From an optimization exercise on the open Yosys and OpenROAD flow, aimed at small area; shortcuts taken in it are not production practice. Function was checked by simulation only, so behaviour that the tests miss may differ from the original. Not every run is shown, and edits may drop behaviour that the tests do not exercise.

<file path="design/flow/config.mk">
export PLATFORM = sky130hd
export DESIGN_NAME = fp_mult
export DESIGN_NICKNAME = fp_mult
export VERILOG_FILES = /design/flow/design.v
export SDC_FILE = /design/flow/constraint.sdc
export NUM_CORES = 4
export LEC_CHECK = 0
export CAP_MARGIN = 20
export CELL_PAD_IN_SITES_DETAIL_PLACEMENT = 2
export CELL_PAD_IN_SITES_GLOBAL_PLACEMENT = 2
export CORE_MARGIN = 2
export CORE_UTILIZATION = 40
export SLEW_MARGIN = 20
export SYNTH_HIERARCHICAL = 1
</file>
<file path="design/flow/constraint.sdc">
create_clock -name core_clock -period 8.5 [get_ports {clk}]
set_input_delay 1.7000 -clock core_clock [delete_from_list [all_inputs] [get_ports {clk}]]
set_output_delay 1.7000 -clock core_clock [all_outputs]
set_load 0.01 [all_outputs]
</file>
<file path="design/flow/design.v">
`default_nettype none
module fa_cell (input a, input b, input c, output s, output co);
    assign s = a ^ b ^ c;
    assign co = (a & b) | (a & c) | (b & c);
endmodule
module ha_cell (input a, input b, output s, output co);
    assign s = a ^ b;
    assign co = a & b;
endmodule
module xor2_cell (input a, input b, output y);
    assign y = a ^ b;
endmodule
module xnor2_cell (input a, input b, output y);
    assign y = ~(a ^ b);
endmodule
module nand2_cell (input a, input b, output y);
    assign y = ~(a & b);
endmodule
module nor2_cell (input a, input b, output y);
    assign y = ~(a | b);
endmodule
module or2_cell (input a, input b, output y);
    assign y = a | b;
endmodule
module inv_cell (input a, output y);
    assign y = ~a;
endmodule
module aoi21_cell (input a, input b, input c, output y);
    assign y = ~((a & b) | c);
endmodule
module oai21_cell (input a, input b, input c, output y);
    assign y = ~((a | b) & c);
endmodule
module sel3_cell (input s1, input s2, input s3, input a, input b, input c, output y);
    assign y = ~((s1 & a) | (s2 & b) | (s3 & c));
endmodule
module fp_mult (
    input  var logic        clk,
    input  var logic        rst,
    input  var logic        valid_i,
    input  var logic [31:0] num_a_i,
    input  var logic [31:0] num_b_i,
    output var logic [31:0] num_o,
    output var logic        valid_o
);
logic        sa, sb;
logic [7:0]  ea, eb;
logic [22:0] fa, fb;
logic        pn_a, pn_b, pn;
logic [23:0] n0, n1, n2, n3;
logic [23:0] y0;
logic [7:0]  raw0;
always_comb begin
    {sa, ea, fa} = num_a_i;
    {sb, eb, fb} = num_b_i;
    pn_a = (ea == 8'd0) & eb[7];
    pn_b = (eb == 8'd0) & ea[7];
    pn   = pn_a | pn_b;
    n0   = pn_b ? {1'b0, fb} : {(ea != 8'd0), fa};
    y0   = pn_b ? {1'b1, fa} : {(eb != 8'd0), fb};
    n1   = (pn & ~|n0[23:8])  ? {n0[7:0], 16'd0} : n0;
    n2   = (pn & ~|n1[23:16]) ? {n1[15:0], 8'd0} : n1;
    n3   = (pn & ~|n2[23:20]) ? {n2[19:0], 4'd0} : n2;
    raw0 = ea + eb;
end
logic [23:0] x_q, y_q;
logic [7:0]  raw_q;
logic        hi_q, lo_q, pn_q, sign_q, valid_q;
always_ff @(posedge clk) begin
    x_q    <= n3;
    y_q    <= y0;
    raw_q  <= raw0;
    hi_q   <= ea[7] & eb[7];
    lo_q   <= ~ea[7] & ~eb[7];
    pn_q   <= pn;
    sign_q <= sa ^ sb;
end
always_ff @(posedge clk)
    if (rst) valid_q <= 1'b0;
    else     valid_q <= valid_i;
logic [11:0] s1, s2, s3;
always_comb
    for (int i = 0; i < 12; i++) begin
        s1[i] = ~y_q[2*i+1] &  y_q[2*i];
        s2[i] =  y_q[2*i+1] & ~y_q[2*i];
        s3[i] =  y_q[2*i+1] &  y_q[2*i];
    end
wire w1;
wire w2;
ha_cell u_w1 (.a(x_q[1]), .b(x_q[0]), .s(w1), .co(w2));
wire w3;
wire w4;
ha_cell u_w3 (.a(x_q[2]), .b(x_q[1]), .s(w3), .co(w4));
wire w5;
wire w6;
ha_cell u_w5 (.a(x_q[3]), .b(x_q[2]), .s(w5), .co(w6));
wire w7;
wire w8;
ha_cell u_w7 (.a(x_q[4]), .b(x_q[3]), .s(w7), .co(w8));
wire w9;
wire w10;
ha_cell u_w9 (.a(x_q[5]), .b(x_q[4]), .s(w9), .co(w10));
wire w11;
wire w12;
ha_cell u_w11 (.a(x_q[6]), .b(x_q[5]), .s(w11), .co(w12));
wire w13;
wire w14;
ha_cell u_w13 (.a(x_q[7]), .b(x_q[6]), .s(w13), .co(w14));
wire w15;
wire w16;
ha_cell u_w15 (.a(x_q[8]), .b(x_q[7]), .s(w15), .co(w16));
wire w17;
wire w18;
ha_cell u_w17 (.a(x_q[9]), .b(x_q[8]), .s(w17), .co(w18));
wire w19;
wire w20;
ha_cell u_w19 (.a(x_q[10]), .b(x_q[9]), .s(w19), .co(w20));
wire w21;
wire w22;
ha_cell u_w21 (.a(x_q[11]), .b(x_q[10]), .s(w21), .co(w22));
wire w23;
wire w24;
ha_cell u_w23 (.a(x_q[12]), .b(x_q[11]), .s(w23), .co(w24));
wire w25;
wire w26;
ha_cell u_w25 (.a(x_q[13]), .b(x_q[12]), .s(w25), .co(w26));
wire w27;
wire w28;
ha_cell u_w27 (.a(x_q[14]), .b(x_q[13]), .s(w27), .co(w28));
wire w29;
wire w30;
ha_cell u_w29 (.a(x_q[15]), .b(x_q[14]), .s(w29), .co(w30));
wire w31;
wire w32;
ha_cell u_w31 (.a(x_q[16]), .b(x_q[15]), .s(w31), .co(w32));
wire w33;
wire w34;
ha_cell u_w33 (.a(x_q[17]), .b(x_q[16]), .s(w33), .co(w34));
wire w35;
wire w36;
ha_cell u_w35 (.a(x_q[18]), .b(x_q[17]), .s(w35), .co(w36));
wire w37;
wire w38;
ha_cell u_w37 (.a(x_q[19]), .b(x_q[18]), .s(w37), .co(w38));
wire w39;
wire w40;
ha_cell u_w39 (.a(x_q[20]), .b(x_q[19]), .s(w39), .co(w40));
wire w41;
wire w42;
ha_cell u_w41 (.a(x_q[21]), .b(x_q[20]), .s(w41), .co(w42));
wire w43;
wire w44;
ha_cell u_w43 (.a(x_q[22]), .b(x_q[21]), .s(w43), .co(w44));
wire w45;
wire w46;
ha_cell u_w45 (.a(x_q[23]), .b(x_q[22]), .s(w45), .co(w46));
wire w47;
aoi21_cell u_w47 (.a(w3), .b(w2), .c(w4), .y(w47));
wire w48;
aoi21_cell u_w48 (.a(w5), .b(w4), .c(w6), .y(w48));
wire w49;
nand2_cell u_w49 (.a(w5), .b(w3), .y(w49));
wire w50;
inv_cell u_w50 (.a(w2), .y(w50));
wire w51;
oai21_cell u_w51 (.a(w49), .b(w50), .c(w48), .y(w51));
wire w52;
aoi21_cell u_w52 (.a(w7), .b(w51), .c(w8), .y(w52));
wire w53;
aoi21_cell u_w53 (.a(w9), .b(w8), .c(w10), .y(w53));
wire w54;
nand2_cell u_w54 (.a(w9), .b(w7), .y(w54));
wire w55;
inv_cell u_w55 (.a(w51), .y(w55));
wire w56;
oai21_cell u_w56 (.a(w54), .b(w55), .c(w53), .y(w56));
wire w57;
aoi21_cell u_w57 (.a(w11), .b(w56), .c(w12), .y(w57));
wire w58;
aoi21_cell u_w58 (.a(w13), .b(w12), .c(w14), .y(w58));
wire w59;
nand2_cell u_w59 (.a(w13), .b(w11), .y(w59));
wire w60;
oai21_cell u_w60 (.a(w59), .b(w53), .c(w58), .y(w60));
wire w61;
nor2_cell u_w61 (.a(w59), .b(w54), .y(w61));
wire w62;
aoi21_cell u_w62 (.a(w61), .b(w51), .c(w60), .y(w62));
wire w63;
inv_cell u_w63 (.a(w62), .y(w63));
wire w64;
aoi21_cell u_w64 (.a(w15), .b(w63), .c(w16), .y(w64));
wire w65;
aoi21_cell u_w65 (.a(w17), .b(w16), .c(w18), .y(w65));
wire w66;
nand2_cell u_w66 (.a(w17), .b(w15), .y(w66));
wire w67;
oai21_cell u_w67 (.a(w66), .b(w62), .c(w65), .y(w67));
wire w68;
aoi21_cell u_w68 (.a(w19), .b(w67), .c(w20), .y(w68));
wire w69;
aoi21_cell u_w69 (.a(w21), .b(w20), .c(w22), .y(w69));
wire w70;
nand2_cell u_w70 (.a(w21), .b(w19), .y(w70));
wire w71;
oai21_cell u_w71 (.a(w70), .b(w65), .c(w69), .y(w71));
wire w72;
nor2_cell u_w72 (.a(w70), .b(w66), .y(w72));
wire w73;
aoi21_cell u_w73 (.a(w72), .b(w63), .c(w71), .y(w73));
wire w74;
inv_cell u_w74 (.a(w73), .y(w74));
wire w75;
aoi21_cell u_w75 (.a(w23), .b(w74), .c(w24), .y(w75));
wire w76;
aoi21_cell u_w76 (.a(w25), .b(w24), .c(w26), .y(w76));
wire w77;
nand2_cell u_w77 (.a(w25), .b(w23), .y(w77));
wire w78;
oai21_cell u_w78 (.a(w77), .b(w73), .c(w76), .y(w78));
wire w79;
aoi21_cell u_w79 (.a(w27), .b(w78), .c(w28), .y(w79));
wire w80;
aoi21_cell u_w80 (.a(w29), .b(w28), .c(w30), .y(w80));
wire w81;
nand2_cell u_w81 (.a(w29), .b(w27), .y(w81));
wire w82;
oai21_cell u_w82 (.a(w81), .b(w76), .c(w80), .y(w82));
wire w83;
nor2_cell u_w83 (.a(w81), .b(w77), .y(w83));
wire w84;
aoi21_cell u_w84 (.a(w83), .b(w71), .c(w82), .y(w84));
wire w85;
nand2_cell u_w85 (.a(w83), .b(w72), .y(w85));
wire w86;
oai21_cell u_w86 (.a(w85), .b(w62), .c(w84), .y(w86));
wire w87;
aoi21_cell u_w87 (.a(w31), .b(w86), .c(w32), .y(w87));
wire w88;
aoi21_cell u_w88 (.a(w33), .b(w32), .c(w34), .y(w88));
wire w89;
nand2_cell u_w89 (.a(w33), .b(w31), .y(w89));
wire w90;
inv_cell u_w90 (.a(w86), .y(w90));
wire w91;
oai21_cell u_w91 (.a(w89), .b(w90), .c(w88), .y(w91));
wire w92;
aoi21_cell u_w92 (.a(w35), .b(w91), .c(w36), .y(w92));
wire w93;
aoi21_cell u_w93 (.a(w37), .b(w36), .c(w38), .y(w93));
wire w94;
nand2_cell u_w94 (.a(w37), .b(w35), .y(w94));
wire w95;
oai21_cell u_w95 (.a(w94), .b(w88), .c(w93), .y(w95));
wire w96;
nor2_cell u_w96 (.a(w94), .b(w89), .y(w96));
wire w97;
aoi21_cell u_w97 (.a(w96), .b(w86), .c(w95), .y(w97));
wire w98;
inv_cell u_w98 (.a(w97), .y(w98));
wire w99;
aoi21_cell u_w99 (.a(w39), .b(w98), .c(w40), .y(w99));
wire w100;
aoi21_cell u_w100 (.a(w41), .b(w40), .c(w42), .y(w100));
wire w101;
nand2_cell u_w101 (.a(w41), .b(w39), .y(w101));
wire w102;
oai21_cell u_w102 (.a(w101), .b(w97), .c(w100), .y(w102));
wire w103;
aoi21_cell u_w103 (.a(w43), .b(w102), .c(w44), .y(w103));
wire w104;
aoi21_cell u_w104 (.a(w45), .b(w44), .c(w46), .y(w104));
wire w105;
nand2_cell u_w105 (.a(w45), .b(w43), .y(w105));
wire w106;
oai21_cell u_w106 (.a(w105), .b(w100), .c(w104), .y(w106));
wire w107;
nor2_cell u_w107 (.a(w105), .b(w101), .y(w107));
wire w108;
aoi21_cell u_w108 (.a(w107), .b(w95), .c(w106), .y(w108));
wire w109;
nand2_cell u_w109 (.a(w107), .b(w96), .y(w109));
wire w110;
oai21_cell u_w110 (.a(w109), .b(w90), .c(w108), .y(w110));
wire w111;
nand2_cell u_w111 (.a(x_q[23]), .b(w110), .y(w111));
wire w112;
xor2_cell u_w112 (.a(w3), .b(w2), .y(w112));
wire w113;
xnor2_cell u_w113 (.a(w5), .b(w47), .y(w113));
wire w114;
xor2_cell u_w114 (.a(w7), .b(w51), .y(w114));
wire w115;
xnor2_cell u_w115 (.a(w9), .b(w52), .y(w115));
wire w116;
xor2_cell u_w116 (.a(w11), .b(w56), .y(w116));
wire w117;
xnor2_cell u_w117 (.a(w13), .b(w57), .y(w117));
wire w118;
xor2_cell u_w118 (.a(w15), .b(w63), .y(w118));
wire w119;
xnor2_cell u_w119 (.a(w17), .b(w64), .y(w119));
wire w120;
xor2_cell u_w120 (.a(w19), .b(w67), .y(w120));
wire w121;
xnor2_cell u_w121 (.a(w21), .b(w68), .y(w121));
wire w122;
xor2_cell u_w122 (.a(w23), .b(w74), .y(w122));
wire w123;
xnor2_cell u_w123 (.a(w25), .b(w75), .y(w123));
wire w124;
xor2_cell u_w124 (.a(w27), .b(w78), .y(w124));
wire w125;
xnor2_cell u_w125 (.a(w29), .b(w79), .y(w125));
wire w126;
xor2_cell u_w126 (.a(w31), .b(w86), .y(w126));
wire w127;
xnor2_cell u_w127 (.a(w33), .b(w87), .y(w127));
wire w128;
xor2_cell u_w128 (.a(w35), .b(w91), .y(w128));
wire w129;
xnor2_cell u_w129 (.a(w37), .b(w92), .y(w129));
wire w130;
xor2_cell u_w130 (.a(w39), .b(w98), .y(w130));
wire w131;
xnor2_cell u_w131 (.a(w41), .b(w99), .y(w131));
wire w132;
xor2_cell u_w132 (.a(w43), .b(w102), .y(w132));
wire w133;
xnor2_cell u_w133 (.a(w45), .b(w103), .y(w133));
wire w134;
xor2_cell u_w134 (.a(x_q[23]), .b(w110), .y(w134));
wire w135;
inv_cell u_w135 (.a(w111), .y(w135));
wire w136;
nand2_cell u_w136 (.a(y_q[0]), .b(x_q[0]), .y(w136));
wire w137;
sel3_cell u_w137 (.s1(s1[0]), .s2(s2[0]), .s3(s3[0]), .a(x_q[1]), .b(x_q[0]), .c(w1), .y(w137));
wire w138;
sel3_cell u_w138 (.s1(s1[0]), .s2(s2[0]), .s3(s3[0]), .a(x_q[2]), .b(x_q[1]), .c(w112), .y(w138));
wire w139;
sel3_cell u_w139 (.s1(s1[0]), .s2(s2[0]), .s3(s3[0]), .a(x_q[3]), .b(x_q[2]), .c(w113), .y(w139));
wire w140;
sel3_cell u_w140 (.s1(s1[0]), .s2(s2[0]), .s3(s3[0]), .a(x_q[4]), .b(x_q[3]), .c(w114), .y(w140));
wire w141;
sel3_cell u_w141 (.s1(s1[0]), .s2(s2[0]), .s3(s3[0]), .a(x_q[5]), .b(x_q[4]), .c(w115), .y(w141));
wire w142;
sel3_cell u_w142 (.s1(s1[0]), .s2(s2[0]), .s3(s3[0]), .a(x_q[6]), .b(x_q[5]), .c(w116), .y(w142));
wire w143;
sel3_cell u_w143 (.s1(s1[0]), .s2(s2[0]), .s3(s3[0]), .a(x_q[7]), .b(x_q[6]), .c(w117), .y(w143));
wire w144;
sel3_cell u_w144 (.s1(s1[0]), .s2(s2[0]), .s3(s3[0]), .a(x_q[8]), .b(x_q[7]), .c(w118), .y(w144));
wire w145;
sel3_cell u_w145 (.s1(s1[0]), .s2(s2[0]), .s3(s3[0]), .a(x_q[9]), .b(x_q[8]), .c(w119), .y(w145));
wire w146;
sel3_cell u_w146 (.s1(s1[0]), .s2(s2[0]), .s3(s3[0]), .a(x_q[10]), .b(x_q[9]), .c(w120), .y(w146));
wire w147;
sel3_cell u_w147 (.s1(s1[0]), .s2(s2[0]), .s3(s3[0]), .a(x_q[11]), .b(x_q[10]), .c(w121), .y(w147));
wire w148;
sel3_cell u_w148 (.s1(s1[0]), .s2(s2[0]), .s3(s3[0]), .a(x_q[12]), .b(x_q[11]), .c(w122), .y(w148));
wire w149;
sel3_cell u_w149 (.s1(s1[0]), .s2(s2[0]), .s3(s3[0]), .a(x_q[13]), .b(x_q[12]), .c(w123), .y(w149));
wire w150;
sel3_cell u_w150 (.s1(s1[0]), .s2(s2[0]), .s3(s3[0]), .a(x_q[14]), .b(x_q[13]), .c(w124), .y(w150));
wire w151;
sel3_cell u_w151 (.s1(s1[0]), .s2(s2[0]), .s3(s3[0]), .a(x_q[15]), .b(x_q[14]), .c(w125), .y(w151));
wire w152;
sel3_cell u_w152 (.s1(s1[0]), .s2(s2[0]), .s3(s3[0]), .a(x_q[16]), .b(x_q[15]), .c(w126), .y(w152));
wire w153;
sel3_cell u_w153 (.s1(s1[0]), .s2(s2[0]), .s3(s3[0]), .a(x_q[17]), .b(x_q[16]), .c(w127), .y(w153));
wire w154;
sel3_cell u_w154 (.s1(s1[0]), .s2(s2[0]), .s3(s3[0]), .a(x_q[18]), .b(x_q[17]), .c(w128), .y(w154));
wire w155;
sel3_cell u_w155 (.s1(s1[0]), .s2(s2[0]), .s3(s3[0]), .a(x_q[19]), .b(x_q[18]), .c(w129), .y(w155));
wire w156;
sel3_cell u_w156 (.s1(s1[0]), .s2(s2[0]), .s3(s3[0]), .a(x_q[20]), .b(x_q[19]), .c(w130), .y(w156));
wire w157;
sel3_cell u_w157 (.s1(s1[0]), .s2(s2[0]), .s3(s3[0]), .a(x_q[21]), .b(x_q[20]), .c(w131), .y(w157));
wire w158;
sel3_cell u_w158 (.s1(s1[0]), .s2(s2[0]), .s3(s3[0]), .a(x_q[22]), .b(x_q[21]), .c(w132), .y(w158));
wire w159;
sel3_cell u_w159 (.s1(s1[0]), .s2(s2[0]), .s3(s3[0]), .a(x_q[23]), .b(x_q[22]), .c(w133), .y(w159));
wire w160;
sel3_cell u_w160 (.s1(s1[0]), .s2(s2[0]), .s3(s3[0]), .a(s2[0]), .b(x_q[23]), .c(w134), .y(w160));
wire w161;
nand2_cell u_w161 (.a(s3[0]), .b(w135), .y(w161));
wire w162;
nand2_cell u_w162 (.a(y_q[2]), .b(x_q[0]), .y(w162));
wire w163;
sel3_cell u_w163 (.s1(s1[1]), .s2(s2[1]), .s3(s3[1]), .a(x_q[1]), .b(x_q[0]), .c(w1), .y(w163));
wire w164;
sel3_cell u_w164 (.s1(s1[1]), .s2(s2[1]), .s3(s3[1]), .a(x_q[2]), .b(x_q[1]), .c(w112), .y(w164));
wire w165;
sel3_cell u_w165 (.s1(s1[1]), .s2(s2[1]), .s3(s3[1]), .a(x_q[3]), .b(x_q[2]), .c(w113), .y(w165));
wire w166;
sel3_cell u_w166 (.s1(s1[1]), .s2(s2[1]), .s3(s3[1]), .a(x_q[4]), .b(x_q[3]), .c(w114), .y(w166));
wire w167;
sel3_cell u_w167 (.s1(s1[1]), .s2(s2[1]), .s3(s3[1]), .a(x_q[5]), .b(x_q[4]), .c(w115), .y(w167));
wire w168;
sel3_cell u_w168 (.s1(s1[1]), .s2(s2[1]), .s3(s3[1]), .a(x_q[6]), .b(x_q[5]), .c(w116), .y(w168));
wire w169;
sel3_cell u_w169 (.s1(s1[1]), .s2(s2[1]), .s3(s3[1]), .a(x_q[7]), .b(x_q[6]), .c(w117), .y(w169));
wire w170;
sel3_cell u_w170 (.s1(s1[1]), .s2(s2[1]), .s3(s3[1]), .a(x_q[8]), .b(x_q[7]), .c(w118), .y(w170));
wire w171;
sel3_cell u_w171 (.s1(s1[1]), .s2(s2[1]), .s3(s3[1]), .a(x_q[9]), .b(x_q[8]), .c(w119), .y(w171));
wire w172;
sel3_cell u_w172 (.s1(s1[1]), .s2(s2[1]), .s3(s3[1]), .a(x_q[10]), .b(x_q[9]), .c(w120), .y(w172));
wire w173;
sel3_cell u_w173 (.s1(s1[1]), .s2(s2[1]), .s3(s3[1]), .a(x_q[11]), .b(x_q[10]), .c(w121), .y(w173));
wire w174;
sel3_cell u_w174 (.s1(s1[1]), .s2(s2[1]), .s3(s3[1]), .a(x_q[12]), .b(x_q[11]), .c(w122), .y(w174));
wire w175;
sel3_cell u_w175 (.s1(s1[1]), .s2(s2[1]), .s3(s3[1]), .a(x_q[13]), .b(x_q[12]), .c(w123), .y(w175));
wire w176;
sel3_cell u_w176 (.s1(s1[1]), .s2(s2[1]), .s3(s3[1]), .a(x_q[14]), .b(x_q[13]), .c(w124), .y(w176));
wire w177;
sel3_cell u_w177 (.s1(s1[1]), .s2(s2[1]), .s3(s3[1]), .a(x_q[15]), .b(x_q[14]), .c(w125), .y(w177));
wire w178;
sel3_cell u_w178 (.s1(s1[1]), .s2(s2[1]), .s3(s3[1]), .a(x_q[16]), .b(x_q[15]), .c(w126), .y(w178));
wire w179;
sel3_cell u_w179 (.s1(s1[1]), .s2(s2[1]), .s3(s3[1]), .a(x_q[17]), .b(x_q[16]), .c(w127), .y(w179));
wire w180;
sel3_cell u_w180 (.s1(s1[1]), .s2(s2[1]), .s3(s3[1]), .a(x_q[18]), .b(x_q[17]), .c(w128), .y(w180));
wire w181;
sel3_cell u_w181 (.s1(s1[1]), .s2(s2[1]), .s3(s3[1]), .a(x_q[19]), .b(x_q[18]), .c(w129), .y(w181));
wire w182;
sel3_cell u_w182 (.s1(s1[1]), .s2(s2[1]), .s3(s3[1]), .a(x_q[20]), .b(x_q[19]), .c(w130), .y(w182));
wire w183;
sel3_cell u_w183 (.s1(s1[1]), .s2(s2[1]), .s3(s3[1]), .a(x_q[21]), .b(x_q[20]), .c(w131), .y(w183));
wire w184;
sel3_cell u_w184 (.s1(s1[1]), .s2(s2[1]), .s3(s3[1]), .a(x_q[22]), .b(x_q[21]), .c(w132), .y(w184));
wire w185;
sel3_cell u_w185 (.s1(s1[1]), .s2(s2[1]), .s3(s3[1]), .a(x_q[23]), .b(x_q[22]), .c(w133), .y(w185));
wire w186;
sel3_cell u_w186 (.s1(s1[1]), .s2(s2[1]), .s3(s3[1]), .a(s2[1]), .b(x_q[23]), .c(w134), .y(w186));
wire w187;
nand2_cell u_w187 (.a(s3[1]), .b(w135), .y(w187));
wire w188;
nand2_cell u_w188 (.a(y_q[4]), .b(x_q[0]), .y(w188));
wire w189;
sel3_cell u_w189 (.s1(s1[2]), .s2(s2[2]), .s3(s3[2]), .a(x_q[1]), .b(x_q[0]), .c(w1), .y(w189));
wire w190;
sel3_cell u_w190 (.s1(s1[2]), .s2(s2[2]), .s3(s3[2]), .a(x_q[2]), .b(x_q[1]), .c(w112), .y(w190));
wire w191;
sel3_cell u_w191 (.s1(s1[2]), .s2(s2[2]), .s3(s3[2]), .a(x_q[3]), .b(x_q[2]), .c(w113), .y(w191));
wire w192;
sel3_cell u_w192 (.s1(s1[2]), .s2(s2[2]), .s3(s3[2]), .a(x_q[4]), .b(x_q[3]), .c(w114), .y(w192));
wire w193;
sel3_cell u_w193 (.s1(s1[2]), .s2(s2[2]), .s3(s3[2]), .a(x_q[5]), .b(x_q[4]), .c(w115), .y(w193));
wire w194;
sel3_cell u_w194 (.s1(s1[2]), .s2(s2[2]), .s3(s3[2]), .a(x_q[6]), .b(x_q[5]), .c(w116), .y(w194));
wire w195;
sel3_cell u_w195 (.s1(s1[2]), .s2(s2[2]), .s3(s3[2]), .a(x_q[7]), .b(x_q[6]), .c(w117), .y(w195));
wire w196;
sel3_cell u_w196 (.s1(s1[2]), .s2(s2[2]), .s3(s3[2]), .a(x_q[8]), .b(x_q[7]), .c(w118), .y(w196));
wire w197;
sel3_cell u_w197 (.s1(s1[2]), .s2(s2[2]), .s3(s3[2]), .a(x_q[9]), .b(x_q[8]), .c(w119), .y(w197));
wire w198;
sel3_cell u_w198 (.s1(s1[2]), .s2(s2[2]), .s3(s3[2]), .a(x_q[10]), .b(x_q[9]), .c(w120), .y(w198));
wire w199;
sel3_cell u_w199 (.s1(s1[2]), .s2(s2[2]), .s3(s3[2]), .a(x_q[11]), .b(x_q[10]), .c(w121), .y(w199));
wire w200;
sel3_cell u_w200 (.s1(s1[2]), .s2(s2[2]), .s3(s3[2]), .a(x_q[12]), .b(x_q[11]), .c(w122), .y(w200));
wire w201;
sel3_cell u_w201 (.s1(s1[2]), .s2(s2[2]), .s3(s3[2]), .a(x_q[13]), .b(x_q[12]), .c(w123), .y(w201));
wire w202;
sel3_cell u_w202 (.s1(s1[2]), .s2(s2[2]), .s3(s3[2]), .a(x_q[14]), .b(x_q[13]), .c(w124), .y(w202));
wire w203;
sel3_cell u_w203 (.s1(s1[2]), .s2(s2[2]), .s3(s3[2]), .a(x_q[15]), .b(x_q[14]), .c(w125), .y(w203));
wire w204;
sel3_cell u_w204 (.s1(s1[2]), .s2(s2[2]), .s3(s3[2]), .a(x_q[16]), .b(x_q[15]), .c(w126), .y(w204));
wire w205;
sel3_cell u_w205 (.s1(s1[2]), .s2(s2[2]), .s3(s3[2]), .a(x_q[17]), .b(x_q[16]), .c(w127), .y(w205));
wire w206;
sel3_cell u_w206 (.s1(s1[2]), .s2(s2[2]), .s3(s3[2]), .a(x_q[18]), .b(x_q[17]), .c(w128), .y(w206));
wire w207;
sel3_cell u_w207 (.s1(s1[2]), .s2(s2[2]), .s3(s3[2]), .a(x_q[19]), .b(x_q[18]), .c(w129), .y(w207));
wire w208;
sel3_cell u_w208 (.s1(s1[2]), .s2(s2[2]), .s3(s3[2]), .a(x_q[20]), .b(x_q[19]), .c(w130), .y(w208));
wire w209;
sel3_cell u_w209 (.s1(s1[2]), .s2(s2[2]), .s3(s3[2]), .a(x_q[21]), .b(x_q[20]), .c(w131), .y(w209));
wire w210;
sel3_cell u_w210 (.s1(s1[2]), .s2(s2[2]), .s3(s3[2]), .a(x_q[22]), .b(x_q[21]), .c(w132), .y(w210));
wire w211;
sel3_cell u_w211 (.s1(s1[2]), .s2(s2[2]), .s3(s3[2]), .a(x_q[23]), .b(x_q[22]), .c(w133), .y(w211));
wire w212;
sel3_cell u_w212 (.s1(s1[2]), .s2(s2[2]), .s3(s3[2]), .a(s2[2]), .b(x_q[23]), .c(w134), .y(w212));
wire w213;
nand2_cell u_w213 (.a(s3[2]), .b(w135), .y(w213));
wire w214;
nand2_cell u_w214 (.a(y_q[6]), .b(x_q[0]), .y(w214));
wire w215;
sel3_cell u_w215 (.s1(s1[3]), .s2(s2[3]), .s3(s3[3]), .a(x_q[1]), .b(x_q[0]), .c(w1), .y(w215));
wire w216;
sel3_cell u_w216 (.s1(s1[3]), .s2(s2[3]), .s3(s3[3]), .a(x_q[2]), .b(x_q[1]), .c(w112), .y(w216));
wire w217;
sel3_cell u_w217 (.s1(s1[3]), .s2(s2[3]), .s3(s3[3]), .a(x_q[3]), .b(x_q[2]), .c(w113), .y(w217));
wire w218;
sel3_cell u_w218 (.s1(s1[3]), .s2(s2[3]), .s3(s3[3]), .a(x_q[4]), .b(x_q[3]), .c(w114), .y(w218));
wire w219;
sel3_cell u_w219 (.s1(s1[3]), .s2(s2[3]), .s3(s3[3]), .a(x_q[5]), .b(x_q[4]), .c(w115), .y(w219));
wire w220;
sel3_cell u_w220 (.s1(s1[3]), .s2(s2[3]), .s3(s3[3]), .a(x_q[6]), .b(x_q[5]), .c(w116), .y(w220));
wire w221;
sel3_cell u_w221 (.s1(s1[3]), .s2(s2[3]), .s3(s3[3]), .a(x_q[7]), .b(x_q[6]), .c(w117), .y(w221));
wire w222;
sel3_cell u_w222 (.s1(s1[3]), .s2(s2[3]), .s3(s3[3]), .a(x_q[8]), .b(x_q[7]), .c(w118), .y(w222));
wire w223;
sel3_cell u_w223 (.s1(s1[3]), .s2(s2[3]), .s3(s3[3]), .a(x_q[9]), .b(x_q[8]), .c(w119), .y(w223));
wire w224;
sel3_cell u_w224 (.s1(s1[3]), .s2(s2[3]), .s3(s3[3]), .a(x_q[10]), .b(x_q[9]), .c(w120), .y(w224));
wire w225;
sel3_cell u_w225 (.s1(s1[3]), .s2(s2[3]), .s3(s3[3]), .a(x_q[11]), .b(x_q[10]), .c(w121), .y(w225));
wire w226;
sel3_cell u_w226 (.s1(s1[3]), .s2(s2[3]), .s3(s3[3]), .a(x_q[12]), .b(x_q[11]), .c(w122), .y(w226));
wire w227;
sel3_cell u_w227 (.s1(s1[3]), .s2(s2[3]), .s3(s3[3]), .a(x_q[13]), .b(x_q[12]), .c(w123), .y(w227));
wire w228;
sel3_cell u_w228 (.s1(s1[3]), .s2(s2[3]), .s3(s3[3]), .a(x_q[14]), .b(x_q[13]), .c(w124), .y(w228));
wire w229;
sel3_cell u_w229 (.s1(s1[3]), .s2(s2[3]), .s3(s3[3]), .a(x_q[15]), .b(x_q[14]), .c(w125), .y(w229));
wire w230;
sel3_cell u_w230 (.s1(s1[3]), .s2(s2[3]), .s3(s3[3]), .a(x_q[16]), .b(x_q[15]), .c(w126), .y(w230));
wire w231;
sel3_cell u_w231 (.s1(s1[3]), .s2(s2[3]), .s3(s3[3]), .a(x_q[17]), .b(x_q[16]), .c(w127), .y(w231));
wire w232;
sel3_cell u_w232 (.s1(s1[3]), .s2(s2[3]), .s3(s3[3]), .a(x_q[18]), .b(x_q[17]), .c(w128), .y(w232));
wire w233;
sel3_cell u_w233 (.s1(s1[3]), .s2(s2[3]), .s3(s3[3]), .a(x_q[19]), .b(x_q[18]), .c(w129), .y(w233));
wire w234;
sel3_cell u_w234 (.s1(s1[3]), .s2(s2[3]), .s3(s3[3]), .a(x_q[20]), .b(x_q[19]), .c(w130), .y(w234));
wire w235;
sel3_cell u_w235 (.s1(s1[3]), .s2(s2[3]), .s3(s3[3]), .a(x_q[21]), .b(x_q[20]), .c(w131), .y(w235));
wire w236;
sel3_cell u_w236 (.s1(s1[3]), .s2(s2[3]), .s3(s3[3]), .a(x_q[22]), .b(x_q[21]), .c(w132), .y(w236));
wire w237;
sel3_cell u_w237 (.s1(s1[3]), .s2(s2[3]), .s3(s3[3]), .a(x_q[23]), .b(x_q[22]), .c(w133), .y(w237));
wire w238;
sel3_cell u_w238 (.s1(s1[3]), .s2(s2[3]), .s3(s3[3]), .a(s2[3]), .b(x_q[23]), .c(w134), .y(w238));
wire w239;
nand2_cell u_w239 (.a(s3[3]), .b(w135), .y(w239));
wire w240;
nand2_cell u_w240 (.a(y_q[8]), .b(x_q[0]), .y(w240));
wire w241;
sel3_cell u_w241 (.s1(s1[4]), .s2(s2[4]), .s3(s3[4]), .a(x_q[1]), .b(x_q[0]), .c(w1), .y(w241));
wire w242;
sel3_cell u_w242 (.s1(s1[4]), .s2(s2[4]), .s3(s3[4]), .a(x_q[2]), .b(x_q[1]), .c(w112), .y(w242));
wire w243;
sel3_cell u_w243 (.s1(s1[4]), .s2(s2[4]), .s3(s3[4]), .a(x_q[3]), .b(x_q[2]), .c(w113), .y(w243));
wire w244;
sel3_cell u_w244 (.s1(s1[4]), .s2(s2[4]), .s3(s3[4]), .a(x_q[4]), .b(x_q[3]), .c(w114), .y(w244));
wire w245;
sel3_cell u_w245 (.s1(s1[4]), .s2(s2[4]), .s3(s3[4]), .a(x_q[5]), .b(x_q[4]), .c(w115), .y(w245));
wire w246;
sel3_cell u_w246 (.s1(s1[4]), .s2(s2[4]), .s3(s3[4]), .a(x_q[6]), .b(x_q[5]), .c(w116), .y(w246));
wire w247;
sel3_cell u_w247 (.s1(s1[4]), .s2(s2[4]), .s3(s3[4]), .a(x_q[7]), .b(x_q[6]), .c(w117), .y(w247));
wire w248;
sel3_cell u_w248 (.s1(s1[4]), .s2(s2[4]), .s3(s3[4]), .a(x_q[8]), .b(x_q[7]), .c(w118), .y(w248));
wire w249;
sel3_cell u_w249 (.s1(s1[4]), .s2(s2[4]), .s3(s3[4]), .a(x_q[9]), .b(x_q[8]), .c(w119), .y(w249));
wire w250;
sel3_cell u_w250 (.s1(s1[4]), .s2(s2[4]), .s3(s3[4]), .a(x_q[10]), .b(x_q[9]), .c(w120), .y(w250));
wire w251;
sel3_cell u_w251 (.s1(s1[4]), .s2(s2[4]), .s3(s3[4]), .a(x_q[11]), .b(x_q[10]), .c(w121), .y(w251));
wire w252;
sel3_cell u_w252 (.s1(s1[4]), .s2(s2[4]), .s3(s3[4]), .a(x_q[12]), .b(x_q[11]), .c(w122), .y(w252));
wire w253;
sel3_cell u_w253 (.s1(s1[4]), .s2(s2[4]), .s3(s3[4]), .a(x_q[13]), .b(x_q[12]), .c(w123), .y(w253));
wire w254;
sel3_cell u_w254 (.s1(s1[4]), .s2(s2[4]), .s3(s3[4]), .a(x_q[14]), .b(x_q[13]), .c(w124), .y(w254));
wire w255;
sel3_cell u_w255 (.s1(s1[4]), .s2(s2[4]), .s3(s3[4]), .a(x_q[15]), .b(x_q[14]), .c(w125), .y(w255));
wire w256;
sel3_cell u_w256 (.s1(s1[4]), .s2(s2[4]), .s3(s3[4]), .a(x_q[16]), .b(x_q[15]), .c(w126), .y(w256));
wire w257;
sel3_cell u_w257 (.s1(s1[4]), .s2(s2[4]), .s3(s3[4]), .a(x_q[17]), .b(x_q[16]), .c(w127), .y(w257));
wire w258;
sel3_cell u_w258 (.s1(s1[4]), .s2(s2[4]), .s3(s3[4]), .a(x_q[18]), .b(x_q[17]), .c(w128), .y(w258));
wire w259;
sel3_cell u_w259 (.s1(s1[4]), .s2(s2[4]), .s3(s3[4]), .a(x_q[19]), .b(x_q[18]), .c(w129), .y(w259));
wire w260;
sel3_cell u_w260 (.s1(s1[4]), .s2(s2[4]), .s3(s3[4]), .a(x_q[20]), .b(x_q[19]), .c(w130), .y(w260));
wire w261;
sel3_cell u_w261 (.s1(s1[4]), .s2(s2[4]), .s3(s3[4]), .a(x_q[21]), .b(x_q[20]), .c(w131), .y(w261));
wire w262;
sel3_cell u_w262 (.s1(s1[4]), .s2(s2[4]), .s3(s3[4]), .a(x_q[22]), .b(x_q[21]), .c(w132), .y(w262));
wire w263;
sel3_cell u_w263 (.s1(s1[4]), .s2(s2[4]), .s3(s3[4]), .a(x_q[23]), .b(x_q[22]), .c(w133), .y(w263));
wire w264;
sel3_cell u_w264 (.s1(s1[4]), .s2(s2[4]), .s3(s3[4]), .a(s2[4]), .b(x_q[23]), .c(w134), .y(w264));
wire w265;
nand2_cell u_w265 (.a(s3[4]), .b(w135), .y(w265));
wire w266;
nand2_cell u_w266 (.a(y_q[10]), .b(x_q[0]), .y(w266));
wire w267;
sel3_cell u_w267 (.s1(s1[5]), .s2(s2[5]), .s3(s3[5]), .a(x_q[1]), .b(x_q[0]), .c(w1), .y(w267));
wire w268;
sel3_cell u_w268 (.s1(s1[5]), .s2(s2[5]), .s3(s3[5]), .a(x_q[2]), .b(x_q[1]), .c(w112), .y(w268));
wire w269;
sel3_cell u_w269 (.s1(s1[5]), .s2(s2[5]), .s3(s3[5]), .a(x_q[3]), .b(x_q[2]), .c(w113), .y(w269));
wire w270;
sel3_cell u_w270 (.s1(s1[5]), .s2(s2[5]), .s3(s3[5]), .a(x_q[4]), .b(x_q[3]), .c(w114), .y(w270));
wire w271;
sel3_cell u_w271 (.s1(s1[5]), .s2(s2[5]), .s3(s3[5]), .a(x_q[5]), .b(x_q[4]), .c(w115), .y(w271));
wire w272;
sel3_cell u_w272 (.s1(s1[5]), .s2(s2[5]), .s3(s3[5]), .a(x_q[6]), .b(x_q[5]), .c(w116), .y(w272));
wire w273;
sel3_cell u_w273 (.s1(s1[5]), .s2(s2[5]), .s3(s3[5]), .a(x_q[7]), .b(x_q[6]), .c(w117), .y(w273));
wire w274;
sel3_cell u_w274 (.s1(s1[5]), .s2(s2[5]), .s3(s3[5]), .a(x_q[8]), .b(x_q[7]), .c(w118), .y(w274));
wire w275;
sel3_cell u_w275 (.s1(s1[5]), .s2(s2[5]), .s3(s3[5]), .a(x_q[9]), .b(x_q[8]), .c(w119), .y(w275));
wire w276;
sel3_cell u_w276 (.s1(s1[5]), .s2(s2[5]), .s3(s3[5]), .a(x_q[10]), .b(x_q[9]), .c(w120), .y(w276));
wire w277;
sel3_cell u_w277 (.s1(s1[5]), .s2(s2[5]), .s3(s3[5]), .a(x_q[11]), .b(x_q[10]), .c(w121), .y(w277));
wire w278;
sel3_cell u_w278 (.s1(s1[5]), .s2(s2[5]), .s3(s3[5]), .a(x_q[12]), .b(x_q[11]), .c(w122), .y(w278));
wire w279;
sel3_cell u_w279 (.s1(s1[5]), .s2(s2[5]), .s3(s3[5]), .a(x_q[13]), .b(x_q[12]), .c(w123), .y(w279));
wire w280;
sel3_cell u_w280 (.s1(s1[5]), .s2(s2[5]), .s3(s3[5]), .a(x_q[14]), .b(x_q[13]), .c(w124), .y(w280));
wire w281;
sel3_cell u_w281 (.s1(s1[5]), .s2(s2[5]), .s3(s3[5]), .a(x_q[15]), .b(x_q[14]), .c(w125), .y(w281));
wire w282;
sel3_cell u_w282 (.s1(s1[5]), .s2(s2[5]), .s3(s3[5]), .a(x_q[16]), .b(x_q[15]), .c(w126), .y(w282));
wire w283;
sel3_cell u_w283 (.s1(s1[5]), .s2(s2[5]), .s3(s3[5]), .a(x_q[17]), .b(x_q[16]), .c(w127), .y(w283));
wire w284;
sel3_cell u_w284 (.s1(s1[5]), .s2(s2[5]), .s3(s3[5]), .a(x_q[18]), .b(x_q[17]), .c(w128), .y(w284));
wire w285;
sel3_cell u_w285 (.s1(s1[5]), .s2(s2[5]), .s3(s3[5]), .a(x_q[19]), .b(x_q[18]), .c(w129), .y(w285));
wire w286;
sel3_cell u_w286 (.s1(s1[5]), .s2(s2[5]), .s3(s3[5]), .a(x_q[20]), .b(x_q[19]), .c(w130), .y(w286));
wire w287;
sel3_cell u_w287 (.s1(s1[5]), .s2(s2[5]), .s3(s3[5]), .a(x_q[21]), .b(x_q[20]), .c(w131), .y(w287));
wire w288;
sel3_cell u_w288 (.s1(s1[5]), .s2(s2[5]), .s3(s3[5]), .a(x_q[22]), .b(x_q[21]), .c(w132), .y(w288));
wire w289;
sel3_cell u_w289 (.s1(s1[5]), .s2(s2[5]), .s3(s3[5]), .a(x_q[23]), .b(x_q[22]), .c(w133), .y(w289));
wire w290;
sel3_cell u_w290 (.s1(s1[5]), .s2(s2[5]), .s3(s3[5]), .a(s2[5]), .b(x_q[23]), .c(w134), .y(w290));
wire w291;
nand2_cell u_w291 (.a(s3[5]), .b(w135), .y(w291));
wire w292;
nand2_cell u_w292 (.a(y_q[12]), .b(x_q[0]), .y(w292));
wire w293;
sel3_cell u_w293 (.s1(s1[6]), .s2(s2[6]), .s3(s3[6]), .a(x_q[1]), .b(x_q[0]), .c(w1), .y(w293));
wire w294;
sel3_cell u_w294 (.s1(s1[6]), .s2(s2[6]), .s3(s3[6]), .a(x_q[2]), .b(x_q[1]), .c(w112), .y(w294));
wire w295;
sel3_cell u_w295 (.s1(s1[6]), .s2(s2[6]), .s3(s3[6]), .a(x_q[3]), .b(x_q[2]), .c(w113), .y(w295));
wire w296;
sel3_cell u_w296 (.s1(s1[6]), .s2(s2[6]), .s3(s3[6]), .a(x_q[4]), .b(x_q[3]), .c(w114), .y(w296));
wire w297;
sel3_cell u_w297 (.s1(s1[6]), .s2(s2[6]), .s3(s3[6]), .a(x_q[5]), .b(x_q[4]), .c(w115), .y(w297));
wire w298;
sel3_cell u_w298 (.s1(s1[6]), .s2(s2[6]), .s3(s3[6]), .a(x_q[6]), .b(x_q[5]), .c(w116), .y(w298));
wire w299;
sel3_cell u_w299 (.s1(s1[6]), .s2(s2[6]), .s3(s3[6]), .a(x_q[7]), .b(x_q[6]), .c(w117), .y(w299));
wire w300;
sel3_cell u_w300 (.s1(s1[6]), .s2(s2[6]), .s3(s3[6]), .a(x_q[8]), .b(x_q[7]), .c(w118), .y(w300));
wire w301;
sel3_cell u_w301 (.s1(s1[6]), .s2(s2[6]), .s3(s3[6]), .a(x_q[9]), .b(x_q[8]), .c(w119), .y(w301));
wire w302;
sel3_cell u_w302 (.s1(s1[6]), .s2(s2[6]), .s3(s3[6]), .a(x_q[10]), .b(x_q[9]), .c(w120), .y(w302));
wire w303;
sel3_cell u_w303 (.s1(s1[6]), .s2(s2[6]), .s3(s3[6]), .a(x_q[11]), .b(x_q[10]), .c(w121), .y(w303));
wire w304;
sel3_cell u_w304 (.s1(s1[6]), .s2(s2[6]), .s3(s3[6]), .a(x_q[12]), .b(x_q[11]), .c(w122), .y(w304));
wire w305;
sel3_cell u_w305 (.s1(s1[6]), .s2(s2[6]), .s3(s3[6]), .a(x_q[13]), .b(x_q[12]), .c(w123), .y(w305));
wire w306;
sel3_cell u_w306 (.s1(s1[6]), .s2(s2[6]), .s3(s3[6]), .a(x_q[14]), .b(x_q[13]), .c(w124), .y(w306));
wire w307;
sel3_cell u_w307 (.s1(s1[6]), .s2(s2[6]), .s3(s3[6]), .a(x_q[15]), .b(x_q[14]), .c(w125), .y(w307));
wire w308;
sel3_cell u_w308 (.s1(s1[6]), .s2(s2[6]), .s3(s3[6]), .a(x_q[16]), .b(x_q[15]), .c(w126), .y(w308));
wire w309;
sel3_cell u_w309 (.s1(s1[6]), .s2(s2[6]), .s3(s3[6]), .a(x_q[17]), .b(x_q[16]), .c(w127), .y(w309));
wire w310;
sel3_cell u_w310 (.s1(s1[6]), .s2(s2[6]), .s3(s3[6]), .a(x_q[18]), .b(x_q[17]), .c(w128), .y(w310));
wire w311;
sel3_cell u_w311 (.s1(s1[6]), .s2(s2[6]), .s3(s3[6]), .a(x_q[19]), .b(x_q[18]), .c(w129), .y(w311));
wire w312;
sel3_cell u_w312 (.s1(s1[6]), .s2(s2[6]), .s3(s3[6]), .a(x_q[20]), .b(x_q[19]), .c(w130), .y(w312));
wire w313;
sel3_cell u_w313 (.s1(s1[6]), .s2(s2[6]), .s3(s3[6]), .a(x_q[21]), .b(x_q[20]), .c(w131), .y(w313));
wire w314;
sel3_cell u_w314 (.s1(s1[6]), .s2(s2[6]), .s3(s3[6]), .a(x_q[22]), .b(x_q[21]), .c(w132), .y(w314));
wire w315;
sel3_cell u_w315 (.s1(s1[6]), .s2(s2[6]), .s3(s3[6]), .a(x_q[23]), .b(x_q[22]), .c(w133), .y(w315));
wire w316;
sel3_cell u_w316 (.s1(s1[6]), .s2(s2[6]), .s3(s3[6]), .a(s2[6]), .b(x_q[23]), .c(w134), .y(w316));
wire w317;
nand2_cell u_w317 (.a(s3[6]), .b(w135), .y(w317));
wire w318;
nand2_cell u_w318 (.a(y_q[14]), .b(x_q[0]), .y(w318));
wire w319;
sel3_cell u_w319 (.s1(s1[7]), .s2(s2[7]), .s3(s3[7]), .a(x_q[1]), .b(x_q[0]), .c(w1), .y(w319));
wire w320;
sel3_cell u_w320 (.s1(s1[7]), .s2(s2[7]), .s3(s3[7]), .a(x_q[2]), .b(x_q[1]), .c(w112), .y(w320));
wire w321;
sel3_cell u_w321 (.s1(s1[7]), .s2(s2[7]), .s3(s3[7]), .a(x_q[3]), .b(x_q[2]), .c(w113), .y(w321));
wire w322;
sel3_cell u_w322 (.s1(s1[7]), .s2(s2[7]), .s3(s3[7]), .a(x_q[4]), .b(x_q[3]), .c(w114), .y(w322));
wire w323;
sel3_cell u_w323 (.s1(s1[7]), .s2(s2[7]), .s3(s3[7]), .a(x_q[5]), .b(x_q[4]), .c(w115), .y(w323));
wire w324;
sel3_cell u_w324 (.s1(s1[7]), .s2(s2[7]), .s3(s3[7]), .a(x_q[6]), .b(x_q[5]), .c(w116), .y(w324));
wire w325;
sel3_cell u_w325 (.s1(s1[7]), .s2(s2[7]), .s3(s3[7]), .a(x_q[7]), .b(x_q[6]), .c(w117), .y(w325));
wire w326;
sel3_cell u_w326 (.s1(s1[7]), .s2(s2[7]), .s3(s3[7]), .a(x_q[8]), .b(x_q[7]), .c(w118), .y(w326));
wire w327;
sel3_cell u_w327 (.s1(s1[7]), .s2(s2[7]), .s3(s3[7]), .a(x_q[9]), .b(x_q[8]), .c(w119), .y(w327));
wire w328;
sel3_cell u_w328 (.s1(s1[7]), .s2(s2[7]), .s3(s3[7]), .a(x_q[10]), .b(x_q[9]), .c(w120), .y(w328));
wire w329;
sel3_cell u_w329 (.s1(s1[7]), .s2(s2[7]), .s3(s3[7]), .a(x_q[11]), .b(x_q[10]), .c(w121), .y(w329));
wire w330;
sel3_cell u_w330 (.s1(s1[7]), .s2(s2[7]), .s3(s3[7]), .a(x_q[12]), .b(x_q[11]), .c(w122), .y(w330));
wire w331;
sel3_cell u_w331 (.s1(s1[7]), .s2(s2[7]), .s3(s3[7]), .a(x_q[13]), .b(x_q[12]), .c(w123), .y(w331));
wire w332;
sel3_cell u_w332 (.s1(s1[7]), .s2(s2[7]), .s3(s3[7]), .a(x_q[14]), .b(x_q[13]), .c(w124), .y(w332));
wire w333;
sel3_cell u_w333 (.s1(s1[7]), .s2(s2[7]), .s3(s3[7]), .a(x_q[15]), .b(x_q[14]), .c(w125), .y(w333));
wire w334;
sel3_cell u_w334 (.s1(s1[7]), .s2(s2[7]), .s3(s3[7]), .a(x_q[16]), .b(x_q[15]), .c(w126), .y(w334));
wire w335;
sel3_cell u_w335 (.s1(s1[7]), .s2(s2[7]), .s3(s3[7]), .a(x_q[17]), .b(x_q[16]), .c(w127), .y(w335));
wire w336;
sel3_cell u_w336 (.s1(s1[7]), .s2(s2[7]), .s3(s3[7]), .a(x_q[18]), .b(x_q[17]), .c(w128), .y(w336));
wire w337;
sel3_cell u_w337 (.s1(s1[7]), .s2(s2[7]), .s3(s3[7]), .a(x_q[19]), .b(x_q[18]), .c(w129), .y(w337));
wire w338;
sel3_cell u_w338 (.s1(s1[7]), .s2(s2[7]), .s3(s3[7]), .a(x_q[20]), .b(x_q[19]), .c(w130), .y(w338));
wire w339;
sel3_cell u_w339 (.s1(s1[7]), .s2(s2[7]), .s3(s3[7]), .a(x_q[21]), .b(x_q[20]), .c(w131), .y(w339));
wire w340;
sel3_cell u_w340 (.s1(s1[7]), .s2(s2[7]), .s3(s3[7]), .a(x_q[22]), .b(x_q[21]), .c(w132), .y(w340));
wire w341;
sel3_cell u_w341 (.s1(s1[7]), .s2(s2[7]), .s3(s3[7]), .a(x_q[23]), .b(x_q[22]), .c(w133), .y(w341));
wire w342;
sel3_cell u_w342 (.s1(s1[7]), .s2(s2[7]), .s3(s3[7]), .a(s2[7]), .b(x_q[23]), .c(w134), .y(w342));
wire w343;
nand2_cell u_w343 (.a(s3[7]), .b(w135), .y(w343));
wire w344;
nand2_cell u_w344 (.a(y_q[16]), .b(x_q[0]), .y(w344));
wire w345;
sel3_cell u_w345 (.s1(s1[8]), .s2(s2[8]), .s3(s3[8]), .a(x_q[1]), .b(x_q[0]), .c(w1), .y(w345));
wire w346;
sel3_cell u_w346 (.s1(s1[8]), .s2(s2[8]), .s3(s3[8]), .a(x_q[2]), .b(x_q[1]), .c(w112), .y(w346));
wire w347;
sel3_cell u_w347 (.s1(s1[8]), .s2(s2[8]), .s3(s3[8]), .a(x_q[3]), .b(x_q[2]), .c(w113), .y(w347));
wire w348;
sel3_cell u_w348 (.s1(s1[8]), .s2(s2[8]), .s3(s3[8]), .a(x_q[4]), .b(x_q[3]), .c(w114), .y(w348));
wire w349;
sel3_cell u_w349 (.s1(s1[8]), .s2(s2[8]), .s3(s3[8]), .a(x_q[5]), .b(x_q[4]), .c(w115), .y(w349));
wire w350;
sel3_cell u_w350 (.s1(s1[8]), .s2(s2[8]), .s3(s3[8]), .a(x_q[6]), .b(x_q[5]), .c(w116), .y(w350));
wire w351;
sel3_cell u_w351 (.s1(s1[8]), .s2(s2[8]), .s3(s3[8]), .a(x_q[7]), .b(x_q[6]), .c(w117), .y(w351));
wire w352;
sel3_cell u_w352 (.s1(s1[8]), .s2(s2[8]), .s3(s3[8]), .a(x_q[8]), .b(x_q[7]), .c(w118), .y(w352));
wire w353;
sel3_cell u_w353 (.s1(s1[8]), .s2(s2[8]), .s3(s3[8]), .a(x_q[9]), .b(x_q[8]), .c(w119), .y(w353));
wire w354;
sel3_cell u_w354 (.s1(s1[8]), .s2(s2[8]), .s3(s3[8]), .a(x_q[10]), .b(x_q[9]), .c(w120), .y(w354));
wire w355;
sel3_cell u_w355 (.s1(s1[8]), .s2(s2[8]), .s3(s3[8]), .a(x_q[11]), .b(x_q[10]), .c(w121), .y(w355));
wire w356;
sel3_cell u_w356 (.s1(s1[8]), .s2(s2[8]), .s3(s3[8]), .a(x_q[12]), .b(x_q[11]), .c(w122), .y(w356));
wire w357;
sel3_cell u_w357 (.s1(s1[8]), .s2(s2[8]), .s3(s3[8]), .a(x_q[13]), .b(x_q[12]), .c(w123), .y(w357));
wire w358;
sel3_cell u_w358 (.s1(s1[8]), .s2(s2[8]), .s3(s3[8]), .a(x_q[14]), .b(x_q[13]), .c(w124), .y(w358));
wire w359;
sel3_cell u_w359 (.s1(s1[8]), .s2(s2[8]), .s3(s3[8]), .a(x_q[15]), .b(x_q[14]), .c(w125), .y(w359));
wire w360;
sel3_cell u_w360 (.s1(s1[8]), .s2(s2[8]), .s3(s3[8]), .a(x_q[16]), .b(x_q[15]), .c(w126), .y(w360));
wire w361;
sel3_cell u_w361 (.s1(s1[8]), .s2(s2[8]), .s3(s3[8]), .a(x_q[17]), .b(x_q[16]), .c(w127), .y(w361));
wire w362;
sel3_cell u_w362 (.s1(s1[8]), .s2(s2[8]), .s3(s3[8]), .a(x_q[18]), .b(x_q[17]), .c(w128), .y(w362));
wire w363;
sel3_cell u_w363 (.s1(s1[8]), .s2(s2[8]), .s3(s3[8]), .a(x_q[19]), .b(x_q[18]), .c(w129), .y(w363));
wire w364;
sel3_cell u_w364 (.s1(s1[8]), .s2(s2[8]), .s3(s3[8]), .a(x_q[20]), .b(x_q[19]), .c(w130), .y(w364));
wire w365;
sel3_cell u_w365 (.s1(s1[8]), .s2(s2[8]), .s3(s3[8]), .a(x_q[21]), .b(x_q[20]), .c(w131), .y(w365));
wire w366;
sel3_cell u_w366 (.s1(s1[8]), .s2(s2[8]), .s3(s3[8]), .a(x_q[22]), .b(x_q[21]), .c(w132), .y(w366));
wire w367;
sel3_cell u_w367 (.s1(s1[8]), .s2(s2[8]), .s3(s3[8]), .a(x_q[23]), .b(x_q[22]), .c(w133), .y(w367));
wire w368;
sel3_cell u_w368 (.s1(s1[8]), .s2(s2[8]), .s3(s3[8]), .a(s2[8]), .b(x_q[23]), .c(w134), .y(w368));
wire w369;
nand2_cell u_w369 (.a(s3[8]), .b(w135), .y(w369));
wire w370;
nand2_cell u_w370 (.a(y_q[18]), .b(x_q[0]), .y(w370));
wire w371;
sel3_cell u_w371 (.s1(s1[9]), .s2(s2[9]), .s3(s3[9]), .a(x_q[1]), .b(x_q[0]), .c(w1), .y(w371));
wire w372;
sel3_cell u_w372 (.s1(s1[9]), .s2(s2[9]), .s3(s3[9]), .a(x_q[2]), .b(x_q[1]), .c(w112), .y(w372));
wire w373;
sel3_cell u_w373 (.s1(s1[9]), .s2(s2[9]), .s3(s3[9]), .a(x_q[3]), .b(x_q[2]), .c(w113), .y(w373));
wire w374;
sel3_cell u_w374 (.s1(s1[9]), .s2(s2[9]), .s3(s3[9]), .a(x_q[4]), .b(x_q[3]), .c(w114), .y(w374));
wire w375;
sel3_cell u_w375 (.s1(s1[9]), .s2(s2[9]), .s3(s3[9]), .a(x_q[5]), .b(x_q[4]), .c(w115), .y(w375));
wire w376;
sel3_cell u_w376 (.s1(s1[9]), .s2(s2[9]), .s3(s3[9]), .a(x_q[6]), .b(x_q[5]), .c(w116), .y(w376));
wire w377;
sel3_cell u_w377 (.s1(s1[9]), .s2(s2[9]), .s3(s3[9]), .a(x_q[7]), .b(x_q[6]), .c(w117), .y(w377));
wire w378;
sel3_cell u_w378 (.s1(s1[9]), .s2(s2[9]), .s3(s3[9]), .a(x_q[8]), .b(x_q[7]), .c(w118), .y(w378));
wire w379;
sel3_cell u_w379 (.s1(s1[9]), .s2(s2[9]), .s3(s3[9]), .a(x_q[9]), .b(x_q[8]), .c(w119), .y(w379));
wire w380;
sel3_cell u_w380 (.s1(s1[9]), .s2(s2[9]), .s3(s3[9]), .a(x_q[10]), .b(x_q[9]), .c(w120), .y(w380));
wire w381;
sel3_cell u_w381 (.s1(s1[9]), .s2(s2[9]), .s3(s3[9]), .a(x_q[11]), .b(x_q[10]), .c(w121), .y(w381));
wire w382;
sel3_cell u_w382 (.s1(s1[9]), .s2(s2[9]), .s3(s3[9]), .a(x_q[12]), .b(x_q[11]), .c(w122), .y(w382));
wire w383;
sel3_cell u_w383 (.s1(s1[9]), .s2(s2[9]), .s3(s3[9]), .a(x_q[13]), .b(x_q[12]), .c(w123), .y(w383));
wire w384;
sel3_cell u_w384 (.s1(s1[9]), .s2(s2[9]), .s3(s3[9]), .a(x_q[14]), .b(x_q[13]), .c(w124), .y(w384));
wire w385;
sel3_cell u_w385 (.s1(s1[9]), .s2(s2[9]), .s3(s3[9]), .a(x_q[15]), .b(x_q[14]), .c(w125), .y(w385));
wire w386;
sel3_cell u_w386 (.s1(s1[9]), .s2(s2[9]), .s3(s3[9]), .a(x_q[16]), .b(x_q[15]), .c(w126), .y(w386));
wire w387;
sel3_cell u_w387 (.s1(s1[9]), .s2(s2[9]), .s3(s3[9]), .a(x_q[17]), .b(x_q[16]), .c(w127), .y(w387));
wire w388;
sel3_cell u_w388 (.s1(s1[9]), .s2(s2[9]), .s3(s3[9]), .a(x_q[18]), .b(x_q[17]), .c(w128), .y(w388));
wire w389;
sel3_cell u_w389 (.s1(s1[9]), .s2(s2[9]), .s3(s3[9]), .a(x_q[19]), .b(x_q[18]), .c(w129), .y(w389));
wire w390;
sel3_cell u_w390 (.s1(s1[9]), .s2(s2[9]), .s3(s3[9]), .a(x_q[20]), .b(x_q[19]), .c(w130), .y(w390));
wire w391;
sel3_cell u_w391 (.s1(s1[9]), .s2(s2[9]), .s3(s3[9]), .a(x_q[21]), .b(x_q[20]), .c(w131), .y(w391));
wire w392;
sel3_cell u_w392 (.s1(s1[9]), .s2(s2[9]), .s3(s3[9]), .a(x_q[22]), .b(x_q[21]), .c(w132), .y(w392));
wire w393;
sel3_cell u_w393 (.s1(s1[9]), .s2(s2[9]), .s3(s3[9]), .a(x_q[23]), .b(x_q[22]), .c(w133), .y(w393));
wire w394;
sel3_cell u_w394 (.s1(s1[9]), .s2(s2[9]), .s3(s3[9]), .a(s2[9]), .b(x_q[23]), .c(w134), .y(w394));
wire w395;
nand2_cell u_w395 (.a(s3[9]), .b(w135), .y(w395));
wire w396;
nand2_cell u_w396 (.a(y_q[20]), .b(x_q[0]), .y(w396));
wire w397;
sel3_cell u_w397 (.s1(s1[10]), .s2(s2[10]), .s3(s3[10]), .a(x_q[1]), .b(x_q[0]), .c(w1), .y(w397));
wire w398;
sel3_cell u_w398 (.s1(s1[10]), .s2(s2[10]), .s3(s3[10]), .a(x_q[2]), .b(x_q[1]), .c(w112), .y(w398));
wire w399;
sel3_cell u_w399 (.s1(s1[10]), .s2(s2[10]), .s3(s3[10]), .a(x_q[3]), .b(x_q[2]), .c(w113), .y(w399));
wire w400;
sel3_cell u_w400 (.s1(s1[10]), .s2(s2[10]), .s3(s3[10]), .a(x_q[4]), .b(x_q[3]), .c(w114), .y(w400));
wire w401;
sel3_cell u_w401 (.s1(s1[10]), .s2(s2[10]), .s3(s3[10]), .a(x_q[5]), .b(x_q[4]), .c(w115), .y(w401));
wire w402;
sel3_cell u_w402 (.s1(s1[10]), .s2(s2[10]), .s3(s3[10]), .a(x_q[6]), .b(x_q[5]), .c(w116), .y(w402));
wire w403;
sel3_cell u_w403 (.s1(s1[10]), .s2(s2[10]), .s3(s3[10]), .a(x_q[7]), .b(x_q[6]), .c(w117), .y(w403));
wire w404;
sel3_cell u_w404 (.s1(s1[10]), .s2(s2[10]), .s3(s3[10]), .a(x_q[8]), .b(x_q[7]), .c(w118), .y(w404));
wire w405;
sel3_cell u_w405 (.s1(s1[10]), .s2(s2[10]), .s3(s3[10]), .a(x_q[9]), .b(x_q[8]), .c(w119), .y(w405));
wire w406;
sel3_cell u_w406 (.s1(s1[10]), .s2(s2[10]), .s3(s3[10]), .a(x_q[10]), .b(x_q[9]), .c(w120), .y(w406));
wire w407;
sel3_cell u_w407 (.s1(s1[10]), .s2(s2[10]), .s3(s3[10]), .a(x_q[11]), .b(x_q[10]), .c(w121), .y(w407));
wire w408;
sel3_cell u_w408 (.s1(s1[10]), .s2(s2[10]), .s3(s3[10]), .a(x_q[12]), .b(x_q[11]), .c(w122), .y(w408));
wire w409;
sel3_cell u_w409 (.s1(s1[10]), .s2(s2[10]), .s3(s3[10]), .a(x_q[13]), .b(x_q[12]), .c(w123), .y(w409));
wire w410;
sel3_cell u_w410 (.s1(s1[10]), .s2(s2[10]), .s3(s3[10]), .a(x_q[14]), .b(x_q[13]), .c(w124), .y(w410));
wire w411;
sel3_cell u_w411 (.s1(s1[10]), .s2(s2[10]), .s3(s3[10]), .a(x_q[15]), .b(x_q[14]), .c(w125), .y(w411));
wire w412;
sel3_cell u_w412 (.s1(s1[10]), .s2(s2[10]), .s3(s3[10]), .a(x_q[16]), .b(x_q[15]), .c(w126), .y(w412));
wire w413;
sel3_cell u_w413 (.s1(s1[10]), .s2(s2[10]), .s3(s3[10]), .a(x_q[17]), .b(x_q[16]), .c(w127), .y(w413));
wire w414;
sel3_cell u_w414 (.s1(s1[10]), .s2(s2[10]), .s3(s3[10]), .a(x_q[18]), .b(x_q[17]), .c(w128), .y(w414));
wire w415;
sel3_cell u_w415 (.s1(s1[10]), .s2(s2[10]), .s3(s3[10]), .a(x_q[19]), .b(x_q[18]), .c(w129), .y(w415));
wire w416;
sel3_cell u_w416 (.s1(s1[10]), .s2(s2[10]), .s3(s3[10]), .a(x_q[20]), .b(x_q[19]), .c(w130), .y(w416));
wire w417;
sel3_cell u_w417 (.s1(s1[10]), .s2(s2[10]), .s3(s3[10]), .a(x_q[21]), .b(x_q[20]), .c(w131), .y(w417));
wire w418;
sel3_cell u_w418 (.s1(s1[10]), .s2(s2[10]), .s3(s3[10]), .a(x_q[22]), .b(x_q[21]), .c(w132), .y(w418));
wire w419;
sel3_cell u_w419 (.s1(s1[10]), .s2(s2[10]), .s3(s3[10]), .a(x_q[23]), .b(x_q[22]), .c(w133), .y(w419));
wire w420;
sel3_cell u_w420 (.s1(s1[10]), .s2(s2[10]), .s3(s3[10]), .a(s2[10]), .b(x_q[23]), .c(w134), .y(w420));
wire w421;
nand2_cell u_w421 (.a(s3[10]), .b(w135), .y(w421));
wire w422;
nand2_cell u_w422 (.a(y_q[22]), .b(x_q[0]), .y(w422));
wire w423;
sel3_cell u_w423 (.s1(s1[11]), .s2(s2[11]), .s3(s3[11]), .a(x_q[1]), .b(x_q[0]), .c(w1), .y(w423));
wire w424;
sel3_cell u_w424 (.s1(s1[11]), .s2(s2[11]), .s3(s3[11]), .a(x_q[2]), .b(x_q[1]), .c(w112), .y(w424));
wire w425;
sel3_cell u_w425 (.s1(s1[11]), .s2(s2[11]), .s3(s3[11]), .a(x_q[3]), .b(x_q[2]), .c(w113), .y(w425));
wire w426;
sel3_cell u_w426 (.s1(s1[11]), .s2(s2[11]), .s3(s3[11]), .a(x_q[4]), .b(x_q[3]), .c(w114), .y(w426));
wire w427;
sel3_cell u_w427 (.s1(s1[11]), .s2(s2[11]), .s3(s3[11]), .a(x_q[5]), .b(x_q[4]), .c(w115), .y(w427));
wire w428;
sel3_cell u_w428 (.s1(s1[11]), .s2(s2[11]), .s3(s3[11]), .a(x_q[6]), .b(x_q[5]), .c(w116), .y(w428));
wire w429;
sel3_cell u_w429 (.s1(s1[11]), .s2(s2[11]), .s3(s3[11]), .a(x_q[7]), .b(x_q[6]), .c(w117), .y(w429));
wire w430;
sel3_cell u_w430 (.s1(s1[11]), .s2(s2[11]), .s3(s3[11]), .a(x_q[8]), .b(x_q[7]), .c(w118), .y(w430));
wire w431;
sel3_cell u_w431 (.s1(s1[11]), .s2(s2[11]), .s3(s3[11]), .a(x_q[9]), .b(x_q[8]), .c(w119), .y(w431));
wire w432;
sel3_cell u_w432 (.s1(s1[11]), .s2(s2[11]), .s3(s3[11]), .a(x_q[10]), .b(x_q[9]), .c(w120), .y(w432));
wire w433;
sel3_cell u_w433 (.s1(s1[11]), .s2(s2[11]), .s3(s3[11]), .a(x_q[11]), .b(x_q[10]), .c(w121), .y(w433));
wire w434;
sel3_cell u_w434 (.s1(s1[11]), .s2(s2[11]), .s3(s3[11]), .a(x_q[12]), .b(x_q[11]), .c(w122), .y(w434));
wire w435;
sel3_cell u_w435 (.s1(s1[11]), .s2(s2[11]), .s3(s3[11]), .a(x_q[13]), .b(x_q[12]), .c(w123), .y(w435));
wire w436;
sel3_cell u_w436 (.s1(s1[11]), .s2(s2[11]), .s3(s3[11]), .a(x_q[14]), .b(x_q[13]), .c(w124), .y(w436));
wire w437;
sel3_cell u_w437 (.s1(s1[11]), .s2(s2[11]), .s3(s3[11]), .a(x_q[15]), .b(x_q[14]), .c(w125), .y(w437));
wire w438;
sel3_cell u_w438 (.s1(s1[11]), .s2(s2[11]), .s3(s3[11]), .a(x_q[16]), .b(x_q[15]), .c(w126), .y(w438));
wire w439;
sel3_cell u_w439 (.s1(s1[11]), .s2(s2[11]), .s3(s3[11]), .a(x_q[17]), .b(x_q[16]), .c(w127), .y(w439));
wire w440;
sel3_cell u_w440 (.s1(s1[11]), .s2(s2[11]), .s3(s3[11]), .a(x_q[18]), .b(x_q[17]), .c(w128), .y(w440));
wire w441;
sel3_cell u_w441 (.s1(s1[11]), .s2(s2[11]), .s3(s3[11]), .a(x_q[19]), .b(x_q[18]), .c(w129), .y(w441));
wire w442;
sel3_cell u_w442 (.s1(s1[11]), .s2(s2[11]), .s3(s3[11]), .a(x_q[20]), .b(x_q[19]), .c(w130), .y(w442));
wire w443;
sel3_cell u_w443 (.s1(s1[11]), .s2(s2[11]), .s3(s3[11]), .a(x_q[21]), .b(x_q[20]), .c(w131), .y(w443));
wire w444;
sel3_cell u_w444 (.s1(s1[11]), .s2(s2[11]), .s3(s3[11]), .a(x_q[22]), .b(x_q[21]), .c(w132), .y(w444));
wire w445;
sel3_cell u_w445 (.s1(s1[11]), .s2(s2[11]), .s3(s3[11]), .a(x_q[23]), .b(x_q[22]), .c(w133), .y(w445));
wire w446;
sel3_cell u_w446 (.s1(s1[11]), .s2(s2[11]), .s3(s3[11]), .a(s2[11]), .b(x_q[23]), .c(w134), .y(w446));
wire w447;
nand2_cell u_w447 (.a(s3[11]), .b(w135), .y(w447));
wire w448;
xnor2_cell u_w448 (.a(w370), .b(w346), .y(w448));
wire w449;
or2_cell u_w449 (.a(w370), .b(w346), .y(w449));
wire w450;
wire w451;
fa_cell u_w450 (.a(w371), .b(w347), .c(w323), .s(w450), .co(w451));
wire w452;
wire w453;
fa_cell u_w452 (.a(w396), .b(w372), .c(w348), .s(w452), .co(w453));
wire w454;
xnor2_cell u_w454 (.a(w324), .b(w300), .y(w454));
wire w455;
or2_cell u_w455 (.a(w324), .b(w300), .y(w455));
wire w456;
wire w457;
fa_cell u_w456 (.a(w397), .b(w373), .c(w349), .s(w456), .co(w457));
wire w458;
wire w459;
fa_cell u_w458 (.a(w325), .b(w301), .c(w277), .s(w458), .co(w459));
wire w460;
wire w461;
fa_cell u_w460 (.a(w422), .b(w398), .c(w374), .s(w460), .co(w461));
wire w462;
wire w463;
fa_cell u_w462 (.a(w350), .b(w326), .c(w302), .s(w462), .co(w463));
wire w464;
xnor2_cell u_w464 (.a(w278), .b(w254), .y(w464));
wire w465;
or2_cell u_w465 (.a(w278), .b(w254), .y(w465));
wire w466;
wire w467;
fa_cell u_w466 (.a(w423), .b(w399), .c(w375), .s(w466), .co(w467));
wire w468;
wire w469;
fa_cell u_w468 (.a(w351), .b(w327), .c(w303), .s(w468), .co(w469));
wire w470;
wire w471;
fa_cell u_w470 (.a(w279), .b(w255), .c(w231), .s(w470), .co(w471));
wire w472;
wire w473;
fa_cell u_w472 (.a(w424), .b(w400), .c(w376), .s(w472), .co(w473));
wire w474;
wire w475;
fa_cell u_w474 (.a(w352), .b(w328), .c(w304), .s(w474), .co(w475));
wire w476;
wire w477;
fa_cell u_w476 (.a(w280), .b(w256), .c(w232), .s(w476), .co(w477));
wire w478;
wire w479;
fa_cell u_w478 (.a(w425), .b(w401), .c(w377), .s(w478), .co(w479));
wire w480;
wire w481;
fa_cell u_w480 (.a(w353), .b(w329), .c(w305), .s(w480), .co(w481));
wire w482;
wire w483;
fa_cell u_w482 (.a(w281), .b(w257), .c(w233), .s(w482), .co(w483));
wire w484;
wire w485;
fa_cell u_w484 (.a(w426), .b(w402), .c(w378), .s(w484), .co(w485));
wire w486;
wire w487;
fa_cell u_w486 (.a(w354), .b(w330), .c(w306), .s(w486), .co(w487));
wire w488;
xnor2_cell u_w488 (.a(w282), .b(w258), .y(w488));
wire w489;
or2_cell u_w489 (.a(w282), .b(w258), .y(w489));
wire w490;
wire w491;
fa_cell u_w490 (.a(w427), .b(w403), .c(w379), .s(w490), .co(w491));
wire w492;
wire w493;
fa_cell u_w492 (.a(w355), .b(w331), .c(w307), .s(w492), .co(w493));
wire w494;
xnor2_cell u_w494 (.a(w283), .b(w259), .y(w494));
wire w495;
or2_cell u_w495 (.a(w283), .b(w259), .y(w495));
wire w496;
wire w497;
fa_cell u_w496 (.a(w428), .b(w404), .c(w380), .s(w496), .co(w497));
wire w498;
wire w499;
fa_cell u_w498 (.a(w356), .b(w332), .c(w308), .s(w498), .co(w499));
wire w500;
wire w501;
fa_cell u_w500 (.a(w429), .b(w405), .c(w381), .s(w500), .co(w501));
wire w502;
xnor2_cell u_w502 (.a(w357), .b(w333), .y(w502));
wire w503;
or2_cell u_w503 (.a(w357), .b(w333), .y(w503));
wire w504;
wire w505;
fa_cell u_w504 (.a(w430), .b(w406), .c(w382), .s(w504), .co(w505));
wire w506;
xnor2_cell u_w506 (.a(w431), .b(w407), .y(w506));
wire w507;
or2_cell u_w507 (.a(w431), .b(w407), .y(w507));
wire w508;
xnor2_cell u_w508 (.a(w292), .b(w268), .y(w508));
wire w509;
or2_cell u_w509 (.a(w292), .b(w268), .y(w509));
wire w510;
wire w511;
fa_cell u_w510 (.a(w293), .b(w269), .c(w245), .s(w510), .co(w511));
wire w512;
wire w513;
fa_cell u_w512 (.a(w318), .b(w294), .c(w270), .s(w512), .co(w513));
wire w514;
xnor2_cell u_w514 (.a(w246), .b(w222), .y(w514));
wire w515;
or2_cell u_w515 (.a(w246), .b(w222), .y(w515));
wire w516;
wire w517;
fa_cell u_w516 (.a(w319), .b(w295), .c(w271), .s(w516), .co(w517));
wire w518;
wire w519;
fa_cell u_w518 (.a(w247), .b(w223), .c(w199), .s(w518), .co(w519));
wire w520;
wire w521;
fa_cell u_w520 (.a(w344), .b(w320), .c(w296), .s(w520), .co(w521));
wire w522;
wire w523;
fa_cell u_w522 (.a(w272), .b(w248), .c(w224), .s(w522), .co(w523));
wire w524;
xnor2_cell u_w524 (.a(w200), .b(w176), .y(w524));
wire w525;
or2_cell u_w525 (.a(w200), .b(w176), .y(w525));
wire w526;
wire w527;
fa_cell u_w526 (.a(w345), .b(w321), .c(w297), .s(w526), .co(w527));
wire w528;
wire w529;
fa_cell u_w528 (.a(w273), .b(w249), .c(w225), .s(w528), .co(w529));
wire w530;
wire w531;
fa_cell u_w530 (.a(w201), .b(w177), .c(w153), .s(w530), .co(w531));
wire w532;
wire w533;
fa_cell u_w532 (.a(w322), .b(w298), .c(w274), .s(w532), .co(w533));
wire w534;
wire w535;
fa_cell u_w534 (.a(w448), .b(w250), .c(w226), .s(w534), .co(w535));
wire w536;
wire w537;
fa_cell u_w536 (.a(w202), .b(w178), .c(w154), .s(w536), .co(w537));
wire w538;
wire w539;
fa_cell u_w538 (.a(w299), .b(w449), .c(w275), .s(w538), .co(w539));
wire w540;
wire w541;
fa_cell u_w540 (.a(w251), .b(w227), .c(w203), .s(w540), .co(w541));
wire w542;
wire w543;
fa_cell u_w542 (.a(w450), .b(w179), .c(w155), .s(w542), .co(w543));
wire w544;
wire w545;
fa_cell u_w544 (.a(w276), .b(w252), .c(w451), .s(w544), .co(w545));
wire w546;
wire w547;
fa_cell u_w546 (.a(w228), .b(w452), .c(w454), .s(w546), .co(w547));
wire w548;
wire w549;
fa_cell u_w548 (.a(w204), .b(w180), .c(w156), .s(w548), .co(w549));
wire w550;
wire w551;
fa_cell u_w550 (.a(w453), .b(w253), .c(w455), .s(w550), .co(w551));
wire w552;
wire w553;
fa_cell u_w552 (.a(w229), .b(w456), .c(w205), .s(w552), .co(w553));
wire w554;
wire w555;
fa_cell u_w554 (.a(w181), .b(w157), .c(w458), .s(w554), .co(w555));
wire w556;
wire w557;
fa_cell u_w556 (.a(w457), .b(w460), .c(w230), .s(w556), .co(w557));
wire w558;
wire w559;
fa_cell u_w558 (.a(w206), .b(w459), .c(w182), .s(w558), .co(w559));
wire w560;
wire w561;
fa_cell u_w560 (.a(w462), .b(w464), .c(w158), .s(w560), .co(w561));
wire w562;
wire w563;
fa_cell u_w562 (.a(w461), .b(w466), .c(w463), .s(w562), .co(w563));
wire w564;
wire w565;
fa_cell u_w564 (.a(w207), .b(w465), .c(w183), .s(w564), .co(w565));
wire w566;
wire w567;
fa_cell u_w566 (.a(w468), .b(w159), .c(w470), .s(w566), .co(w567));
wire w568;
wire w569;
fa_cell u_w568 (.a(w467), .b(w472), .c(w469), .s(w568), .co(w569));
wire w570;
wire w571;
fa_cell u_w570 (.a(w208), .b(w184), .c(w474), .s(w570), .co(w571));
wire w572;
wire w573;
fa_cell u_w572 (.a(w160), .b(w471), .c(w476), .s(w572), .co(w573));
wire w574;
wire w575;
fa_cell u_w574 (.a(w473), .b(w478), .c(w475), .s(w574), .co(w575));
wire w576;
wire w577;
fa_cell u_w576 (.a(w209), .b(w185), .c(w480), .s(w576), .co(w577));
wire w578;
wire w579;
fa_cell u_w578 (.a(w161), .b(w477), .c(w482), .s(w578), .co(w579));
wire w580;
wire w581;
fa_cell u_w580 (.a(w479), .b(w484), .c(w234), .s(w580), .co(w581));
wire w582;
wire w583;
fa_cell u_w582 (.a(w481), .b(w210), .c(w186), .s(w582), .co(w583));
wire w584;
wire w585;
fa_cell u_w584 (.a(w486), .b(w488), .c(w483), .s(w584), .co(w585));
wire w586;
wire w587;
fa_cell u_w586 (.a(w485), .b(w490), .c(w235), .s(w586), .co(w587));
wire w588;
wire w589;
fa_cell u_w588 (.a(w487), .b(w211), .c(w489), .s(w588), .co(w589));
wire w590;
wire w591;
fa_cell u_w590 (.a(w187), .b(w492), .c(w494), .s(w590), .co(w591));
wire w592;
wire w593;
fa_cell u_w592 (.a(w491), .b(w284), .c(w260), .s(w592), .co(w593));
wire w594;
wire w595;
fa_cell u_w594 (.a(w496), .b(w236), .c(w493), .s(w594), .co(w595));
wire w596;
wire w597;
fa_cell u_w596 (.a(w212), .b(w495), .c(w498), .s(w596), .co(w597));
wire w598;
wire w599;
fa_cell u_w598 (.a(w309), .b(w497), .c(w285), .s(w598), .co(w599));
wire w600;
wire w601;
fa_cell u_w600 (.a(w502), .b(w261), .c(w500), .s(w600), .co(w601));
wire w602;
wire w603;
fa_cell u_w602 (.a(w237), .b(w499), .c(w213), .s(w602), .co(w603));
wire w604;
wire w605;
fa_cell u_w604 (.a(w358), .b(w334), .c(w310), .s(w604), .co(w605));
wire w606;
wire w607;
fa_cell u_w606 (.a(w501), .b(w286), .c(w503), .s(w606), .co(w607));
wire w608;
wire w609;
fa_cell u_w608 (.a(w262), .b(w504), .c(w238), .s(w608), .co(w609));
wire w610;
wire w611;
fa_cell u_w610 (.a(w383), .b(w359), .c(w506), .s(w610), .co(w611));
wire w612;
wire w613;
fa_cell u_w612 (.a(w335), .b(w311), .c(w505), .s(w612), .co(w613));
wire w614;
wire w615;
fa_cell u_w614 (.a(w287), .b(w263), .c(w239), .s(w614), .co(w615));
wire w616;
wire w617;
fa_cell u_w616 (.a(w432), .b(w408), .c(w384), .s(w616), .co(w617));
wire w618;
wire w619;
fa_cell u_w618 (.a(w360), .b(w507), .c(w336), .s(w618), .co(w619));
wire w620;
wire w621;
fa_cell u_w620 (.a(w312), .b(w288), .c(w264), .s(w620), .co(w621));
wire w622;
wire w623;
fa_cell u_w622 (.a(w433), .b(w409), .c(w385), .s(w622), .co(w623));
wire w624;
wire w625;
fa_cell u_w624 (.a(w361), .b(w337), .c(w313), .s(w624), .co(w625));
wire w626;
xnor2_cell u_w626 (.a(w289), .b(w265), .y(w626));
wire w627;
or2_cell u_w627 (.a(w289), .b(w265), .y(w627));
wire w628;
wire w629;
fa_cell u_w628 (.a(w434), .b(w410), .c(w386), .s(w628), .co(w629));
wire w630;
wire w631;
fa_cell u_w630 (.a(w362), .b(w338), .c(w314), .s(w630), .co(w631));
wire w632;
wire w633;
fa_cell u_w632 (.a(w435), .b(w411), .c(w387), .s(w632), .co(w633));
wire w634;
xnor2_cell u_w634 (.a(w363), .b(w339), .y(w634));
wire w635;
or2_cell u_w635 (.a(w363), .b(w339), .y(w635));
wire w636;
wire w637;
fa_cell u_w636 (.a(w436), .b(w412), .c(w388), .s(w636), .co(w637));
wire w638;
xnor2_cell u_w638 (.a(w437), .b(w413), .y(w638));
wire w639;
or2_cell u_w639 (.a(w437), .b(w413), .y(w639));
wire w640;
xnor2_cell u_w640 (.a(w240), .b(w216), .y(w640));
wire w641;
or2_cell u_w641 (.a(w240), .b(w216), .y(w641));
wire w642;
wire w643;
fa_cell u_w642 (.a(w241), .b(w217), .c(w193), .s(w642), .co(w643));
wire w644;
wire w645;
fa_cell u_w644 (.a(w266), .b(w242), .c(w218), .s(w644), .co(w645));
wire w646;
xnor2_cell u_w646 (.a(w194), .b(w170), .y(w646));
wire w647;
or2_cell u_w647 (.a(w194), .b(w170), .y(w647));
wire w648;
wire w649;
fa_cell u_w648 (.a(w267), .b(w243), .c(w219), .s(w648), .co(w649));
wire w650;
wire w651;
fa_cell u_w650 (.a(w195), .b(w171), .c(w147), .s(w650), .co(w651));
wire w652;
wire w653;
fa_cell u_w652 (.a(w244), .b(w220), .c(w196), .s(w652), .co(w653));
wire w654;
wire w655;
fa_cell u_w654 (.a(w508), .b(w172), .c(w148), .s(w654), .co(w655));
wire w656;
wire w657;
fa_cell u_w656 (.a(w221), .b(w509), .c(w197), .s(w656), .co(w657));
wire w658;
wire w659;
fa_cell u_w658 (.a(w173), .b(w149), .c(w510), .s(w658), .co(w659));
wire w660;
wire w661;
fa_cell u_w660 (.a(w198), .b(w174), .c(w511), .s(w660), .co(w661));
wire w662;
wire w663;
fa_cell u_w662 (.a(w150), .b(w512), .c(w514), .s(w662), .co(w663));
wire w664;
wire w665;
fa_cell u_w664 (.a(w513), .b(w175), .c(w515), .s(w664), .co(w665));
wire w666;
wire w667;
fa_cell u_w666 (.a(w151), .b(w516), .c(w518), .s(w666), .co(w667));
wire w668;
wire w669;
fa_cell u_w668 (.a(w517), .b(w520), .c(w152), .s(w668), .co(w669));
wire w670;
wire w671;
fa_cell u_w670 (.a(w519), .b(w522), .c(w524), .s(w670), .co(w671));
wire w672;
wire w673;
fa_cell u_w672 (.a(w521), .b(w526), .c(w523), .s(w672), .co(w673));
wire w674;
wire w675;
fa_cell u_w674 (.a(w525), .b(w528), .c(w530), .s(w674), .co(w675));
wire w676;
wire w677;
fa_cell u_w676 (.a(w527), .b(w532), .c(w529), .s(w676), .co(w677));
wire w678;
wire w679;
fa_cell u_w678 (.a(w534), .b(w531), .c(w536), .s(w678), .co(w679));
wire w680;
wire w681;
fa_cell u_w680 (.a(w533), .b(w538), .c(w535), .s(w680), .co(w681));
wire w682;
wire w683;
fa_cell u_w682 (.a(w540), .b(w537), .c(w542), .s(w682), .co(w683));
wire w684;
wire w685;
fa_cell u_w684 (.a(w539), .b(w541), .c(w544), .s(w684), .co(w685));
wire w686;
wire w687;
fa_cell u_w686 (.a(w546), .b(w543), .c(w548), .s(w686), .co(w687));
wire w688;
wire w689;
fa_cell u_w688 (.a(w545), .b(w547), .c(w550), .s(w688), .co(w689));
wire w690;
wire w691;
fa_cell u_w690 (.a(w552), .b(w549), .c(w554), .s(w690), .co(w691));
wire w692;
wire w693;
fa_cell u_w692 (.a(w551), .b(w553), .c(w556), .s(w692), .co(w693));
wire w694;
wire w695;
fa_cell u_w694 (.a(w555), .b(w558), .c(w560), .s(w694), .co(w695));
wire w696;
wire w697;
fa_cell u_w696 (.a(w557), .b(w559), .c(w562), .s(w696), .co(w697));
wire w698;
wire w699;
fa_cell u_w698 (.a(w561), .b(w564), .c(w566), .s(w698), .co(w699));
wire w700;
wire w701;
fa_cell u_w700 (.a(w563), .b(w565), .c(w568), .s(w700), .co(w701));
wire w702;
wire w703;
fa_cell u_w702 (.a(w570), .b(w567), .c(w572), .s(w702), .co(w703));
wire w704;
wire w705;
fa_cell u_w704 (.a(w569), .b(w571), .c(w574), .s(w704), .co(w705));
wire w706;
wire w707;
fa_cell u_w706 (.a(w576), .b(w573), .c(w578), .s(w706), .co(w707));
wire w708;
wire w709;
fa_cell u_w708 (.a(w575), .b(w580), .c(w577), .s(w708), .co(w709));
wire w710;
wire w711;
fa_cell u_w710 (.a(w582), .b(w579), .c(w584), .s(w710), .co(w711));
wire w712;
wire w713;
fa_cell u_w712 (.a(w581), .b(w586), .c(w583), .s(w712), .co(w713));
wire w714;
wire w715;
fa_cell u_w714 (.a(w588), .b(w590), .c(w585), .s(w714), .co(w715));
wire w716;
wire w717;
fa_cell u_w716 (.a(w587), .b(w592), .c(w589), .s(w716), .co(w717));
wire w718;
wire w719;
fa_cell u_w718 (.a(w591), .b(w594), .c(w596), .s(w718), .co(w719));
wire w720;
wire w721;
fa_cell u_w720 (.a(w593), .b(w598), .c(w600), .s(w720), .co(w721));
wire w722;
wire w723;
fa_cell u_w722 (.a(w595), .b(w597), .c(w602), .s(w722), .co(w723));
wire w724;
wire w725;
fa_cell u_w724 (.a(w599), .b(w604), .c(w601), .s(w724), .co(w725));
wire w726;
wire w727;
fa_cell u_w726 (.a(w606), .b(w603), .c(w608), .s(w726), .co(w727));
wire w728;
wire w729;
fa_cell u_w728 (.a(w605), .b(w610), .c(w607), .s(w728), .co(w729));
wire w730;
wire w731;
fa_cell u_w730 (.a(w612), .b(w609), .c(w614), .s(w730), .co(w731));
wire w732;
wire w733;
fa_cell u_w732 (.a(w616), .b(w611), .c(w618), .s(w732), .co(w733));
wire w734;
wire w735;
fa_cell u_w734 (.a(w613), .b(w615), .c(w620), .s(w734), .co(w735));
wire w736;
wire w737;
fa_cell u_w736 (.a(w617), .b(w622), .c(w619), .s(w736), .co(w737));
wire w738;
wire w739;
fa_cell u_w738 (.a(w626), .b(w624), .c(w621), .s(w738), .co(w739));
wire w740;
wire w741;
fa_cell u_w740 (.a(w623), .b(w290), .c(w628), .s(w740), .co(w741));
wire w742;
wire w743;
fa_cell u_w742 (.a(w625), .b(w627), .c(w630), .s(w742), .co(w743));
wire w744;
wire w745;
fa_cell u_w744 (.a(w315), .b(w629), .c(w291), .s(w744), .co(w745));
wire w746;
wire w747;
fa_cell u_w746 (.a(w634), .b(w632), .c(w631), .s(w746), .co(w747));
wire w748;
wire w749;
fa_cell u_w748 (.a(w364), .b(w340), .c(w316), .s(w748), .co(w749));
wire w750;
wire w751;
fa_cell u_w750 (.a(w633), .b(w635), .c(w636), .s(w750), .co(w751));
wire w752;
wire w753;
fa_cell u_w752 (.a(w389), .b(w365), .c(w341), .s(w752), .co(w753));
wire w754;
wire w755;
fa_cell u_w754 (.a(w638), .b(w317), .c(w637), .s(w754), .co(w755));
wire w756;
wire w757;
fa_cell u_w756 (.a(w438), .b(w414), .c(w390), .s(w756), .co(w757));
wire w758;
wire w759;
fa_cell u_w758 (.a(w366), .b(w639), .c(w342), .s(w758), .co(w759));
wire w760;
wire w761;
fa_cell u_w760 (.a(w439), .b(w415), .c(w391), .s(w760), .co(w761));
wire w762;
xnor2_cell u_w762 (.a(w367), .b(w343), .y(w762));
wire w763;
or2_cell u_w763 (.a(w367), .b(w343), .y(w763));
wire w764;
wire w765;
fa_cell u_w764 (.a(w440), .b(w416), .c(w392), .s(w764), .co(w765));
wire w766;
xnor2_cell u_w766 (.a(w441), .b(w417), .y(w766));
wire w767;
or2_cell u_w767 (.a(w441), .b(w417), .y(w767));
wire w768;
xnor2_cell u_w768 (.a(w214), .b(w190), .y(w768));
wire w769;
or2_cell u_w769 (.a(w214), .b(w190), .y(w769));
wire w770;
wire w771;
fa_cell u_w770 (.a(w215), .b(w191), .c(w167), .s(w770), .co(w771));
wire w772;
wire w773;
fa_cell u_w772 (.a(w192), .b(w168), .c(w144), .s(w772), .co(w773));
wire w774;
wire w775;
fa_cell u_w774 (.a(w169), .b(w641), .c(w145), .s(w774), .co(w775));
wire w776;
wire w777;
fa_cell u_w776 (.a(w146), .b(w643), .c(w644), .s(w776), .co(w777));
wire w778;
wire w779;
fa_cell u_w778 (.a(w645), .b(w647), .c(w648), .s(w778), .co(w779));
wire w780;
wire w781;
fa_cell u_w780 (.a(w649), .b(w652), .c(w651), .s(w780), .co(w781));
wire w782;
wire w783;
fa_cell u_w782 (.a(w653), .b(w656), .c(w655), .s(w782), .co(w783));
wire w784;
wire w785;
fa_cell u_w784 (.a(w657), .b(w659), .c(w660), .s(w784), .co(w785));
wire w786;
wire w787;
fa_cell u_w786 (.a(w661), .b(w663), .c(w664), .s(w786), .co(w787));
wire w788;
wire w789;
fa_cell u_w788 (.a(w665), .b(w668), .c(w667), .s(w788), .co(w789));
wire w790;
wire w791;
fa_cell u_w790 (.a(w669), .b(w671), .c(w672), .s(w790), .co(w791));
wire w792;
wire w793;
fa_cell u_w792 (.a(w673), .b(w676), .c(w675), .s(w792), .co(w793));
wire w794;
wire w795;
fa_cell u_w794 (.a(w677), .b(w680), .c(w679), .s(w794), .co(w795));
wire w796;
wire w797;
fa_cell u_w796 (.a(w681), .b(w684), .c(w683), .s(w796), .co(w797));
wire w798;
wire w799;
fa_cell u_w798 (.a(w685), .b(w688), .c(w687), .s(w798), .co(w799));
wire w800;
wire w801;
fa_cell u_w800 (.a(w689), .b(w692), .c(w691), .s(w800), .co(w801));
wire w802;
wire w803;
fa_cell u_w802 (.a(w693), .b(w696), .c(w695), .s(w802), .co(w803));
wire w804;
wire w805;
fa_cell u_w804 (.a(w697), .b(w700), .c(w699), .s(w804), .co(w805));
wire w806;
wire w807;
fa_cell u_w806 (.a(w701), .b(w704), .c(w703), .s(w806), .co(w807));
wire w808;
wire w809;
fa_cell u_w808 (.a(w705), .b(w708), .c(w707), .s(w808), .co(w809));
wire w810;
wire w811;
fa_cell u_w810 (.a(w709), .b(w712), .c(w711), .s(w810), .co(w811));
wire w812;
wire w813;
fa_cell u_w812 (.a(w713), .b(w716), .c(w715), .s(w812), .co(w813));
wire w814;
wire w815;
fa_cell u_w814 (.a(w717), .b(w720), .c(w719), .s(w814), .co(w815));
wire w816;
wire w817;
fa_cell u_w816 (.a(w721), .b(w724), .c(w723), .s(w816), .co(w817));
wire w818;
wire w819;
fa_cell u_w818 (.a(w725), .b(w728), .c(w727), .s(w818), .co(w819));
wire w820;
wire w821;
fa_cell u_w820 (.a(w729), .b(w732), .c(w731), .s(w820), .co(w821));
wire w822;
wire w823;
fa_cell u_w822 (.a(w733), .b(w736), .c(w735), .s(w822), .co(w823));
wire w824;
wire w825;
fa_cell u_w824 (.a(w737), .b(w740), .c(w739), .s(w824), .co(w825));
wire w826;
wire w827;
fa_cell u_w826 (.a(w741), .b(w744), .c(w743), .s(w826), .co(w827));
wire w828;
wire w829;
fa_cell u_w828 (.a(w745), .b(w748), .c(w750), .s(w828), .co(w829));
wire w830;
wire w831;
fa_cell u_w830 (.a(w749), .b(w752), .c(w751), .s(w830), .co(w831));
wire w832;
wire w833;
fa_cell u_w832 (.a(w756), .b(w753), .c(w758), .s(w832), .co(w833));
wire w834;
wire w835;
fa_cell u_w834 (.a(w757), .b(w762), .c(w760), .s(w834), .co(w835));
wire w836;
wire w837;
fa_cell u_w836 (.a(w368), .b(w761), .c(w763), .s(w836), .co(w837));
wire w838;
wire w839;
fa_cell u_w838 (.a(w393), .b(w369), .c(w766), .s(w838), .co(w839));
wire w840;
wire w841;
fa_cell u_w840 (.a(w442), .b(w418), .c(w394), .s(w840), .co(w841));
wire w842;
xnor2_cell u_w842 (.a(w443), .b(w419), .y(w842));
wire w843;
or2_cell u_w843 (.a(w443), .b(w419), .y(w843));
wire w844;
xnor2_cell u_w844 (.a(w188), .b(w164), .y(w844));
wire w845;
or2_cell u_w845 (.a(w188), .b(w164), .y(w845));
wire w846;
wire w847;
fa_cell u_w846 (.a(w189), .b(w165), .c(w141), .s(w846), .co(w847));
wire w848;
wire w849;
fa_cell u_w848 (.a(w166), .b(w142), .c(w768), .s(w848), .co(w849));
wire w850;
wire w851;
fa_cell u_w850 (.a(w143), .b(w769), .c(w770), .s(w850), .co(w851));
wire w852;
wire w853;
fa_cell u_w852 (.a(w640), .b(w771), .c(w772), .s(w852), .co(w853));
wire w854;
wire w855;
fa_cell u_w854 (.a(w642), .b(w773), .c(w774), .s(w854), .co(w855));
wire w856;
wire w857;
fa_cell u_w856 (.a(w646), .b(w775), .c(w776), .s(w856), .co(w857));
wire w858;
wire w859;
fa_cell u_w858 (.a(w650), .b(w777), .c(w778), .s(w858), .co(w859));
wire w860;
wire w861;
fa_cell u_w860 (.a(w654), .b(w779), .c(w780), .s(w860), .co(w861));
wire w862;
wire w863;
fa_cell u_w862 (.a(w658), .b(w781), .c(w782), .s(w862), .co(w863));
wire w864;
wire w865;
fa_cell u_w864 (.a(w662), .b(w783), .c(w784), .s(w864), .co(w865));
wire w866;
wire w867;
fa_cell u_w866 (.a(w666), .b(w785), .c(w786), .s(w866), .co(w867));
wire w868;
wire w869;
fa_cell u_w868 (.a(w670), .b(w787), .c(w788), .s(w868), .co(w869));
wire w870;
wire w871;
fa_cell u_w870 (.a(w674), .b(w789), .c(w790), .s(w870), .co(w871));
wire w872;
wire w873;
fa_cell u_w872 (.a(w791), .b(w678), .c(w792), .s(w872), .co(w873));
wire w874;
wire w875;
fa_cell u_w874 (.a(w682), .b(w793), .c(w794), .s(w874), .co(w875));
wire w876;
wire w877;
fa_cell u_w876 (.a(w686), .b(w795), .c(w796), .s(w876), .co(w877));
wire w878;
wire w879;
fa_cell u_w878 (.a(w690), .b(w797), .c(w798), .s(w878), .co(w879));
wire w880;
wire w881;
fa_cell u_w880 (.a(w694), .b(w799), .c(w800), .s(w880), .co(w881));
wire w882;
wire w883;
fa_cell u_w882 (.a(w698), .b(w801), .c(w802), .s(w882), .co(w883));
wire w884;
wire w885;
fa_cell u_w884 (.a(w702), .b(w803), .c(w804), .s(w884), .co(w885));
wire w886;
wire w887;
fa_cell u_w886 (.a(w706), .b(w805), .c(w806), .s(w886), .co(w887));
wire w888;
wire w889;
fa_cell u_w888 (.a(w710), .b(w807), .c(w808), .s(w888), .co(w889));
wire w890;
wire w891;
fa_cell u_w890 (.a(w714), .b(w809), .c(w810), .s(w890), .co(w891));
wire w892;
wire w893;
fa_cell u_w892 (.a(w718), .b(w811), .c(w812), .s(w892), .co(w893));
wire w894;
wire w895;
fa_cell u_w894 (.a(w722), .b(w813), .c(w814), .s(w894), .co(w895));
wire w896;
wire w897;
fa_cell u_w896 (.a(w726), .b(w815), .c(w816), .s(w896), .co(w897));
wire w898;
wire w899;
fa_cell u_w898 (.a(w730), .b(w817), .c(w818), .s(w898), .co(w899));
wire w900;
wire w901;
fa_cell u_w900 (.a(w734), .b(w819), .c(w820), .s(w900), .co(w901));
wire w902;
wire w903;
fa_cell u_w902 (.a(w738), .b(w821), .c(w822), .s(w902), .co(w903));
wire w904;
wire w905;
fa_cell u_w904 (.a(w742), .b(w823), .c(w824), .s(w904), .co(w905));
wire w906;
wire w907;
fa_cell u_w906 (.a(w746), .b(w825), .c(w826), .s(w906), .co(w907));
wire w908;
wire w909;
fa_cell u_w908 (.a(w747), .b(w828), .c(w827), .s(w908), .co(w909));
wire w910;
wire w911;
fa_cell u_w910 (.a(w754), .b(w829), .c(w830), .s(w910), .co(w911));
wire w912;
wire w913;
fa_cell u_w912 (.a(w755), .b(w832), .c(w831), .s(w912), .co(w913));
wire w914;
wire w915;
fa_cell u_w914 (.a(w759), .b(w834), .c(w833), .s(w914), .co(w915));
wire w916;
wire w917;
fa_cell u_w916 (.a(w764), .b(w835), .c(w836), .s(w916), .co(w917));
wire w918;
wire w919;
fa_cell u_w918 (.a(w765), .b(w838), .c(w837), .s(w918), .co(w919));
wire w920;
wire w921;
fa_cell u_w920 (.a(w767), .b(w840), .c(w839), .s(w920), .co(w921));
wire w922;
wire w923;
fa_cell u_w922 (.a(w395), .b(w842), .c(w841), .s(w922), .co(w923));
wire w924;
wire w925;
fa_cell u_w924 (.a(w444), .b(w420), .c(w843), .s(w924), .co(w925));
wire w926;
xnor2_cell u_w926 (.a(w445), .b(w421), .y(w926));
wire w927;
or2_cell u_w927 (.a(w445), .b(w421), .y(w927));
wire w928;
nor2_cell u_w928 (.a(w162), .b(w138), .y(w928));
wire w929;
xor2_cell u_w929 (.a(w162), .b(w138), .y(w929));
wire w930;
nor2_cell u_w930 (.a(w163), .b(w139), .y(w930));
wire w931;
xor2_cell u_w931 (.a(w163), .b(w139), .y(w931));
wire w932;
nor2_cell u_w932 (.a(w140), .b(w844), .y(w932));
wire w933;
xor2_cell u_w933 (.a(w140), .b(w844), .y(w933));
wire w934;
nor2_cell u_w934 (.a(w845), .b(w846), .y(w934));
wire w935;
xor2_cell u_w935 (.a(w845), .b(w846), .y(w935));
wire w936;
nor2_cell u_w936 (.a(w847), .b(w848), .y(w936));
wire w937;
xor2_cell u_w937 (.a(w847), .b(w848), .y(w937));
wire w938;
nor2_cell u_w938 (.a(w849), .b(w850), .y(w938));
wire w939;
xor2_cell u_w939 (.a(w849), .b(w850), .y(w939));
wire w940;
nor2_cell u_w940 (.a(w851), .b(w852), .y(w940));
wire w941;
xor2_cell u_w941 (.a(w851), .b(w852), .y(w941));
wire w942;
nor2_cell u_w942 (.a(w853), .b(w854), .y(w942));
wire w943;
xor2_cell u_w943 (.a(w853), .b(w854), .y(w943));
wire w944;
nor2_cell u_w944 (.a(w855), .b(w856), .y(w944));
wire w945;
xor2_cell u_w945 (.a(w855), .b(w856), .y(w945));
wire w946;
nor2_cell u_w946 (.a(w857), .b(w858), .y(w946));
wire w947;
xor2_cell u_w947 (.a(w857), .b(w858), .y(w947));
wire w948;
nor2_cell u_w948 (.a(w859), .b(w860), .y(w948));
wire w949;
xor2_cell u_w949 (.a(w859), .b(w860), .y(w949));
wire w950;
nor2_cell u_w950 (.a(w861), .b(w862), .y(w950));
wire w951;
xor2_cell u_w951 (.a(w861), .b(w862), .y(w951));
wire w952;
nor2_cell u_w952 (.a(w863), .b(w864), .y(w952));
wire w953;
xor2_cell u_w953 (.a(w863), .b(w864), .y(w953));
wire w954;
nor2_cell u_w954 (.a(w865), .b(w866), .y(w954));
wire w955;
xor2_cell u_w955 (.a(w865), .b(w866), .y(w955));
wire w956;
nor2_cell u_w956 (.a(w867), .b(w868), .y(w956));
wire w957;
xor2_cell u_w957 (.a(w867), .b(w868), .y(w957));
wire w958;
nor2_cell u_w958 (.a(w869), .b(w870), .y(w958));
wire w959;
xor2_cell u_w959 (.a(w869), .b(w870), .y(w959));
wire w960;
nor2_cell u_w960 (.a(w871), .b(w872), .y(w960));
wire w961;
xor2_cell u_w961 (.a(w871), .b(w872), .y(w961));
wire w962;
nor2_cell u_w962 (.a(w873), .b(w874), .y(w962));
wire w963;
xor2_cell u_w963 (.a(w873), .b(w874), .y(w963));
wire w964;
nor2_cell u_w964 (.a(w875), .b(w876), .y(w964));
wire w965;
xor2_cell u_w965 (.a(w875), .b(w876), .y(w965));
wire w966;
nor2_cell u_w966 (.a(w877), .b(w878), .y(w966));
wire w967;
xor2_cell u_w967 (.a(w877), .b(w878), .y(w967));
wire w968;
nor2_cell u_w968 (.a(w879), .b(w880), .y(w968));
wire w969;
xor2_cell u_w969 (.a(w879), .b(w880), .y(w969));
wire w970;
nor2_cell u_w970 (.a(w881), .b(w882), .y(w970));
wire w971;
xor2_cell u_w971 (.a(w881), .b(w882), .y(w971));
wire w972;
nor2_cell u_w972 (.a(w883), .b(w884), .y(w972));
wire w973;
xor2_cell u_w973 (.a(w883), .b(w884), .y(w973));
wire w974;
nor2_cell u_w974 (.a(w885), .b(w886), .y(w974));
wire w975;
xor2_cell u_w975 (.a(w885), .b(w886), .y(w975));
wire w976;
nor2_cell u_w976 (.a(w887), .b(w888), .y(w976));
wire w977;
xor2_cell u_w977 (.a(w887), .b(w888), .y(w977));
wire w978;
nor2_cell u_w978 (.a(w889), .b(w890), .y(w978));
wire w979;
xor2_cell u_w979 (.a(w889), .b(w890), .y(w979));
wire w980;
nor2_cell u_w980 (.a(w891), .b(w892), .y(w980));
wire w981;
xor2_cell u_w981 (.a(w891), .b(w892), .y(w981));
wire w982;
nor2_cell u_w982 (.a(w893), .b(w894), .y(w982));
wire w983;
xor2_cell u_w983 (.a(w893), .b(w894), .y(w983));
wire w984;
nor2_cell u_w984 (.a(w895), .b(w896), .y(w984));
wire w985;
xor2_cell u_w985 (.a(w895), .b(w896), .y(w985));
wire w986;
nor2_cell u_w986 (.a(w897), .b(w898), .y(w986));
wire w987;
xor2_cell u_w987 (.a(w897), .b(w898), .y(w987));
wire w988;
nor2_cell u_w988 (.a(w899), .b(w900), .y(w988));
wire w989;
xor2_cell u_w989 (.a(w899), .b(w900), .y(w989));
wire w990;
nor2_cell u_w990 (.a(w901), .b(w902), .y(w990));
wire w991;
xor2_cell u_w991 (.a(w901), .b(w902), .y(w991));
wire w992;
nor2_cell u_w992 (.a(w903), .b(w904), .y(w992));
wire w993;
xor2_cell u_w993 (.a(w903), .b(w904), .y(w993));
wire w994;
nor2_cell u_w994 (.a(w905), .b(w906), .y(w994));
wire w995;
xor2_cell u_w995 (.a(w905), .b(w906), .y(w995));
wire w996;
nor2_cell u_w996 (.a(w907), .b(w908), .y(w996));
wire w997;
xor2_cell u_w997 (.a(w907), .b(w908), .y(w997));
wire w998;
nor2_cell u_w998 (.a(w909), .b(w910), .y(w998));
wire w999;
xor2_cell u_w999 (.a(w909), .b(w910), .y(w999));
wire w1000;
nor2_cell u_w1000 (.a(w911), .b(w912), .y(w1000));
wire w1001;
xor2_cell u_w1001 (.a(w911), .b(w912), .y(w1001));
wire w1002;
nor2_cell u_w1002 (.a(w913), .b(w914), .y(w1002));
wire w1003;
xor2_cell u_w1003 (.a(w913), .b(w914), .y(w1003));
wire w1004;
nor2_cell u_w1004 (.a(w915), .b(w916), .y(w1004));
wire w1005;
xor2_cell u_w1005 (.a(w915), .b(w916), .y(w1005));
wire w1006;
nor2_cell u_w1006 (.a(w917), .b(w918), .y(w1006));
wire w1007;
xor2_cell u_w1007 (.a(w917), .b(w918), .y(w1007));
wire w1008;
nor2_cell u_w1008 (.a(w919), .b(w920), .y(w1008));
wire w1009;
xor2_cell u_w1009 (.a(w919), .b(w920), .y(w1009));
wire w1010;
nor2_cell u_w1010 (.a(w921), .b(w922), .y(w1010));
wire w1011;
xor2_cell u_w1011 (.a(w921), .b(w922), .y(w1011));
wire w1012;
nor2_cell u_w1012 (.a(w923), .b(w924), .y(w1012));
wire w1013;
xor2_cell u_w1013 (.a(w923), .b(w924), .y(w1013));
wire w1014;
nor2_cell u_w1014 (.a(w925), .b(w926), .y(w1014));
wire w1015;
xor2_cell u_w1015 (.a(w925), .b(w926), .y(w1015));
wire w1016;
nor2_cell u_w1016 (.a(w446), .b(w927), .y(w1016));
wire w1017;
xor2_cell u_w1017 (.a(w446), .b(w927), .y(w1017));
wire w1018;
aoi21_cell u_w1018 (.a(w963), .b(w960), .c(w962), .y(w1018));
wire w1019;
aoi21_cell u_w1019 (.a(w959), .b(w956), .c(w958), .y(w1019));
wire w1020;
nand2_cell u_w1020 (.a(w963), .b(w961), .y(w1020));
wire w1021;
oai21_cell u_w1021 (.a(w1020), .b(w1019), .c(w1018), .y(w1021));
wire w1022;
aoi21_cell u_w1022 (.a(w955), .b(w952), .c(w954), .y(w1022));
wire w1023;
aoi21_cell u_w1023 (.a(w951), .b(w948), .c(w950), .y(w1023));
wire w1024;
nand2_cell u_w1024 (.a(w955), .b(w953), .y(w1024));
wire w1025;
oai21_cell u_w1025 (.a(w1024), .b(w1023), .c(w1022), .y(w1025));
wire w1026;
aoi21_cell u_w1026 (.a(w947), .b(w944), .c(w946), .y(w1026));
wire w1027;
aoi21_cell u_w1027 (.a(w943), .b(w940), .c(w942), .y(w1027));
wire w1028;
nand2_cell u_w1028 (.a(w947), .b(w945), .y(w1028));
wire w1029;
oai21_cell u_w1029 (.a(w1028), .b(w1027), .c(w1026), .y(w1029));
wire w1030;
nand2_cell u_w1030 (.a(w951), .b(w949), .y(w1030));
wire w1031;
nor2_cell u_w1031 (.a(w1024), .b(w1030), .y(w1031));
wire w1032;
aoi21_cell u_w1032 (.a(w1031), .b(w1029), .c(w1025), .y(w1032));
wire w1033;
aoi21_cell u_w1033 (.a(w939), .b(w936), .c(w938), .y(w1033));
wire w1034;
aoi21_cell u_w1034 (.a(w935), .b(w932), .c(w934), .y(w1034));
wire w1035;
nand2_cell u_w1035 (.a(w939), .b(w937), .y(w1035));
wire w1036;
oai21_cell u_w1036 (.a(w1035), .b(w1034), .c(w1033), .y(w1036));
wire w1037;
aoi21_cell u_w1037 (.a(w931), .b(w928), .c(w930), .y(w1037));
wire w1038;
nand2_cell u_w1038 (.a(w935), .b(w933), .y(w1038));
wire w1039;
nor2_cell u_w1039 (.a(w1035), .b(w1038), .y(w1039));
wire w1040;
inv_cell u_w1040 (.a(w1037), .y(w1040));
wire w1041;
aoi21_cell u_w1041 (.a(w1039), .b(w1040), .c(w1036), .y(w1041));
wire w1042;
nand2_cell u_w1042 (.a(w943), .b(w941), .y(w1042));
wire w1043;
nor2_cell u_w1043 (.a(w1028), .b(w1042), .y(w1043));
wire w1044;
nand2_cell u_w1044 (.a(w1031), .b(w1043), .y(w1044));
wire w1045;
oai21_cell u_w1045 (.a(w1044), .b(w1041), .c(w1032), .y(w1045));
wire w1046;
nand2_cell u_w1046 (.a(w959), .b(w957), .y(w1046));
wire w1047;
nor2_cell u_w1047 (.a(w1020), .b(w1046), .y(w1047));
wire w1048;
aoi21_cell u_w1048 (.a(w1047), .b(w1045), .c(w1021), .y(w1048));
wire w1049;
inv_cell u_w1049 (.a(w1048), .y(w1049));
wire w1050;
aoi21_cell u_w1050 (.a(w965), .b(w1049), .c(w964), .y(w1050));
wire w1051;
aoi21_cell u_w1051 (.a(w967), .b(w964), .c(w966), .y(w1051));
wire w1052;
nand2_cell u_w1052 (.a(w967), .b(w965), .y(w1052));
wire w1053;
oai21_cell u_w1053 (.a(w1052), .b(w1048), .c(w1051), .y(w1053));
wire w1054;
aoi21_cell u_w1054 (.a(w969), .b(w1053), .c(w968), .y(w1054));
wire w1055;
aoi21_cell u_w1055 (.a(w971), .b(w968), .c(w970), .y(w1055));
wire w1056;
nand2_cell u_w1056 (.a(w971), .b(w969), .y(w1056));
wire w1057;
oai21_cell u_w1057 (.a(w1056), .b(w1051), .c(w1055), .y(w1057));
wire w1058;
nor2_cell u_w1058 (.a(w1056), .b(w1052), .y(w1058));
wire w1059;
aoi21_cell u_w1059 (.a(w1058), .b(w1021), .c(w1057), .y(w1059));
wire w1060;
nand2_cell u_w1060 (.a(w1058), .b(w1047), .y(w1060));
wire w1061;
inv_cell u_w1061 (.a(w1045), .y(w1061));
wire w1062;
oai21_cell u_w1062 (.a(w1060), .b(w1061), .c(w1059), .y(w1062));
wire w1063;
aoi21_cell u_w1063 (.a(w973), .b(w1062), .c(w972), .y(w1063));
wire w1064;
aoi21_cell u_w1064 (.a(w975), .b(w972), .c(w974), .y(w1064));
wire w1065;
nand2_cell u_w1065 (.a(w975), .b(w973), .y(w1065));
wire w1066;
inv_cell u_w1066 (.a(w1062), .y(w1066));
wire w1067;
oai21_cell u_w1067 (.a(w1065), .b(w1066), .c(w1064), .y(w1067));
wire w1068;
aoi21_cell u_w1068 (.a(w977), .b(w1067), .c(w976), .y(w1068));
wire w1069;
aoi21_cell u_w1069 (.a(w979), .b(w976), .c(w978), .y(w1069));
wire w1070;
nand2_cell u_w1070 (.a(w979), .b(w977), .y(w1070));
wire w1071;
oai21_cell u_w1071 (.a(w1070), .b(w1064), .c(w1069), .y(w1071));
wire w1072;
nor2_cell u_w1072 (.a(w1070), .b(w1065), .y(w1072));
wire w1073;
aoi21_cell u_w1073 (.a(w1072), .b(w1062), .c(w1071), .y(w1073));
wire w1074;
inv_cell u_w1074 (.a(w1073), .y(w1074));
wire w1075;
aoi21_cell u_w1075 (.a(w981), .b(w1074), .c(w980), .y(w1075));
wire w1076;
aoi21_cell u_w1076 (.a(w983), .b(w980), .c(w982), .y(w1076));
wire w1077;
nand2_cell u_w1077 (.a(w983), .b(w981), .y(w1077));
wire w1078;
oai21_cell u_w1078 (.a(w1077), .b(w1073), .c(w1076), .y(w1078));
wire w1079;
aoi21_cell u_w1079 (.a(w985), .b(w1078), .c(w984), .y(w1079));
wire w1080;
aoi21_cell u_w1080 (.a(w987), .b(w984), .c(w986), .y(w1080));
wire w1081;
nand2_cell u_w1081 (.a(w987), .b(w985), .y(w1081));
wire w1082;
oai21_cell u_w1082 (.a(w1081), .b(w1076), .c(w1080), .y(w1082));
wire w1083;
nor2_cell u_w1083 (.a(w1081), .b(w1077), .y(w1083));
wire w1084;
aoi21_cell u_w1084 (.a(w1083), .b(w1071), .c(w1082), .y(w1084));
wire w1085;
nand2_cell u_w1085 (.a(w1083), .b(w1072), .y(w1085));
wire w1086;
oai21_cell u_w1086 (.a(w1085), .b(w1059), .c(w1084), .y(w1086));
wire w1087;
nor2_cell u_w1087 (.a(w1085), .b(w1060), .y(w1087));
wire w1088;
aoi21_cell u_w1088 (.a(w1087), .b(w1045), .c(w1086), .y(w1088));
wire w1089;
inv_cell u_w1089 (.a(w1088), .y(w1089));
wire w1090;
aoi21_cell u_w1090 (.a(w989), .b(w1089), .c(w988), .y(w1090));
wire w1091;
aoi21_cell u_w1091 (.a(w991), .b(w988), .c(w990), .y(w1091));
wire w1092;
nand2_cell u_w1092 (.a(w991), .b(w989), .y(w1092));
wire w1093;
oai21_cell u_w1093 (.a(w1092), .b(w1088), .c(w1091), .y(w1093));
wire w1094;
aoi21_cell u_w1094 (.a(w993), .b(w1093), .c(w992), .y(w1094));
wire w1095;
aoi21_cell u_w1095 (.a(w995), .b(w992), .c(w994), .y(w1095));
wire w1096;
nand2_cell u_w1096 (.a(w995), .b(w993), .y(w1096));
wire w1097;
oai21_cell u_w1097 (.a(w1096), .b(w1091), .c(w1095), .y(w1097));
wire w1098;
nor2_cell u_w1098 (.a(w1096), .b(w1092), .y(w1098));
wire w1099;
aoi21_cell u_w1099 (.a(w1098), .b(w1089), .c(w1097), .y(w1099));
wire w1100;
inv_cell u_w1100 (.a(w1099), .y(w1100));
wire w1101;
aoi21_cell u_w1101 (.a(w997), .b(w1100), .c(w996), .y(w1101));
wire w1102;
aoi21_cell u_w1102 (.a(w999), .b(w996), .c(w998), .y(w1102));
wire w1103;
nand2_cell u_w1103 (.a(w999), .b(w997), .y(w1103));
wire w1104;
oai21_cell u_w1104 (.a(w1103), .b(w1099), .c(w1102), .y(w1104));
wire w1105;
aoi21_cell u_w1105 (.a(w1001), .b(w1104), .c(w1000), .y(w1105));
wire w1106;
aoi21_cell u_w1106 (.a(w1003), .b(w1000), .c(w1002), .y(w1106));
wire w1107;
nand2_cell u_w1107 (.a(w1003), .b(w1001), .y(w1107));
wire w1108;
oai21_cell u_w1108 (.a(w1107), .b(w1102), .c(w1106), .y(w1108));
wire w1109;
nor2_cell u_w1109 (.a(w1107), .b(w1103), .y(w1109));
wire w1110;
aoi21_cell u_w1110 (.a(w1109), .b(w1097), .c(w1108), .y(w1110));
wire w1111;
nand2_cell u_w1111 (.a(w1109), .b(w1098), .y(w1111));
wire w1112;
oai21_cell u_w1112 (.a(w1111), .b(w1088), .c(w1110), .y(w1112));
wire w1113;
aoi21_cell u_w1113 (.a(w1005), .b(w1112), .c(w1004), .y(w1113));
wire w1114;
aoi21_cell u_w1114 (.a(w1007), .b(w1004), .c(w1006), .y(w1114));
wire w1115;
nand2_cell u_w1115 (.a(w1007), .b(w1005), .y(w1115));
wire w1116;
inv_cell u_w1116 (.a(w1112), .y(w1116));
wire w1117;
oai21_cell u_w1117 (.a(w1115), .b(w1116), .c(w1114), .y(w1117));
wire w1118;
aoi21_cell u_w1118 (.a(w1009), .b(w1117), .c(w1008), .y(w1118));
wire w1119;
aoi21_cell u_w1119 (.a(w1011), .b(w1008), .c(w1010), .y(w1119));
wire w1120;
nand2_cell u_w1120 (.a(w1011), .b(w1009), .y(w1120));
wire w1121;
oai21_cell u_w1121 (.a(w1120), .b(w1114), .c(w1119), .y(w1121));
wire w1122;
nor2_cell u_w1122 (.a(w1120), .b(w1115), .y(w1122));
wire w1123;
aoi21_cell u_w1123 (.a(w1122), .b(w1112), .c(w1121), .y(w1123));
wire w1124;
inv_cell u_w1124 (.a(w1123), .y(w1124));
wire w1125;
aoi21_cell u_w1125 (.a(w1013), .b(w1124), .c(w1012), .y(w1125));
wire w1126;
aoi21_cell u_w1126 (.a(w1015), .b(w1012), .c(w1014), .y(w1126));
wire w1127;
nand2_cell u_w1127 (.a(w1015), .b(w1013), .y(w1127));
wire w1128;
oai21_cell u_w1128 (.a(w1127), .b(w1123), .c(w1126), .y(w1128));
wire w1129;
aoi21_cell u_w1129 (.a(w1017), .b(w1128), .c(w1016), .y(w1129));
wire w1130;
xor2_cell u_w1130 (.a(w965), .b(w1049), .y(w1130));
wire w1131;
xnor2_cell u_w1131 (.a(w967), .b(w1050), .y(w1131));
wire w1132;
xor2_cell u_w1132 (.a(w969), .b(w1053), .y(w1132));
wire w1133;
xnor2_cell u_w1133 (.a(w971), .b(w1054), .y(w1133));
wire w1134;
xor2_cell u_w1134 (.a(w973), .b(w1062), .y(w1134));
wire w1135;
xnor2_cell u_w1135 (.a(w975), .b(w1063), .y(w1135));
wire w1136;
xor2_cell u_w1136 (.a(w977), .b(w1067), .y(w1136));
wire w1137;
xnor2_cell u_w1137 (.a(w979), .b(w1068), .y(w1137));
wire w1138;
xor2_cell u_w1138 (.a(w981), .b(w1074), .y(w1138));
wire w1139;
xnor2_cell u_w1139 (.a(w983), .b(w1075), .y(w1139));
wire w1140;
xor2_cell u_w1140 (.a(w985), .b(w1078), .y(w1140));
wire w1141;
xnor2_cell u_w1141 (.a(w987), .b(w1079), .y(w1141));
wire w1142;
xor2_cell u_w1142 (.a(w989), .b(w1089), .y(w1142));
wire w1143;
xnor2_cell u_w1143 (.a(w991), .b(w1090), .y(w1143));
wire w1144;
xor2_cell u_w1144 (.a(w993), .b(w1093), .y(w1144));
wire w1145;
xnor2_cell u_w1145 (.a(w995), .b(w1094), .y(w1145));
wire w1146;
xor2_cell u_w1146 (.a(w997), .b(w1100), .y(w1146));
wire w1147;
xnor2_cell u_w1147 (.a(w999), .b(w1101), .y(w1147));
wire w1148;
xor2_cell u_w1148 (.a(w1001), .b(w1104), .y(w1148));
wire w1149;
xnor2_cell u_w1149 (.a(w1003), .b(w1105), .y(w1149));
wire w1150;
xor2_cell u_w1150 (.a(w1005), .b(w1112), .y(w1150));
wire w1151;
xnor2_cell u_w1151 (.a(w1007), .b(w1113), .y(w1151));
wire w1152;
xor2_cell u_w1152 (.a(w1009), .b(w1117), .y(w1152));
wire w1153;
xnor2_cell u_w1153 (.a(w1011), .b(w1118), .y(w1153));
wire w1154;
xor2_cell u_w1154 (.a(w1013), .b(w1124), .y(w1154));
wire w1155;
xnor2_cell u_w1155 (.a(w1015), .b(w1125), .y(w1155));
wire w1156;
xor2_cell u_w1156 (.a(w1017), .b(w1128), .y(w1156));
wire w1157;
xor2_cell u_w1157 (.a(w447), .b(w1129), .y(w1157));
logic [47:20] prod;
assign prod[20] = w1130;
assign prod[21] = w1131;
assign prod[22] = w1132;
assign prod[23] = w1133;
assign prod[24] = w1134;
assign prod[25] = w1135;
assign prod[26] = w1136;
assign prod[27] = w1137;
assign prod[28] = w1138;
assign prod[29] = w1139;
assign prod[30] = w1140;
assign prod[31] = w1141;
assign prod[32] = w1142;
assign prod[33] = w1143;
assign prod[34] = w1144;
assign prod[35] = w1145;
assign prod[36] = w1146;
assign prod[37] = w1147;
assign prod[38] = w1148;
assign prod[39] = w1149;
assign prod[40] = w1150;
assign prod[41] = w1151;
assign prod[42] = w1152;
assign prod[43] = w1153;
assign prod[44] = w1154;
assign prod[45] = w1155;
assign prod[46] = w1156;
assign prod[47] = w1157;
logic [7:0]  e0, e1, exp0, exp1;
logic        p47, ovf0, ovf1, ovf, unf_e, raw127, gt103;
logic [4:0]  sub, r;
logic [27:0] v1, v2, v3, v4, v5;
logic [2:0]  lz;
logic [7:0]  res_exp;
logic [22:0] res_man;
always_comb begin
    e0     = raw_q + 8'd129;
    e1     = raw_q + 8'd130;
    ovf0   = hi_q & (~e0[7] | (e0 == 8'hff));
    ovf1   = hi_q & (~e1[7] | (e1 == 8'hff));
    unf_e  = lo_q & e0[7];                      
    raw127 = lo_q & (raw_q == 8'd127);          
    gt103  = raw_q > 8'd103;
    sub    = gt103 ? ~raw_q[4:0] : 5'd31;
    exp0   = ovf0 ? 8'd254 : ((unf_e | raw127) ? 8'd0 : e0);
    exp1   = ovf1 ? 8'd254 : (unf_e ? 8'd0 : e1);
    casez (prod[47:43])
        5'b1????: lz = 3'd0;
        5'b01???: lz = 3'd1;
        5'b001??: lz = 3'd2;
        5'b0001?: lz = 3'd3;
        default:  lz = 3'd4;
    endcase
    r      = unf_e ? ((sub == 5'd31) ? 5'd31 : sub + 5'd4) : (raw127 ? 5'd4 : 5'd4 - {2'd0, lz});
    p47    = prod[47] & ~pn_q;
    ovf    = p47 ? ovf1 : ovf0;
    res_exp = p47 ? exp1 : exp0;
end
logic [27:0] v_q;
logic [4:0]  r_q;
logic        ovf_q;
logic [7:0]  exp_q;
logic        sgn_q;
always_ff @(posedge clk) begin
    v_q   <= prod[47:20];
    r_q   <= r;
    ovf_q <= ovf;
    exp_q <= res_exp;
    sgn_q <= sign_q;
end
always_ff @(posedge clk)
    if (rst) valid_o <= 1'b0;
    else     valid_o <= valid_q;
always_comb begin
    v1 = r_q[4] ? {16'd0, v_q[27:16]} : v_q;
    v2 = r_q[3] ? {8'd0, v1[27:8]}    : v1;
    v3 = r_q[2] ? {4'd0, v2[27:4]}    : v2;
    v4 = r_q[1] ? {2'd0, v3[27:2]}    : v3;
    v5 = r_q[0] ? {1'd0, v4[27:1]}    : v4;
    res_man = v5[22:0] | {23{ovf_q}};
    num_o   = {sgn_q, exp_q, res_man};
end
endmodule
`resetall
</file>
<file path="design/flow/run.sh">
#!/bin/bash
# synth_recipe.tcl (not shown) runs the flow's synth.tcl, then flattens the netlist and writes it again
# the make line also repeats each setting of config.mk as NAME=value (left out here)
make -C /OpenROAD-flow-scripts/flow DESIGN_CONFIG=/design/flow/config.mk WORK_HOME=/design/flow/orfs CLKGATE_MAP_FILE= SYNTH_SCRIPT=/design/flow/synth_recipe.tcl finish
</file>
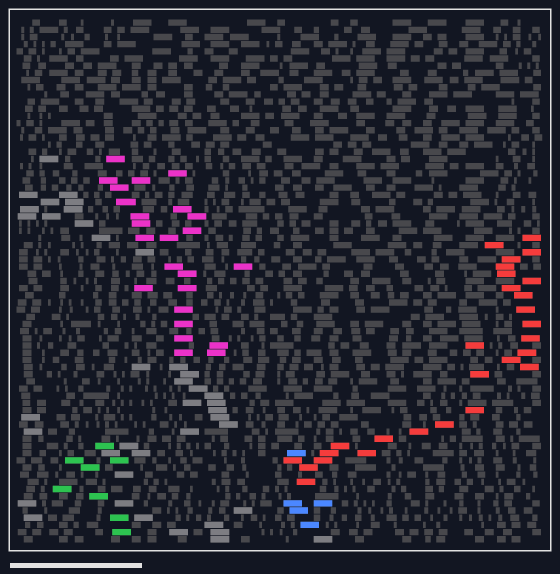
Run 1: sequential cells grouped by signal name
The bar under the picture is 50 um long. Other sequential cells in the stronger grey, the rest of the logic in the fainter grey.
legend:
  red:
    name_in_the_netlist: v_q
    placed_flops: 28
  magenta:
    name_in_the_netlist: x_q
    placed_flops: 24
  green:
    name_in_the_netlist: raw_q
    placed_flops: 8
    where: south-west
  blue:
    name_in_the_netlist: r_q
    placed_flops: 5
    where: south
not coloured: 40

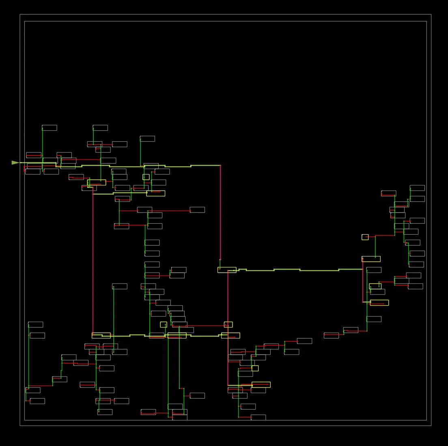
Run 1: clock nets
total clock sinks: 105
number of clock buffers inserted by TritonCTS: 9

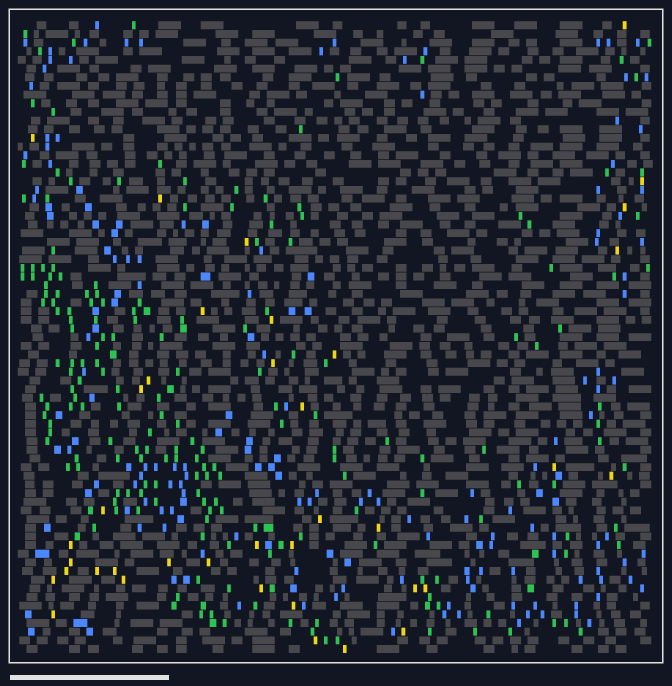
Run 1: selected gate families
The bar under the picture is 50 um long.
legend:
  blue:
    family: nor cells
    cells: 175
    most_used: nor2_1
    where: all over the die
  yellow:
    family: inv cells
    cells: 38
    most_used: inv_1
    where: all over the die
  green:
    family: nand cells
    cells: 202
    most_used: nand2_1
    where: all over the die

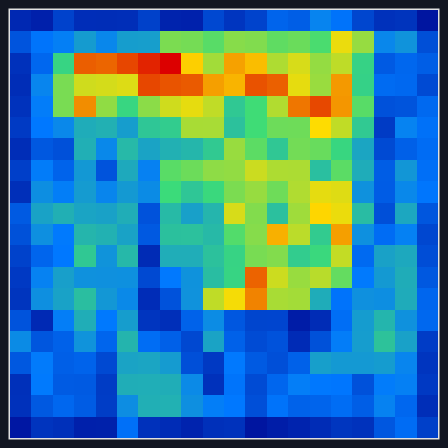
Run 1: routed metal per tile
The die is cut into 20 by 20 equal tiles; dark blue is low, red is high, scaled to the fullest tile. Values are wire area over tile area, all layers added.
tiles over half the peak: 25%
densest ninth of the die: north
fullest tile: 0.79
mean over tiles: 0.29

==> results_tabular.tex, run 1 <==
\begin{tabular}{lr}
\hline
Metric & Value \\
\hline
\multicolumn{2}{l}{\textbf{Status}} \\
Result of the run & no timing/DRC/antenna violations \\
\multicolumn{2}{l}{\textbf{Synthesis}} \\
Leading cell types by total area after synthesis & sky130\_fd\_sc\_hd\_\_fa\_1 (27\%), sky130\_fd\_sc\_hd\_\_a222oi\_1 (18\%), sky130\_fd\_sc\_hd\_\_dfxtp\_1 (13\%), sky130\_fd\_sc\_hd\_\_nand2\_1 (4.4\%), sky130\_fd\_sc\_hd\_\_xor2\_1 (4.1\%) \\
Most used standard cells in the synthesized netlist & sky130\_fd\_sc\_hd\_\_a222oi\_1 (287), sky130\_fd\_sc\_hd\_\_fa\_1 (220), sky130\_fd\_sc\_hd\_\_nand2\_1 (187) \\
Seq cells post-synth & 105 \\
Number of enable flip-flop cells after synthesis & 0 \\
Biggest area consumer among synthesized cells & sky130\_fd\_sc\_hd\_\_fa\_1 \\
Simple logic cell fraction of the synthesized area & about an eighth \\
Primary FF master, synth & sky130\_fd\_sc\_hd\_\_dfxtp\_1 \\
Sequential area share after synthesis & roughly an eighth \\
Post-Syn Area & 16120 um2 \\
Post-synth cell types & 66 \\
Synth warnings & 7 \\
Main combinational cell family by area after synthesis & adder cells \\
Async S/R FF share, synth & 0\% \\
Synth top area share & approximately 27\% \\
Complex-gate fraction of the synthesized area & 29.66\% \\
Share of cell area taken by muxes after synthesis & 5.807\% \\
XOR/XNOR share of the synthesized area & 7.120\% \\
Average instance area after synthesis & roughly 9.9 um2 \\
Cell with the most instances after synthesis & sky130\_fd\_sc\_hd\_\_a222oi\_1 \\
\multicolumn{2}{l}{\textbf{Worst setup path}} \\
Data arrival time at the worst-slack endpoint & 8.32 ns \\
Worst Setup Start Kind & register \\
Number of buffers and inverters on the critical path & 2 \\
Worst R2R Start & x\_q[10] \\
Minimum setup slack among reg-to-reg paths & slightly below 0.5 ns \\
Slowest stage cell, crit path & sky130\_fd\_sc\_hd\_\_fa\_1 \\
CP Capture Point & exp\_q[6] \\
Worst path max stage delay & 0.55 ns \\
Critical-path maximum fanout & 10 \\
Data required time at the worst endpoint & 8.80 ns \\
Register-to-Register Path Depth & 32 \\
Critical Path Sink Type & register \\
CP delay by family, top & compound AO/OA/AOI/OAI gates \\
Worst path depth & 32 \\
Class of the most critical setup path & register to register \\
Most frequent CP cell & sky130\_fd\_sc\_hd\_\_o21ai\_1 \\
Reg-to-reg endpoint & exp\_q[6] \\
Setup crit start & x\_q[10] \\
\multicolumn{2}{l}{\textbf{Final layout}} \\
Fraction of layout cells with a size suffix above 1 & 13.83\% \\
Registers with the most flip-flops & v\_q (28), x\_q (24), y\_q (24) \\
Largest cell class by area & multi-input combinational cells \\
Layout overhead on the synthesized area & 16.46\% \\
Area used by multi-input combinational logic & 13780 um2 \\
Diodes inserted & 0 \\
Fraction of area in registers & 11.21\% \\
Most common cell after layout, fill and taps aside & sky130\_fd\_sc\_hd\_\_a222oi\_1 \\
Multi-input gate share of total cell area & 73.40\% \\
Flip-flop count of the largest register, all copies and words added & 28 \\
Number of flip-flops and latches & 105 \\
Nets & 2136 \\
Non-clock buffer area fraction after layout & under 10\% \\
Non-filler cells, final & around 2300 \\
Clk\_buf instances & 9 \\
Fraction of the core area covered by cells at the end of the flow & 47.24\% \\
Number of buffers other than clock buffers in the final layout & 207 \\
Number of multi-input combinational cells in the layout & 1450 \\
Area fraction of clock buffers and clock inverters & under 10\% \\
Top register by number of flip-flops & v\_q \\
Area taken by flip-flops and latches & 2103 um2 \\
Most frequent cells in the layout & sky130\_fd\_sc\_hd\_\_a222oi\_1 (287), sky130\_fd\_sc\_hd\_\_fa\_1 (220), sky130\_fd\_sc\_hd\_\_nand2\_1 (187) \\
Number of fillers in the final layout & between 4000 and 5000 \\
\multicolumn{2}{l}{\textbf{Die}} \\
TAP cells & about 530 \\
IO Count & 100 \\
Overall die area & 41910 um2 \\
Initial core utilization & about two fifths \\
Cell Rows & 73 \\
Die X-Extent & roughly 200 um \\
Area of the core & 39730 um2 \\
Die outline height & 204.7 um \\
\multicolumn{2}{l}{\textbf{Global route}} \\
Number of global-route vias before repair & roughly 18000 \\
GR met3 Demand/Resource & 8.066\% \\
Global-route congestion overflow total & 0 \\
Antenna violations before repair & 0 \\
Largest net degree at the start of global routing & 56 \\
Met1 Resource Use GR & 43.89\% \\
Wire length of the first global-routing pass & 107.6 mm \\
Overall track demand over capacity in global routing & approximately a third \\
Met2 track demand over resource in global routing & 53.52\% \\
\multicolumn{2}{l}{\textbf{Clock tree}} \\
Setup bufs post-CTS & 0 \\
Maximum root-to-sink buffer count & 2 \\
Maximum level of the CTS H-tree & 3 \\
Clock transition at path regs & 0.08 ns \\
CTS tree & built \\
Number of resized instances in the post-cts repair step & 4 \\
Clock tree root buffer cell & sky130\_fd\_sc\_hd\_\_clkbuf\_16 \\
Hold bufs inserted after CTS & 0 \\
Worst-skew pair later-pin latency & 0.38 ns \\
\multicolumn{2}{l}{\textbf{Timing}} \\
Slew HR & 31.21\% \\
Final Cycle Share & 94.32\% \\
Fmax & 124.7 MHz \\
Setup slack of the critical path after layout & between 0.4 and 0.5 ns \\
Setup violation total in the final timing report & 0 \\
Hold Vio Cnt, Final & 0 \\
Slew at the pin closest to its max-slew limit & $\sim$1.0 ns \\
Final Max Slew Viols & 0 \\
Post-Route Setup TNS & 0 ns \\
Final min period & 8.018 ns \\
Worst setup skew after layout & approximately 0.010 ns \\
Setup repair after global routing missed its margin & false \\
Worst hold margin & 0.3431 ns \\
\multicolumn{2}{l}{\textbf{Place}} \\
Instance count after placement with tap cells included & 2324 \\
Final estimated routing congestion in global placement & 0.9141 \\
Pre-CTS setup slack & -0.1077 ns \\
Placed standard-cell area & 18370 um2 \\
Sum of net half-perimeters after detailed placement & 53.53 mm \\
\multicolumn{2}{l}{\textbf{Min path}} \\
Endpoint with the worst hold slack & sgn\_q \\
Startpoint of the tightest hold check path & sign\_q \\
WHS Path Cells & 0 \\
Worst min-delay path class & register to register \\
\multicolumn{2}{l}{\textbf{Job}} \\
Max-cap check violation count & 0 \\
\multicolumn{2}{l}{\textbf{Routing}} \\
Total number of vias & approximately 17000 \\
Uppermost routed layer & met4 \\
Metal1 wirelength & 28.32 mm \\
Average wire per cell in the routed design & roughly 30 um \\
Wire length after detailed routing & 70.64 mm \\
First drt pass iteration count & 15 \\
DRC & 0 \\
Via-to-Cell Ratio & 7.086 \\
Routed length on met3 & 7.414 mm \\
Number of DRC markers after the initial detailed-route iteration & between 2000 and 3000 \\
Final antenna-violating net count & 0 \\
Routed length on met2 & 32.19 mm \\
\hline
\end{tabular}
==> run 2, diff against run 1 <==
--- a/design/flow/config.mk
+++ b/design/flow/config.mk
@@ -12,2 +12,3 @@
 export CORE_UTILIZATION = 40
+export CTS_BUF_LIST = sky130_fd_sc_hd__clkbuf_4 sky130_fd_sc_hd__clkbuf_8
 export SLEW_MARGIN = 20
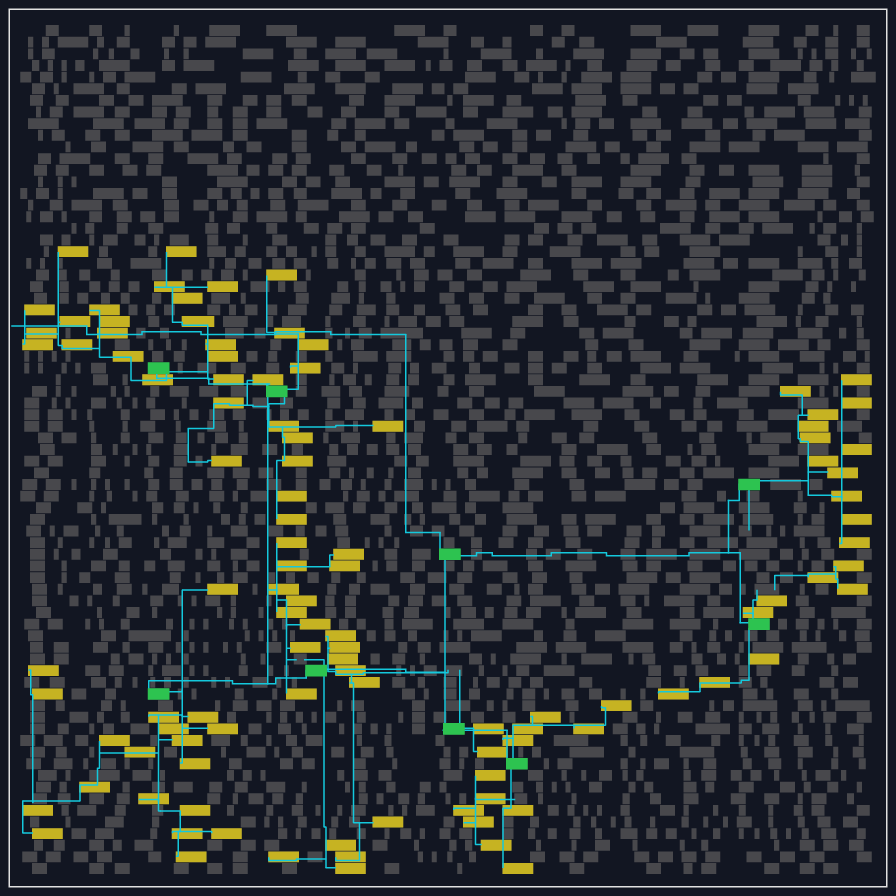
Run 2: clock network drawn from the DEF
legend:
  green:
    item: clock-net drivers
    count: 9
  cyan:
    item: clock wires
    length: 1560 um
  yellow:
    item: flip-flops
    count: 105
routed clock nets: 10

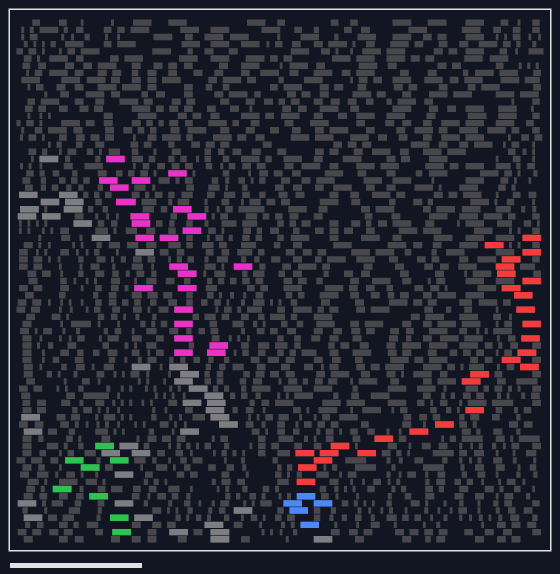
Run 2: sequential cells grouped by signal name
The bar under the picture is 50 um long. Other sequential cells in the stronger grey, the rest of the logic in the fainter grey.
legend:
  green:
    name_in_the_netlist: raw_q
    placed_flops: 8
    where: south-west
  magenta:
    name_in_the_netlist: x_q
    placed_flops: 24
  blue:
    name_in_the_netlist: r_q
    placed_flops: 5
    where: south
  red:
    name_in_the_netlist: v_q
    placed_flops: 28
not coloured: 40

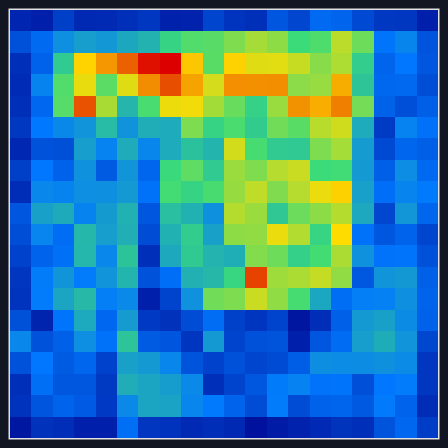
Run 2: routed metal per tile
The die is cut into 20 by 20 equal tiles; dark blue is low, red is high, scaled to the fullest tile. Values are wire area over tile area, all layers added.
tiles over half the peak: 24%
densest ninth of the die: north
fullest tile: 0.83
mean over tiles: 0.28

==> results_tabular.tex, run 2 <==
\begin{tabular}{lr}
\hline
Metric & Value \\
\hline
\multicolumn{2}{l}{\textbf{Clock tree}} \\
Maximum root-to-sink buffer count & 2 \\
Setup bufs post-CTS & 0 \\
CTS tree & built \\
Clock transition at path regs & 0.12 ns \\
Number of clock buffers inserted by TritonCTS & 9 \\
Hold bufs inserted after CTS & 0 \\
Clock tree root buffer cell & sky130\_fd\_sc\_hd\_\_clkbuf\_8 \\
\multicolumn{2}{l}{\textbf{Final layout}} \\
Top register by number of flip-flops & v\_q \\
Area used by multi-input combinational logic & 13810 um2 \\
Fraction of area in registers & 11.24\% \\
Number of fillers in the final layout & 4286 \\
Multi-input gate share of total cell area & 73.84\% \\
Largest cell class by area & multi-input combinational cells \\
Number of buffers other than clock buffers in the final layout & 207 \\
Flip-flop count of the largest register, all copies and words added & 28 \\
Registers with the most flip-flops & v\_q (28), x\_q (24), y\_q (24) \\
\multicolumn{2}{l}{\textbf{Routing}} \\
DRC & 0 \\
Number of DRC markers after the initial detailed-route iteration & $\sim$3000 \\
Final antenna-violating net count & 0 \\
Average wire per cell in the routed design & around 30 um \\
\multicolumn{2}{l}{\textbf{Place}} \\
Instance count after placement with tap cells included & 2324 \\
Placed standard-cell area & between 15000 and 20000 um2 \\
Final estimated routing congestion in global placement & between 0.9 and 1 \\
\multicolumn{2}{l}{\textbf{Timing}} \\
Setup slack of the critical path after layout & 0.3988 ns \\
Post-Route Setup TNS & 0 ns \\
Setup repair after global routing missed its margin & false \\
Fmax & 123.4 MHz \\
Hold Vio Cnt, Final & 0 \\
Slew HR & 30.62\% \\
Worst setup skew after layout & 0.02067 ns \\
Final Max Slew Viols & 0 \\
Final Cycle Share & 95.31\% \\
Slew at the pin closest to its max-slew limit & $\sim$1.0 ns \\
\multicolumn{2}{l}{\textbf{Global route}} \\
Met2 track demand over resource in global routing & 53.58\% \\
Global-route congestion overflow total & 0 \\
Met1 Resource Use GR & 43.67\% \\
Antenna violations before repair & 0 \\
\multicolumn{2}{l}{\textbf{Worst setup path}} \\
CP delay by family, top & adder cells \\
Critical-path maximum fanout & 10 \\
Minimum setup slack among reg-to-reg paths & 0.40 ns \\
Number of buffers and inverters on the critical path & 2 \\
Critical Path Sink Type & register \\
CP Capture Point & exp\_q[6] \\
\multicolumn{2}{l}{\textbf{Synthesis}} \\
Sequential area share after synthesis & 13.04\% \\
XOR/XNOR share of the synthesized area & 7.120\% \\
Complex-gate fraction of the synthesized area & a little under 30\% \\
Most used standard cells in the synthesized netlist & sky130\_fd\_sc\_hd\_\_a222oi\_1 (287), sky130\_fd\_sc\_hd\_\_fa\_1 (220), sky130\_fd\_sc\_hd\_\_nand2\_1 (187) \\
Simple logic cell fraction of the synthesized area & 11.95\% \\
Leading cell types by total area after synthesis & sky130\_fd\_sc\_hd\_\_fa\_1 (27\%), sky130\_fd\_sc\_hd\_\_a222oi\_1 (18\%), sky130\_fd\_sc\_hd\_\_dfxtp\_1 (13\%), sky130\_fd\_sc\_hd\_\_nand2\_1 (4.4\%), sky130\_fd\_sc\_hd\_\_xor2\_1 (4.1\%) \\
Primary FF master, synth & sky130\_fd\_sc\_hd\_\_dfxtp\_1 \\
Async S/R FF share, synth & 0\% \\
Synth warnings & 7 \\
Number of enable flip-flop cells after synthesis & 0 \\
Biggest area consumer among synthesized cells & sky130\_fd\_sc\_hd\_\_fa\_1 \\
\multicolumn{2}{l}{\textbf{Die}} \\
IO Count & 100 \\
TAP cells & between 500 and 600 \\
Die X-Extent & 204.7 um \\
\multicolumn{2}{l}{\textbf{Job}} \\
Max-cap check violation count & 0 \\
\multicolumn{2}{l}{\textbf{Status}} \\
Result of the run & no timing/DRC/antenna violations \\
\hline
\end{tabular}
==> run 3, diff against run 2 <==
==> design/flow/flow/run.sh (new file) <==
#!/bin/bash
# The standard layout (standard.sh: its synthesis and the ORFS steps to
# finish), with two changes:
# - the buffers that buffer_ports puts on every input and output port are the
#   smallest buffer cell, sky130_fd_sc_hd__buf_1 (repair may still resize them);
# - after global routing, cells on paths with positive slack are downsized
#   (ORFS RECOVER_POWER).
set -e
echo 'export BUFFER_PORTS_ARGS = -buffer_cell sky130_fd_sc_hd__buf_1' >> config.mk
echo 'export RECOVER_POWER = 100' >> config.mk
bash standard.sh > standard.log 2>&1
==> design/flow/standard.sh (new file) <==
#!/bin/bash
# synth_recipe.tcl (not shown) runs the flow's synth.tcl, then flattens the netlist and writes it again
# the make line also repeats each setting of config.mk as NAME=value (left out here)
make -C /OpenROAD-flow-scripts/flow DESIGN_CONFIG=/design/flow/config.mk WORK_HOME=/design/flow/orfs CLKGATE_MAP_FILE= SYNTH_SCRIPT=/design/flow/synth_recipe.tcl "${@:-finish}"
--- a/design/flow/config.mk
+++ b/design/flow/config.mk
@@ -12,4 +12,5 @@
 export CORE_UTILIZATION = 40
-export CTS_BUF_LIST = sky130_fd_sc_hd__clkbuf_4 sky130_fd_sc_hd__clkbuf_8
 export SLEW_MARGIN = 20
 export SYNTH_HIERARCHICAL = 1
+export BUFFER_PORTS_ARGS = -buffer_cell sky130_fd_sc_hd__buf_1
+export RECOVER_POWER = 100
removed: design/flow/run.sh
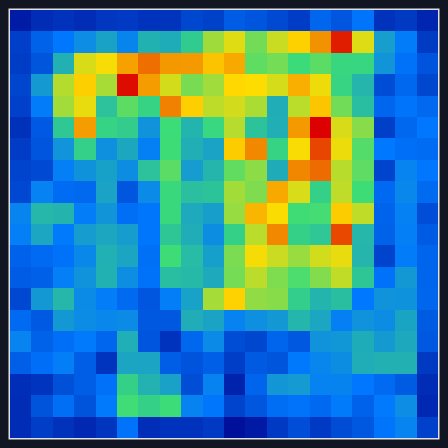
Run 3: routed metal per tile
The die is cut into 20 by 20 equal tiles; dark blue is low, red is high, scaled to the fullest tile. Values are wire area over tile area, all layers added.
mean over tiles: 0.28
fullest tile: 0.75
tiles over half the peak: 25%

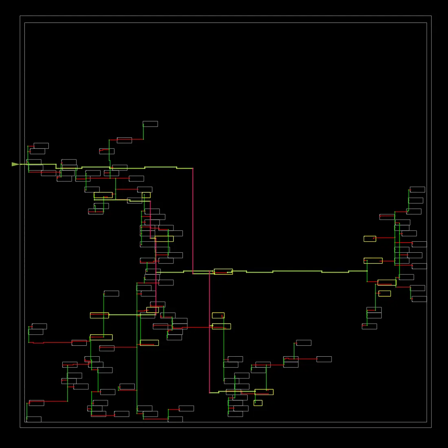
Run 3: clock nets
clk_buf instances: 9
number of flip-flops and latches: 105

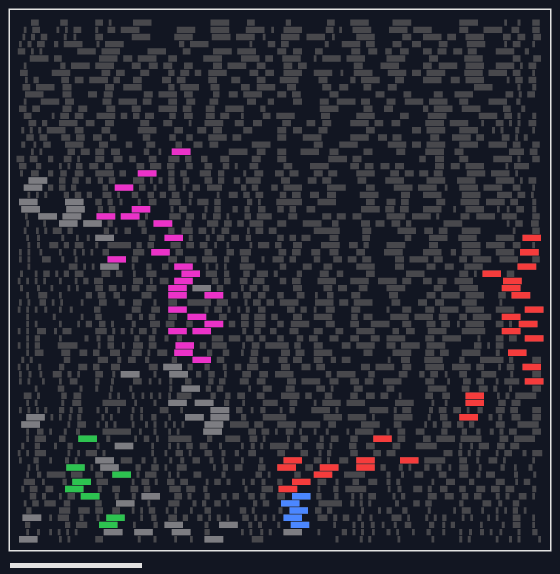
Run 3: sequential cells grouped by signal name
The bar under the picture is 50 um long. Other sequential cells in the stronger grey, the rest of the logic in the fainter grey.
legend:
  green:
    name_in_the_netlist: raw_q
    placed_flops: 8
    where: south-west
  blue:
    name_in_the_netlist: r_q
    placed_flops: 5
    where: south
  red:
    name_in_the_netlist: v_q
    placed_flops: 28
  magenta:
    name_in_the_netlist: x_q
    placed_flops: 24
not coloured: 40

==> results_tabular.tex, run 3 <==
\begin{tabular}{lr}
\hline
Metric & Value \\
\hline
\multicolumn{2}{l}{\textbf{Status}} \\
Result of the run & failed layout checks \\
Causes of the layout check failure & max-capacitance violations, max-slew violations \\
\multicolumn{2}{l}{\textbf{Worst setup path}} \\
CP Capture Point & exp\_q[6] \\
Setup crit start & x\_q[3] \\
Data arrival time at the worst-slack endpoint & 8.34 ns \\
Minimum setup slack among reg-to-reg paths & 0.46 ns \\
Critical-path maximum fanout & 9 \\
Worst path depth & 30 \\
Class of the most critical setup path & register to register \\
Reg-to-reg endpoint & exp\_q[6] \\
\multicolumn{2}{l}{\textbf{Final layout}} \\
Number of multi-input combinational cells in the layout & 1450 \\
Nets & between 2000 and 2500 \\
Fraction of the core area covered by cells at the end of the flow & between 40\% and 50\% \\
Layout overhead on the synthesized area & 12.97\% \\
Multi-input gate share of total cell area & 75.68\% \\
Area used by multi-input combinational logic & between 10000 and 15000 um2 \\
Most common cell after layout, fill and taps aside & sky130\_fd\_sc\_hd\_\_a222oi\_1 \\
Diodes inserted & 0 \\
Fraction of area in registers & 11.55\% \\
Registers with the most flip-flops & v\_q (28), x\_q (24), y\_q (24) \\
\multicolumn{2}{l}{\textbf{Routing}} \\
Routed length on met3 & between 6 and 7 mm \\
Routed length on met2 & approximately 32 mm \\
Wire length after detailed routing & roughly 70 mm \\
Average wire per cell in the routed design & 29.84 um \\
Total number of vias & 16450 \\
Uppermost routed layer & met4 \\
\multicolumn{2}{l}{\textbf{Min path}} \\
WHS Path Cells & 0 \\
Endpoint with the worst hold slack & sgn\_q \\
Worst min-delay path class & register to register \\
\multicolumn{2}{l}{\textbf{Die}} \\
Cell Rows & 73 \\
IO Count & 100 \\
Overall die area & 41910 um2 \\
Initial core utilization & approximately two fifths \\
\multicolumn{2}{l}{\textbf{Synthesis}} \\
Average instance area after synthesis & $\sim$9.9 um2 \\
Seq cells post-synth & 105 \\
Main combinational cell family by area after synthesis & adder cells \\
Cell with the most instances after synthesis & sky130\_fd\_sc\_hd\_\_a222oi\_1 \\
XOR/XNOR share of the synthesized area & 7.120\% \\
Post-Syn Area & 16120 um2 \\
Primary FF master, synth & sky130\_fd\_sc\_hd\_\_dfxtp\_1 \\
Synth warnings & 7 \\
Number of enable flip-flop cells after synthesis & 0 \\
Simple logic cell fraction of the synthesized area & approximately an eighth \\
Leading cell types by total area after synthesis & sky130\_fd\_sc\_hd\_\_fa\_1 (27\%), sky130\_fd\_sc\_hd\_\_a222oi\_1 (18\%), sky130\_fd\_sc\_hd\_\_dfxtp\_1 (13\%), sky130\_fd\_sc\_hd\_\_nand2\_1 (4.4\%), sky130\_fd\_sc\_hd\_\_xor2\_1 (4.1\%) \\
Biggest area consumer among synthesized cells & sky130\_fd\_sc\_hd\_\_fa\_1 \\
\multicolumn{2}{l}{\textbf{Global route}} \\
Antenna violations before repair & 0 \\
Wire length of the first global-routing pass & 106.3 mm \\
Met2 track demand over resource in global routing & a little over half \\
Number of global-route vias before repair & around 17000 \\
Global-route congestion overflow total & 0 \\
Largest net degree at the start of global routing & 56 \\
\multicolumn{2}{l}{\textbf{Timing}} \\
Worst hold margin & 0.3450 ns \\
Final Max Slew Viols & around 110 \\
Final Cycle Share & roughly 95\% \\
Slew HR & -79.53\% \\
Setup repair after global routing missed its margin & false \\
Fmax & about 120 MHz \\
Setup violation total in the final timing report & 0 \\
Post-Route Setup TNS & 0 ns \\
Slew at the pin closest to its max-slew limit & between 2 and 3 ns \\
\multicolumn{2}{l}{\textbf{Clock tree}} \\
Setup bufs post-CTS & 0 \\
Maximum root-to-sink buffer count & 2 \\
Worst-skew pair later-pin latency & 0.38 ns \\
Number of resized instances in the post-cts repair step & 5 \\
Clock tree root buffer cell & sky130\_fd\_sc\_hd\_\_clkbuf\_16 \\
Maximum level of the CTS H-tree & 3 \\
\multicolumn{2}{l}{\textbf{Place}} \\
Final estimated routing congestion in global placement & 0.9088 \\
Pre-CTS setup slack & -0.2228 ns \\
\multicolumn{2}{l}{\textbf{Job}} \\
Max-cap check violation count & 2 \\
\hline
\end{tabular}
==> run 4, diff against run 3 <==
--- a/design/flow/config.mk
+++ b/design/flow/config.mk
@@ -11,3 +11,3 @@
 export CORE_MARGIN = 2
-export CORE_UTILIZATION = 40
+export CORE_UTILIZATION = 50
 export SLEW_MARGIN = 20
==> results_tabular.tex, run 4 <==
\begin{tabular}{lr}
\hline
Metric & Value \\
\hline
\multicolumn{2}{l}{\textbf{Synthesis}} \\
Biggest area consumer among synthesized cells & sky130\_fd\_sc\_hd\_\_fa\_1 \\
Complex-gate fraction of the synthesized area & 29.66\% \\
Seq cells post-synth & 105 \\
Synth top area share & 27.33\% \\
Async S/R FF share, synth & 0\% \\
Cells after synthesis & 1632 \\
XOR/XNOR share of the synthesized area & 7.120\% \\
Net count after synthesis & roughly 2000 \\
Adder-cell share of the synthesized area & between 30\% and 40\% \\
Average instance area after synthesis & between 9 and 10 um2 \\
Sequential area share after synthesis & a little over an eighth \\
Primary FF master, synth & sky130\_fd\_sc\_hd\_\_dfxtp\_1 \\
Number of enable flip-flop cells after synthesis & 0 \\
Post-synth cell types & 66 \\
Leading cell types by total area after synthesis & sky130\_fd\_sc\_hd\_\_fa\_1 (27\%), sky130\_fd\_sc\_hd\_\_a222oi\_1 (18\%), sky130\_fd\_sc\_hd\_\_dfxtp\_1 (13\%), sky130\_fd\_sc\_hd\_\_nand2\_1 (4.4\%), sky130\_fd\_sc\_hd\_\_xor2\_1 (4.1\%) \\
Share of cell area taken by muxes after synthesis & slightly below 6\% \\
Post-Syn Area & 16120 um2 \\
Simple logic cell fraction of the synthesized area & a little under an eighth \\
Most used standard cells in the synthesized netlist & sky130\_fd\_sc\_hd\_\_a222oi\_1 (287), sky130\_fd\_sc\_hd\_\_fa\_1 (220), sky130\_fd\_sc\_hd\_\_nand2\_1 (187) \\
Synth warnings & 7 \\
Cell with the most instances after synthesis & sky130\_fd\_sc\_hd\_\_a222oi\_1 \\
Main combinational cell family by area after synthesis & adder cells \\
\multicolumn{2}{l}{\textbf{Clock tree}} \\
Clock tree root buffer cell & sky130\_fd\_sc\_hd\_\_clkbuf\_16 \\
Number of clock buffers inserted by TritonCTS & 9 \\
Maximum root-to-sink buffer count & 2 \\
Number of resized instances in the post-cts repair step & 62 \\
Hold bufs inserted after CTS & 0 \\
Setup bufs post-CTS & 4 \\
Total clock sinks & 105 \\
Maximum level of the CTS H-tree & 3 \\
\multicolumn{2}{l}{\textbf{Place}} \\
Final estimated routing congestion in global placement & 0.9596 \\
Pre-CTS setup slack & -0.7162 ns \\
Instance count after placement with tap cells included & 2191 \\
Placed standard-cell area & 17530 um2 \\
Sum of net half-perimeters after detailed placement & $\sim$61 mm \\
Input/output buffers & 99 \\
\multicolumn{2}{l}{\textbf{Die}} \\
IO Count & 100 \\
Initial core utilization & between 50\% and 60\% \\
Die outline height & approximately 180 um \\
Die X-Extent & 183.5 um \\
Cell Rows & 65 \\
\multicolumn{2}{l}{\textbf{Status}} \\
Stop Error & [ERROR DPL-0033] detailed placement checks failed during check placement. \\
Result of the run & did not finish \\
Failing step & 4\_1\_cts \\
\hline
\end{tabular}
==> run 5, diff against run 4 <==
==> design/flow/flow/run.sh (replaced) <==
#!/bin/bash
# The standard layout (standard.sh: its synthesis and the ORFS steps to
# finish), with three changes:
# - the buffers that buffer_ports puts on every input and output port are the
#   smallest buffer cell, sky130_fd_sc_hd__buf_1 (repair may still resize them);
# - after global routing, cells on paths with positive slack are downsized
#   (ORFS RECOVER_POWER);
# - timing-driven global placement does not keep the buffers its repair
#   inserts (GPL_KEEP_OVERFLOW 0); the later repair steps add what is needed.
set -e
echo 'export BUFFER_PORTS_ARGS = -buffer_cell sky130_fd_sc_hd__buf_1' >> config.mk
echo 'export RECOVER_POWER = 100' >> config.mk
echo 'export GPL_KEEP_OVERFLOW = 0' >> config.mk
bash standard.sh > standard.log 2>&1
--- a/design/flow/config.mk
+++ b/design/flow/config.mk
@@ -11,3 +11,3 @@
 export CORE_MARGIN = 2
-export CORE_UTILIZATION = 50
+export CORE_UTILIZATION = 40
 export SLEW_MARGIN = 20
@@ -16 +16,2 @@
 export RECOVER_POWER = 100
+export GPL_KEEP_OVERFLOW = 0
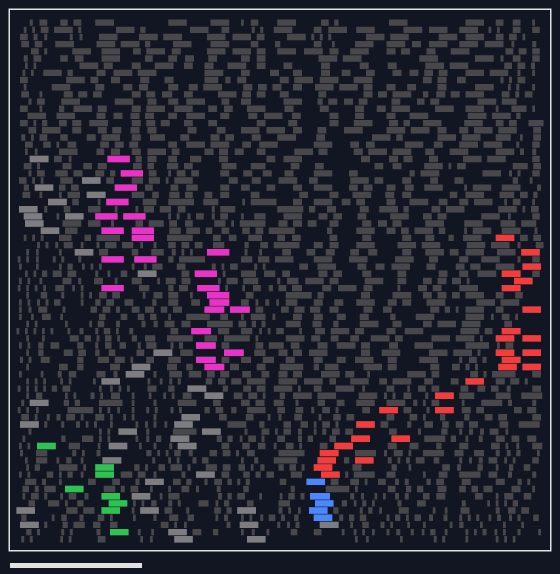
Run 5: sequential cells grouped by signal name
The bar under the picture is 50 um long. Other sequential cells in the stronger grey, the rest of the logic in the fainter grey.
legend:
  red:
    name_in_the_netlist: v_q
    placed_flops: 28
  blue:
    name_in_the_netlist: r_q
    placed_flops: 5
    where: south
  green:
    name_in_the_netlist: raw_q
    placed_flops: 8
    where: south-west
  magenta:
    name_in_the_netlist: x_q
    placed_flops: 24

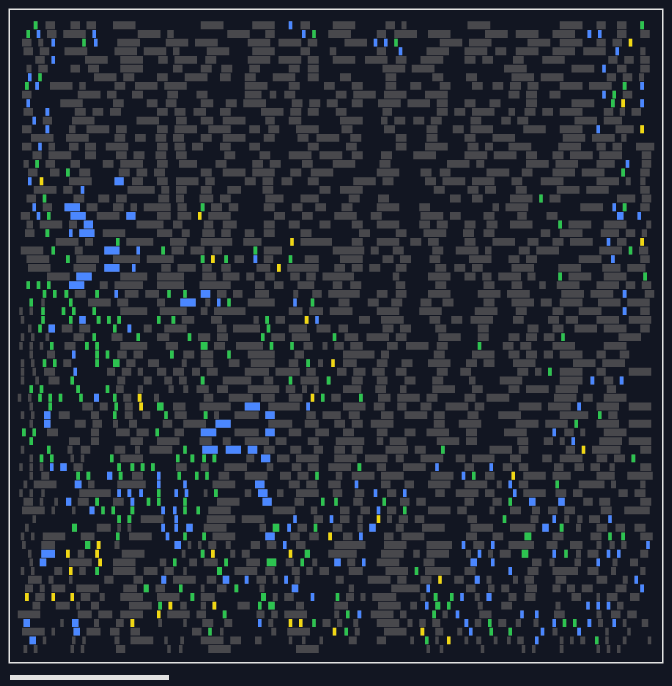
Run 5: selected gate families
The bar under the picture is 50 um long.
legend:
  green:
    family: nand cells
    cells: 202
    most_used: nand2_1
  yellow:
    family: inv cells
    cells: 38
    most_used: inv_1
    where: all over the die
  blue:
    family: nor cells
    cells: 175
    most_used: nor2_1
    where: all over the die

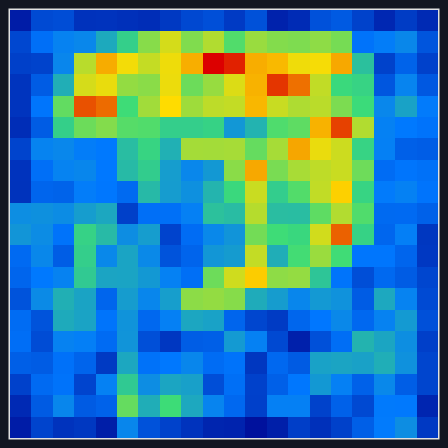
Run 5: routed metal per tile
The die is cut into 20 by 20 equal tiles; dark blue is low, red is high, scaled to the fullest tile. Values are wire area over tile area, all layers added.
fullest tile: 0.77
densest ninth of the die: north
tiles over half the peak: 25%
mean over tiles: 0.27

==> results_tabular.tex, run 5 <==
\begin{tabular}{lr}
\hline
Metric & Value \\
\hline
\multicolumn{2}{l}{\textbf{Status}} \\
Result of the run & failed layout checks \\
Causes of the layout check failure & max-capacitance violations, max-slew violations \\
\multicolumn{2}{l}{\textbf{Synthesis}} \\
Async S/R FF share, synth & 0\% \\
Main combinational cell family by area after synthesis & adder cells \\
Cells after synthesis & 1632 \\
Simple logic cell fraction of the synthesized area & 11.95\% \\
Complex-gate fraction of the synthesized area & just under 30\% \\
Average instance area after synthesis & a little under 10 um2 \\
Seq cells post-synth & approximately 110 \\
\multicolumn{2}{l}{\textbf{Timing}} \\
Final Cycle Share & 97.18\% \\
Fmax & 121.1 MHz \\
Slew HR & -14.64\% \\
Setup slack of the critical path after layout & 0.2397 ns \\
Hold Vio Cnt, Final & 0 \\
Setup violation total in the final timing report & 0 \\
Final Max Slew Viols & 33 \\
\multicolumn{2}{l}{\textbf{Final layout}} \\
Nets & around 2100 \\
Diodes inserted & 1 \\
Registers with the most flip-flops & v\_q (28), x\_q (24), y\_q (24) \\
Area fraction of clock buffers and clock inverters & under 10\% \\
Non-clock buffer area fraction after layout & 4.052\% \\
Area taken by flip-flops and latches & 2173 um2 \\
Fraction of area in registers & 11.93\% \\
Flip-flop count of the largest register, all copies and words added & 28 \\
Fraction of layout cells with a size suffix above 1 & about 14\% \\
\multicolumn{2}{l}{\textbf{Place}} \\
Sum of net half-perimeters after detailed placement & 50.65 mm \\
Instance count after placement with tap cells included & 2234 \\
\multicolumn{2}{l}{\textbf{Die}} \\
IO Count & 100 \\
Initial core utilization & 40.56\% \\
Die outline height & roughly 200 um \\
Overall die area & 41910 um2 \\
Die X-Extent & 204.7 um \\
\multicolumn{2}{l}{\textbf{Routing}} \\
Routed length on met3 & 6.502 mm \\
Total number of vias & roughly 16000 \\
Wire length after detailed routing & 69.07 mm \\
First drt pass iteration count & 17 \\
Metal1 wirelength & $\sim$29 mm \\
Average wire per cell in the routed design & 30.47 um \\
\multicolumn{2}{l}{\textbf{Global route}} \\
Global-route congestion overflow total & 0 \\
Met2 track demand over resource in global routing & 52.50\% \\
Largest net degree at the start of global routing & 39 \\
Met1 Resource Use GR & 43.59\% \\
Overall track demand over capacity in global routing & 32.36\% \\
\multicolumn{2}{l}{\textbf{Worst setup path}} \\
Worst path max stage delay & $\sim$0.84 ns \\
Worst path depth & 29 \\
Register-to-Register Path Depth & 29 \\
CP delay by family, top & compound AO/OA/AOI/OAI gates \\
CP Capture Point & exp\_q[6] \\
Data arrival time at the worst-slack endpoint & approximately 8.5 ns \\
Worst Setup Start Kind & register \\
Minimum setup slack among reg-to-reg paths & about 0.24 ns \\
\multicolumn{2}{l}{\textbf{Min path}} \\
Worst min-delay path class & register to register \\
Startpoint of the tightest hold check path & sign\_q \\
WHS Path Cells & 0 \\
\multicolumn{2}{l}{\textbf{Job}} \\
Max-cap check violation count & 1 \\
\multicolumn{2}{l}{\textbf{Clock tree}} \\
Clock tree root buffer cell & sky130\_fd\_sc\_hd\_\_clkbuf\_16 \\
\hline
\end{tabular}
==> run 6, diff against run 5 <==
==> design/flow/flow/run.sh (replaced) <==
#!/bin/bash
# The standard layout (standard.sh: its synthesis and the ORFS steps to
# finish), with one change: the buffers that buffer_ports puts on every input
# and output port are the smallest buffer cell, sky130_fd_sc_hd__buf_1,
# instead of the default choice. The repair steps may still resize them.
set -e
echo 'export BUFFER_PORTS_ARGS = -buffer_cell sky130_fd_sc_hd__buf_1' >> config.mk
bash standard.sh > standard.log 2>&1
--- a/design/flow/config.mk
+++ b/design/flow/config.mk
@@ -15,3 +15 @@
 export BUFFER_PORTS_ARGS = -buffer_cell sky130_fd_sc_hd__buf_1
-export RECOVER_POWER = 100
-export GPL_KEEP_OVERFLOW = 0
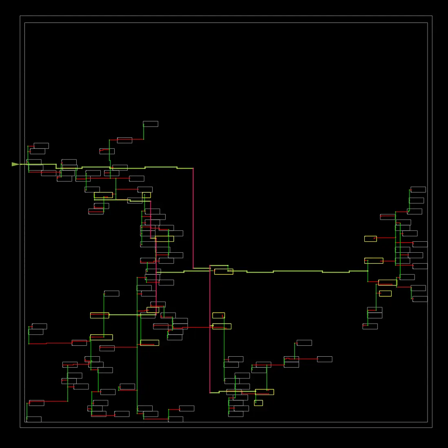
Run 6: clock nets
worst setup skew after layout: 0.01776 ns
worst-skew pair later-pin latency: 0.38 ns

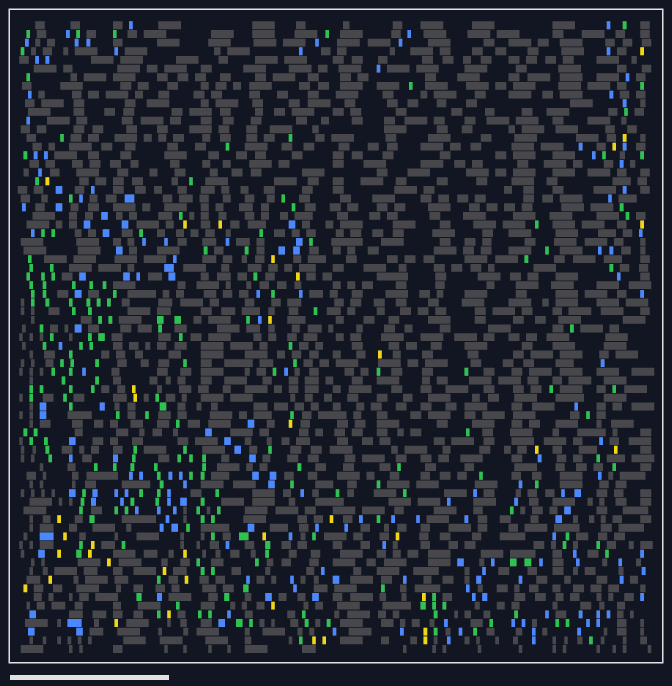
Run 6: selected gate families
The bar under the picture is 50 um long.
legend:
  blue:
    family: nor cells
    cells: 175
    most_used: nor2_1
    where: all over the die
  green:
    family: nand cells
    cells: 202
    most_used: nand2_1
    where: all over the die
  yellow:
    family: inv cells
    cells: 38
    most_used: inv_1
    where: all over the die

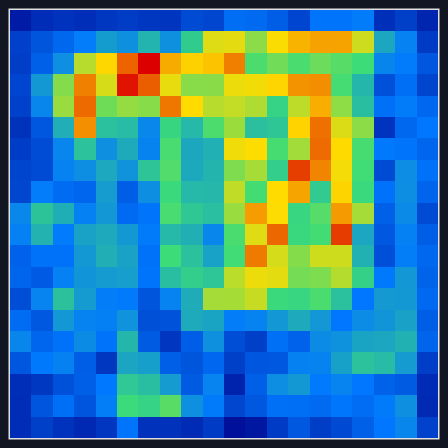
Run 6: routed metal per tile
The die is cut into 20 by 20 equal tiles; dark blue is low, red is high, scaled to the fullest tile. Values are wire area over tile area, all layers added.
fullest tile: 0.74
mean over tiles: 0.28
tiles over half the peak: 26%

==> results_tabular.tex, run 6 <==
\begin{tabular}{lr}
\hline
Metric & Value \\
\hline
\multicolumn{2}{l}{\textbf{Routing}} \\
First drt pass iteration count & 14 \\
Total number of vias & 16550 \\
Number of DRC markers after the initial detailed-route iteration & 2788 \\
Routed length on met2 & 32.55 mm \\
Routed length on met3 & 6.856 mm \\
Final antenna-violating net count & 0 \\
Wire length after detailed routing & 70.06 mm \\
DRC & 0 \\
Uppermost routed layer & met4 \\
Average wire per cell in the routed design & between 20 and 30 um \\
Via-to-Cell Ratio & 7.066 \\
Metal1 wirelength & roughly 29 mm \\
\multicolumn{2}{l}{\textbf{Global route}} \\
Overall track demand over capacity in global routing & 33.08\% \\
Global-route congestion overflow total & 0 \\
GR met3 Demand/Resource & between 7 and 8\% \\
Number of global-route vias before repair & 17260 \\
GRT Max-Usage Layer & met2 \\
Met2 track demand over resource in global routing & approximately 53\% \\
Wire length of the first global-routing pass & 106.3 mm \\
Met1 Resource Use GR & between 40\% and 50\% \\
Largest net degree at the start of global routing & 56 \\
Antenna violations before repair & 0 \\
\multicolumn{2}{l}{\textbf{Worst setup path}} \\
Critical Path Sink Type & register \\
CP Capture Point & exp\_q[6] \\
Worst R2R Start & x\_q[3] \\
Class of the most critical setup path & register to register \\
Critical-path maximum fanout & 9 \\
Slowest stage cell, crit path & sky130\_fd\_sc\_hd\_\_xnor2\_2 \\
Worst Setup Start Kind & register \\
Number of buffers and inverters on the critical path & 1 \\
CP delay by family, top & adder cells \\
Data arrival time at the worst-slack endpoint & 8.32 ns \\
Worst path max stage delay & about 0.7 ns \\
Setup crit start & x\_q[3] \\
Worst path depth & 30 \\
Register-to-Register Path Depth & 30 \\
Data required time at the worst endpoint & 8.80 ns \\
Minimum setup slack among reg-to-reg paths & 0.48 ns \\
Reg-to-reg endpoint & exp\_q[6] \\
\multicolumn{2}{l}{\textbf{Clock tree}} \\
Total clock sinks & 105 \\
Hold bufs inserted after CTS & 0 \\
Maximum level of the CTS H-tree & 3 \\
Clock transition at path regs & approximately 0.090 ns \\
CTS tree & built \\
Setup bufs post-CTS & 0 \\
Number of clock buffers inserted by TritonCTS & 9 \\
Clock tree root buffer cell & sky130\_fd\_sc\_hd\_\_clkbuf\_16 \\
Maximum root-to-sink buffer count & 2 \\
Number of resized instances in the post-cts repair step & 5 \\
\multicolumn{2}{l}{\textbf{Timing}} \\
Final Max Slew Viols & 0 \\
Slew at the pin closest to its max-slew limit & 1.235 ns \\
Hold Vio Cnt, Final & 0 \\
Setup slack of the critical path after layout & 0.4809 ns \\
Fmax & 124.7 MHz \\
Setup repair after global routing missed its margin & false \\
Post-Route Setup TNS & 0 ns \\
Final Cycle Share & 94.34\% \\
Final min period & roughly 8.0 ns \\
Worst hold margin & 0.3453 ns \\
Setup violation total in the final timing report & 0 \\
Slew HR & 17.51\% \\
\multicolumn{2}{l}{\textbf{Final layout}} \\
Number of flip-flops and latches & 105 \\
Area fraction of clock buffers and clock inverters & 1.875\% \\
Non-clock inverter instance count of the final layout & 38 \\
Fraction of area in registers & 11.50\% \\
Flip-flop count of the largest register, all copies and words added & 28 \\
Fraction of layout cells with a size suffix above 1 & 14.36\% \\
Diodes inserted & 0 \\
Area used by multi-input combinational logic & 13840 um2 \\
Number of multi-input combinational cells in the layout & around 1500 \\
Top register by number of flip-flops & v\_q \\
Clk\_buf instances & 9 \\
Multi-input gate share of total cell area & 75.68\% \\
Non-filler cells, final & 2342 \\
Nets & around 2100 \\
Area taken by flip-flops and latches & 2102 um2 \\
Layout overhead on the synthesized area & 13.45\% \\
Number of fillers in the final layout & between 4000 and 5000 \\
Fraction of the core area covered by cells at the end of the flow & 46.01\% \\
Registers with the most flip-flops & v\_q (28), x\_q (24), y\_q (24) \\
Non-clock buffer area fraction after layout & 6.577\% \\
Largest cell class by area & multi-input combinational cells \\
Number of buffers other than clock buffers in the final layout & about 210 \\
Most common cell after layout, fill and taps aside & sky130\_fd\_sc\_hd\_\_a222oi\_1 \\
Most frequent cells in the layout & sky130\_fd\_sc\_hd\_\_a222oi\_1 (287), sky130\_fd\_sc\_hd\_\_fa\_1 (220), sky130\_fd\_sc\_hd\_\_nand2\_1 (187) \\
Finished Cell Area & 18280 um2 \\
\multicolumn{2}{l}{\textbf{Min path}} \\
Endpoint with the worst hold slack & sgn\_q \\
Startpoint of the tightest hold check path & sign\_q \\
Worst min-delay path class & register to register \\
WHS Path Cells & 0 \\
\multicolumn{2}{l}{\textbf{Place}} \\
Input/output buffers & between 90 and 100 \\
Placed standard-cell area & around 18000 um2 \\
Final estimated routing congestion in global placement & about 0.9 \\
Sum of net half-perimeters after detailed placement & 52.79 mm \\
Instance count after placement with tap cells included & 2326 \\
Pre-CTS setup slack & -0.2228 ns \\
\multicolumn{2}{l}{\textbf{Synthesis}} \\
Net count after synthesis & 1957 \\
Simple logic cell fraction of the synthesized area & around an eighth \\
Share of cell area taken by muxes after synthesis & 5.807\% \\
Primary FF master, synth & sky130\_fd\_sc\_hd\_\_dfxtp\_1 \\
Cell with the most instances after synthesis & sky130\_fd\_sc\_hd\_\_a222oi\_1 \\
Post-Syn Area & between 15000 and 20000 um2 \\
Seq cells post-synth & $\sim$110 \\
Cells after synthesis & 1632 \\
Leading cell types by total area after synthesis & sky130\_fd\_sc\_hd\_\_fa\_1 (27\%), sky130\_fd\_sc\_hd\_\_a222oi\_1 (18\%), sky130\_fd\_sc\_hd\_\_dfxtp\_1 (13\%), sky130\_fd\_sc\_hd\_\_nand2\_1 (4.4\%), sky130\_fd\_sc\_hd\_\_xor2\_1 (4.1\%) \\
Sequential area share after synthesis & 13.04\% \\
Number of enable flip-flop cells after synthesis & 0 \\
XOR/XNOR share of the synthesized area & 7.120\% \\
Biggest area consumer among synthesized cells & sky130\_fd\_sc\_hd\_\_fa\_1 \\
Post-synth cell types & between 60 and 70 \\
Complex-gate fraction of the synthesized area & slightly below 30\% \\
Main combinational cell family by area after synthesis & adder cells \\
Average instance area after synthesis & 9.875 um2 \\
Synth warnings & 7 \\
Async S/R FF share, synth & 0\% \\
Most used standard cells in the synthesized netlist & sky130\_fd\_sc\_hd\_\_a222oi\_1 (287), sky130\_fd\_sc\_hd\_\_fa\_1 (220), sky130\_fd\_sc\_hd\_\_nand2\_1 (187) \\
Synth top area share & 27.33\% \\
Adder-cell share of the synthesized area & 30.28\% \\
\multicolumn{2}{l}{\textbf{Die}} \\
Die X-Extent & a little over 200 um \\
Cell Rows & 73 \\
Initial core utilization & between 40\% and 50\% \\
Overall die area & 41910 um2 \\
Area of the core & 39730 um2 \\
Die outline height & 204.7 um \\
TAP cells & 525 \\
IO Count & 100 \\
\multicolumn{2}{l}{\textbf{Status}} \\
Result of the run & no timing/DRC/antenna violations \\
\multicolumn{2}{l}{\textbf{Job}} \\
Max-cap check violation count & 0 \\
\hline
\end{tabular}

afterwards: timing with drivers on the ports:
Ports are ideal in the flow. The routed layouts listed here were re-timed in OpenROAD.
Step 1 assumes that a clkbuf_16 drives the clock port and a buf_2 every other input.
Step 2 adds t to the input delays and takes it off the output delays; t is the mean of the earliest and latest rising clock arrival at the registers after step 1. Input paths then give back, and output paths get back, about the clock's delay inside the block.
Slacks: no drivers / after step 1 / after step 2; pairs: no drivers / after step 1.
run | t, ns | setup WS [ns] | hold WS [ns]
run 1 | 0.425 | 0.482 / 0.482 / 0.482 | 0.343 / 0.343 / 0.343
run 2 | 0.466 | 0.399 / 0.399 / 0.399 | 0.351 / 0.351 / 0.351
run 3 | 0.423 | 0.464 / 0.464 / 0.464 | 0.345 / 0.345 / 0.345
run 5 | 0.427 | 0.240 / 0.240 / 0.240 | 0.340 / 0.340 / 0.340
run 6 | 0.425 | 0.481 / 0.481 / 0.481 | 0.345 / 0.345 / 0.345
